Background: an optimization exercise with open tools, aiming at small area, a short achievable clock period and few clock cycles. Do not read the settings as production practice.
Function was checked by simulation only, so behaviour that the tests miss may differ from the original.
Not every run is shown, and edits may drop behaviour that the tests do not exercise.

$ cat flow/constraint.sdc
create_clock -name core_clock -period 13.0 [get_ports {clk}]
set_input_delay 2.6000 -clock core_clock [delete_from_list [all_inputs] [get_ports {clk}]]
set_output_delay 2.6000 -clock core_clock [all_outputs]
set_load 0.01 [all_outputs]
$ cat flow/standard.sh
#!/bin/bash
# synth_recipe.tcl (not shown) runs the flow's synth.tcl, then flattens the netlist and writes it again
# the make line also repeats each setting of config.mk as NAME=value (left out here)
make -C /OpenROAD-flow-scripts/flow DESIGN_CONFIG=/design/flow/config.mk WORK_HOME=/design/flow/orfs CLKGATE_MAP_FILE= SYNTH_SCRIPT=/design/flow/synth_recipe.tcl "${@:-finish}"
$ cat flow/flow/run.sh
#!/bin/bash
# The standard layout, with ORFS's timing repair aiming for a setup slack of
# $MARGIN ns (a shorter period than the constraint's) instead of the default.
set -euo pipefail
MARGIN=$(cat flow/margin.txt)
bash standard.sh SETUP_SLACK_MARGIN=$MARGIN PLACE_DENSITY=0.5 finish > make_finish.log 2>&1
$ cat flow/config.mk
export PLATFORM = sky130hd
export DESIGN_NAME = geofence
export DESIGN_NICKNAME = geofence
export VERILOG_FILES = /design/flow/design.v
export SDC_FILE = /design/flow/constraint.sdc
export NUM_CORES = 4
export LEC_CHECK = 0
export CAP_MARGIN = 20
export CORE_MARGIN = 2
export CORE_UTILIZATION = 40
export SLEW_MARGIN = 20
export SYNTH_HIERARCHICAL = 1
export SYNTH_MINIMUM_KEEP_SIZE = 0
$ cat flow/flow/margin.txt
8.0
$ cat flow/design.v
module geofence ( clk,reset,X,Y,valid,is_inside);
input clk;
input reset;
input [9:0] X;
input [9:0] Y;
output valid;
output is_inside;
reg [3:0] cnt;
reg [9:0] ox, oy;
reg v_sx, v_sy, a_sx, a_sy, b_sx, b_sy;
reg [9:0] v_mx, v_my, a_mx, a_my, b_mx, b_my;
reg [11:0] v_3x, v_3y;
reg ins_r;
wire le1, eq1, le2, eq2;
xcmp u_x1(.am(a_mx), .vm(v_my), .v3m(v_3y), .an(a_my), .vn(v_mx), .v3n(v_3x), .le(le1), .eq(eq1));
xcmp u_x2(.am(b_mx), .vm(v_my), .v3m(v_3y), .an(b_my), .vn(v_mx), .v3n(v_3x), .le(le2), .eq(eq2));
function [1:0] cross_sign;
    input p_sx, p_sy;
    input [9:0] p_mx, p_my;
    input q_sx, q_sy;
    input [9:0] q_mx, q_my;
    input le, eq;
    reg sp, sq, zp, zq;
    begin
        sp = p_sx ^ q_sy;
        sq = p_sy ^ q_sx;
        zp = (p_mx == 10'd0) || (q_my == 10'd0);
        zq = (p_my == 10'd0) || (q_mx == 10'd0);
        case ({sp, sq})
            2'b00: cross_sign = {le && !eq, eq};
            2'b11: cross_sign = {!le, eq};
            2'b01: cross_sign = {1'b0, zp && zq};
            2'b10: cross_sign = {!(zp && zq), zp && zq};
        endcase
    end
endfunction
wire [1:0] c1 = cross_sign(a_sx, a_sy, a_mx, a_my, v_sx, v_sy, v_mx, v_my, le1, eq1);
wire [1:0] c2 = cross_sign(b_sx, b_sy, b_mx, b_my, v_sx, v_sy, v_mx, v_my, le2, eq2);
wire s1n = c1[1], s1z = c1[0];
wire s2n = c2[1], s2z = c2[0];
wire s1p = !s1n && !s1z;
wire s2p = !s2n && !s2z;
wire same = (a_sx == v_sx && a_mx != 10'd0 && v_mx != 10'd0) ||
            (a_sy == v_sy && a_my != 10'd0 && v_my != 10'd0);
wire hit = (s1n && !s2n) || (s1z && s2p) || (s1z && s2z && !same);
wire load = (cnt == 4'd2);
assign valid = (cnt == 4'd8);
assign is_inside = ins_r;
wire [9:0] mx, my;
wire [11:0] m3x, m3y;
wire nx, ny;    
absx u_ax(.x(X), .o(ox), .m(mx), .m3(m3x), .neg(nx));
absx u_ay(.x(Y), .o(oy), .m(my), .m3(m3y), .neg(ny));
always @(posedge clk or posedge reset) begin
    if (reset)
        cnt <= 4'd0;
    else
        cnt <= (cnt == 4'd8) ? 4'd0 : cnt + 4'd1;
end
always @(posedge clk) begin
    if (cnt == 4'd0) begin
        ox <= X;
        oy <= Y;
    end
    v_sx <= nx;
    v_sy <= ny;
    v_mx <= mx;
    v_my <= my;
    v_3x <= m3x;
    v_3y <= m3y;
    if (load || (s1n && s2n)) begin
        a_sx <= v_sx; a_sy <= v_sy; a_mx <= v_mx; a_my <= v_my;
    end
    if (load || (s1p && s2p)) begin
        b_sx <= v_sx; b_sy <= v_sy; b_mx <= v_mx; b_my <= v_my;
    end
    ins_r <= !load && (ins_r || hit);
end
endmodule
module xcmp(am, vm, v3m, an, vn, v3n, le, eq);
input [9:0] am, vm, an, vn;
input [11:0] v3m, v3n;
output le, eq;
wire s1;
wire s2;
wire s3;
wire p4;
wire p5;
wire p6;
wire p7;
wire p8;
wire p9;
wire p10;
wire p11;
wire p12;
wire p13;
wire p14;
wire p15;
wire s16;
wire s17;
wire s18;
wire p19;
wire p20;
wire p21;
wire p22;
wire p23;
wire p24;
wire p25;
wire p26;
wire p27;
wire p28;
wire p29;
wire p30;
wire s31;
wire s32;
wire s33;
wire p34;
wire p35;
wire p36;
wire p37;
wire p38;
wire p39;
wire p40;
wire p41;
wire p42;
wire p43;
wire p44;
wire p45;
wire s46;
wire s47;
wire s48;
wire p49;
wire p50;
wire p51;
wire p52;
wire p53;
wire p54;
wire p55;
wire p56;
wire p57;
wire p58;
wire p59;
wire p60;
wire s61;
wire s62;
wire s63;
wire p64;
wire p65;
wire p66;
wire p67;
wire p68;
wire p69;
wire p70;
wire p71;
wire p72;
wire p73;
wire p74;
wire p75;
wire s76;
wire s77;
wire s78;
wire p79;
wire p80;
wire p81;
wire p82;
wire p83;
wire p84;
wire p85;
wire p86;
wire p87;
wire p88;
wire p89;
wire p90;
wire s91;
wire s92;
wire s93;
wire p94;
wire p95;
wire p96;
wire p97;
wire p98;
wire p99;
wire p100;
wire p101;
wire p102;
wire p103;
wire p104;
wire p105;
wire s106;
wire s107;
wire s108;
wire p109;
wire p110;
wire p111;
wire p112;
wire p113;
wire p114;
wire p115;
wire p116;
wire p117;
wire p118;
wire p119;
wire p120;
wire s121;
wire s122;
wire s123;
wire p124;
wire p125;
wire p126;
wire p127;
wire p128;
wire p129;
wire p130;
wire p131;
wire p132;
wire p133;
wire p134;
wire p135;
wire s136;
wire s137;
wire s138;
wire p139;
wire p140;
wire p141;
wire p142;
wire p143;
wire p144;
wire p145;
wire p146;
wire p147;
wire p148;
wire p149;
wire p150;
wire s151;
wire c152;
wire s153;
wire c154;
wire s155;
wire c156;
wire s157;
wire c158;
wire s159;
wire c160;
wire s161;
wire c162;
wire s163;
wire c164;
wire s165;
wire c166;
wire s167;
wire c168;
wire s169;
wire c170;
wire s171;
wire c172;
wire s173;
wire c174;
wire s175;
wire c176;
wire s177;
wire c178;
wire s179;
wire c180;
wire s181;
wire c182;
wire s183;
wire c184;
wire s185;
wire c186;
wire s187;
wire c188;
wire s189;
wire c190;
wire s191;
wire c192;
wire s193;
wire c194;
wire s195;
wire c196;
wire s197;
wire c198;
wire s199;
wire c200;
wire s201;
wire c202;
wire s203;
wire c204;
wire s205;
wire c206;
wire s207;
wire c208;
wire s209;
wire c210;
wire s211;
wire c212;
wire s213;
wire c214;
wire s215;
wire c216;
wire s217;
wire c218;
wire s219;
wire c220;
wire s221;
wire c222;
wire s223;
wire c224;
wire s225;
wire c226;
wire s227;
wire c228;
wire s229;
wire c230;
wire s231;
wire c232;
wire s233;
wire c234;
wire s235;
wire c236;
wire s237;
wire c238;
wire s239;
wire c240;
wire s241;
wire c242;
wire s243;
wire c244;
wire s245;
wire c246;
wire s247;
wire c248;
wire s249;
wire c250;
wire s251;
wire c252;
wire s253;
wire c254;
wire s255;
wire c256;
wire s257;
wire c258;
wire s259;
wire c260;
wire s261;
wire c262;
wire s263;
wire c264;
wire s265;
wire c266;
wire s267;
wire c268;
wire s269;
wire c270;
wire s271;
wire c272;
wire s273;
wire c274;
wire s275;
wire c276;
wire s277;
wire c278;
wire s279;
wire c280;
wire s281;
wire c282;
wire s283;
wire c284;
wire s285;
wire c286;
wire s287;
wire c288;
wire s289;
wire c290;
wire s291;
wire c292;
wire s293;
wire c294;
wire s295;
wire c296;
wire s297;
wire c298;
wire s299;
wire c300;
wire s301;
wire c302;
wire s303;
wire c304;
wire s305;
wire c306;
wire s307;
wire c308;
wire s309;
wire c310;
wire s311;
wire c312;
wire s313;
wire c314;
wire s315;
wire c316;
wire s317;
wire c318;
wire s319;
wire c320;
wire s321;
wire c322;
wire s323;
wire c324;
wire s325;
wire c326;
wire s327;
wire c328;
wire s329;
wire c330;
wire s331;
wire c332;
wire s333;
wire c334;
wire s335;
wire c336;
wire s337;
wire c338;
wire s339;
wire c340;
wire s341;
wire c342;
wire s343;
wire c344;
wire s345;
wire c346;
wire s347;
wire c348;
wire s349;
wire c350;
wire p351;
wire g352;
wire p353;
wire g354;
wire p355;
wire g356;
wire p357;
wire g358;
wire p359;
wire g360;
wire p361;
wire g362;
wire p363;
wire g364;
wire p365;
wire g366;
wire p367;
wire g368;
wire p369;
wire g370;
wire p371;
wire g372;
wire p373;
wire g374;
wire p375;
wire g376;
wire p377;
wire g378;
wire p379;
wire g380;
wire p381;
wire g382;
wire p383;
wire g384;
wire p385;
wire g386;
wire p387;
wire g388;
wire p389;
wire g390;
wire p391;
wire g392;
dec4 uds1(.a0(am[0]), .a1(am[1]), .s1(s1), .s2(s2), .s3(s3));
an2 up4(.a(am[0]), .b(vm[0]), .y(p4));
pp3 up5(.a1(s1), .a2(vm[1]), .b1(s2), .b2(vm[0]), .c1(s3), .c2(v3m[1]), .y(p5));
pp3 up6(.a1(s1), .a2(vm[2]), .b1(s2), .b2(vm[1]), .c1(s3), .c2(v3m[2]), .y(p6));
pp3 up7(.a1(s1), .a2(vm[3]), .b1(s2), .b2(vm[2]), .c1(s3), .c2(v3m[3]), .y(p7));
pp3 up8(.a1(s1), .a2(vm[4]), .b1(s2), .b2(vm[3]), .c1(s3), .c2(v3m[4]), .y(p8));
pp3 up9(.a1(s1), .a2(vm[5]), .b1(s2), .b2(vm[4]), .c1(s3), .c2(v3m[5]), .y(p9));
pp3 up10(.a1(s1), .a2(vm[6]), .b1(s2), .b2(vm[5]), .c1(s3), .c2(v3m[6]), .y(p10));
pp3 up11(.a1(s1), .a2(vm[7]), .b1(s2), .b2(vm[6]), .c1(s3), .c2(v3m[7]), .y(p11));
pp3 up12(.a1(s1), .a2(vm[8]), .b1(s2), .b2(vm[7]), .c1(s3), .c2(v3m[8]), .y(p12));
pp3 up13(.a1(s1), .a2(vm[9]), .b1(s2), .b2(vm[8]), .c1(s3), .c2(v3m[9]), .y(p13));
pp2 up14(.a1(s2), .a2(vm[9]), .b1(s3), .b2(v3m[10]), .y(p14));
an2 up15(.a(s3), .b(v3m[11]), .y(p15));
dec4 uds16(.a0(am[2]), .a1(am[3]), .s1(s16), .s2(s17), .s3(s18));
an2 up19(.a(am[2]), .b(vm[0]), .y(p19));
pp3 up20(.a1(s16), .a2(vm[1]), .b1(s17), .b2(vm[0]), .c1(s18), .c2(v3m[1]), .y(p20));
pp3 up21(.a1(s16), .a2(vm[2]), .b1(s17), .b2(vm[1]), .c1(s18), .c2(v3m[2]), .y(p21));
pp3 up22(.a1(s16), .a2(vm[3]), .b1(s17), .b2(vm[2]), .c1(s18), .c2(v3m[3]), .y(p22));
pp3 up23(.a1(s16), .a2(vm[4]), .b1(s17), .b2(vm[3]), .c1(s18), .c2(v3m[4]), .y(p23));
pp3 up24(.a1(s16), .a2(vm[5]), .b1(s17), .b2(vm[4]), .c1(s18), .c2(v3m[5]), .y(p24));
pp3 up25(.a1(s16), .a2(vm[6]), .b1(s17), .b2(vm[5]), .c1(s18), .c2(v3m[6]), .y(p25));
pp3 up26(.a1(s16), .a2(vm[7]), .b1(s17), .b2(vm[6]), .c1(s18), .c2(v3m[7]), .y(p26));
pp3 up27(.a1(s16), .a2(vm[8]), .b1(s17), .b2(vm[7]), .c1(s18), .c2(v3m[8]), .y(p27));
pp3 up28(.a1(s16), .a2(vm[9]), .b1(s17), .b2(vm[8]), .c1(s18), .c2(v3m[9]), .y(p28));
pp2 up29(.a1(s17), .a2(vm[9]), .b1(s18), .b2(v3m[10]), .y(p29));
an2 up30(.a(s18), .b(v3m[11]), .y(p30));
dec4 uds31(.a0(am[4]), .a1(am[5]), .s1(s31), .s2(s32), .s3(s33));
an2 up34(.a(am[4]), .b(vm[0]), .y(p34));
pp3 up35(.a1(s31), .a2(vm[1]), .b1(s32), .b2(vm[0]), .c1(s33), .c2(v3m[1]), .y(p35));
pp3 up36(.a1(s31), .a2(vm[2]), .b1(s32), .b2(vm[1]), .c1(s33), .c2(v3m[2]), .y(p36));
pp3 up37(.a1(s31), .a2(vm[3]), .b1(s32), .b2(vm[2]), .c1(s33), .c2(v3m[3]), .y(p37));
pp3 up38(.a1(s31), .a2(vm[4]), .b1(s32), .b2(vm[3]), .c1(s33), .c2(v3m[4]), .y(p38));
pp3 up39(.a1(s31), .a2(vm[5]), .b1(s32), .b2(vm[4]), .c1(s33), .c2(v3m[5]), .y(p39));
pp3 up40(.a1(s31), .a2(vm[6]), .b1(s32), .b2(vm[5]), .c1(s33), .c2(v3m[6]), .y(p40));
pp3 up41(.a1(s31), .a2(vm[7]), .b1(s32), .b2(vm[6]), .c1(s33), .c2(v3m[7]), .y(p41));
pp3 up42(.a1(s31), .a2(vm[8]), .b1(s32), .b2(vm[7]), .c1(s33), .c2(v3m[8]), .y(p42));
pp3 up43(.a1(s31), .a2(vm[9]), .b1(s32), .b2(vm[8]), .c1(s33), .c2(v3m[9]), .y(p43));
pp2 up44(.a1(s32), .a2(vm[9]), .b1(s33), .b2(v3m[10]), .y(p44));
an2 up45(.a(s33), .b(v3m[11]), .y(p45));
dec4 uds46(.a0(am[6]), .a1(am[7]), .s1(s46), .s2(s47), .s3(s48));
an2 up49(.a(am[6]), .b(vm[0]), .y(p49));
pp3 up50(.a1(s46), .a2(vm[1]), .b1(s47), .b2(vm[0]), .c1(s48), .c2(v3m[1]), .y(p50));
pp3 up51(.a1(s46), .a2(vm[2]), .b1(s47), .b2(vm[1]), .c1(s48), .c2(v3m[2]), .y(p51));
pp3 up52(.a1(s46), .a2(vm[3]), .b1(s47), .b2(vm[2]), .c1(s48), .c2(v3m[3]), .y(p52));
pp3 up53(.a1(s46), .a2(vm[4]), .b1(s47), .b2(vm[3]), .c1(s48), .c2(v3m[4]), .y(p53));
pp3 up54(.a1(s46), .a2(vm[5]), .b1(s47), .b2(vm[4]), .c1(s48), .c2(v3m[5]), .y(p54));
pp3 up55(.a1(s46), .a2(vm[6]), .b1(s47), .b2(vm[5]), .c1(s48), .c2(v3m[6]), .y(p55));
pp3 up56(.a1(s46), .a2(vm[7]), .b1(s47), .b2(vm[6]), .c1(s48), .c2(v3m[7]), .y(p56));
pp3 up57(.a1(s46), .a2(vm[8]), .b1(s47), .b2(vm[7]), .c1(s48), .c2(v3m[8]), .y(p57));
pp3 up58(.a1(s46), .a2(vm[9]), .b1(s47), .b2(vm[8]), .c1(s48), .c2(v3m[9]), .y(p58));
pp2 up59(.a1(s47), .a2(vm[9]), .b1(s48), .b2(v3m[10]), .y(p59));
an2 up60(.a(s48), .b(v3m[11]), .y(p60));
dec4 uds61(.a0(am[8]), .a1(am[9]), .s1(s61), .s2(s62), .s3(s63));
an2 up64(.a(am[8]), .b(vm[0]), .y(p64));
pp3 up65(.a1(s61), .a2(vm[1]), .b1(s62), .b2(vm[0]), .c1(s63), .c2(v3m[1]), .y(p65));
pp3 up66(.a1(s61), .a2(vm[2]), .b1(s62), .b2(vm[1]), .c1(s63), .c2(v3m[2]), .y(p66));
pp3 up67(.a1(s61), .a2(vm[3]), .b1(s62), .b2(vm[2]), .c1(s63), .c2(v3m[3]), .y(p67));
pp3 up68(.a1(s61), .a2(vm[4]), .b1(s62), .b2(vm[3]), .c1(s63), .c2(v3m[4]), .y(p68));
pp3 up69(.a1(s61), .a2(vm[5]), .b1(s62), .b2(vm[4]), .c1(s63), .c2(v3m[5]), .y(p69));
pp3 up70(.a1(s61), .a2(vm[6]), .b1(s62), .b2(vm[5]), .c1(s63), .c2(v3m[6]), .y(p70));
pp3 up71(.a1(s61), .a2(vm[7]), .b1(s62), .b2(vm[6]), .c1(s63), .c2(v3m[7]), .y(p71));
pp3 up72(.a1(s61), .a2(vm[8]), .b1(s62), .b2(vm[7]), .c1(s63), .c2(v3m[8]), .y(p72));
pp3 up73(.a1(s61), .a2(vm[9]), .b1(s62), .b2(vm[8]), .c1(s63), .c2(v3m[9]), .y(p73));
pp2 up74(.a1(s62), .a2(vm[9]), .b1(s63), .b2(v3m[10]), .y(p74));
an2 up75(.a(s63), .b(v3m[11]), .y(p75));
dec4 uds76(.a0(an[0]), .a1(an[1]), .s1(s76), .s2(s77), .s3(s78));
nd2 up79(.a(an[0]), .b(vn[0]), .y(p79));
pp3n up80(.a1(s76), .a2(vn[1]), .b1(s77), .b2(vn[0]), .c1(s78), .c2(v3n[1]), .y(p80));
pp3n up81(.a1(s76), .a2(vn[2]), .b1(s77), .b2(vn[1]), .c1(s78), .c2(v3n[2]), .y(p81));
pp3n up82(.a1(s76), .a2(vn[3]), .b1(s77), .b2(vn[2]), .c1(s78), .c2(v3n[3]), .y(p82));
pp3n up83(.a1(s76), .a2(vn[4]), .b1(s77), .b2(vn[3]), .c1(s78), .c2(v3n[4]), .y(p83));
pp3n up84(.a1(s76), .a2(vn[5]), .b1(s77), .b2(vn[4]), .c1(s78), .c2(v3n[5]), .y(p84));
pp3n up85(.a1(s76), .a2(vn[6]), .b1(s77), .b2(vn[5]), .c1(s78), .c2(v3n[6]), .y(p85));
pp3n up86(.a1(s76), .a2(vn[7]), .b1(s77), .b2(vn[6]), .c1(s78), .c2(v3n[7]), .y(p86));
pp3n up87(.a1(s76), .a2(vn[8]), .b1(s77), .b2(vn[7]), .c1(s78), .c2(v3n[8]), .y(p87));
pp3n up88(.a1(s76), .a2(vn[9]), .b1(s77), .b2(vn[8]), .c1(s78), .c2(v3n[9]), .y(p88));
pp2n up89(.a1(s77), .a2(vn[9]), .b1(s78), .b2(v3n[10]), .y(p89));
nd2 up90(.a(s78), .b(v3n[11]), .y(p90));
dec4 uds91(.a0(an[2]), .a1(an[3]), .s1(s91), .s2(s92), .s3(s93));
nd2 up94(.a(an[2]), .b(vn[0]), .y(p94));
pp3n up95(.a1(s91), .a2(vn[1]), .b1(s92), .b2(vn[0]), .c1(s93), .c2(v3n[1]), .y(p95));
pp3n up96(.a1(s91), .a2(vn[2]), .b1(s92), .b2(vn[1]), .c1(s93), .c2(v3n[2]), .y(p96));
pp3n up97(.a1(s91), .a2(vn[3]), .b1(s92), .b2(vn[2]), .c1(s93), .c2(v3n[3]), .y(p97));
pp3n up98(.a1(s91), .a2(vn[4]), .b1(s92), .b2(vn[3]), .c1(s93), .c2(v3n[4]), .y(p98));
pp3n up99(.a1(s91), .a2(vn[5]), .b1(s92), .b2(vn[4]), .c1(s93), .c2(v3n[5]), .y(p99));
pp3n up100(.a1(s91), .a2(vn[6]), .b1(s92), .b2(vn[5]), .c1(s93), .c2(v3n[6]), .y(p100));
pp3n up101(.a1(s91), .a2(vn[7]), .b1(s92), .b2(vn[6]), .c1(s93), .c2(v3n[7]), .y(p101));
pp3n up102(.a1(s91), .a2(vn[8]), .b1(s92), .b2(vn[7]), .c1(s93), .c2(v3n[8]), .y(p102));
pp3n up103(.a1(s91), .a2(vn[9]), .b1(s92), .b2(vn[8]), .c1(s93), .c2(v3n[9]), .y(p103));
pp2n up104(.a1(s92), .a2(vn[9]), .b1(s93), .b2(v3n[10]), .y(p104));
nd2 up105(.a(s93), .b(v3n[11]), .y(p105));
dec4 uds106(.a0(an[4]), .a1(an[5]), .s1(s106), .s2(s107), .s3(s108));
nd2 up109(.a(an[4]), .b(vn[0]), .y(p109));
pp3n up110(.a1(s106), .a2(vn[1]), .b1(s107), .b2(vn[0]), .c1(s108), .c2(v3n[1]), .y(p110));
pp3n up111(.a1(s106), .a2(vn[2]), .b1(s107), .b2(vn[1]), .c1(s108), .c2(v3n[2]), .y(p111));
pp3n up112(.a1(s106), .a2(vn[3]), .b1(s107), .b2(vn[2]), .c1(s108), .c2(v3n[3]), .y(p112));
pp3n up113(.a1(s106), .a2(vn[4]), .b1(s107), .b2(vn[3]), .c1(s108), .c2(v3n[4]), .y(p113));
pp3n up114(.a1(s106), .a2(vn[5]), .b1(s107), .b2(vn[4]), .c1(s108), .c2(v3n[5]), .y(p114));
pp3n up115(.a1(s106), .a2(vn[6]), .b1(s107), .b2(vn[5]), .c1(s108), .c2(v3n[6]), .y(p115));
pp3n up116(.a1(s106), .a2(vn[7]), .b1(s107), .b2(vn[6]), .c1(s108), .c2(v3n[7]), .y(p116));
pp3n up117(.a1(s106), .a2(vn[8]), .b1(s107), .b2(vn[7]), .c1(s108), .c2(v3n[8]), .y(p117));
pp3n up118(.a1(s106), .a2(vn[9]), .b1(s107), .b2(vn[8]), .c1(s108), .c2(v3n[9]), .y(p118));
pp2n up119(.a1(s107), .a2(vn[9]), .b1(s108), .b2(v3n[10]), .y(p119));
nd2 up120(.a(s108), .b(v3n[11]), .y(p120));
dec4 uds121(.a0(an[6]), .a1(an[7]), .s1(s121), .s2(s122), .s3(s123));
nd2 up124(.a(an[6]), .b(vn[0]), .y(p124));
pp3n up125(.a1(s121), .a2(vn[1]), .b1(s122), .b2(vn[0]), .c1(s123), .c2(v3n[1]), .y(p125));
pp3n up126(.a1(s121), .a2(vn[2]), .b1(s122), .b2(vn[1]), .c1(s123), .c2(v3n[2]), .y(p126));
pp3n up127(.a1(s121), .a2(vn[3]), .b1(s122), .b2(vn[2]), .c1(s123), .c2(v3n[3]), .y(p127));
pp3n up128(.a1(s121), .a2(vn[4]), .b1(s122), .b2(vn[3]), .c1(s123), .c2(v3n[4]), .y(p128));
pp3n up129(.a1(s121), .a2(vn[5]), .b1(s122), .b2(vn[4]), .c1(s123), .c2(v3n[5]), .y(p129));
pp3n up130(.a1(s121), .a2(vn[6]), .b1(s122), .b2(vn[5]), .c1(s123), .c2(v3n[6]), .y(p130));
pp3n up131(.a1(s121), .a2(vn[7]), .b1(s122), .b2(vn[6]), .c1(s123), .c2(v3n[7]), .y(p131));
pp3n up132(.a1(s121), .a2(vn[8]), .b1(s122), .b2(vn[7]), .c1(s123), .c2(v3n[8]), .y(p132));
pp3n up133(.a1(s121), .a2(vn[9]), .b1(s122), .b2(vn[8]), .c1(s123), .c2(v3n[9]), .y(p133));
pp2n up134(.a1(s122), .a2(vn[9]), .b1(s123), .b2(v3n[10]), .y(p134));
nd2 up135(.a(s123), .b(v3n[11]), .y(p135));
dec4 uds136(.a0(an[8]), .a1(an[9]), .s1(s136), .s2(s137), .s3(s138));
nd2 up139(.a(an[8]), .b(vn[0]), .y(p139));
pp3n up140(.a1(s136), .a2(vn[1]), .b1(s137), .b2(vn[0]), .c1(s138), .c2(v3n[1]), .y(p140));
pp3n up141(.a1(s136), .a2(vn[2]), .b1(s137), .b2(vn[1]), .c1(s138), .c2(v3n[2]), .y(p141));
pp3n up142(.a1(s136), .a2(vn[3]), .b1(s137), .b2(vn[2]), .c1(s138), .c2(v3n[3]), .y(p142));
pp3n up143(.a1(s136), .a2(vn[4]), .b1(s137), .b2(vn[3]), .c1(s138), .c2(v3n[4]), .y(p143));
pp3n up144(.a1(s136), .a2(vn[5]), .b1(s137), .b2(vn[4]), .c1(s138), .c2(v3n[5]), .y(p144));
pp3n up145(.a1(s136), .a2(vn[6]), .b1(s137), .b2(vn[5]), .c1(s138), .c2(v3n[6]), .y(p145));
pp3n up146(.a1(s136), .a2(vn[7]), .b1(s137), .b2(vn[6]), .c1(s138), .c2(v3n[7]), .y(p146));
pp3n up147(.a1(s136), .a2(vn[8]), .b1(s137), .b2(vn[7]), .c1(s138), .c2(v3n[8]), .y(p147));
pp3n up148(.a1(s136), .a2(vn[9]), .b1(s137), .b2(vn[8]), .c1(s138), .c2(v3n[9]), .y(p148));
pp2n up149(.a1(s137), .a2(vn[9]), .b1(s138), .b2(v3n[10]), .y(p149));
nd2 up150(.a(s138), .b(v3n[11]), .y(p150));
xn2 us151(.a(p64), .b(p87), .y(s151));
or2 uc152(.a(p64), .b(p87), .y(c152));
fa3 us153(.a(p88), .b(p101), .c(p114), .s(s153), .co(c154));
fa3 us155(.a(p14), .b(p89), .c(p102), .s(s155), .co(c156));
fa3 us157(.a(p15), .b(p90), .c(p103), .s(s157), .co(c158));
assign s159 = ~p29;
assign c160 = p29;
assign s161 = ~p30;
assign c162 = p30;
assign s163 = ~p34;
assign c164 = p34;
ha2 us165(.a(p84), .b(p97), .s(s165), .co(c166));
xn2 us167(.a(p49), .b(p85), .y(s167));
or2 uc168(.a(p49), .b(p85), .y(c168));
fa3 us169(.a(p98), .b(p111), .c(p124), .s(s169), .co(c170));
fa3 us171(.a(p86), .b(p99), .c(p112), .s(s171), .co(c172));
fa3 us173(.a(p125), .b(p11), .c(p24), .s(s173), .co(c174));
fa3 us175(.a(p100), .b(p113), .c(p126), .s(s175), .co(c176));
fa3 us177(.a(p139), .b(p12), .c(p25), .s(s177), .co(c178));
ha2 us179(.a(p38), .b(p51), .s(s179), .co(c180));
fa3 us181(.a(p127), .b(p140), .c(p13), .s(s181), .co(c182));
fa3 us183(.a(p26), .b(p39), .c(p52), .s(s183), .co(c184));
fa3 us185(.a(p65), .b(c152), .c(s153), .s(s185), .co(c186));
fa3 us187(.a(p115), .b(p128), .c(p141), .s(s187), .co(c188));
fa3 us189(.a(p27), .b(p40), .c(p53), .s(s189), .co(c190));
fa3 us191(.a(p66), .b(c154), .c(s155), .s(s191), .co(c192));
fa3 us193(.a(p116), .b(p129), .c(p142), .s(s193), .co(c194));
fa3 us195(.a(p28), .b(p41), .c(p54), .s(s195), .co(c196));
fa3 us197(.a(p67), .b(c156), .c(s157), .s(s197), .co(c198));
fa3 us199(.a(p104), .b(p117), .c(p130), .s(s199), .co(c200));
fa3 us201(.a(p143), .b(p42), .c(p55), .s(s201), .co(c202));
fa3 us203(.a(p68), .b(s159), .c(c158), .s(s203), .co(c204));
fa3 us205(.a(p105), .b(p118), .c(p131), .s(s205), .co(c206));
fa3 us207(.a(p144), .b(p43), .c(p56), .s(s207), .co(c208));
fa3 us209(.a(p69), .b(c160), .c(s161), .s(s209), .co(c210));
fa3 us211(.a(p44), .b(p119), .c(p132), .s(s211), .co(c212));
fa3 us213(.a(p145), .b(p57), .c(p70), .s(s213), .co(c214));
xn2 us215(.a(p45), .b(p120), .y(s215));
or2 uc216(.a(p45), .b(p120), .y(c216));
ha2 us217(.a(p133), .b(p146), .s(s217), .co(c218));
assign s219 = ~p19;
assign c220 = p19;
ha2 us221(.a(p82), .b(p95), .s(s221), .co(c222));
fa3 us223(.a(p83), .b(p96), .c(p109), .s(s223), .co(c224));
ha2 us225(.a(p8), .b(p21), .s(s225), .co(c226));
fa3 us227(.a(p110), .b(p9), .c(p22), .s(s227), .co(c228));
fa3 us229(.a(p35), .b(c164), .c(s165), .s(s229), .co(c230));
fa3 us231(.a(p10), .b(p23), .c(p36), .s(s231), .co(c232));
fa3 us233(.a(s167), .b(c166), .c(s169), .s(s233), .co(c234));
fa3 us235(.a(p37), .b(p50), .c(c168), .s(s235), .co(c236));
fa3 us237(.a(c170), .b(s171), .c(s173), .s(s237), .co(c238));
fa3 us239(.a(s151), .b(c172), .c(s175), .s(s239), .co(c240));
fa3 us241(.a(s179), .b(c174), .c(s177), .s(s241), .co(c242));
fa3 us243(.a(c180), .b(c176), .c(c178), .s(s243), .co(c244));
fa3 us245(.a(s181), .b(s183), .c(s185), .s(s245), .co(c246));
fa3 us247(.a(s187), .b(c182), .c(c184), .s(s247), .co(c248));
fa3 us249(.a(s189), .b(c186), .c(s191), .s(s249), .co(c250));
fa3 us251(.a(c188), .b(s193), .c(c190), .s(s251), .co(c252));
fa3 us253(.a(s195), .b(c192), .c(s197), .s(s253), .co(c254));
fa3 us255(.a(c194), .b(s199), .c(c196), .s(s255), .co(c256));
fa3 us257(.a(s201), .b(s203), .c(c198), .s(s257), .co(c258));
fa3 us259(.a(c200), .b(s205), .c(c202), .s(s259), .co(c260));
fa3 us261(.a(s207), .b(s209), .c(c204), .s(s261), .co(c262));
fa3 us263(.a(c162), .b(c206), .c(s211), .s(s263), .co(c264));
fa3 us265(.a(c208), .b(s213), .c(c210), .s(s265), .co(c266));
fa3 us267(.a(p58), .b(p71), .c(s215), .s(s267), .co(c268));
fa3 us269(.a(s217), .b(c212), .c(c214), .s(s269), .co(c270));
fa3 us271(.a(p59), .b(p134), .c(p147), .s(s271), .co(c272));
fa3 us273(.a(p72), .b(c216), .c(c218), .s(s273), .co(c274));
xn2 us275(.a(p60), .b(p135), .y(s275));
or2 uc276(.a(p60), .b(p135), .y(c276));
ha2 us277(.a(p148), .b(p73), .s(s277), .co(c278));
ha2 us279(.a(p81), .b(p94), .s(s279), .co(c280));
fa3 us281(.a(p7), .b(p20), .c(c220), .s(s281), .co(c282));
fa3 us283(.a(c222), .b(s163), .c(s223), .s(s283), .co(c284));
fa3 us285(.a(c226), .b(c224), .c(s227), .s(s285), .co(c286));
fa3 us287(.a(c228), .b(s231), .c(c230), .s(s287), .co(c288));
fa3 us289(.a(c232), .b(s235), .c(c234), .s(s289), .co(c290));
fa3 us291(.a(c236), .b(s239), .c(c238), .s(s291), .co(c292));
fa3 us293(.a(c240), .b(s243), .c(c242), .s(s293), .co(c294));
fa3 us295(.a(c244), .b(s247), .c(c246), .s(s295), .co(c296));
fa3 us297(.a(c248), .b(s251), .c(c250), .s(s297), .co(c298));
fa3 us299(.a(c252), .b(s255), .c(s257), .s(s299), .co(c300));
fa3 us301(.a(c256), .b(s259), .c(s261), .s(s301), .co(c302));
fa3 us303(.a(c260), .b(s263), .c(s265), .s(s303), .co(c304));
fa3 us305(.a(s267), .b(c264), .c(s269), .s(s305), .co(c306));
fa3 us307(.a(s271), .b(c268), .c(s273), .s(s307), .co(c308));
fa3 us309(.a(s275), .b(c272), .c(s277), .s(s309), .co(c310));
fa3 us311(.a(p74), .b(p149), .c(c276), .s(s311), .co(c312));
assign s313 = ~p75;
assign c314 = p75;
ha2 us315(.a(p6), .b(s219), .s(s315), .co(c316));
fa3 us317(.a(c280), .b(s221), .c(s281), .s(s317), .co(c318));
fa3 us319(.a(s225), .b(c282), .c(s283), .s(s319), .co(c320));
fa3 us321(.a(s229), .b(c284), .c(s285), .s(s321), .co(c322));
fa3 us323(.a(s233), .b(c286), .c(s287), .s(s323), .co(c324));
fa3 us325(.a(c288), .b(s237), .c(s289), .s(s325), .co(c326));
fa3 us327(.a(s241), .b(c290), .c(s291), .s(s327), .co(c328));
fa3 us329(.a(s245), .b(c292), .c(s293), .s(s329), .co(c330));
fa3 us331(.a(s249), .b(c294), .c(s295), .s(s331), .co(c332));
fa3 us333(.a(s253), .b(c296), .c(s297), .s(s333), .co(c334));
fa3 us335(.a(c254), .b(c298), .c(s299), .s(s335), .co(c336));
fa3 us337(.a(c258), .b(s301), .c(c300), .s(s337), .co(c338));
fa3 us339(.a(c262), .b(s303), .c(c302), .s(s339), .co(c340));
fa3 us341(.a(c266), .b(s305), .c(c304), .s(s341), .co(c342));
fa3 us343(.a(c270), .b(s307), .c(c306), .s(s343), .co(c344));
fa3 us345(.a(c274), .b(s309), .c(c308), .s(s345), .co(c346));
fa3 us347(.a(c278), .b(s311), .c(c310), .s(s347), .co(c348));
fa3 us349(.a(p150), .b(s313), .c(c312), .s(s349), .co(c350));
ha2 up351(.a(p4), .b(p79), .s(p351), .co(g352));
ha2 up353(.a(p80), .b(p5), .s(p353), .co(g354));
ha2 up355(.a(s279), .b(s315), .s(p355), .co(g356));
ha2 up357(.a(s317), .b(c316), .s(p357), .co(g358));
ha2 up359(.a(s319), .b(c318), .s(p359), .co(g360));
ha2 up361(.a(s321), .b(c320), .s(p361), .co(g362));
ha2 up363(.a(s323), .b(c322), .s(p363), .co(g364));
ha2 up365(.a(s325), .b(c324), .s(p365), .co(g366));
ha2 up367(.a(s327), .b(c326), .s(p367), .co(g368));
ha2 up369(.a(s329), .b(c328), .s(p369), .co(g370));
ha2 up371(.a(s331), .b(c330), .s(p371), .co(g372));
ha2 up373(.a(s333), .b(c332), .s(p373), .co(g374));
ha2 up375(.a(s335), .b(c334), .s(p375), .co(g376));
ha2 up377(.a(s337), .b(c336), .s(p377), .co(g378));
ha2 up379(.a(s339), .b(c338), .s(p379), .co(g380));
ha2 up381(.a(s341), .b(c340), .s(p381), .co(g382));
ha2 up383(.a(s343), .b(c342), .s(p383), .co(g384));
ha2 up385(.a(s345), .b(c344), .s(p385), .co(g386));
ha2 up387(.a(s347), .b(c346), .s(p387), .co(g388));
ha2 up389(.a(s349), .b(c348), .s(p389), .co(g390));
ha2 up391(.a(c314), .b(c350), .s(p391), .co(g392));
wire [20:0] g0 = {g392, g390, g388, g386, g384, g382, g380, g378, g376, g374, g372, g370, g368, g366, g364, g362, g360, g358, g356, g354, g352};
wire [20:0] p0 = {p391, p389, p387, p385, p383, p381, p379, p377, p375, p373, p371, p369, p367, p365, p363, p361, p359, p357, p355, p353, p351};
csz u_sz(.g0(g0), .p0(p0), .le(le), .eq(eq));
endmodule
module csz(g0, p0, le, eq);
input [20:0] g0, p0;
output le, eq;
wire [19:0] g1, p1, g2, p2, g3, p3, g4, p4, g5, p5;
genvar i;
generate for (i = 0; i < 20; i = i + 1) begin : pf
    if (i % 2 == 1) begin
        assign g1[i] = g0[i] | (p0[i] & g0[i - 1]);
        assign p1[i] = p0[i] & p0[i - 1];
    end else begin
        assign g1[i] = g0[i]; assign p1[i] = p0[i];
    end
    if (i % 4 >= 2) begin
        assign g2[i] = g1[i] | (p1[i] & g1[i - i % 4 + 1]);
        assign p2[i] = p1[i] & p1[i - i % 4 + 1];
    end else begin
        assign g2[i] = g1[i]; assign p2[i] = p1[i];
    end
    if (i % 8 >= 4) begin
        assign g3[i] = g2[i] | (p2[i] & g2[i - i % 8 + 3]);
        assign p3[i] = p2[i] & p2[i - i % 8 + 3];
    end else begin
        assign g3[i] = g2[i]; assign p3[i] = p2[i];
    end
    if (i % 16 >= 8) begin
        assign g4[i] = g3[i] | (p3[i] & g3[i - i % 16 + 7]);
        assign p4[i] = p3[i] & p3[i - i % 16 + 7];
    end else begin
        assign g4[i] = g3[i]; assign p4[i] = p3[i];
    end
    if (i % 32 >= 16) begin
        assign g5[i] = g4[i] | (p4[i] & g4[i - i % 32 + 15]);
        assign p5[i] = p4[i] & p4[i - i % 32 + 15];
    end else begin
        assign g5[i] = g4[i]; assign p5[i] = p4[i];
    end
end endgenerate
assign le = p0[20] ^ g5[19];
assign eq = &p0;
endmodule
module dec4(a0, a1, s1, s2, s3);
input a0, a1;
output s1, s2, s3;
assign s1 = a0 & ~a1;
assign s2 = ~a0 & a1;
assign s3 = a0 & a1;
endmodule
module pp3(a1, a2, b1, b2, c1, c2, y);
input a1, a2, b1, b2, c1, c2;
output y;
assign y = (a1 & a2) | (b1 & b2) | (c1 & c2);
endmodule
module pp3n(a1, a2, b1, b2, c1, c2, y);
input a1, a2, b1, b2, c1, c2;
output y;
assign y = ~((a1 & a2) | (b1 & b2) | (c1 & c2));
endmodule
module pp2(a1, a2, b1, b2, y);
input a1, a2, b1, b2;
output y;
assign y = (a1 & a2) | (b1 & b2);
endmodule
module pp2n(a1, a2, b1, b2, y);
input a1, a2, b1, b2;
output y;
assign y = ~((a1 & a2) | (b1 & b2));
endmodule
module an2(a, b, y);
input a, b;
output y;
assign y = a & b;
endmodule
module nd2(a, b, y);
input a, b;
output y;
assign y = ~(a & b);
endmodule
module xn2(a, b, y);
input a, b;
output y;
assign y = ~(a ^ b);
endmodule
module or2(a, b, y);
input a, b;
output y;
assign y = a | b;
endmodule
module fa3(a, b, c, s, co);
input a, b, c;
output s, co;
assign s = a ^ b ^ c;
assign co = (a & b) | (c & (a ^ b));
endmodule
module ha2(a, b, s, co);
input a, b;
output s, co;
assign s = a ^ b;
assign co = a & b;
endmodule
module absx(x, o, m, m3, neg);
input [9:0] x, o;
output neg;
output [9:0] m;
output [11:0] m3;
wire [9:0] g = x & ~o;
wire [9:0] p = ~(x ^ o);
wire [9:0] G1, P1, G2, P2, G3, P3, G4, P4;
genvar i;
generate for (i = 0; i < 10; i = i + 1) begin : pf
    if (i % 2 == 1) begin
        assign G1[i] = g[i] | (p[i] & g[i-1]); assign P1[i] = p[i] & p[i-1];
    end else begin assign G1[i] = g[i]; assign P1[i] = p[i]; end
    if (i % 4 >= 2) begin
        assign G2[i] = G1[i] | (P1[i] & G1[i - i%4 + 1]); assign P2[i] = P1[i] & P1[i - i%4 + 1];
    end else begin assign G2[i] = G1[i]; assign P2[i] = P1[i]; end
    if (i % 8 >= 4) begin
        assign G3[i] = G2[i] | (P2[i] & G2[i - i%8 + 3]); assign P3[i] = P2[i] & P2[i - i%8 + 3];
    end else begin assign G3[i] = G2[i]; assign P3[i] = P2[i]; end
    if (i % 16 >= 8) begin
        assign G4[i] = G3[i] | (P3[i] & G3[i - i%16 + 7]); assign P4[i] = P3[i] & P3[i - i%16 + 7];
    end else begin assign G4[i] = G3[i]; assign P4[i] = P3[i]; end
end endgenerate
wire co = G4[9];            
assign neg = ~co;
wire [9:0] c = {G4[8:0] | (P4[8:0] & {9{co}}), co};
assign m = p ^ c ^ {10{~co}};
wire [10:0] a3 = {1'b0, m};
wire [10:0] b3 = {m, 1'b0};
wire [10:0] h = a3 ^ b3;
wire [10:0] k = a3 & b3;
wire [10:0] K1, Q1, K2, Q2, K3, Q3, K4, Q4;
generate for (i = 0; i < 11; i = i + 1) begin : pf3
    if (i % 2 == 1) begin
        assign K1[i] = k[i] | (h[i] & k[i-1]); assign Q1[i] = h[i] & h[i-1];
    end else begin assign K1[i] = k[i]; assign Q1[i] = h[i]; end
    if (i % 4 >= 2) begin
        assign K2[i] = K1[i] | (Q1[i] & K1[i - i%4 + 1]); assign Q2[i] = Q1[i] & Q1[i - i%4 + 1];
    end else begin assign K2[i] = K1[i]; assign Q2[i] = Q1[i]; end
    if (i % 8 >= 4) begin
        assign K3[i] = K2[i] | (Q2[i] & K2[i - i%8 + 3]); assign Q3[i] = Q2[i] & Q2[i - i%8 + 3];
    end else begin assign K3[i] = K2[i]; assign Q3[i] = Q2[i]; end
    if (i % 16 >= 8) begin
        assign K4[i] = K3[i] | (Q3[i] & K3[i - i%16 + 7]); assign Q4[i] = Q3[i] & Q3[i - i%16 + 7];
    end else begin assign K4[i] = K3[i]; assign Q4[i] = Q3[i]; end
end endgenerate
assign m3 = {K4[10], h ^ {K4[9:0], 1'b0}};
endmodule
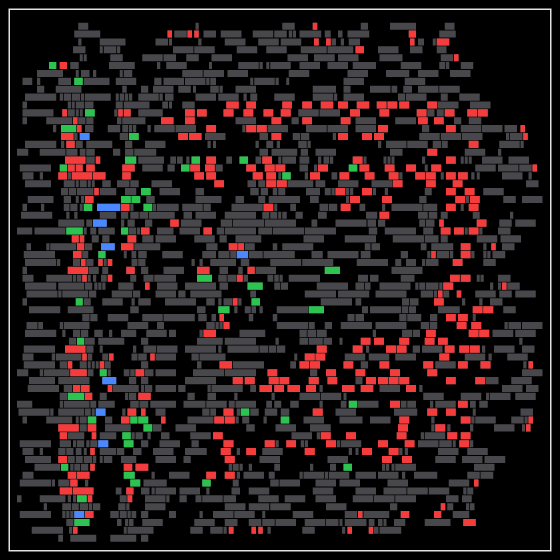
Run 1: gate families picked out
color	family	cells
red	aoi and oai cells	307
green	non-inverting ao/oa cells	46
blue	mux cells	9

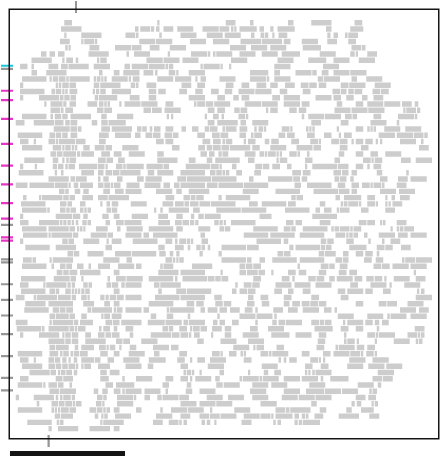
Run 1: pin map
The bar under the picture is 50 um long. Pins as bars across the die edge, other pins in gray.
color	port	pins	direction	edge
cyan	clk	1	input	left
magenta	X	10	input	left
all pins by edge	22 left, 1 bottom, 1 top

==> results.sh, run 1 <==
export IMPL_worst_pin_slew_ns=0.930
export IMPL_mostFrequentLayoutCell="a222oi_1"
export IMPL_slowest_delay_ns=0.77
export IMPL_drive_gt1_share_pct=28.5
export IMPL_start_util_pct=40.7
export IMPL_syn_num_nets=1514
export IMPL_path_cells="nor2b_1 -> a222oi_1 -> inv_1 -> fa_1 -> fa_1 -> fa_1 -> fa_1 -> ha_1 -> nand2_1 -> nor3_4 -> a211oi_2 -> a21oi_2 -> nor4_4 -> buf_4 -> o22ai_1 -> a31oi_2 -> nand2b_4 -> nand2_4"
export IMPL_io_buffers=23
export IMPL_wl_met2_um=19900
export IMPL_dpl_cell_area_um2=14600
export IMPL_fin_crit_ns=5.72
export IMPL_cts_buffers=17
export IMPL_status="timing/DRC/antenna clean"
export IMPL_grt_max_degree=24
export IMPL_syn_area_um2=13300
export IMPL_synthCells=1229
export IMPL_stdcell_area_um2=16600
export IMPL_finalSetupTns_ns=0
export IMPL_route_vias_total=11900
export IMPL_synth_avg_cell_area_um2=10.8
export IMPL_cts_clk_slew_worst_paths_ns=0.06
export IMPL_min_path_type="flop to flop"
export IMPL_setup_violations_final=0
export IMPL_cts_sinks=113
export IMPL_crit_type="flop to flop"
export IMPL_cp_common_cell="fa_1"
export IMPL_slew_headroom_pct=37.9
export IMPL_post_cts_buffers=78
export IMPL_syn2layout_area_growth_pct=24.7
export IMPL_critPathBufInv=2
export IMPL_rsz0062_at_grt="true"
export IMPL_slowest_stage="nor2b_1"
export IMPL_end_kind="flop"
export IMPL_final_cell_mix="180 x a222oi_1, 158 x fa_1, 143 x inv_1, 113 x buf_4, 69 x nand2_1"
export IMPL_hold_viol_final=0
export IMPL_finClkSkew_ns=0.0143
export IMPL_fmax_mhz=175
export IMPL_core_area_um2=32700
export IMPL_cts_tree="done"
export IMPL_post_cts_resized=191
export IMPL_ys_warnings_count=7
export IMPL_place_congestion=0.842
export IMPL_insertion_delay_ns=0.42
export IMPL_diodes=0
export IMPL_die_h_um=186
export IMPL_routed_wirelength_um=44900
export IMPL_hold_ws_ns=0.480
export IMPL_grt_busiest_layer="met2"
export IMPL_antenna_found_initial=0
export IMPL_post_route_period_util_pct=44.0
export IMPL_fp_row_count=66
export IMPL_nNetsFinal=1678
export IMPL_wl_met3_um=5020
export IMPL_cp_max_fo=9
export IMPL_slew_viol_final=0
export IMPL_cts_htree_levels=4
export IMPL_grt_use_met3_pct=6.73
export IMPL_critPathRequiredTime_ns=13.16
export IMPL_die_w_um=186
export IMPL_viasPerCell=6.43
export IMPL_cts_root_buffer="clkbuf_16"
export IMPL_met1Wirelength_um=18300
export IMPL_dr_first_iter_drc_count=2475
export IMPL_cp_arrival_ns=5.87
export IMPL_grt_pass1_wl_um=68400
export IMPL_cts_max_path_buffers=2
export IMPL_post_route_drc_count=0
export IMPL_grt_ovfl_total=0
export IMPL_dp_hpwl_um=30700
export IMPL_ant_nets=0
export IMPL_start_kind="flop"
export IMPL_cts_hold_buf=0
export IMPL_topRoutingLayerUsed="met4"
export IMPL_first_global_vias=12000
export IMPL_drtPass1Iterations=10
export IMPL_max_cap_viol_count=0
export IMPL_io_pins=24
export IMPL_die_area_um2=34800
export IMPL_crit_family="adder cells"
Testbench counts for the RTL of run 1, summed over its fixed seeds: cycles 21,600.
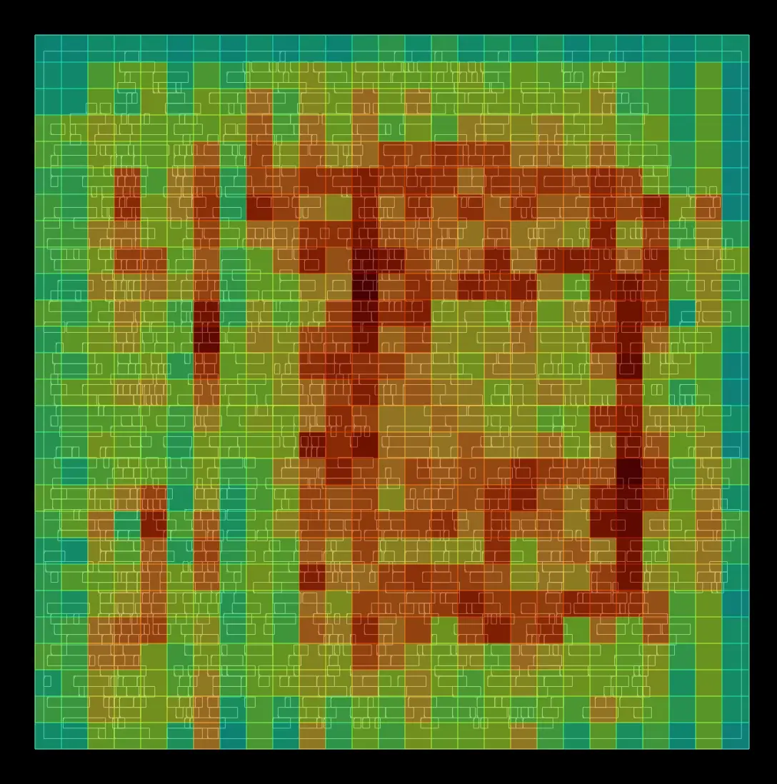
Run 1: track usage over the die
wire per inst: 24.3 um
All-Layer GR Usage: 25.6%
routing usage on met1: 34.5%
M2 GR Usage: 39.8%
Core Util, Final: 50.8%

[run 1: layout make-up]
cell class	count	area, um^2
Clock inverter	14	133
Fill cell	3009	16100
Multi-Input combinational cell	966	10900
Sequential cell	113	2930
Clock buffer	18	429
Inverter	154	583
Tap cell	442	553
Timing Repair Buffer	141	1110
[run 1: state kept, by name, summed over array words and instances (netlist names), 4 cells and up]
register  count
oy           10
cnt           4
v_my         10
b_mx         10
v_mx         10
a_mx         10
v_3y         11
a_my         10
ox           10
v_3x         11
b_my         10
[run 1: path summary, 6_finish.rpt]
| check | start | end | slack [ns] | cells after the start |
|---|---|---|---|---|
| min in group asynchronous | reset | cnt[2] | 2.37 | 2 |
| max | b_mx[0] | a_mx[6] | 7.28 | 18 |
| max in group asynchronous | reset | cnt[3] | 10.48 | 2 |
| min reg2reg | cnt[0] | cnt[0] | 0.48 | 1 |
| max reg2reg | b_mx[0] | a_mx[6] | 7.28 | 18 |
| min | cnt[0] | cnt[0] | 0.48 | 1 |
[run 1: per-stage QoR]
step	setup slack, ns	cells
3_5_place_dp	6.51	1708
4_1_cts	7.37	1822
6_report	7.28	1848
5_1_grt	7.09	1848
2_1_floorplan	7.32	1229
3_3_place_gp	6.58	1708
Run 1, top view of the die:
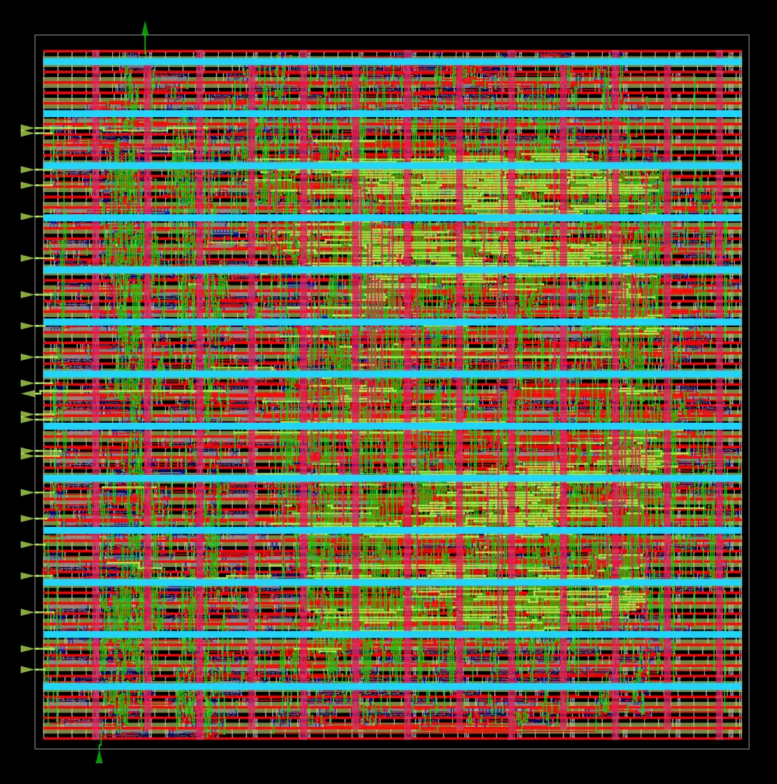

==> run 1 -> run 2 <==
==> flow/flow/margin.txt (replaced) <==
7.0
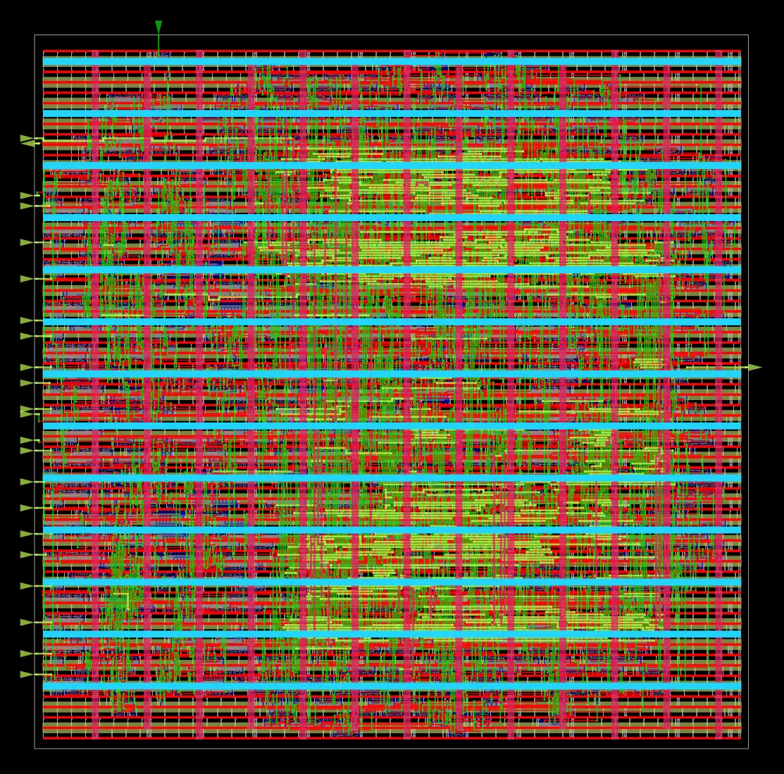
Run 2: top view of the die
DIE WIDTH: 186 um
total wire length: 43800 um
Final Non-Filler Cells: 1771
DIE AREA: 34800 um^2
post-route cell area: 15600 um^2

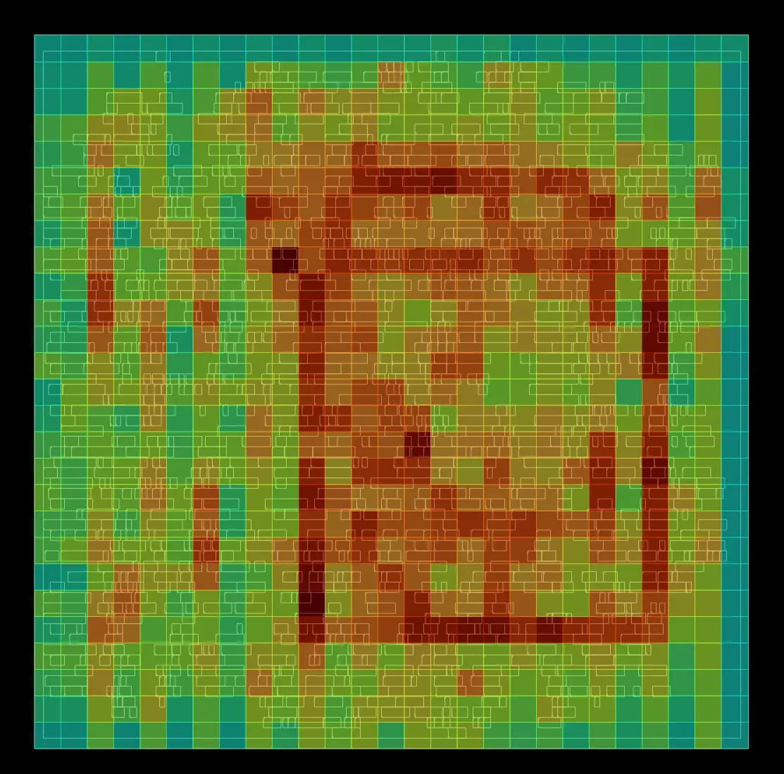
Run 2: track usage over the die
Core Util, Final: 47.6%
M2 GR Usage: 38.6%
routing usage on met1: 34.6%
wire per inst: 24.8 um

==> run 2 against run 1 <==
Still clean. Wire length decreased by 2.3%. Cell area down 6.3%. First-iteration DRC count increased by 4.6%. Fmax down 1.8%. Sequential cell count unchanged. Worst setup slack worse by 0.11 ns. Clock skew decreased by 0.0023 ns. Die area did not move. Largest cell class unchanged. Highest routed layer unchanged.
==> results.sh, run 2 <==
export IMPL_cp_max_fo=11
export IMPL_cts_tree="done"
export IMPL_synth_avg_cell_area_um2=10.8
export IMPL_worst_pin_slew_ns=0.934
export IMPL_track_usage_pct=24.7
export IMPL_critPathLaunch="b_my[3]"
export IMPL_grt_pass1_wl_um=66100
export IMPL_crit_type="flop to flop"
export IMPL_start_kind="flop"
export IMPL_r2r_start="b_my[3]"
export IMPL_syn_num_nets=1514
export IMPL_diodes=0
export IMPL_dp_hpwl_um=30700
export IMPL_cp_common_cell="fa_1"
export IMPL_drtPass1Iterations=12
export IMPL_critPathRequiredTime_ns=13.16
export IMPL_worstSetupEndpoint="b_sx"
export IMPL_rsz0062_at_grt="false"
export IMPL_max_cap_viol_count=0
export IMPL_cts_hold_buf=0
export IMPL_setup_violations_final=0
export IMPL_grt_ovfl_total=0
export IMPL_synthCells=1229
export IMPL_fp_row_count=66
export IMPL_dpl_cell_area_um2=14200
export IMPL_nNetsFinal=1601
export IMPL_antenna_found_initial=0
export IMPL_syn_area_um2=13300
export IMPL_grt_max_degree=24
export IMPL_slew_viol_final=0
export IMPL_crit_family="adder cells"
export IMPL_r2r_end="b_sx"
export IMPL_post_route_period_util_pct=44.8
export IMPL_cts_htree_levels=4
export IMPL_reg2reg_slack_ns=7.18
export IMPL_cts_sinks=113
export IMPL_path_cells="and2_4 -> a222oi_1 -> fa_1 -> fa_1 -> fa_1 -> fa_1 -> fa_1 -> ha_1 -> nand2_1 -> nor3_4 -> nand3_2 -> and3_4 -> nor4_4 -> o21ai_0 -> a32o_2 -> a21o_4"
export IMPL_hold_end="cnt[0]"
export IMPL_min_path_type="flop to flop"
export IMPL_hold_ws_ns=0.488
export IMPL_slew_headroom_pct=37.7
export IMPL_ant_nets=0
export IMPL_io_buffers=23
export IMPL_core_area_um2=32700
export IMPL_syn2layout_area_growth_pct=16.9
export IMPL_end_kind="flop"
export IMPL_post_place_ws_ns=6.19
export IMPL_cp_arrival_ns=5.98
export IMPL_place_congestion=0.820
export IMPL_fin_ws_ns=7.18
export IMPL_io_pins=24
export IMPL_first_global_vias=11200
export IMPL_post_route_drc_count=0
export IMPL_insertion_delay_ns=0.41
export IMPL_fin_crit_ns=5.82
export IMPL_finalSetupTns_ns=0
export IMPL_ys_warnings_count=7
export IMPL_fmax_mhz=172
export IMPL_slowest_stage="fa_1"
export IMPL_slowest_delay_ns=0.51
export IMPL_cts_buffers=17
export IMPL_status="timing/DRC/antenna clean"
export IMPL_dp_cells=1710
export IMPL_dr_first_iter_drc_count=2588
export IMPL_cts_root_buffer="clkbuf_16"
export IMPL_ff2ff_path_depth=16
export IMPL_cts_clk_slew_worst_paths_ns=0.06
export IMPL_cp_num_cells=16
export IMPL_route_vias_total=11400
export IMPL_drive_gt1_share_pct=17.6
export IMPL_finClkSkew_ns=0.0120
export IMPL_reg_top3="v_3x: 11 flops, v_3y: 11 flops"
export IMPL_critPathBufInv=0
export IMPL_worstHoldStart="cnt[0]"
export IMPL_cts_max_path_buffers=2
export IMPL_viasPerCell=6.45
export IMPL_hold_viol_final=0
export IMPL_holdPathStages=1
export IMPL_final_cell_mix="180 x a222oi_1, 168 x fa_1, 150 x inv_1, 79 x ha_1, 70 x nand2_1"
export IMPL_mostFrequentLayoutCell="a222oi_1"
export IMPL_start_util_pct=40.7
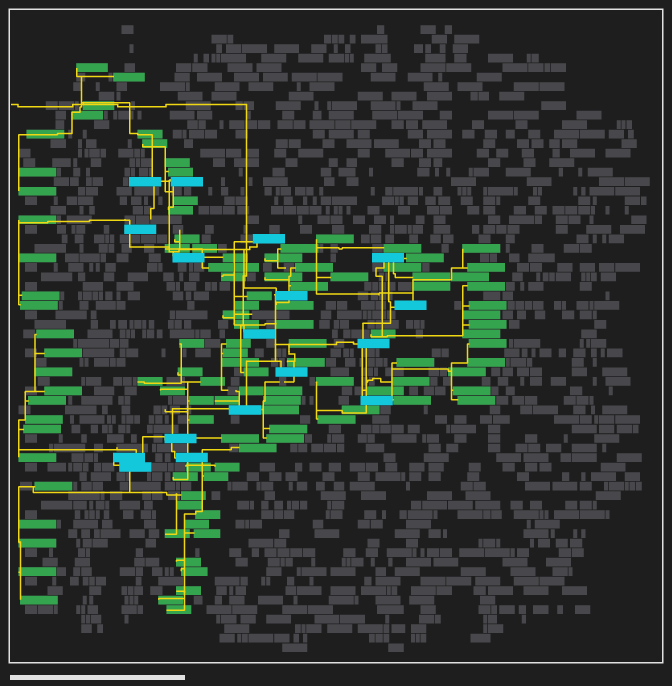
Run 2: clock network drawn from the DEF
The bar under the picture is 50 um long.
[cyan] clock-net drivers | count: 17
[yellow] clock wires | length: 1570 um
[green] flip-flops | count: 113
routed clock nets	18

## run 2: timing repair
| item | 4_1_cts | 5_1_grt |
|---|---|---|
| gates cloned | 0 | 5 |
| endpoints found under the setup margin | 56 | 52 |
| setup buffers | 4 | 20 |
| pin swaps | 3 | 37 |
| gates resized for setup | 21 | 90 |
## run 2: metal layers
metal,up-vias,GRT usage (%),part of all wire [%],wire length (um)
met5,-,0,0,0
met4,0,6.32,2.2,981
met3,70,5.76,12,5310
met2,786,38.6,45,19600
met1,5583,34.6,41,18000
li1,4990,-,-,-
## run 2: cell type report
cell class,count,area [um^2]
fillers,3091,17100
multi-input cells,965,10300
flip-flops and latches,113,2930
inverters,154,578
well taps,442,553
repair buffers,65,546
clock buffers,20,500
clock inverters,12,111
Run 2, pin map:
The bar under the picture is 50 um long. Pins as bars across the die edge, other pins in gray.
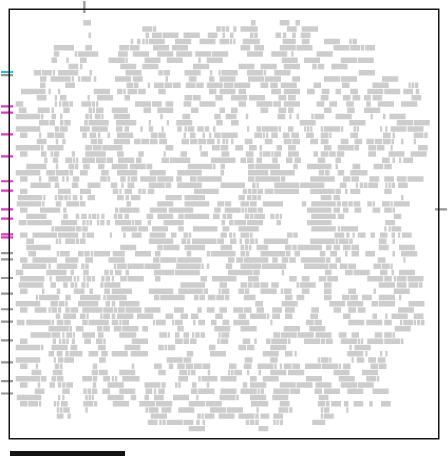

==> run 2 -> run 3 <==
==> flow/flow/margin.txt (replaced) <==
6.5
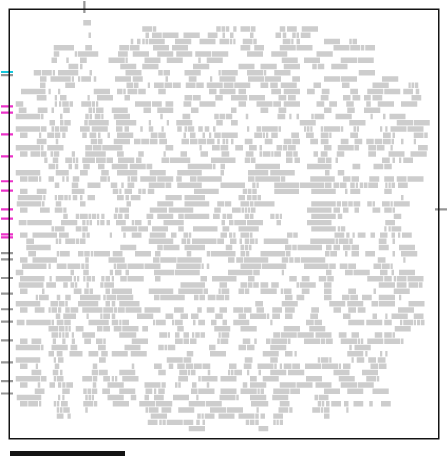
Run 3: pin map
The bar under the picture is 50 um long. Pins as bars across the die edge, other pins in gray.
color	port	pins	direction	edge
magenta	X	10	input	left
cyan	clk	1	input	left
all pins by edge	22 left, 1 right, 1 top

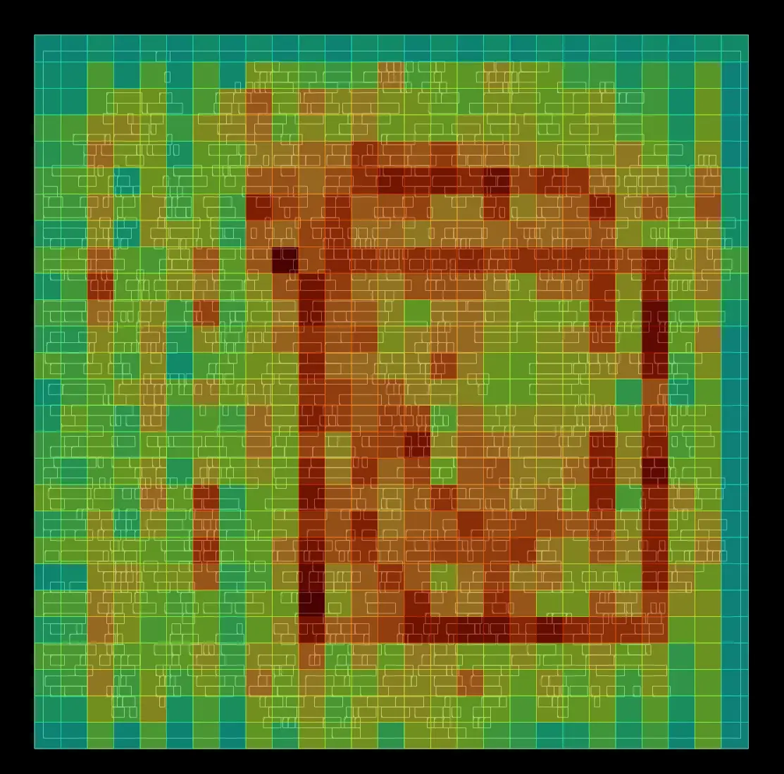
Run 3: track usage over the die
Core Util, Final: 45.6%
All-Layer GR Usage: 24.6%
M3 GR Usage: 5.70%
M2 GR Usage: 38.2%
wire per inst: 24.5 um

==> run 3 against run 2 <==
Still clean. Worst setup slack worse by 0.39 ns. Via count down 2.1%. Core utilization down 2.0 points. Sequential cell count unchanged. Synthesized cell count unchanged. Area after synthesis unchanged. Fmax down 6.3%. Critical endpoint is now b_my[0].
==> results.sh, run 3 <==
export IMPL_slowest_stage="dfxtp_1"
export IMPL_holdPathStages=1
export IMPL_wl_met2_um=18700
export IMPL_dp_cells=1710
export IMPL_wl_met3_um=5200
export IMPL_insertion_delay_ns=0.41
export IMPL_dp_hpwl_um=30700
export IMPL_drive_gt1_share_pct=11.7
export IMPL_setup_violations_final=0
export IMPL_crit_family="adder cells"
export IMPL_fp_row_count=66
export IMPL_cts_sinks=113
export IMPL_syn2layout_area_growth_pct=11.9
export IMPL_r2r_start="v_my[8]"
export IMPL_viasPerCell=6.43
export IMPL_ff2ff_path_depth=16
export IMPL_post_route_period_util_pct=47.8
export IMPL_ant_nets=0
export IMPL_antenna_found_initial=0
export IMPL_topRoutingLayerUsed="met4"
export IMPL_dpl_cell_area_um2=14200
export IMPL_dr_first_iter_drc_count=2461
export IMPL_start_kind="flop"
export IMPL_min_path_type="flop to flop"
export IMPL_fin_crit_ns=6.21
export IMPL_core_area_um2=32700
export IMPL_regArea_um2=2930
export IMPL_use_met1_pct=34.5
export IMPL_hold_end="cnt[0]"
export IMPL_grt_max_degree=24
export IMPL_grt_ovfl_total=0
export IMPL_routed_wirelength_um=42700
export IMPL_max_cap_viol_count=0
export IMPL_post_route_drc_count=0
export IMPL_fmax_mhz=161
export IMPL_fin_ws_ns=6.79
export IMPL_hold_ws_ns=0.490
export IMPL_start_util_pct=40.7
export IMPL_slowest_delay_ns=1.13
export IMPL_die_area_um2=34800
export IMPL_reg_top3="v_3x: 11 flops, v_3y: 11 flops"
export IMPL_finalSetupTns_ns=0
export IMPL_drtPass1Iterations=15
export IMPL_rsz0062_at_grt="false"
export IMPL_mostFrequentLayoutCell="a222oi_1"
export IMPL_route_vias_total=11200
export IMPL_die_h_um=186
export IMPL_critPathLaunch="v_my[8]"
export IMPL_io_buffers=23
export IMPL_cts_root_buffer="clkbuf_16"
export IMPL_syn_area_um2=13300
export IMPL_cts_clk_slew_worst_paths_ns=0.06
export IMPL_hold_viol_final=0
export IMPL_synth_avg_cell_area_um2=10.8
export IMPL_stdcell_count=1742
export IMPL_slew_headroom_pct=18.5
export IMPL_critPathBufInv=1
export IMPL_ys_warnings_count=7
export IMPL_r2r_end="b_my[0]"
export IMPL_cts_max_path_buffers=2
export IMPL_crit_type="flop to flop"
export IMPL_cts_htree_levels=4
export IMPL_die_w_um=186
export IMPL_post_cts_buffers=0
export IMPL_worst_pin_slew_ns=1.22
export IMPL_syn_num_nets=1514
export IMPL_grt_pass1_wl_um=65700
export IMPL_post_cts_resized=1
export IMPL_cts_hold_buf=0
export IMPL_slew_viol_final=0
export IMPL_cp_arrival_ns=6.29
export IMPL_final_cell_mix="180 x a222oi_1, 168 x fa_1, 152 x inv_1, 95 x ha_1, 71 x nand2_1"
export IMPL_status="timing/DRC/antenna clean"
export IMPL_place_congestion=0.820
export IMPL_cp_common_cell="fa_1"
export IMPL_cts_buffers=17
export IMPL_nNetsFinal=1572
export IMPL_worstHoldStart="cnt[0]"
export IMPL_finClkSkew_ns=0.0103
export IMPL_synthCells=1229
export IMPL_first_global_vias=11100
export IMPL_multi_input_area_um2=9870
export IMPL_met1Wirelength_um=17700
export IMPL_critPathRequiredTime_ns=13.08
export IMPL_cp_max_fo=23
export IMPL_grt_busiest_layer="met2"
export IMPL_n_fill_cell=3125
export IMPL_path_cells="a222oi_1 -> inv_1 -> fa_1 -> fa_1 -> fa_1 -> fa_1 -> ha_1 -> nand4_2 -> nor2_1 -> nand4_1 -> nor4_1 -> nor2b_1 -> a31oi_1 -> o21ai_1 -> nor2_1 -> a21o_4"
export IMPL_post_place_ws_ns=6.19
export IMPL_diodes=0
export IMPL_reg2reg_slack_ns=6.79
export IMPL_cts_tree="done"
export IMPL_end_kind="flop"
export IMPL_io_pins=24
export IMPL_stdcell_area_um2=14900
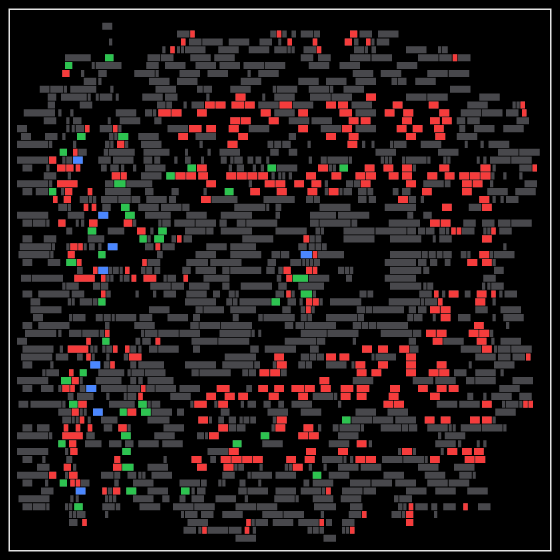
Run 3: gate families picked out
color	family	cells
green	non-inverting ao/oa cells	43
red	aoi and oai cells	307
blue	mux cells	9

run 3: cell types whose count changed in the layout (fill, tap and decap cells not counted), moves of 4 or more:
cell / before / now
ha_4: 13 / 0
a211oi_1: 4 / 11
buf_4: 42 / 18
and2_2: 13 / 20
nor2b_4: 5 / 0
nand3_1: 15 / 19
nand3_2: 4 / 0
ha_1: 79 / 95
nor2b_1: 8 / 16
a211oi_2: 7 / 2
and2_4: 7 / 0
run 3: cell type report:
| cell class | count | share of cell area (%) |
|---|---|---|
| clock buffers | 20 | 3.36 |
| clock inverters | 12 | 0.747 |
| inverters | 154 | 3.88 |
| multi-input cells | 960 | 66.2 |
| flip-flops and latches | 113 | 19.6 |
| well taps | 442 | 3.71 |
| repair buffers | 41 | 2.45 |
run 3: how the worst max path moves through the flow:
stage,to,cells after the start
after detailed placement,v_3x[9],15
final,b_my[0],16
after global routing,v_3y[9],15
after floorplan,v_3x[9],14
after global placement,v_3y[9],15
after CTS,v_3x[9],15
Run 3, clock network drawn from the DEF:
The bar under the picture is 50 um long.
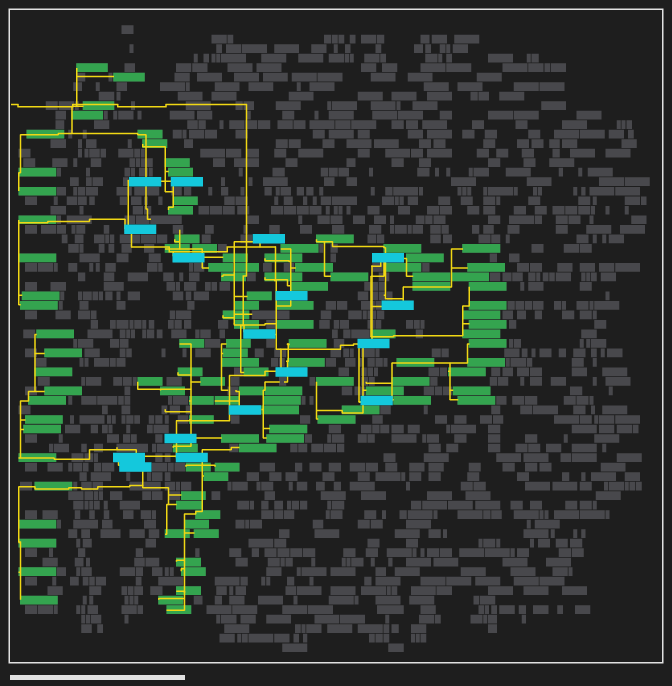

==> run 3 -> run 4 <==
==> flow/flow/margin.txt (replaced) <==
7.0
--- a/flow/config.mk
+++ b/flow/config.mk
@@ -8,6 +8,7 @@
 export CAP_MARGIN = 20
 export CORE_MARGIN = 2
 export CORE_UTILIZATION = 40
+export CTS_BUF_LIST = sky130_fd_sc_hd__clkbuf_4 sky130_fd_sc_hd__clkbuf_8
 export SLEW_MARGIN = 20
 export SYNTH_HIERARCHICAL = 1
 export SYNTH_MINIMUM_KEEP_SIZE = 0
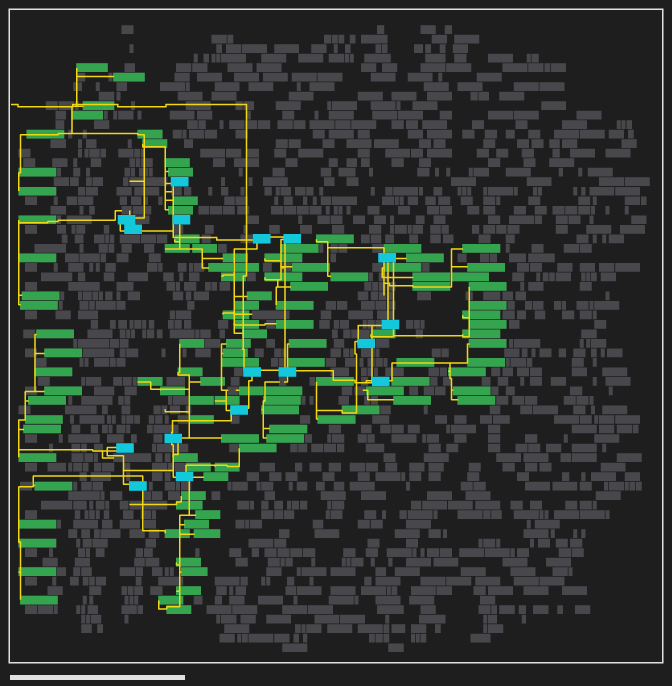
Run 4: clock network drawn from the DEF
The bar under the picture is 50 um long.
[green] flip-flops | count: 113
[cyan] clock-net drivers | count: 17
[yellow] clock wires | length: 1520 um
routed clock nets	18

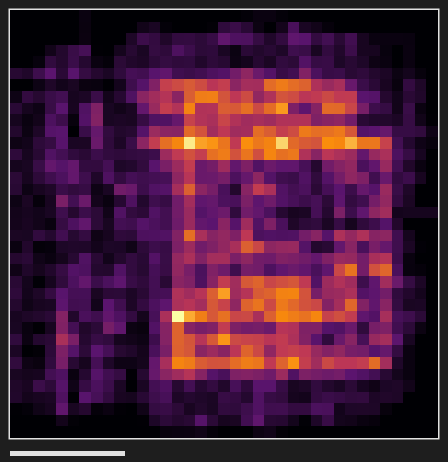
Run 4: wiring heat map
The bar under the picture is 50 um long. The die is cut into 37 by 37 equal tiles; black is low, pale yellow is high, scaled to the fullest tile. Values are wire area over tile area, all layers added.
tiles over half the peak	12%
nearly empty tiles	14%
fullest tile	0.98
mean over tiles	0.21

==> run 4 against run 3 <==
Non-clock buffer count grew 26. Fmax grew 6.7%. Clock-buffer cell count shrank 3. Highest routed layer unchanged. Area after synthesis is the same. Die area is the same. Clock skew grew 0.0045 ns. Worst setup slack gained 0.39 ns. First-iteration DRC count grew 5.5%. Still clean on timing, DRC and antenna. Sequential cell count is the same. Via count grew 1.8%.
==> results.sh, run 4 <==
export IMPL_reg2reg_slack_ns=7.18
export IMPL_post_route_drc_count=0
export IMPL_stdcell_count=1773
export IMPL_met1Wirelength_um=18300
export IMPL_cts_hold_buf=0
export IMPL_die_h_um=186
export IMPL_fmax_mhz=172
export IMPL_max_cap_viol_count=0
export IMPL_finClkSkew_ns=0.0148
export IMPL_fin_ws_ns=7.18
export IMPL_post_route_period_util_pct=44.7
export IMPL_topRoutingLayerUsed="met4"
export IMPL_die_area_um2=34800
export IMPL_dr_first_iter_drc_count=2597
export IMPL_rsz0062_at_grt="false"
export IMPL_r2r_start="b_my[5]"
export IMPL_grt_ovfl_total=0
export IMPL_critPathLaunch="b_my[5]"
export IMPL_hold_end="cnt[0]"
export IMPL_n_fill_cell=3128
export IMPL_cts_root_buffer="clkbuf_8"
export IMPL_diodes=0
export IMPL_ant_nets=0
export IMPL_start_kind="flop"
export IMPL_route_vias_total=11400
export IMPL_core_area_um2=32700
export IMPL_cts_max_path_buffers=2
export IMPL_post_cts_buffers=4
export IMPL_holdPathStages=1
export IMPL_slew_headroom_pct=37.9
export IMPL_track_usage_pct=24.7
export IMPL_syn_num_nets=1514
export IMPL_ys_warnings_count=7
export IMPL_crit_type="flop to flop"
export IMPL_io_pins=24
export IMPL_drive_gt1_share_pct=17.4
export IMPL_dp_cells=1710
export IMPL_nNetsFinal=1603
export IMPL_min_path_type="flop to flop"
export IMPL_insertion_delay_ns=0.43
export IMPL_worst_pin_slew_ns=0.930
export IMPL_status="timing/DRC/antenna clean"
export IMPL_cts_sinks=113
export IMPL_syn_area_um2=13300
export IMPL_die_w_um=186
export IMPL_cts_clk_slew_worst_paths_ns=0.08
export IMPL_syn2layout_area_growth_pct=15.5
export IMPL_slowest_stage="fa_1"
export IMPL_end_kind="flop"
export IMPL_slew_viol_final=0
export IMPL_drtPass1Iterations=15
export IMPL_final_cell_mix="180 x a222oi_1, 168 x fa_1, 152 x inv_1, 82 x ha_1, 70 x nand2_1"
export IMPL_mostFrequentLayoutCell="a222oi_1"
export IMPL_worstHoldStart="cnt[0]"
export IMPL_cp_arrival_ns=6.00
export IMPL_synth_avg_cell_area_um2=10.8
export IMPL_grt_max_degree=24
export IMPL_post_place_ws_ns=6.19
export IMPL_place_congestion=0.820
export IMPL_reg_top3="v_3x: 11 flops, v_3y: 11 flops"
export IMPL_r2r_end="b_mx[9]"
export IMPL_critPathRequiredTime_ns=13.18
export IMPL_first_global_vias=11300
export IMPL_io_buffers=23
export IMPL_wl_met3_um=5030
export IMPL_cp_common_cell="fa_1"
export IMPL_slowest_delay_ns=0.51
export IMPL_setup_violations_final=0
export IMPL_cts_htree_levels=4
export IMPL_path_cells="and2b_2 -> a222oi_1 -> fa_1 -> fa_1 -> fa_1 -> fa_1 -> fa_1 -> ha_1 -> nand2_1 -> nor3_4 -> nand3_2 -> and3_4 -> nor4_4 -> o21ai_0 -> a32o_2 -> a21o_4"
export IMPL_hold_viol_final=0
export IMPL_wl_met2_um=19300
export IMPL_cp_max_fo=10
export IMPL_hold_ws_ns=0.493
export IMPL_stdcell_area_um2=15400
export IMPL_cts_tree="done"
export IMPL_antenna_found_initial=0
export IMPL_ff2ff_path_depth=16
export IMPL_routed_wirelength_um=43800
export IMPL_cts_buffers=17
export IMPL_post_cts_resized=22
export IMPL_start_util_pct=40.7
export IMPL_finalSetupTns_ns=0
export IMPL_wl_per_cell_um=24.7
export IMPL_dpl_cell_area_um2=14200
export IMPL_fin_crit_ns=5.82
export IMPL_viasPerCell=6.43
export IMPL_fp_row_count=66
export IMPL_grt_pass1_wl_um=66200
export IMPL_dp_hpwl_um=30700
export IMPL_synthCells=1229
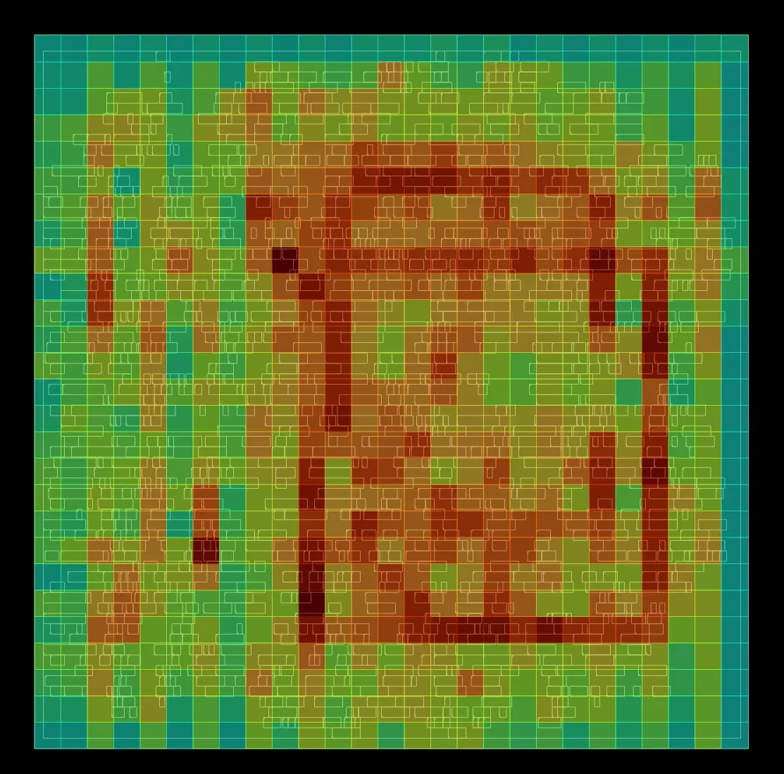
Run 4: track usage over the die
M3 GR Usage: 5.77%
Core Util, Final: 47.1%
M2 GR Usage: 38.5%

## run 4: final cells by class
type	count	area, um^2	share of cell area [%]
inverter	154	578	3.76
clock inverter	15	201	1.31
timing repair buffer	67	561	3.64
multi-input combinational	965	10300	67.2
sequential	113	2930	19.0
tap	442	553	3.59
clock buffer	17	234	1.52
## run 4: metal layers
| metal | track usage, % | vias to the layer above |
|---|---|---|
| met5 | 0 | - |
| met4 | 6.72 | 0 |
| met3 | 5.77 | 69 |
| met2 | 38.5 | 791 |
| met1 | 34.6 | 5547 |
| li1 | - | 4993 |
## run 4: how the worst max path moves through the flow
stage | endpoint | slack, ns
3_3_place_gp | v_3y[9] | 6.26
6_report | b_mx[9] | 7.18
2_1_floorplan | v_3x[9] | 7.19
5_1_grt | b_sy | 6.96
4_1_cts | v_3y[8] | 7.04
3_5_place_dp | v_3x[9] | 6.19
## run 4: critical path, delay by kind of cell, from the launching register on
family	cells	cell delay, ns
simple gates	6	1.37
fa+ha+maj	6	2.56
flops	1	0.46
compound gates	4	1.16
Run 4, top view of the die:
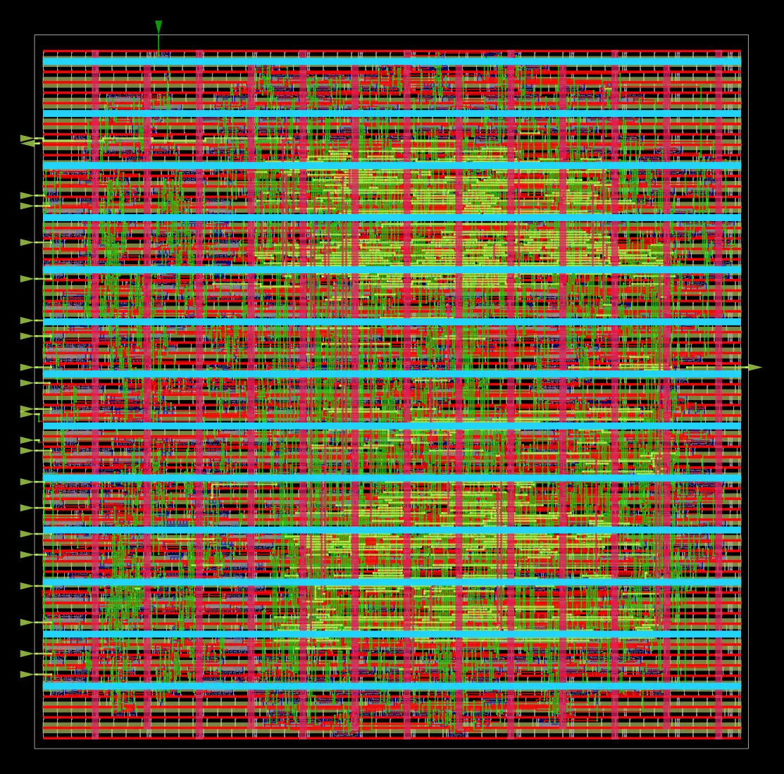

==> run 4 -> run 5 <==
--- a/flow/config.mk
+++ b/flow/config.mk
@@ -8,7 +8,9 @@
 export CAP_MARGIN = 20
 export CORE_MARGIN = 2
 export CORE_UTILIZATION = 40
-export CTS_BUF_LIST = sky130_fd_sc_hd__clkbuf_4 sky130_fd_sc_hd__clkbuf_8
+export CTS_BUF_LIST = sky130_fd_sc_hd__clkbuf_4
+export CTS_CLUSTER_DIAMETER = 60
+export CTS_CLUSTER_SIZE = 30
 export SLEW_MARGIN = 20
 export SYNTH_HIERARCHICAL = 1
 export SYNTH_MINIMUM_KEEP_SIZE = 0
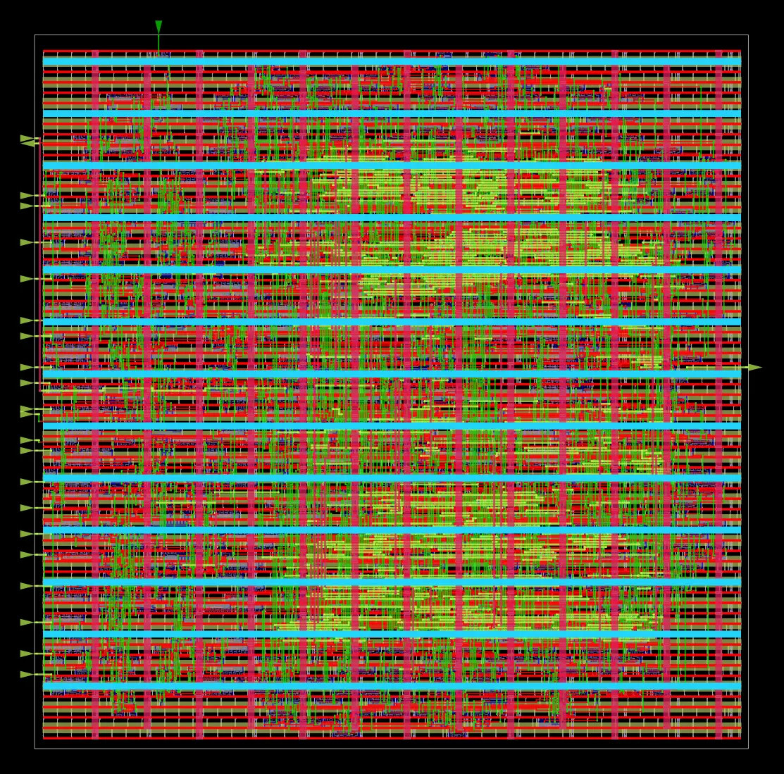
Run 5: top view of the die
total wire length: 43500 um
Rows: 66
Core Util, Final: 46.3%
die height: 186 um
io pins: 24

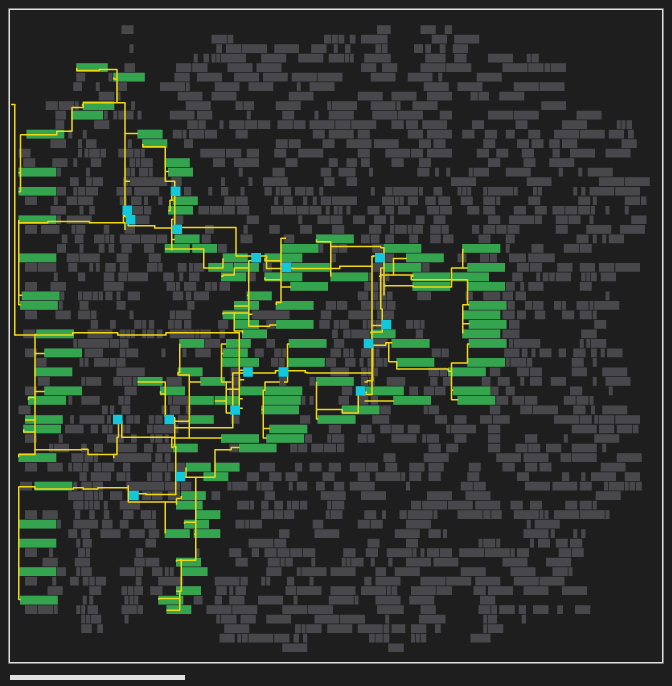
Run 5: clock network drawn from the DEF
The bar under the picture is 50 um long.
[yellow] clock wires | length: 1490 um
[green] flip-flops | count: 113
[cyan] clock-net drivers | count: 17
routed clock nets	18

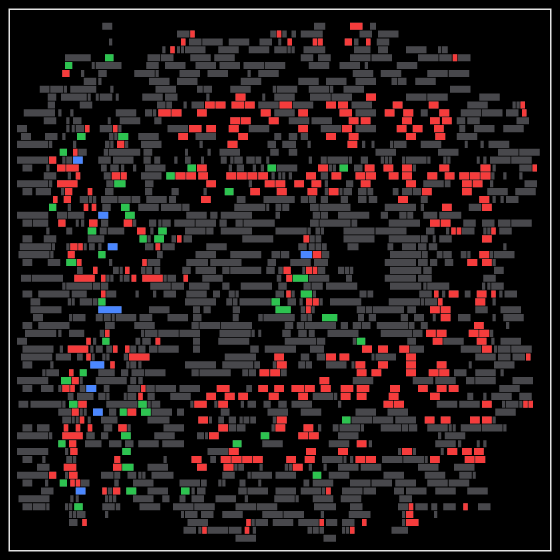
Run 5: gate families picked out
color	family	cells
green	non-inverting ao/oa cells	46
blue	mux cells	9
red	aoi and oai cells	307

==> run 5 against run 4 <==
Sequential share of layout area grew 0.32 points. Clock-buffer cell count did not move. Via count rose by 0.19%. Global-route usage decreased by 0.075 points. Synthesized cell count unchanged. Final cell count up 0.11%. Worst setup slack got worse by 0.032 ns. Wire length decreased by 0.56%. Largest cell class unchanged. Highest routed layer unchanged.
==> results.sh, run 5 <==
export IMPL_track_usage_pct=24.7
export IMPL_slew_viol_final=0
export IMPL_fin_ws_ns=7.15
export IMPL_critPathRequiredTime_ns=13.40
export IMPL_viasPerCell=6.43
export IMPL_cp_max_fo=8
export IMPL_syn2layout_area_growth_pct=13.6
export IMPL_drtPass1Iterations=14
export IMPL_dr_first_iter_drc_count=2506
export IMPL_finalSetupTns_ns=0
export IMPL_hold_viol_final=0
export IMPL_route_vias_total=11400
export IMPL_cts_clk_slew_worst_paths_ns=0.13
export IMPL_reg2reg_slack_ns=7.19
export IMPL_post_route_period_util_pct=45.0
export IMPL_syn_num_nets=1514
export IMPL_cts_sinks=113
export IMPL_grt_max_degree=24
export IMPL_post_route_drc_count=0
export IMPL_insertion_delay_ns=0.53
export IMPL_start_util_pct=40.7
export IMPL_nNetsFinal=1600
export IMPL_cts_tree="done"
export IMPL_worstSetupEndpoint="v_3x[9]"
export IMPL_dp_hpwl_um=30700
export IMPL_worstHoldStart="cnt[0]"
export IMPL_cts_hold_buf=0
export IMPL_first_global_vias=11300
export IMPL_multi_input_area_um2=10200
export IMPL_io_buffers=23
export IMPL_regArea_um2=2930
export IMPL_fin_crit_ns=5.85
export IMPL_cp_arrival_ns=6.25
export IMPL_ff2ff_path_depth=16
export IMPL_reg_top3="v_3x: 11 flops, v_3y: 11 flops"
export IMPL_min_path_type="flop to flop"
export IMPL_critPathLaunch="X[1]"
export IMPL_crit_type="input port to flop"
export IMPL_die_area_um2=34800
export IMPL_post_place_ws_ns=6.19
export IMPL_slew_headroom_pct=36.9
export IMPL_synthCells=1229
export IMPL_status="timing/DRC/antenna clean"
export IMPL_grt_ovfl_total=0
export IMPL_stdcell_count=1775
export IMPL_core_area_um2=32700
export IMPL_fmax_mhz=171
export IMPL_cts_buffers=17
export IMPL_dpl_cell_area_um2=14200
export IMPL_finClkSkew_ns=0.0251
export IMPL_ant_nets=0
export IMPL_hold_ws_ns=0.497
export IMPL_final_cell_mix="180 x a222oi_1, 168 x fa_1, 152 x inv_1, 89 x ha_1, 70 x nand2_1"
export IMPL_die_w_um=186
export IMPL_setup_violations_final=0
export IMPL_rsz0062_at_grt="true"
export IMPL_drive_gt1_share_pct=16.3
export IMPL_hold_end="cnt[0]"
export IMPL_place_congestion=0.820
export IMPL_grt_pass1_wl_um=66000
export IMPL_n_fill_cell=3144
export IMPL_syn_area_um2=13300
export IMPL_cts_htree_levels=4
export IMPL_synth_avg_cell_area_um2=10.8
export IMPL_ys_warnings_count=7
export IMPL_stdcell_area_um2=15100
export IMPL_start_kind="input port"
export IMPL_max_cap_viol_count=0
export IMPL_antenna_found_initial=1
export IMPL_worst_pin_slew_ns=0.945
export IMPL_cts_max_path_buffers=2
export IMPL_end_kind="flop"
export IMPL_dp_cells=1710
export IMPL_cts_root_buffer="clkbuf_4"
export IMPL_mostFrequentLayoutCell="a222oi_1"
export IMPL_wl_per_cell_um=24.5
export IMPL_holdPathStages=1
export IMPL_r2r_start="a_my[9]"
export IMPL_r2r_end="b_mx[0]"
[run 5: area by class of cell]
cell class                 count  area share [%]
clock buffer                  17           0.843
sequential                   113            19.3
multi-input combinational    965            67.4
timing repair buffer          64            3.55
antenna                        5          0.0827
tap                          442            3.65
inverter                     154            3.82
clock inverter                15            1.33
[run 5: timing repair]
item,CTS,global route
pin swaps,1,30
endpoints found under the setup margin,49,51
buffers inserted,1,22
gates cloned,0,5
resized for setup,22,65
[run 5: worst max-delay path, cell delays in order]
cell and delay (ns):
clkdlybuf4s50_1 0.44, ha_2 0.44, a211oi_4 0.10, o21ba_2 0.27
o22ai_4 0.27, mux2i_4 0.32, xor2_2 0.17, inv_1 0.11
ha_1 0.34, inv_1 0.08, a211oi_4 0.21, o21a_1 0.24
o22ai_1 0.14, fa_1 0.39, xnor2_1 0.14
[run 5: per-layer routing]
layer | wire length, um | global-route usage (%)
met1 | 17900 | 34.6
met2 | 19000 | 38.2
met3 | 5270 | 5.87
met4 | 1350 | 6.56
met5 | 0 | 0
Run 5, pin map:
The bar under the picture is 50 um long. Pins as bars across the die edge, other pins in gray.
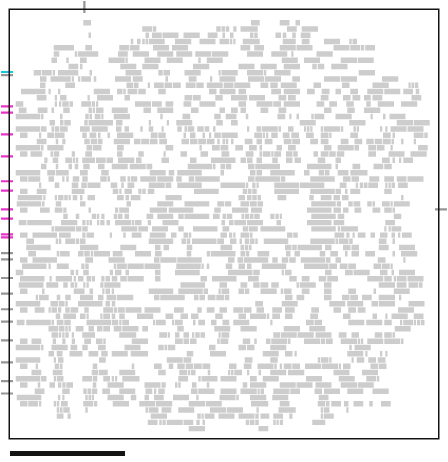

==> run 5 -> run 6 <==
==> flow/flow/run.sh (replaced) <==
#!/bin/bash
# The standard layout, with ORFS's timing repair aiming for a setup slack of
# $MARGIN ns (a shorter period than the constraint's) instead of the default.
set -euo pipefail
MARGIN=$(cat flow/margin.txt)
bash standard.sh SETUP_SLACK_MARGIN=$MARGIN finish > make_finish.log 2>&1
==> flow/flow/margin.txt (replaced) <==
7.5
--- a/flow/config.mk
+++ b/flow/config.mk
@@ -8,9 +8,6 @@
 export CAP_MARGIN = 20
 export CORE_MARGIN = 2
 export CORE_UTILIZATION = 40
-export CTS_BUF_LIST = sky130_fd_sc_hd__clkbuf_4
-export CTS_CLUSTER_DIAMETER = 60
-export CTS_CLUSTER_SIZE = 30
 export SLEW_MARGIN = 20
 export SYNTH_HIERARCHICAL = 1
 export SYNTH_MINIMUM_KEEP_SIZE = 0
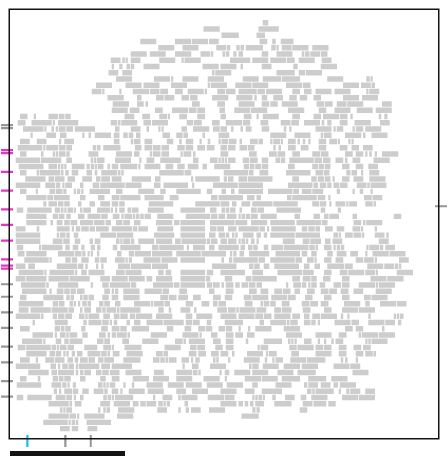
Run 6: pin map
The bar under the picture is 50 um long. Pins as bars across the die edge, other pins in gray.
color	port	pins	direction	edge
cyan	clk	1	input	bottom
magenta	X	10	input	left
all pins by edge	20 left, 3 bottom, 1 right

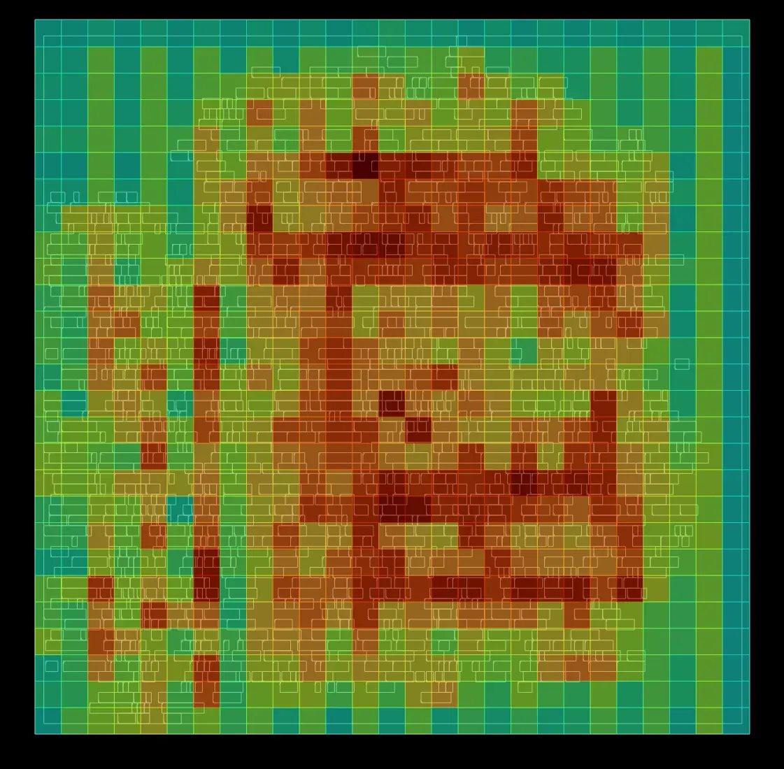
Run 6: track usage over the die
Top Usage Layer GRT: met2
wire per inst: 23.6 um
Core Util, Final: 49.9%
routing usage on met1: 32.1%
All-Layer GR Usage: 24.5%

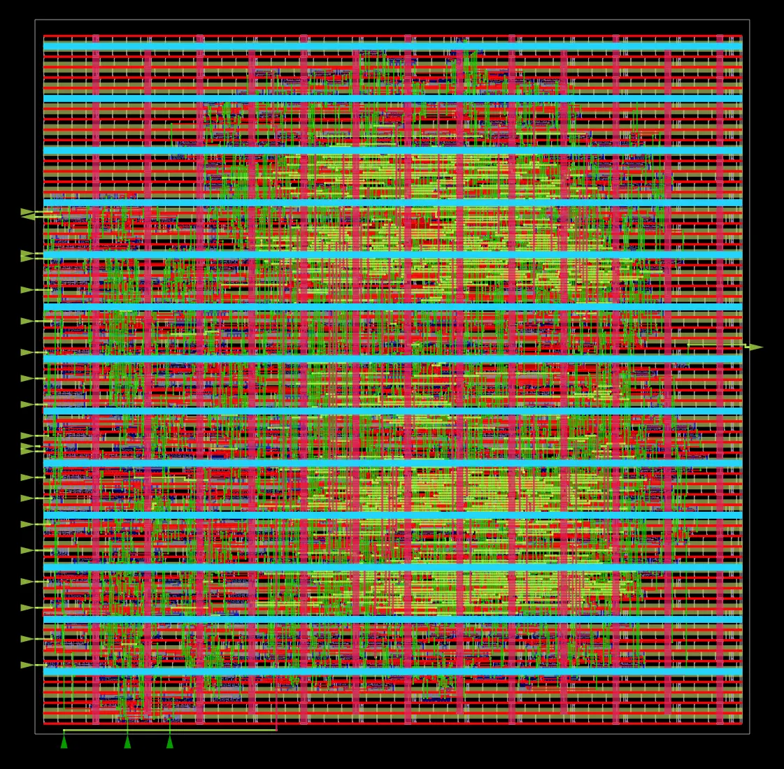
Run 6: top view of the die
total wire length: 43100 um
Final Non-Filler Cells: 1824
post-route cell area: 16300 um^2

==> run 6 against run 5 <==
Synthesized cell count is the same. Sequential share of layout area shrank 1.3 points. Worst hold slack lost 0.012 ns. Non-clock buffer count grew 53. Final cell count grew 2.8%. Core utilization grew 3.6 points. Global-route usage shrank 0.15 points. Wire length shrank 1.1%. Via count grew 4.2%. Highest routed layer unchanged. Cell area grew 7.9%.
==> results.sh, run 6 <==
export IMPL_post_cts_buffers=58
export IMPL_grt_pass1_wl_um=66600
export IMPL_fin_crit_ns=5.71
export IMPL_post_route_period_util_pct=43.9
export IMPL_cts_hold_buf=0
export IMPL_critPathLaunch="a_my[5]"
export IMPL_cp_arrival_ns=5.83
export IMPL_n_fill_cell=2984
export IMPL_fin_ws_ns=7.29
export IMPL_reg2reg_slack_ns=7.29
export IMPL_start_kind="flop"
export IMPL_finalSetupTns_ns=0
export IMPL_dp_hpwl_um=29500
export IMPL_final_cell_mix="180 x a222oi_1, 156 x fa_1, 146 x inv_1, 93 x buf_4, 69 x nand2_1"
export IMPL_seq_share_pct=18.0
export IMPL_r2r_start="a_my[5]"
export IMPL_drtPass1Iterations=14
export IMPL_post_place_ws_ns=6.52
export IMPL_crit_type="flop to flop"
export IMPL_topRoutingLayerUsed="met4"
export IMPL_hold_end="cnt[0]"
export IMPL_grt_use_met3_pct=7.67
export IMPL_dominant_cells="multi-input combinational cells"
export IMPL_start_util_pct=40.7
export IMPL_nWellTaps=442
export IMPL_critPathRequiredTime_ns=13.12
export IMPL_diodes=0
export IMPL_drive_gt1_share_pct=24.6
export IMPL_fmax_mhz=175
export IMPL_buf_share_pct=5.82
export IMPL_end_kind="flop"
export IMPL_insertion_delay_ns=0.42
export IMPL_seq_cell_count=113
export IMPL_regArea_um2=2940
export IMPL_slew_headroom_pct=38.6
export IMPL_dpl_cell_area_um2=14400
export IMPL_met1Wirelength_um=16500
export IMPL_io_buffers=23
export IMPL_syn_area_um2=13300
export IMPL_multi_input_area_um2=10700
export IMPL_hold_viol_final=0
export IMPL_ant_nets=0
export IMPL_grt_ovfl_total=0
export IMPL_post_route_drc_count=0
export IMPL_multi_input_cells=966
export IMPL_reg_top3="v_3x: 11 flops, v_3y: 11 flops"
export IMPL_ys_warnings_count=7
export IMPL_r2r_end="a_my[1]"
export IMPL_die_w_um=186
export IMPL_syn2layout_area_growth_pct=22.6
export IMPL_nNonClkInverters=154
export IMPL_cp_max_fo=9
export IMPL_worstHoldStart="cnt[0]"
export IMPL_dp_cells=1709
export IMPL_route_vias_total=11900
export IMPL_clock_area_share_pct=3.86
export IMPL_met2_usage_pct=37.8
export IMPL_die_area_um2=34800
export IMPL_fp_row_count=66
export IMPL_max_cap_viol_count=0
export IMPL_rsz0062_at_grt="true"
export IMPL_grt_max_degree=24
export IMPL_signal_buffers=117
export IMPL_status="timing/DRC/antenna clean"
export IMPL_worst_pin_slew_ns=0.920
export IMPL_core_area_um2=32700
export IMPL_viasPerCell=6.52
export IMPL_cts_max_path_buffers=2
export IMPL_io_pins=24
export IMPL_worstSetupEndpoint="a_my[1]"
export IMPL_cts_tree="done"
export IMPL_cts_buffers=17
export IMPL_wl_met3_um=5680
export IMPL_first_global_vias=12100
export IMPL_slew_viol_final=0
export IMPL_multi_input_area_share_pct=65.4
export IMPL_n_clock_buffer=17
export IMPL_nNetsFinal=1654
export IMPL_cts_sinks=113
export IMPL_wl_met2_um=18900
export IMPL_mostFrequentLayoutCell="a222oi_1"
export IMPL_min_path_type="flop to flop"
export IMPL_ff2ff_path_depth=19
export IMPL_synthCells=1229
export IMPL_holdPathStages=1
export IMPL_die_h_um=186
export IMPL_cts_clk_slew_worst_paths_ns=0.06
export IMPL_antenna_found_initial=1
export IMPL_post_cts_resized=125
export IMPL_cts_htree_levels=4
export IMPL_place_congestion=0.887
export IMPL_syn_num_nets=1514
==> run 6: changes by cell type in the layout (fill, tap and decap cells not counted), sizes merged <==
cell and change:
dlygate4sd2 +10, buf +53, clkdlybuf4s50 -20, inv -4
nand2 +1, clkdlybuf4s15 +1, clkinv +1, diode -5
dlymetal6s2s +9, clkinvlp +3
==> run 6: critical path, stage by stage, from the launching register on <==
cell      delay (ns)
edfxtp_1        0.49
nor2b_4         0.32
a222oi_1        0.19
fa_1            0.60
fa_2            0.44
fa_2            0.35
fa_1            0.50
fa_1            0.41
ha_1            0.31
nand2_2         0.11
nor3_4          0.06
a211oi_2        0.28
a21oi_2         0.11
nor4_4          0.34
nor2b_1         0.20
a31oi_1         0.11
o21ai_2         0.15
buf_4           0.17
nand2b_4        0.12
nand2_4         0.14
==> run 6: per-stage QoR <==
step / hold slack, ns
floorplan: 0.454
global placement: 0.475
detailed placement: 0.480
CTS: 0.489
global route: 0.525
finish: 0.485
Run 6, clock network drawn from the DEF:
The bar under the picture is 50 um long.
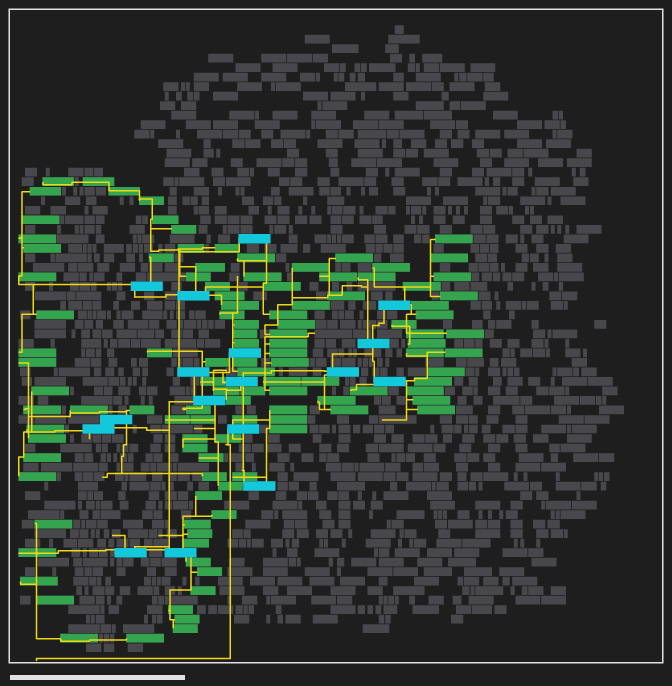

==> run 6 -> run 7 <==
==> flow/flow/run.sh (replaced) <==
#!/bin/bash
# The standard layout (standard.sh, ORFS's own steps), with two changes made
# through make variables, one per line in flow/make_args.txt:
#  - ORFS's timing repair aims for a setup slack of SETUP_SLACK_MARGIN ns,
#    i.e. a shorter period than the constraint's, instead of the default 0;
#  - the port buffers that ORFS inserts are a plain buffer cell instead of the
#    delay cell buffer_ports picks by itself.
set -euo pipefail
mapfile -t ARGS < flow/make_args.txt
bash standard.sh "${ARGS[@]}" finish > make_finish.log 2>&1
==> flow/flow/make_args.txt (new file) <==
SETUP_SLACK_MARGIN=7.25
PLACE_DENSITY=0.5
BUFFER_PORTS_ARGS=-buffer_cell sky130_fd_sc_hd__buf_2
--- a/flow/config.mk
+++ b/flow/config.mk
@@ -8,6 +8,7 @@
 export CAP_MARGIN = 20
 export CORE_MARGIN = 2
 export CORE_UTILIZATION = 40
+export CTS_BUF_LIST = sky130_fd_sc_hd__clkbuf_4 sky130_fd_sc_hd__clkbuf_8
 export SLEW_MARGIN = 20
 export SYNTH_HIERARCHICAL = 1
 export SYNTH_MINIMUM_KEEP_SIZE = 0
removed: flow/flow/margin.txt
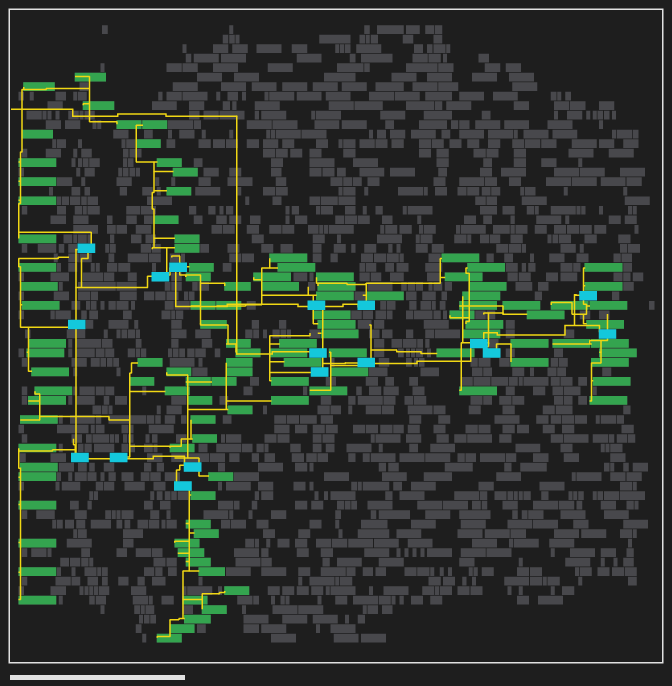
Run 7: clock network drawn from the DEF
The bar under the picture is 50 um long.
[yellow] clock wires | length: 1610 um
[green] flip-flops | count: 113
[cyan] clock-net drivers | count: 17
routed clock nets	18

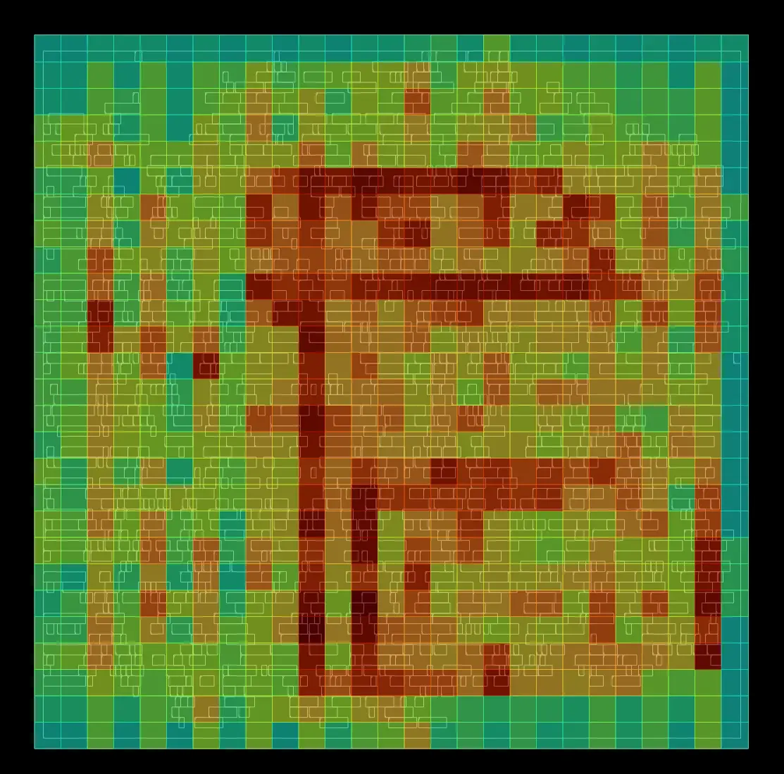
Run 7: track usage over the die
Core Util, Final: 47.5%
All-Layer GR Usage: 25.0%
routing usage on met1: 33.9%

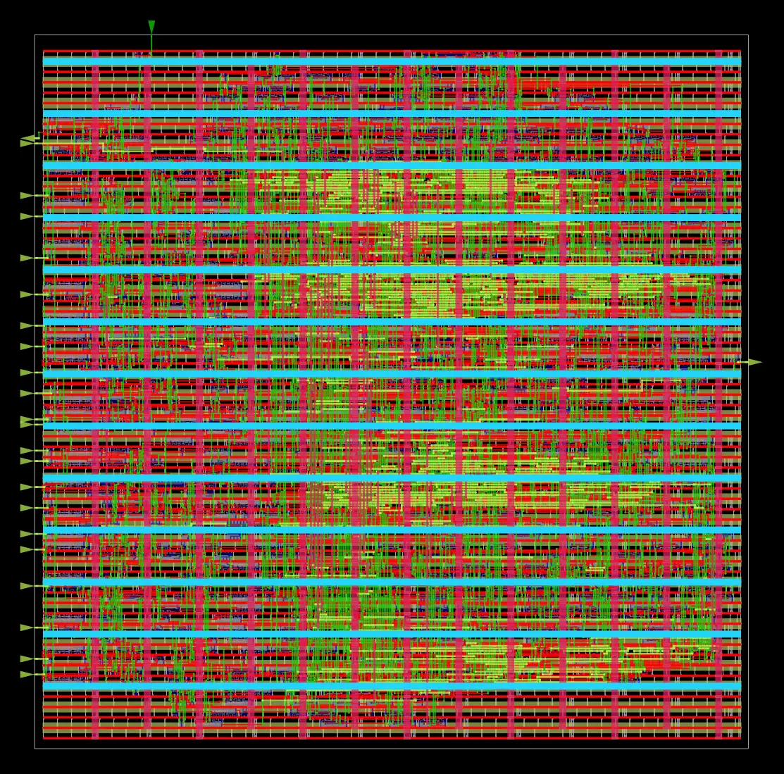
Run 7: top view of the die
total wire length: 43600 um
Final Non-Filler Cells: 1803

==> run 7 against run 6 <==
Critical endpoint is now b_mx[9]. Final cell count decreased by 1.2%. Fmax down 1.0%. Global-route usage rose by 0.53 points. Highest routed layer unchanged. First-iteration DRC count is 15% lower. Non-clock buffer count fell by 21. Critical path type unchanged. Largest cell class unchanged. Clock skew up 0.0066 ns. Die area did not move. Worst setup slack worse by 0.058 ns.
==> results.sh, run 7 <==
export IMPL_cts_tree="done"
export IMPL_fp_row_count=66
export IMPL_start_util_pct=40.7
export IMPL_crit_type="flop to flop"
export IMPL_viasPerCell=6.41
export IMPL_post_route_drc_count=0
export IMPL_cp_common_cell="fa_1"
export IMPL_route_vias_total=11600
export IMPL_setup_violations_final=0
export IMPL_mostFrequentLayoutCell="a222oi_1"
export IMPL_reg_top3="v_3x: 11 flops, v_3y: 11 flops"
export IMPL_ys_warnings_count=7
export IMPL_stdcell_area_um2=15500
export IMPL_finClkSkew_ns=0.0219
export IMPL_grt_ovfl_total=0
export IMPL_post_route_period_util_pct=44.4
export IMPL_core_area_um2=32700
export IMPL_cp_max_fo=6
export IMPL_end_kind="flop"
export IMPL_grt_pass1_wl_um=67000
export IMPL_synthCells=1229
export IMPL_final_cell_mix="180 x a222oi_1, 161 x fa_1, 151 x inv_1, 80 x ha_1, 72 x buf_4"
export IMPL_syn_num_nets=1514
export IMPL_dr_first_iter_drc_count=2444
export IMPL_cts_max_path_buffers=2
export IMPL_io_pins=24
export IMPL_die_h_um=186
export IMPL_cts_hold_buf=0
export IMPL_start_kind="flop"
export IMPL_diodes=0
export IMPL_dpl_cell_area_um2=14100
export IMPL_status="timing/DRC/antenna clean"
export IMPL_critPathRequiredTime_ns=13.15
export IMPL_drtPass1Iterations=12
export IMPL_critPathBufInv=1
export IMPL_grt_max_degree=24
export IMPL_cts_htree_levels=4
export IMPL_slew_viol_final=0
export IMPL_antenna_found_initial=0
export IMPL_die_area_um2=34800
export IMPL_path_cells="nor2b_4 -> buf_4 -> a222oi_1 -> fa_1 -> fa_1 -> fa_1 -> fa_1 -> ha_1 -> nand2_1 -> o21ai_0 -> a211oi_2 -> and3_4 -> nor4_4 -> nor3_1 -> a31oi_1 -> o21ai_2 -> nor2_4 -> a21o_4"
export IMPL_max_cap_viol_count=0
export IMPL_crit_family="adder cells"
export IMPL_ant_nets=0
export IMPL_syn_area_um2=13300
export IMPL_cts_sinks=113
export IMPL_cts_buffers=17
export IMPL_fin_ws_ns=7.23
export IMPL_io_buffers=23
export IMPL_drive_gt1_share_pct=21.9
export IMPL_rsz0062_at_grt="true"
export IMPL_fin_crit_ns=5.77
export IMPL_cts_root_buffer="clkbuf_8"
export IMPL_synth_avg_cell_area_um2=10.8
export IMPL_hold_ws_ns=0.490
export IMPL_wl_per_cell_um=24.2
export IMPL_slowest_delay_ns=0.53
export IMPL_cp_arrival_ns=5.92
export IMPL_hold_viol_final=0
export IMPL_slowest_stage="fa_1"
export IMPL_worst_pin_slew_ns=0.865
export IMPL_place_congestion=0.868
export IMPL_dp_cells=1708
export IMPL_die_w_um=186
export IMPL_finalSetupTns_ns=0
export IMPL_min_path_type="flop to flop"
export IMPL_first_global_vias=11700
export IMPL_syn2layout_area_growth_pct=16.7
export IMPL_post_place_ws_ns=6.33
export IMPL_insertion_delay_ns=0.45
export IMPL_cts_clk_slew_worst_paths_ns=0.09
export IMPL_post_cts_resized=56
export IMPL_nNetsFinal=1633
export IMPL_post_cts_buffers=17
export IMPL_slew_headroom_pct=42.3
export IMPL_fmax_mhz=173
export IMPL_dp_hpwl_um=30900
## run 7: final cells by class
class	instances	area, um^2
tap	442	553
fill	3122	17200
timing repair buffer	96	676
inverter	154	578
clock inverter	15	194
multi-input combinational	966	10400
clock buffer	17	234
sequential	113	2930
## run 7: worst paths after layout
kind	start	end	slack [ns]	cells after the start
worst min register to register	cnt[0]	cnt[0]	0.49	1
max in group asynchronous	reset	cnt[1]	10.83	2
worst min-delay path	cnt[0]	cnt[0]	0.49	1
min in group asynchronous	reset	cnt[2]	2.01	2
worst max register to register	a_my[4]	b_mx[9]	7.23	18
worst max-delay path	a_my[4]	b_mx[9]	7.23	18
## run 7: per-layer routing
layer | vias to the layer above | routed length (um) | track usage [%]
li1 | 5064 | - | -
met1 | 5599 | 17800 | 33.9
met2 | 783 | 19200 | 38.5
met3 | 118 | 5210 | 7.65
met4 | 0 | 1380 | 7.57
met5 | - | 0 | 0.412
Run 7, gate families picked out:
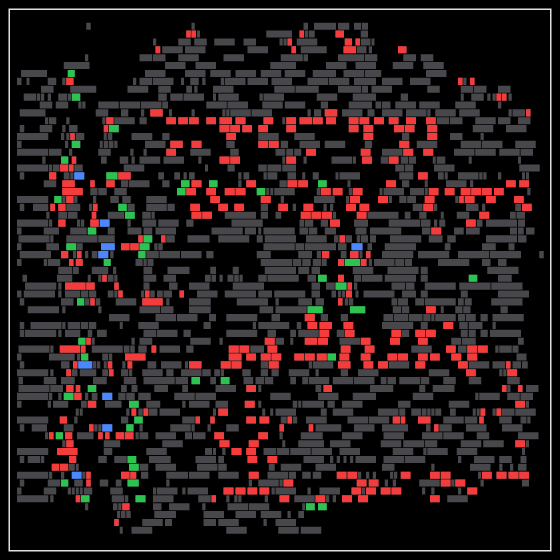

==> run 7 -> run 8 <==
==> flow/flow/make_args.txt (replaced) <==
SETUP_SLACK_MARGIN=6.75
PLACE_DENSITY=0.5
BUFFER_PORTS_ARGS=-buffer_cell sky130_fd_sc_hd__buf_2
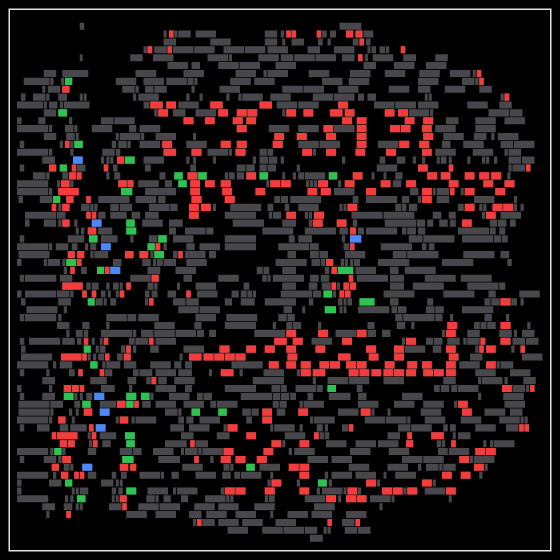
Run 8: gate families picked out
color	family	cells
green	non-inverting ao/oa cells	44
red	aoi and oai cells	307
blue	mux cells	9

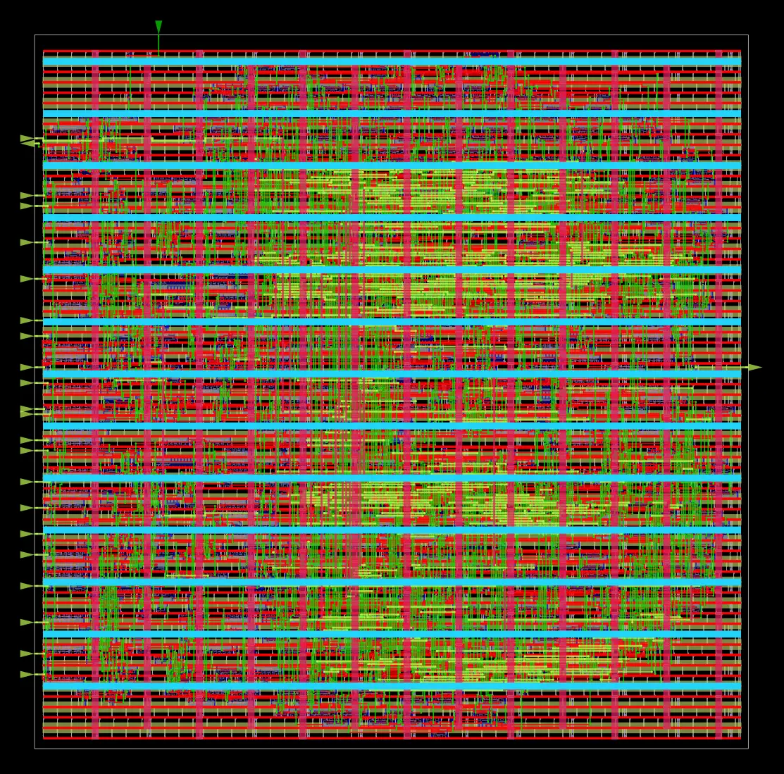
Run 8: top view of the die
post-route cell area: 14600 um^2
Final Non-Filler Cells: 1743
total wire length: 42800 um
Core Util, Final: 44.7%

==> run 8 against run 7 <==
Global-route usage is 0.22 points lower. Cell area is 5.9% lower. Fmax is 2.3% lower. Largest cell class unchanged. Final cell count is 3.3% lower. Still clean. Sequential cell count stayed put. Synthesized cell count stayed put. Sequential share of layout area is 1.1 points higher. Worst hold slack worse by 0.0043 ns. Clock-buffer cell count is 3 higher. Clock skew is 0.0018 ns lower. Highest routed layer unchanged. Wire length is 1.9% lower.
==> results.sh, run 8 <==
export IMPL_status="timing/DRC/antenna clean"
export IMPL_fp_row_count=66
export IMPL_cp_arrival_ns=6.21
export IMPL_cts_tree="done"
export IMPL_post_place_ws_ns=6.39
export IMPL_fin_ws_ns=7.10
export IMPL_mostFrequentLayoutCell="a222oi_1"
export IMPL_worst_pin_slew_ns=1.11
export IMPL_dominant_cells="multi-input combinational cells"
export IMPL_core_area_um2=32700
export IMPL_min_path_type="flop to flop"
export IMPL_die_area_um2=34800
export IMPL_hold_viol_final=0
export IMPL_antenna_found_initial=0
export IMPL_ant_nets=0
export IMPL_die_w_um=186
export IMPL_start_util_pct=40.7
export IMPL_die_h_um=186
export IMPL_reg2reg_slack_ns=7.13
export IMPL_track_usage_pct=24.8
export IMPL_nNetsFinal=1573
export IMPL_dpl_cell_area_um2=14100
export IMPL_fin_crit_ns=5.90
export IMPL_io_pins=24
export IMPL_post_route_drc_count=0
export IMPL_rsz0062_at_grt="true"
export IMPL_seq_cell_count=113
export IMPL_cts_clk_slew_worst_paths_ns=0.08
export IMPL_dp_cells=1710
export IMPL_cts_max_path_buffers=2
export IMPL_dp_hpwl_um=30700
export IMPL_grt_pass1_wl_um=66800
export IMPL_io_buffers=23
export IMPL_post_route_period_util_pct=45.4
export IMPL_finClkSkew_ns=0.0201
export IMPL_nWellTaps=442
export IMPL_regArea_um2=2930
export IMPL_hold_ws_ns=0.485
export IMPL_seq_share_pct=20.0
export IMPL_setup_violations_final=0
export IMPL_synth_avg_cell_area_um2=10.8
export IMPL_start_kind="input port"
export IMPL_buf_share_pct=1.71
export IMPL_end_kind="flop"
export IMPL_cts_hold_buf=0
export IMPL_viasPerCell=6.40
export IMPL_slew_headroom_pct=26.2
export IMPL_first_global_vias=11300
export IMPL_insertion_delay_ns=0.44
export IMPL_post_cts_buffers=0
export IMPL_n_clock_buffer=20
export IMPL_cts_buffers=17
export IMPL_place_congestion=0.858
export IMPL_multi_input_area_um2=9900
export IMPL_cts_sinks=113
export IMPL_wl_per_cell_um=24.5
export IMPL_max_cap_viol_count=0
export IMPL_final_cell_mix="180 x a222oi_1, 168 x fa_1, 152 x inv_1, 95 x ha_1, 71 x nand2_1"
export IMPL_fmax_mhz=169
export IMPL_ys_warnings_count=7
export IMPL_syn_num_nets=1514
export IMPL_signal_buffers=41
export IMPL_syn2layout_area_growth_pct=9.79
export IMPL_nNonClkInverters=154
export IMPL_route_vias_total=11200
export IMPL_reg_top3="v_3x: 11 flops, v_3y: 11 flops"
export IMPL_n_fill_cell=3194
export IMPL_post_cts_resized=7
export IMPL_grt_ovfl_total=0
export IMPL_syn_area_um2=13300
export IMPL_cts_htree_levels=4
export IMPL_diodes=0
export IMPL_critPathRequiredTime_ns=13.31
export IMPL_clock_area_share_pct=2.83
export IMPL_crit_type="input port to flop"
export IMPL_dr_first_iter_drc_count=2368
export IMPL_cts_root_buffer="clkbuf_8"
export IMPL_grt_max_degree=24
export IMPL_slew_viol_final=0
export IMPL_multi_input_cells=961
export IMPL_drive_gt1_share_pct=13.8
export IMPL_synthCells=1229
export IMPL_cp_max_fo=8
export IMPL_multi_input_area_share_pct=67.7
export IMPL_drtPass1Iterations=15
export IMPL_finalSetupTns_ns=0
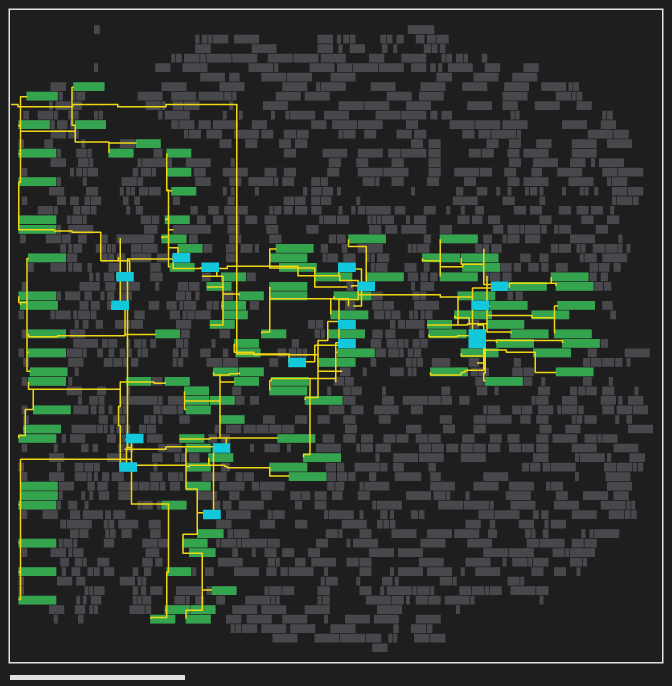
Run 8: clock network drawn from the DEF
The bar under the picture is 50 um long.
[green] flip-flops | count: 113
[cyan] clock-net drivers | count: 17
[yellow] clock wires | length: 1740 um
routed clock nets	18

-- run 8: worst paths after layout --
path / from / endpoint / cells after the start
worst max register to register: b_my[7] / a_my[4] / 17
worst min-delay path: cnt[0] / cnt[0] / 1
worst min register to register: cnt[0] / cnt[0] / 1
max in group asynchronous: reset / cnt[0] / 2
worst max-delay path: X[2] / v_3x[9] / 15
min in group asynchronous: reset / cnt[2] / 2
-- run 8: metal layers --
| metal | up-vias | wire length [um] | global-route usage (%) |
|---|---|---|---|
| met5 | - | 0 | 0 |
| li1 | 4931 | - | - |
| met1 | 5467 | 17700 | 34.8 |
| met3 | 58 | 4840 | 5.53 |
| met2 | 700 | 19200 | 38.6 |
| met4 | 0 | 1020 | 7.11 |
-- run 8: critical path, stage by stage --
cell	delay, ns
buf_2	0.11
ha_1	0.39
o21ai_0	0.19
o21ba_2	0.28
o22ai_4	0.24
mux2i_1	0.25
xor2_1	0.35
inv_1	0.16
ha_1	0.35
inv_1	0.04
a211oi_1	0.33
o21a_1	0.24
o22ai_1	0.14
fa_1	0.39
xnor2_1	0.14
Run 8, wiring heat map:
The bar under the picture is 50 um long. The die is cut into 37 by 37 equal tiles; black is low, pale yellow is high, scaled to the fullest tile. Values are wire area over tile area, all layers added.
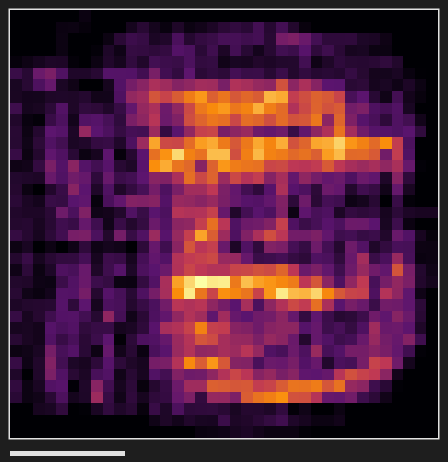

==> run 8 -> run 9 <==
==> flow/flow/make_args.txt (replaced) <==
SETUP_SLACK_MARGIN=6.5
PLACE_DENSITY=0.5
BUFFER_PORTS_ARGS=-buffer_cell sky130_fd_sc_hd__buf_2
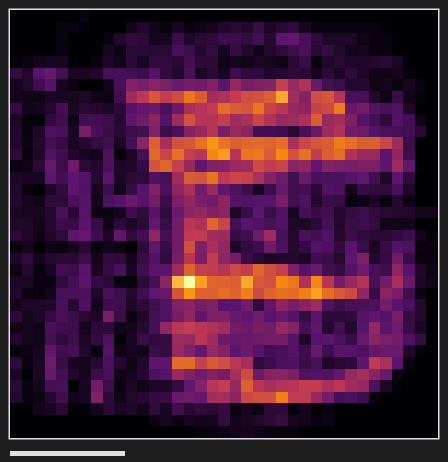
Run 9: wiring heat map
The bar under the picture is 50 um long. The die is cut into 37 by 37 equal tiles; black is low, pale yellow is high, scaled to the fullest tile. Values are wire area over tile area, all layers added.
nearly empty tiles	14%
mean over tiles	0.21
fullest tile	1.0

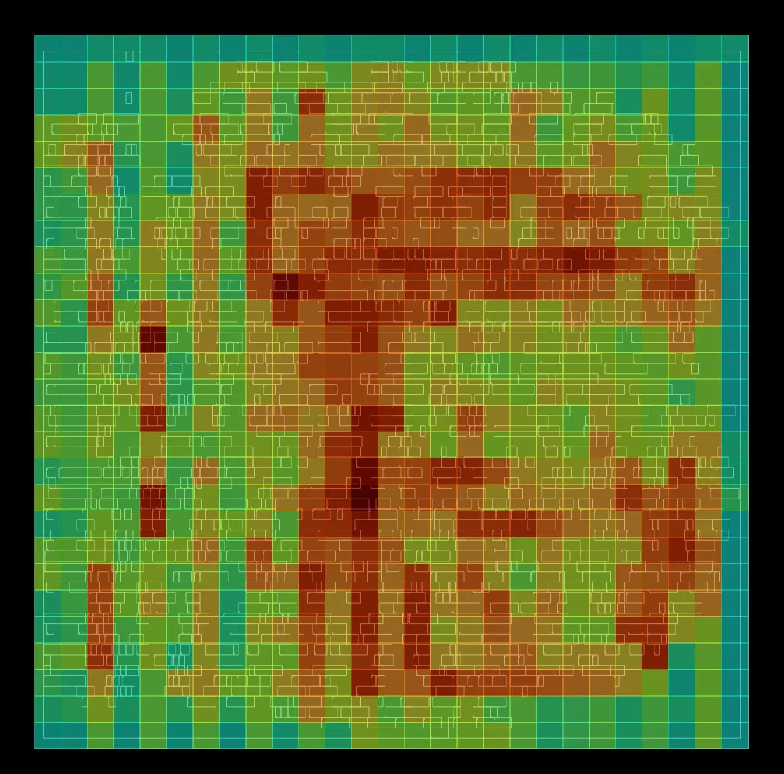
Run 9: track usage over the die
M3 GR Usage: 5.53%
All-Layer GR Usage: 24.8%

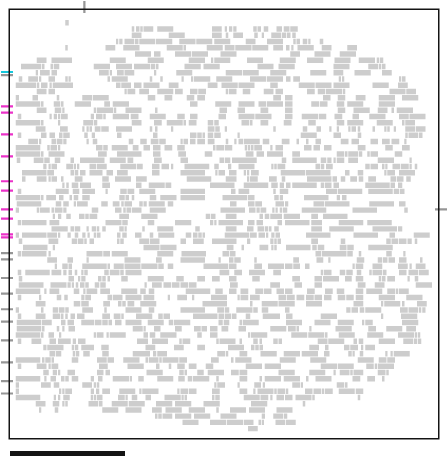
Run 9: pin map
The bar under the picture is 50 um long. Pins as bars across the die edge, other pins in gray.
color	port	pins	direction	edge
cyan	clk	1	input	left
magenta	X	10	input	left
all pins by edge	22 left, 1 right, 1 top

==> run 9 against run 8 <==
Wire length decreased by 0.50%. Sequential cell count stayed put. Worst setup slack worse by 0.25 ns. Critical path depth grew 2. Clock skew is 0.0011 ns higher. Global-route usage is essentially flat. First-iteration DRC count fell by 4.5%. Critical path type is now flop to flop. Register-to-register slack lost 0.28 ns. Die area stayed put. Clock-buffer cell count did not move.
==> results.sh, run 9 <==
export IMPL_synthCells=1229
export IMPL_viasPerCell=6.37
export IMPL_end_kind="flop"
export IMPL_post_cts_resized=1
export IMPL_dr_first_iter_drc_count=2262
export IMPL_slew_headroom_pct=16.5
export IMPL_syn_num_nets=1514
export IMPL_post_cts_buffers=0
export IMPL_place_congestion=0.858
export IMPL_topRoutingLayerUsed="met4"
export IMPL_insertion_delay_ns=0.44
export IMPL_cp_arrival_ns=6.26
export IMPL_grt_max_degree=24
export IMPL_antenna_found_initial=0
export IMPL_post_route_drc_count=0
export IMPL_routed_wirelength_um=42600
export IMPL_wl_per_cell_um=24.4
export IMPL_die_h_um=186
export IMPL_route_vias_total=11100
export IMPL_use_met1_pct=34.8
export IMPL_nNetsFinal=1572
export IMPL_min_path_type="flop to flop"
export IMPL_die_w_um=186
export IMPL_syn_area_um2=13300
export IMPL_status="timing/DRC/antenna clean"
export IMPL_crit_family="adder cells"
export IMPL_max_cap_viol_count=0
export IMPL_start_kind="flop"
export IMPL_finalSetupTns_ns=0
export IMPL_stdcell_count=1742
export IMPL_hold_ws_ns=0.485
export IMPL_first_global_vias=11300
export IMPL_die_area_um2=34800
export IMPL_cp_max_fo=23
export IMPL_hold_viol_final=0
export IMPL_ant_nets=0
export IMPL_dp_cells=1710
export IMPL_io_pins=24
export IMPL_reg_top3="v_3x: 11 flops, v_3y: 11 flops"
export IMPL_drive_gt1_share_pct=12.8
export IMPL_slowest_delay_ns=1.15
export IMPL_final_cell_mix="180 x a222oi_1, 168 x fa_1, 152 x inv_1, 95 x ha_1, 71 x nand2_1"
export IMPL_cp_common_cell="fa_1"
export IMPL_path_cells="a222oi_1 -> inv_1 -> fa_1 -> fa_1 -> fa_1 -> fa_1 -> ha_1 -> nand4_2 -> nor2_1 -> nand4_1 -> nor4_1 -> inv_1 -> nand2_1 -> o22ai_1 -> a31oi_1 -> nand2b_1 -> nand2_4"
export IMPL_drtPass1Iterations=13
export IMPL_grt_ovfl_total=0
export IMPL_worst_pin_slew_ns=1.25
export IMPL_io_buffers=23
export IMPL_grt_pass1_wl_um=66700
export IMPL_slew_viol_final=0
export IMPL_syn2layout_area_growth_pct=9.26
export IMPL_fin_crit_ns=6.15
export IMPL_fmax_mhz=163
export IMPL_start_util_pct=40.7
export IMPL_grt_busiest_layer="met2"
export IMPL_synth_avg_cell_area_um2=10.8
export IMPL_finClkSkew_ns=0.0212
export IMPL_cts_buffers=17
export IMPL_critPathRequiredTime_ns=13.11
export IMPL_cts_htree_levels=4
export IMPL_wl_met2_um=19000
export IMPL_core_area_um2=32700
export IMPL_post_route_period_util_pct=47.3
export IMPL_slowest_stage="dfxtp_1"
export IMPL_crit_type="flop to flop"
export IMPL_n_fill_cell=3199
export IMPL_cts_tree="done"
export IMPL_cts_sinks=113
export IMPL_cts_clk_slew_worst_paths_ns=0.08
export IMPL_wl_met3_um=4690
export IMPL_fp_row_count=66
export IMPL_ys_warnings_count=7
export IMPL_mostFrequentLayoutCell="a222oi_1"
export IMPL_critPathBufInv=2
export IMPL_setup_violations_final=0
export IMPL_cts_root_buffer="clkbuf_8"
export IMPL_dp_hpwl_um=30700
export IMPL_met1Wirelength_um=17800
export IMPL_met2_usage_pct=38.5
export IMPL_cts_max_path_buffers=2
export IMPL_rsz0062_at_grt="false"
export IMPL_cts_hold_buf=0
export IMPL_diodes=0
## run 9: metrics by stage
stage | setup slack (ns) | area [um^2] | utilization, %
after floorplan | 7.19 | 13300 | -
after global placement | 6.43 | 14100 | 43.1
after detailed placement | 6.39 | 14100 | 43.1
after CTS | 6.64 | 14500 | 44.4
after global routing | 6.56 | 14600 | 44.5
final | 6.85 | 14600 | 44.5
## run 9: worst paths after layout
path	slack [ns]	cells after the start	from	end
worst max-delay path	6.85	17	v_my[7]	a_mx[2]
worst min-delay path	0.49	1	cnt[0]	cnt[0]
worst max register to register	6.85	17	v_my[7]	a_mx[2]
worst min register to register	0.49	1	cnt[0]	cnt[0]
max in group asynchronous	10.81	2	reset	cnt[0]
min in group asynchronous	2.03	2	reset	cnt[2]
## run 9: area by class of cell
cell class	instances	area, um^2	share of cell area [%]
clock inverters	12	158	1.08
inverters	154	578	3.97
flip-flops and latches	113	2920	20.1
repair buffers	41	250	1.72
multi-input cells	960	9830	67.6
clock buffers	20	256	1.76
well taps	442	553	3.80
Run 9, gate families picked out:
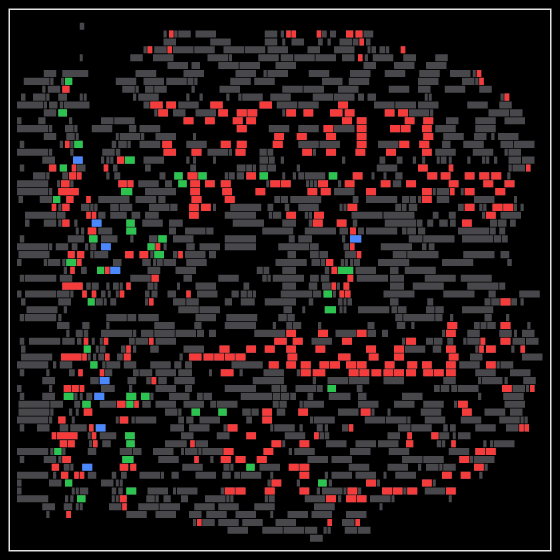

==> run 9 -> run 10 <==
==> flow/flow/make_args.txt (replaced) <==
SETUP_SLACK_MARGIN=7.0
PLACE_DENSITY=0.5
BUFFER_PORTS_ARGS=-buffer_cell sky130_fd_sc_hd__buf_2
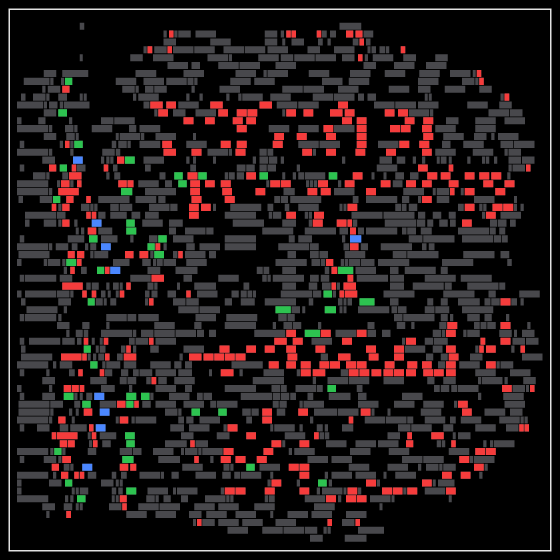
Run 10: gate families picked out
color	family	cells
red	aoi and oai cells	307
blue	mux cells	9
green	non-inverting ao/oa cells	46

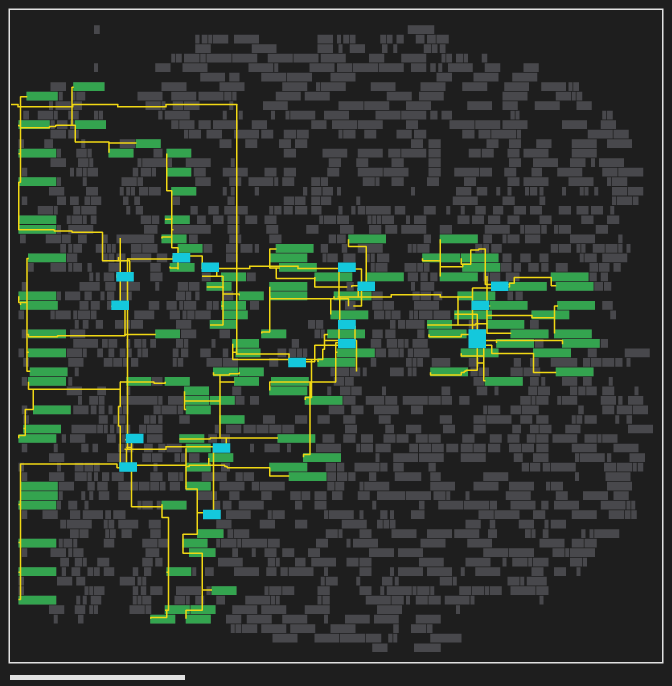
Run 10: clock network drawn from the DEF
The bar under the picture is 50 um long.
[cyan] clock-net drivers | count: 17
[green] flip-flops | count: 113
[yellow] clock wires | length: 1750 um
routed clock nets	18

==> run 10 against run 9 <==
Core utilization increased by 1.2 points. Register-to-register slack better by 0.32 ns. Critical path type unchanged. Highest routed layer unchanged.
==> results.sh, run 10 <==
export IMPL_first_global_vias=11300
export IMPL_core_area_um2=32700
export IMPL_post_route_drc_count=0
export IMPL_start_util_pct=40.7
export IMPL_io_buffers=23
export IMPL_nNetsFinal=1592
export IMPL_routed_wirelength_um=43600
export IMPL_r2r_start="a_my[1]"
export IMPL_synthCells=1229
export IMPL_syn_area_um2=13300
export IMPL_antenna_found_initial=0
export IMPL_dpl_cell_area_um2=14100
export IMPL_drtPass1Iterations=15
export IMPL_syn_num_nets=1514
export IMPL_grt_pass1_wl_um=67100
export IMPL_dp_hpwl_um=30700
export IMPL_cp_arrival_ns=5.96
export IMPL_dr_first_iter_drc_count=2403
export IMPL_ys_warnings_count=7
export IMPL_min_path_type="flop to flop"
export IMPL_grt_max_degree=24
export IMPL_cts_clk_slew_worst_paths_ns=0.08
export IMPL_insertion_delay_ns=0.44
export IMPL_mostFrequentLayoutCell="a222oi_1"
export IMPL_viasPerCell=6.41
export IMPL_wl_per_cell_um=24.8
export IMPL_holdPathStages=1
export IMPL_finalSetupTns_ns=0
export IMPL_stdcell_area_um2=14900
export IMPL_critPathLaunch="a_my[1]"
export IMPL_die_h_um=186
export IMPL_fp_row_count=66
export IMPL_synth_avg_cell_area_um2=10.8
export IMPL_route_vias_total=11300
export IMPL_critPathBufInv=0
export IMPL_hold_viol_final=0
export IMPL_reg_top3="v_3x: 11 flops, v_3y: 11 flops"
export IMPL_io_pins=24
export IMPL_critPathRequiredTime_ns=13.13
export IMPL_syn2layout_area_growth_pct=12.1
export IMPL_max_cap_viol_count=0
export IMPL_cp_common_cell="fa_1"
export IMPL_slowest_delay_ns=0.51
export IMPL_cp_num_cells=18
export IMPL_hold_ws_ns=0.486
export IMPL_track_usage_pct=25.0
export IMPL_end_kind="flop"
export IMPL_crit_family="adder cells"
export IMPL_cts_root_buffer="clkbuf_8"
export IMPL_worst_pin_slew_ns=0.887
export IMPL_setup_violations_final=0
export IMPL_place_congestion=0.858
export IMPL_slew_headroom_pct=40.8
export IMPL_multi_input_area_um2=10100
export IMPL_crit_type="flop to flop"
export IMPL_met2_usage_pct=38.8
export IMPL_path_cells="and2_2 -> a222oi_1 -> fa_1 -> fa_1 -> fa_1 -> fa_1 -> fa_1 -> ha_1 -> nand2_1 -> nor3_2 -> a211oi_1 -> a21oi_1 -> nor4_4 -> nor3_1 -> a31oi_1 -> o21ai_2 -> nor2_4 -> a21o_4"
export IMPL_slew_viol_final=0
export IMPL_stdcell_count=1762
export IMPL_status="timing/DRC/antenna clean"
export IMPL_worstSetupEndpoint="b_mx[8]"
export IMPL_diodes=0
export IMPL_fin_crit_ns=5.83
export IMPL_cts_tree="done"
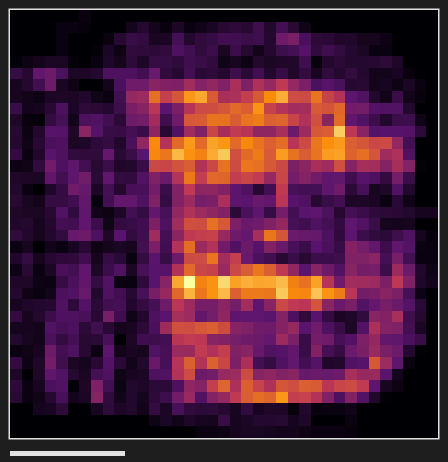
Run 10: wiring heat map
The bar under the picture is 50 um long. The die is cut into 37 by 37 equal tiles; black is low, pale yellow is high, scaled to the fullest tile. Values are wire area over tile area, all layers added.
fullest tile	0.93
densest ninth of the die	center
nearly empty tiles	14%
mean over tiles	0.21

==> run 10: layout make-up <==
cell class / instances / area share, %
clock inverters: 12 / 1.06
multi-input cells: 968 / 67.8
flip-flops and latches: 113 / 19.6
well taps: 442 / 3.70
clock buffers: 20 / 1.72
repair buffers: 53 / 2.28
inverters: 154 / 3.87
==> run 10: how the worst min path moves through the flow <==
stage | start | endpoint
detailed placement | cnt[0] | cnt[0]
global route | cnt[0] | cnt[0]
CTS | cnt[0] | cnt[0]
floorplan | cnt[0] | cnt[0]
finish | cnt[0] | cnt[0]
global placement | cnt[0] | cnt[0]
==> run 10: routing by layer <==
layer  share of wire [%]  vias up
met5                   0        -
met4                 2.8        0
met3                  12       80
met2                  45      740
met1                  41     5496
li1                    -     4978
==> run 10: stage by stage <==
stage	worst slack (ns)	utilization (%)
2_1_floorplan	7.19	-
3_3_place_gp	6.43	43.1
3_5_place_dp	6.39	43.1
4_1_cts	7.00	44.6
5_1_grt	6.97	45.7
6_report	7.17	45.7
==> run 10: timing repair <==
action	CTS	global route
gates resized for setup	12	49
cloned	1	7
pin swaps	0	23
endpoints found under the setup margin	44	50
buffers inserted	0	12
Run 10, pin map:
The bar under the picture is 50 um long. Pins as bars across the die edge, other pins in gray.
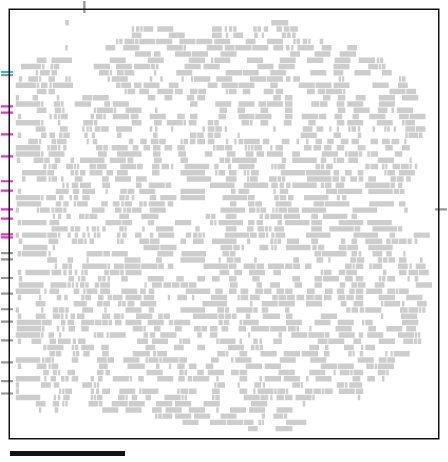

==> run 10 -> run 11 <==
==> flow/flow/make_args.txt (replaced) <==
SETUP_SLACK_MARGIN=7.0
PLACE_DENSITY=0.72
BUFFER_PORTS_ARGS=-buffer_cell sky130_fd_sc_hd__buf_2
--- a/flow/config.mk
+++ b/flow/config.mk
@@ -7,7 +7,7 @@
 export LEC_CHECK = 0
 export CAP_MARGIN = 20
 export CORE_MARGIN = 2
-export CORE_UTILIZATION = 40
+export CORE_UTILIZATION = 65
 export CTS_BUF_LIST = sky130_fd_sc_hd__clkbuf_4 sky130_fd_sc_hd__clkbuf_8
 export SLEW_MARGIN = 20
 export SYNTH_HIERARCHICAL = 1
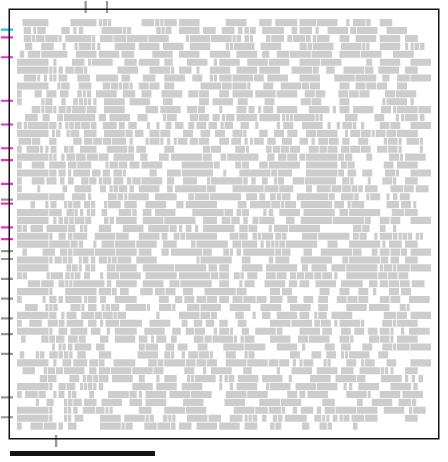
Run 11: pin map
The bar under the picture is 50 um long. Pins as bars across the die edge, other pins in gray.
color	port	pins	direction	edge
magenta	X	10	input	left
cyan	clk	1	input	left

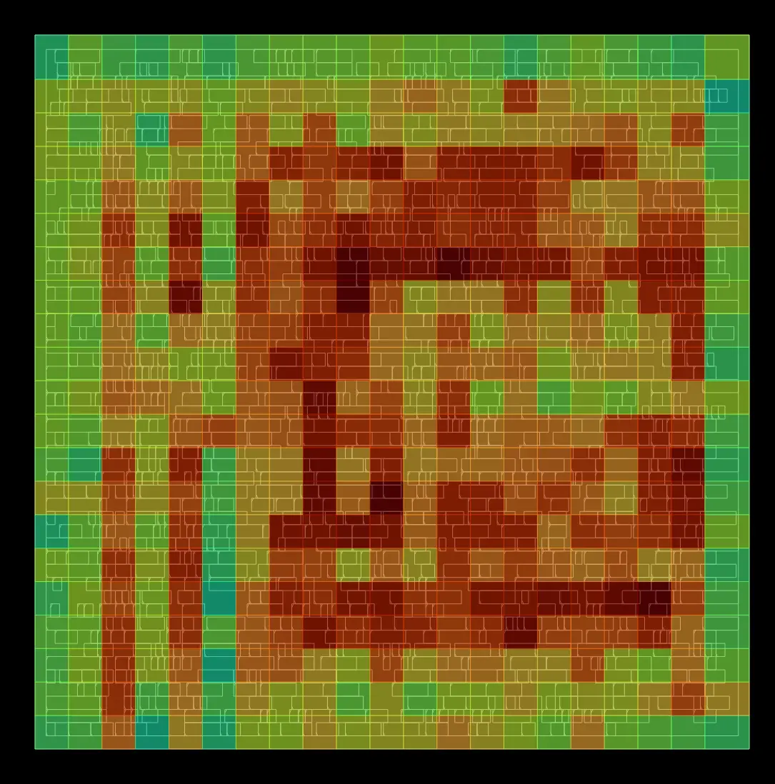
Run 11: track usage over the die
M2 GR Usage: 55.1%
M3 GR Usage: 14.3%

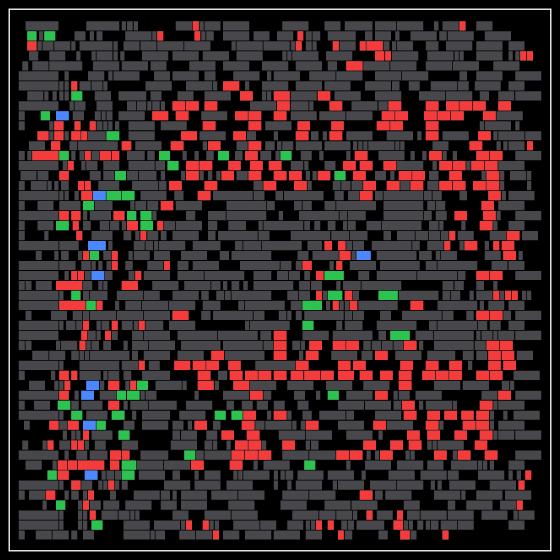
Run 11: gate families picked out
color	family	cells
green	non-inverting ao/oa cells	46
red	aoi and oai cells	307
blue	mux cells	9

==> run 11 against run 10 <==
Sequential cell count stayed put. Worst hold slack improved by 0.0054 ns. Area after synthesis is the same. First-iteration DRC count up 20%. Global-route usage rose by 12 points. Non-clock buffer count shrank 9. Clock skew shrank 0.0052 ns. Wire length decreased by 9.0%. Largest cell class unchanged. Highest routed layer unchanged.
==> results.sh, run 11 <==
export IMPL_final_cell_mix="180 x a222oi_1, 168 x fa_1, 152 x inv_1, 94 x ha_1, 71 x nand2_1"
export IMPL_slew_headroom_pct=12.9
export IMPL_finClkSkew_ns=0.0159
export IMPL_wl_per_cell_um=25.2
export IMPL_cp_arrival_ns=6.07
export IMPL_cts_htree_levels=4
export IMPL_start_kind="flop"
export IMPL_start_util_pct=66.0
export IMPL_slew_viol_final=0
export IMPL_grt_pass1_wl_um=61400
export IMPL_post_route_drc_count=0
export IMPL_dr_first_iter_drc_count=2875
export IMPL_hold_ws_ns=0.492
export IMPL_crit_type="flop to flop"
export IMPL_track_usage_pct=36.7
export IMPL_reg2reg_slack_ns=7.07
export IMPL_ys_warnings_count=7
export IMPL_fin_ws_ns=7.07
export IMPL_place_congestion=0.926
export IMPL_diodes=0
export IMPL_dp_cells=1531
export IMPL_status="timing/DRC/antenna clean"
export IMPL_critPathLaunch="v_my[3]"
export IMPL_crit_family="adder cells"
export IMPL_grt_ovfl_total=0
export IMPL_finalSetupTns_ns=0
export IMPL_stdcell_area_um2=14600
export IMPL_insertion_delay_ns=0.43
export IMPL_r2r_start="v_my[3]"
export IMPL_cts_buffers=17
export IMPL_viasPerCell=7.41
export IMPL_cts_root_buffer="clkbuf_8"
export IMPL_rsz0062_at_grt="false"
export IMPL_slowest_stage="dfxtp_1"
export IMPL_synthCells=1229
export IMPL_route_vias_total=11700
export IMPL_drtPass1Iterations=15
export IMPL_antenna_found_initial=0
export IMPL_die_h_um=147
export IMPL_io_pins=24
export IMPL_stdcell_count=1578
export IMPL_synth_avg_cell_area_um2=10.8
export IMPL_cts_tree="done"
export IMPL_critPathBufInv=1
export IMPL_max_cap_viol_count=0
export IMPL_cp_common_cell="fa_1"
export IMPL_worst_pin_slew_ns=1.30
export IMPL_reg_top3="v_3x: 11 flops, v_3y: 11 flops"
export IMPL_setup_violations_final=0
export IMPL_holdPathStages=1
export IMPL_syn2layout_area_growth_pct=9.70
export IMPL_mostFrequentLayoutCell="a222oi_1"
export IMPL_routed_wirelength_um=39700
export IMPL_first_global_vias=11800
export IMPL_dpl_cell_area_um2=13800
export IMPL_cp_max_fo=23
export IMPL_post_place_ws_ns=6.47
export IMPL_critPathRequiredTime_ns=13.14
export IMPL_die_area_um2=21700
export IMPL_drive_gt1_share_pct=15.4
export IMPL_cts_sinks=113
export IMPL_syn_num_nets=1514
export IMPL_fp_row_count=52
export IMPL_end_kind="flop"
export IMPL_dp_hpwl_um=27600
export IMPL_ff2ff_path_depth=17
export IMPL_worstHoldStart="cnt[0]"
export IMPL_die_w_um=147
export IMPL_post_route_period_util_pct=45.6
export IMPL_core_area_um2=20200
export IMPL_hold_end="cnt[0]"
export IMPL_fin_util_pct=72.4
export IMPL_cts_clk_slew_worst_paths_ns=0.08
export IMPL_hold_viol_final=0
export IMPL_syn_area_um2=13300
export IMPL_ant_nets=0
export IMPL_cts_max_path_buffers=2
export IMPL_path_cells="a222oi_1 -> inv_1 -> fa_1 -> fa_1 -> fa_1 -> fa_1 -> ha_1 -> nand4_4 -> nor3_4 -> nand3_2 -> and3_1 -> nor4_4 -> nor3_1 -> a31oi_1 -> o21ai_2 -> nor2_4 -> a21o_4"
export IMPL_slowest_delay_ns=1.19
export IMPL_cp_num_cells=17
export IMPL_io_buffers=23
export IMPL_nNetsFinal=1580
export IMPL_n_fill_cell=1487
export IMPL_fin_crit_ns=5.93
export IMPL_fmax_mhz=169
export IMPL_min_path_type="flop to flop"
export IMPL_grt_max_degree=24
export IMPL_r2r_end="b_my[8]"
export IMPL_worstSetupEndpoint="b_my[8]"
## run 11: final cells by class
type / count / area (um^2) / share of cell area (%)
Multi-Input combinational cell: 965 / 10100 / 68.8
Sequential cell: 113 / 2930 / 20.1
Clock inverter: 15 / 203 / 1.39
Inverter: 154 / 578 / 3.96
Tap cell: 270 / 338 / 2.31
Clock buffer: 17 / 234 / 1.60
Timing Repair Buffer: 44 / 273 / 1.87
## run 11: what timing repair did
action | in CTS | in global routing
gates cloned | 0 | 5
gates resized for setup | 10 | 46
setup endpoints to repair | 44 | 51
pin swaps | 0 | 19
hold buffers | 0 | 0
hold endpoints to repair | 0 | 0
buffers inserted | 0 | 10
## run 11: per-layer routing
metal | wire, um | part of all wire, % | track usage [%] | up-vias
li1 | - | - | - | 4952
met1 | 13900 | 35 | 46.8 | 5513
met2 | 17200 | 43 | 55.1 | 1015
met3 | 6390 | 16 | 14.3 | 210
met4 | 2250 | 5.7 | 17.3 | 0
met5 | 0 | 0 | 0.909 | -
Run 11, clock network drawn from the DEF:
The bar under the picture is 50 um long.
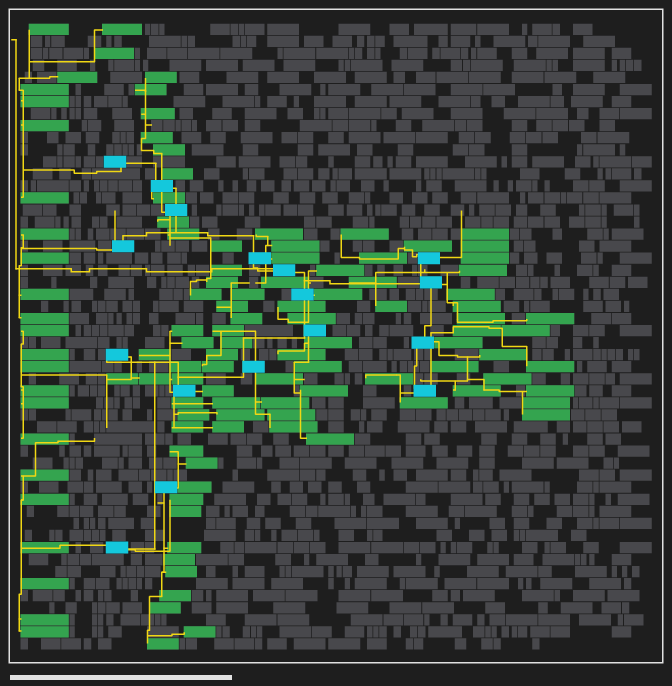

==> run 11 -> run 12 <==
==> flow/flow/make_args.txt (replaced) <==
SETUP_SLACK_MARGIN=7.0
PLACE_DENSITY=0.62
BUFFER_PORTS_ARGS=-buffer_cell sky130_fd_sc_hd__buf_2
--- a/flow/config.mk
+++ b/flow/config.mk
@@ -7,7 +7,7 @@
 export LEC_CHECK = 0
 export CAP_MARGIN = 20
 export CORE_MARGIN = 2
-export CORE_UTILIZATION = 65
+export CORE_UTILIZATION = 55
 export CTS_BUF_LIST = sky130_fd_sc_hd__clkbuf_4 sky130_fd_sc_hd__clkbuf_8
 export SLEW_MARGIN = 20
 export SYNTH_HIERARCHICAL = 1
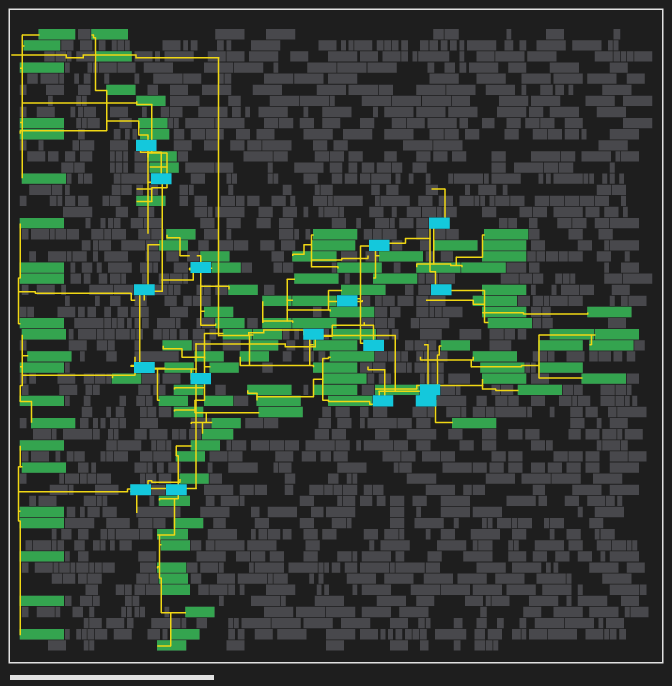
Run 12: clock network drawn from the DEF
The bar under the picture is 50 um long.
[cyan] clock-net drivers | count: 17
[green] flip-flops | count: 113
[yellow] clock wires | length: 1600 um
routed clock nets	18

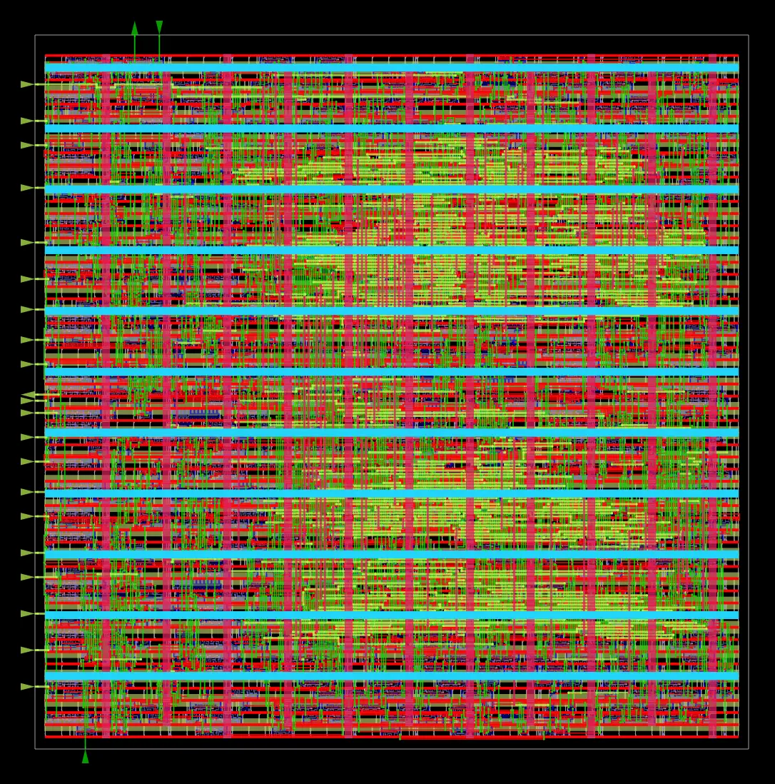
Run 12: top view of the die
total wire length: 41100 um
DIE WIDTH: 160 um
DIE AREA: 25500 um^2
Final Non-Filler Cells: 1632

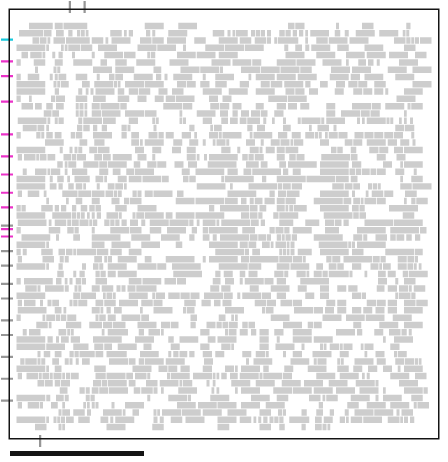
Run 12: pin map
The bar under the picture is 50 um long. Pins as bars across the die edge, other pins in gray.
color	port	pins	direction	edge
cyan	clk	1	input	left
magenta	X	10	input	left
all pins by edge	21 left, 2 top, 1 bottom

==> run 12 against run 11 <==
Clock-buffer cell count up 1. Synthesized cell count unchanged. Non-clock buffer count up 5. Largest cell class unchanged. Highest routed layer unchanged. Final cell count up 3.4%.
==> results.sh, run 12 <==
export IMPL_status="timing/DRC/antenna clean"
export IMPL_met2_usage_pct=47.7
export IMPL_cts_sinks=113
export IMPL_ys_warnings_count=7
export IMPL_post_cts_resized=8
export IMPL_drtPass1Iterations=15
export IMPL_met1Wirelength_um=15200
export IMPL_first_global_vias=11600
export IMPL_finalSetupTns_ns=0
export IMPL_critPathRequiredTime_ns=13.15
export IMPL_cts_max_path_buffers=2
export IMPL_fmax_mhz=173
export IMPL_path_cells="a222oi_1 -> inv_1 -> fa_1 -> fa_1 -> fa_1 -> fa_1 -> ha_1 -> nand2_1 -> nor3_2 -> nand3_1 -> and3_1 -> nor4_4 -> nor3_1 -> a31oi_1 -> o21ai_2 -> nor2_4 -> a21o_4"
export IMPL_min_path_type="flop to flop"
export IMPL_slowest_stage="dfxtp_1"
export IMPL_cts_hold_buf=0
export IMPL_io_pins=24
export IMPL_slowest_delay_ns=1.17
export IMPL_grt_pass1_wl_um=63400
export IMPL_cts_clk_slew_worst_paths_ns=0.08
export IMPL_worst_pin_slew_ns=1.27
export IMPL_cts_buffers=17
export IMPL_grt_busiest_layer="met2"
export IMPL_ant_nets=0
export IMPL_max_cap_viol_count=0
export IMPL_wl_met2_um=17700
export IMPL_reg_top3="v_3x: 11 flops, v_3y: 11 flops"
export IMPL_use_met1_pct=41.7
export IMPL_track_usage_pct=32.3
export IMPL_wl_per_cell_um=25.2
export IMPL_end_kind="flop"
export IMPL_viasPerCell=7.04
export IMPL_grt_use_met3_pct=12.6
export IMPL_grt_ovfl_total=0
export IMPL_synth_avg_cell_area_um2=10.8
export IMPL_fin_crit_ns=5.79
export IMPL_post_route_drc_count=0
export IMPL_syn2layout_area_growth_pct=9.88
export IMPL_crit_family="adder cells"
export IMPL_finClkSkew_ns=0.0126
export IMPL_dp_hpwl_um=28900
export IMPL_fp_row_count=56
export IMPL_wl_met3_um=6190
export IMPL_place_congestion=0.890
export IMPL_insertion_delay_ns=0.44
export IMPL_setup_violations_final=0
export IMPL_cp_max_fo=23
export IMPL_nNetsFinal=1585
export IMPL_core_area_um2=23600
export IMPL_antenna_found_initial=1
export IMPL_slew_viol_final=0
export IMPL_start_util_pct=56.4
export IMPL_route_vias_total=11500
export IMPL_start_kind="flop"
-- run 12: final timing paths --
check,startpoint,end,slack (ns),cells past startpoint
setup / recovery,v_my[2],b_mx[4],7.21,17
hold / removal,cnt[0],cnt[0],0.50,1
setup reg to reg,v_my[2],b_mx[4],7.21,17
hold reg to reg,cnt[0],cnt[0],0.50,1
max in group asynchronous,reset,cnt[0],10.84,2
min in group asynchronous,reset,cnt[2],2.02,2
-- run 12: final cells by class --
cell class,count,area (um^2)
flip-flops and latches,113,2930
inverters,154,578
well taps,319,399
fillers,2008,8980
repair buffers,49,310
clock buffers,18,248
multi-input cells,965,10000
clock inverters,14,155
-- run 12: metrics by stage --
| stage | hold WS [ns] | cells | worst slack, ns | util, % |
|---|---|---|---|---|
| finish | 0.496 | 1632 | 7.21 | 62.0 |
| floorplan | 0.454 | 1229 | 7.19 | - |
| global placement | 0.477 | 1586 | 6.59 | 59.1 |
| CTS | 0.497 | 1618 | 7.05 | 60.9 |
| detailed placement | 0.490 | 1586 | 6.54 | 59.1 |
| global route | 0.546 | 1632 | 6.95 | 62.0 |
Run 12, wiring heat map:
The bar under the picture is 50 um long. The die is cut into 32 by 32 equal tiles; black is low, pale yellow is high, scaled to the fullest tile. Values are wire area over tile area, all layers added.
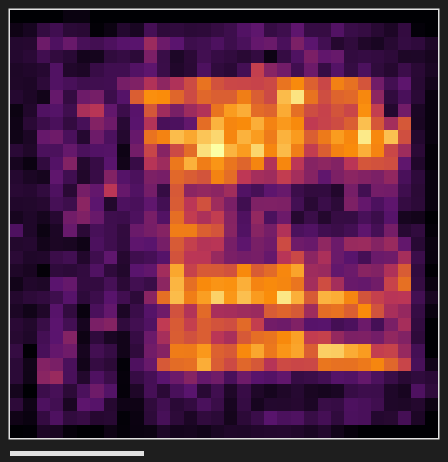

==> run 12 -> run 13 <==
==> flow/flow/make_args.txt (replaced) <==
SETUP_SLACK_MARGIN=6.75
PLACE_DENSITY=0.62
BUFFER_PORTS_ARGS=-buffer_cell sky130_fd_sc_hd__buf_2
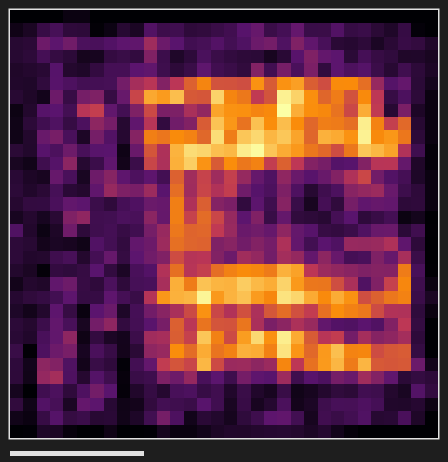
Run 13: wiring heat map
The bar under the picture is 50 um long. The die is cut into 32 by 32 equal tiles; black is low, pale yellow is high, scaled to the fullest tile. Values are wire area over tile area, all layers added.
densest ninth of the die	center
nearly empty tiles	6.3%
tiles over half the peak	23%

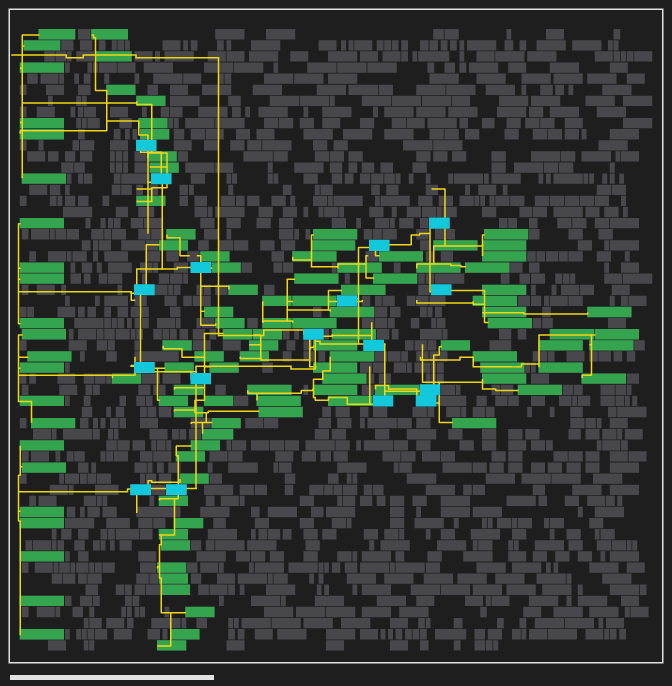
Run 13: clock network drawn from the DEF
The bar under the picture is 50 um long.
[cyan] clock-net drivers | count: 17
[yellow] clock wires | length: 1600 um
[green] flip-flops | count: 113
routed clock nets	18

==> run 13 against run 12 <==
Still clean on timing, DRC and antenna. Area after synthesis is the same. Register-to-register slack worse by 0.27 ns. Largest cell class unchanged. Final cell count shrank 0.80%.
==> results.sh, run 13 <==
export IMPL_status="timing/DRC/antenna clean"
export IMPL_grt_ovfl_total=0
export IMPL_synth_avg_cell_area_um2=10.8
export IMPL_path_cells="a222oi_1 -> inv_1 -> fa_1 -> fa_1 -> fa_1 -> fa_1 -> ha_1 -> nand4_2 -> nor3_2 -> nand3_1 -> and3_1 -> nor4_4 -> nor3_1 -> a31oi_1 -> o21ai_1 -> nor2_1 -> a21o_4"
export IMPL_drive_gt1_share_pct=13.2
export IMPL_synthCells=1229
export IMPL_wl_per_cell_um=25.0
export IMPL_antenna_found_initial=1
export IMPL_cts_hold_buf=0
export IMPL_diodes=0
export IMPL_route_vias_total=11400
export IMPL_mostFrequentLayoutCell="a222oi_1"
export IMPL_start_util_pct=56.4
export IMPL_cts_tree="done"
export IMPL_grt_pass1_wl_um=63200
export IMPL_hold_viol_final=0
export IMPL_slew_headroom_pct=8.00
export IMPL_cp_common_cell="fa_1"
export IMPL_met2_usage_pct=47.5
export IMPL_grt_max_degree=24
export IMPL_r2r_start="v_my[6]"
export IMPL_post_route_drc_count=0
export IMPL_end_kind="flop"
export IMPL_die_w_um=160
export IMPL_critPathRequiredTime_ns=13.13
export IMPL_crit_type="flop to flop"
export IMPL_fin_crit_ns=6.06
export IMPL_slowest_stage="dfxtp_1"
export IMPL_wl_met3_um=6060
export IMPL_cts_buffers=17
export IMPL_min_path_type="flop to flop"
export IMPL_holdPathStages=1
export IMPL_die_h_um=160
export IMPL_dr_first_iter_drc_count=2546
export IMPL_grt_busiest_layer="met2"
export IMPL_topRoutingLayerUsed="met4"
export IMPL_multi_input_area_um2=9890
export IMPL_slowest_delay_ns=1.13
export IMPL_regArea_um2=2920
export IMPL_hold_end="cnt[0]"
export IMPL_r2r_end="b_mx[4]"
export IMPL_worstHoldStart="cnt[0]"
export IMPL_slew_viol_final=0
export IMPL_cts_max_path_buffers=2
export IMPL_worst_pin_slew_ns=1.38
export IMPL_met1Wirelength_um=15000
export IMPL_final_cell_mix="180 x a222oi_1, 168 x fa_1, 152 x inv_1, 95 x ha_1, 71 x nand2_1"
export IMPL_insertion_delay_ns=0.44
export IMPL_die_area_um2=25500
export IMPL_syn_area_um2=13300
export IMPL_cp_max_fo=23
export IMPL_n_fill_cell=2037
export IMPL_reg_top3="v_3x: 11 flops, v_3y: 11 flops"
export IMPL_io_pins=24
export IMPL_viasPerCell=7.01
export IMPL_post_route_period_util_pct=46.7
export IMPL_io_buffers=23
export IMPL_routed_wirelength_um=40500
export IMPL_finClkSkew_ns=0.0135
export IMPL_reg2reg_slack_ns=6.94
export IMPL_cts_clk_slew_worst_paths_ns=0.08
export IMPL_nNetsFinal=1572
export IMPL_start_kind="flop"
export IMPL_finalSetupTns_ns=0
export IMPL_wl_met2_um=17500
export IMPL_rsz0062_at_grt="true"
export IMPL_dp_cells=1586
export IMPL_syn2layout_area_growth_pct=8.37
export IMPL_hold_ws_ns=0.496
export IMPL_crit_family="adder cells"
export IMPL_critPathBufInv=1
export IMPL_track_usage_pct=32.2
export IMPL_syn_num_nets=1514
export IMPL_ant_nets=0
export IMPL_cts_sinks=113
export IMPL_dp_hpwl_um=28900
export IMPL_stdcell_count=1619
export IMPL_setup_violations_final=0
export IMPL_drtPass1Iterations=15
export IMPL_post_cts_buffers=0
export IMPL_ff2ff_path_depth=17
export IMPL_fp_row_count=56
export IMPL_cts_htree_levels=4
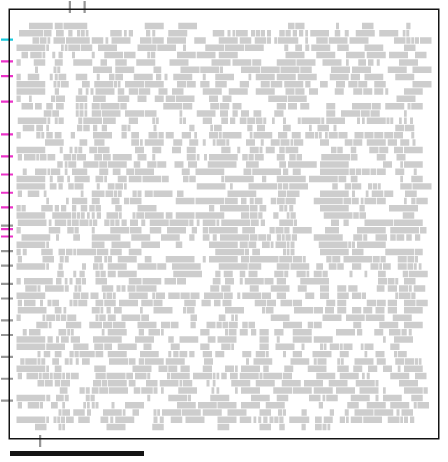
Run 13: pin map
The bar under the picture is 50 um long. Pins as bars across the die edge, other pins in gray.
color	port	pins	direction	edge
magenta	X	10	input	left
cyan	clk	1	input	left
all pins by edge	21 left, 2 top, 1 bottom

==> run 13: final cells by class <==
cell class                 instances  area share, %
multi-input combinational        961           68.5
sequential                       113           20.3
inverter                         154           4.00
tap                              319           2.77
clock buffer                      18           1.72
timing repair buffer              40           1.68
clock inverter                    14           1.07
==> run 13: worst max-delay path by stage <==
stage / from / to / slack (ns) / depth (start not counted)
after floorplan: X[2] / v_3x[9] / 7.19 / 14
after global placement: b_my[2] / a_my[6] / 6.59 / 18
after detailed placement: b_my[3] / a_my[1] / 6.54 / 18
after CTS: a_my[3] / b_mx[5] / 6.75 / 18
after global routing: a_my[0] / b_mx[4] / 6.74 / 19
final: v_my[6] / b_mx[4] / 6.94 / 17
==> run 13: what timing repair did <==
action,in CTS,in global routing
setup endpoints to repair,22,46
resized for setup,1,14
gates cloned,0,1
pin swaps,0,3
==> run 13: per-stage QoR <==
| stage | setup WS, ns | cell area (um^2) | utilization (%) |
|---|---|---|---|
| after floorplan | 7.19 | 13300 | - |
| after global routing | 6.74 | 14400 | 61.1 |
| after global placement | 6.59 | 13900 | 59.1 |
| after CTS | 6.75 | 14300 | 60.8 |
| final | 6.94 | 14400 | 61.1 |
| after detailed placement | 6.54 | 13900 | 59.1 |
Run 13, track usage over the die:
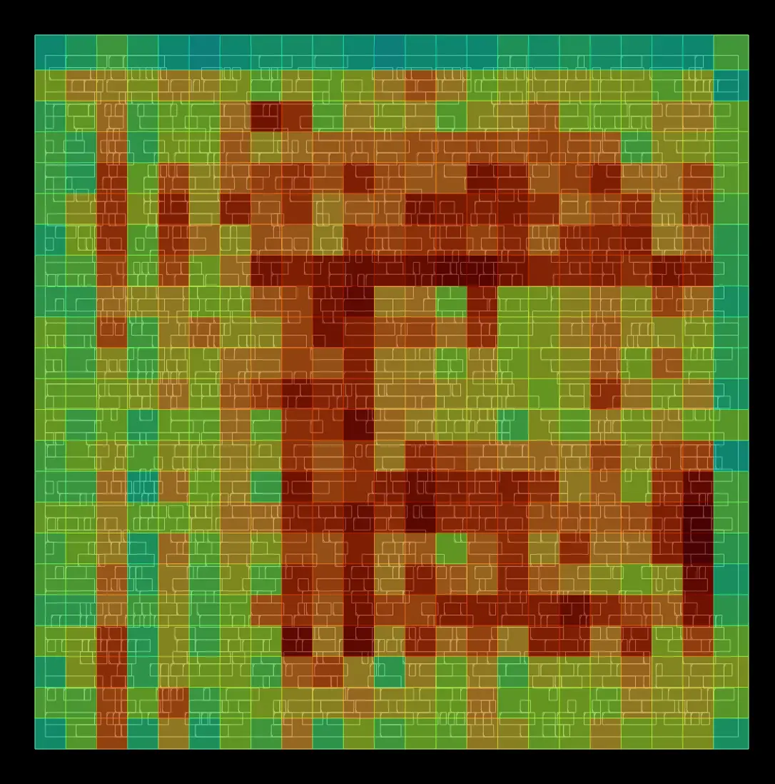

==> run 13 -> run 14 <==
==> flow/flow/make_args.txt (replaced) <==
SETUP_SLACK_MARGIN=7.0
BUFFER_PORTS_ARGS=-buffer_cell sky130_fd_sc_hd__buf_2
--- a/flow/config.mk
+++ b/flow/config.mk
@@ -9,6 +9,7 @@
 export CORE_MARGIN = 2
 export CORE_UTILIZATION = 55
 export CTS_BUF_LIST = sky130_fd_sc_hd__clkbuf_4 sky130_fd_sc_hd__clkbuf_8
+export PLACE_DENSITY = 0.62
 export SLEW_MARGIN = 20
 export SYNTH_HIERARCHICAL = 1
 export SYNTH_MINIMUM_KEEP_SIZE = 0
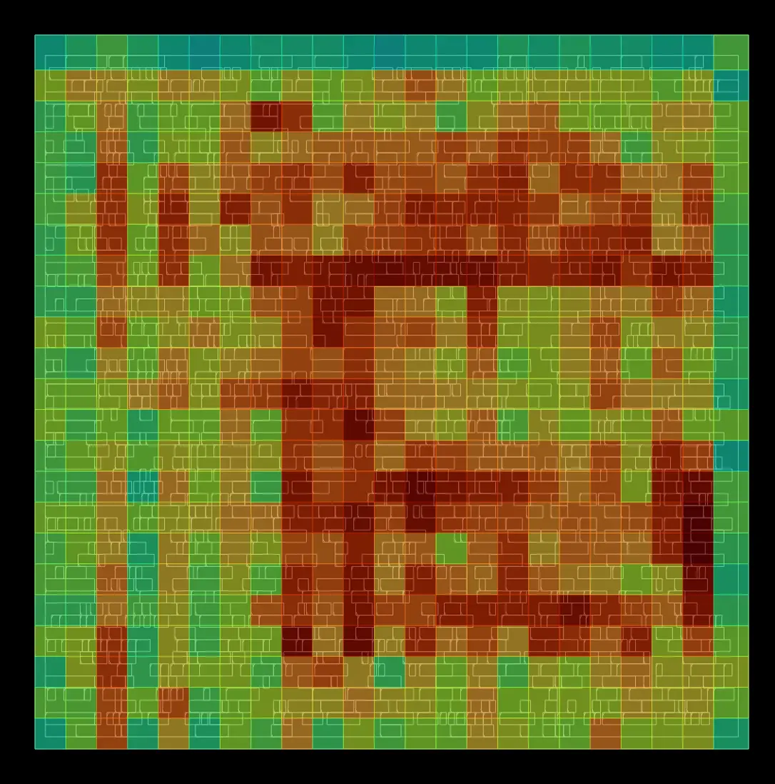
Run 14: track usage over the die
Core Util, Final: 62.0%
M3 GR Usage: 12.6%
routing usage on met1: 41.7%
All-Layer GR Usage: 32.3%
wire per inst: 25.2 um

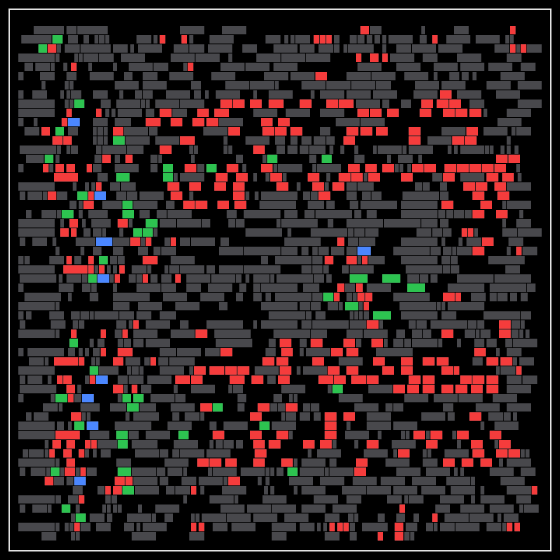
Run 14: gate families picked out
color	family	cells
red	aoi and oai cells	307
green	non-inverting ao/oa cells	46
blue	mux cells	9

==> run 14 against run 13 <==
Non-clock buffer count grew 9. Synthesized cell count unchanged. Worst hold slack hardly changed. Still clean. Global-route usage increased by 0.090 points. Register-to-register slack improved by 0.27 ns. Critical endpoint unchanged. Wire length grew 1.5%. Via count up 1.2%.
==> results.sh, run 14 <==
export IMPL_slowest_stage="dfxtp_1"
export IMPL_grt_pass1_wl_um=63400
export IMPL_diodes=0
export IMPL_hold_viol_final=0
export IMPL_hold_end="cnt[0]"
export IMPL_worstSetupEndpoint="b_mx[4]"
export IMPL_start_util_pct=56.4
export IMPL_mostFrequentLayoutCell="a222oi_1"
export IMPL_cp_max_fo=23
export IMPL_cp_num_cells=17
export IMPL_post_route_drc_count=0
export IMPL_cts_tree="done"
export IMPL_core_area_um2=23600
export IMPL_clock_area_share_pct=2.75
export IMPL_cts_root_buffer="clkbuf_8"
export IMPL_multi_input_cells=965
export IMPL_post_cts_resized=8
export IMPL_holdPathStages=1
export IMPL_dr_first_iter_drc_count=2592
export IMPL_synth_avg_cell_area_um2=10.8
export IMPL_dominant_cells="multi-input combinational cells"
export IMPL_insertion_delay_ns=0.44
export IMPL_critPathLaunch="v_my[2]"
export IMPL_cts_sinks=113
export IMPL_rsz0062_at_grt="false"
export IMPL_fin_ws_ns=7.21
export IMPL_viasPerCell=7.04
export IMPL_setup_violations_final=0
export IMPL_reg_top3="v_3x: 11 flops, v_3y: 11 flops"
export IMPL_cts_clk_slew_worst_paths_ns=0.08
export IMPL_cts_buffers=17
export IMPL_cp_arrival_ns=5.94
export IMPL_slew_viol_final=0
export IMPL_first_global_vias=11600
export IMPL_die_area_um2=25500
export IMPL_syn_area_um2=13300
export IMPL_finClkSkew_ns=0.0126
export IMPL_path_cells="a222oi_1 -> inv_1 -> fa_1 -> fa_1 -> fa_1 -> fa_1 -> ha_1 -> nand2_1 -> nor3_2 -> nand3_1 -> and3_1 -> nor4_4 -> nor3_1 -> a31oi_1 -> o21ai_2 -> nor2_4 -> a21o_4"
export IMPL_io_buffers=23
export IMPL_reg2reg_slack_ns=7.21
export IMPL_cts_hold_buf=0
export IMPL_n_fill_cell=2008
export IMPL_route_vias_total=11500
export IMPL_nNonClkInverters=154
export IMPL_antenna_found_initial=1
export IMPL_multi_input_area_um2=10000
export IMPL_fp_row_count=56
export IMPL_ys_warnings_count=7
export IMPL_routed_wirelength_um=41100
export IMPL_multi_input_area_share_pct=68.5
export IMPL_place_congestion=0.890
export IMPL_post_place_ws_ns=6.54
export IMPL_finalSetupTns_ns=0
export IMPL_syn_num_nets=1514
export IMPL_max_cap_viol_count=0
export IMPL_n_clock_buffer=18
export IMPL_grt_max_degree=24
export IMPL_die_w_um=160
export IMPL_ff2ff_path_depth=17
export IMPL_cts_htree_levels=4
export IMPL_fmax_mhz=173
export IMPL_post_route_period_util_pct=44.5
export IMPL_drive_gt1_share_pct=15.1
export IMPL_status="timing/DRC/antenna clean"
export IMPL_cts_max_path_buffers=2
export IMPL_regArea_um2=2930
export IMPL_io_pins=24
export IMPL_nWellTaps=319
export IMPL_drtPass1Iterations=15
export IMPL_critPathRequiredTime_ns=13.15
export IMPL_signal_buffers=49
export IMPL_buf_share_pct=2.12
export IMPL_die_h_um=160
export IMPL_synthCells=1229
export IMPL_min_path_type="flop to flop"
export IMPL_r2r_start="v_my[2]"
export IMPL_worst_pin_slew_ns=1.27
export IMPL_crit_type="flop to flop"
export IMPL_syn2layout_area_growth_pct=9.88
export IMPL_post_cts_buffers=0
run 14: cell count changes in the layout (fill, tap and decap cells not counted), moves of 3 or more:
cell / before / now
buf_4: 17 / 26
and2_2: 20 / 17
and2_4: 0 / 3
nor2b_1: 18 / 14
run 14: through the flow:
| step | cells | area [um^2] | hold WS [ns] | utilization [%] |
|---|---|---|---|---|
| floorplan | 1229 | 13300 | 0.454 | - |
| global placement | 1586 | 13900 | 0.477 | 59.1 |
| detailed placement | 1586 | 13900 | 0.490 | 59.1 |
| CTS | 1618 | 14400 | 0.497 | 60.9 |
| global route | 1632 | 14600 | 0.546 | 62.0 |
| finish | 1632 | 14600 | 0.496 | 62.0 |
run 14: layer usage:
| metal | routed length [um] | vias to the layer above | track usage [%] | share of wire [%] |
|---|---|---|---|---|
| li1 | - | 4965 | - | - |
| met4 | 2010 | 0 | 15.5 | 4.9 |
| met3 | 6190 | 147 | 12.6 | 15 |
| met2 | 17700 | 879 | 47.7 | 43 |
| met1 | 15200 | 5501 | 41.7 | 37 |
| met5 | 0 | - | 0 | 0 |

afterwards: timing with drivers on the ports:
The flow's constraints put no driver on any port. The routed layouts listed below were extracted and timed again, unchanged, in two steps. Step 1 assumes that a clkbuf_16 drives the clock port and a buf_2 every other input. Step 2 moves the port delays by t, midway between the first and last clock arrival at a register: inputs arrive t later, outputs are due t later. That takes back most of the time a late clock gives input paths. Three values: ideal, step 1, step 2; two values: the first two.
run | t (ns) | setup WS [ns] | worst setup path at the end | slew at the worst register clock pin (ns) | worst slew at a driven data input, ns
run 1 | 0.463 | 7.284 / 7.284 / 7.284 | register to register | 0.06 / 0.06 | 0.05
run 2 | 0.451 | 7.179 / 7.179 / 6.784 | input to register | 0.06 / 0.06 | 0.03
run 3 | 0.449 | 6.791 / 6.791 / 6.392 | input to register | 0.06 / 0.06 | 0.03
run 4 | 0.468 | 7.183 / 7.183 / 6.748 | input to register | 0.08 / 0.08 | 0.03
run 5 | 0.558 | 7.151 / 7.177 / 6.618 | input to register | 0.13 / 0.13 | 0.03
run 6 | 0.455 | 7.290 / 7.290 / 7.185 | input to register | 0.06 / 0.06 | 0.03
run 7 | 0.489 | 7.232 / 7.232 / 7.027 | input to register | 0.09 / 0.09 | 0.03
run 8 | 0.471 | 7.098 / 7.124 / 6.654 | input to register | 0.08 / 0.08 | 0.03
run 9 | 0.471 | 6.852 / 6.852 / 6.638 | input to register | 0.08 / 0.08 | 0.03
run 10 | 0.471 | 7.168 / 7.168 / 6.825 | input to register | 0.09 / 0.09 | 0.03
run 11 | 0.463 | 7.069 / 7.069 / 6.742 | input to register | 0.08 / 0.08 | 0.03
run 12 | 0.480 | 7.209 / 7.209 / 6.796 | input to register | 0.08 / 0.08 | 0.03
run 13 | 0.475 | 6.935 / 6.935 / 6.672 | input to register | 0.08 / 0.08 | 0.03
run 14 | 0.480 | 7.209 / 7.209 / 6.796 | input to register | 0.08 / 0.08 | 0.03
After both steps every run listed still meets setup and hold. The setup slack of run 5, which loses most, moves by +0.026 ns with the drivers and by -0.533 ns with both steps.
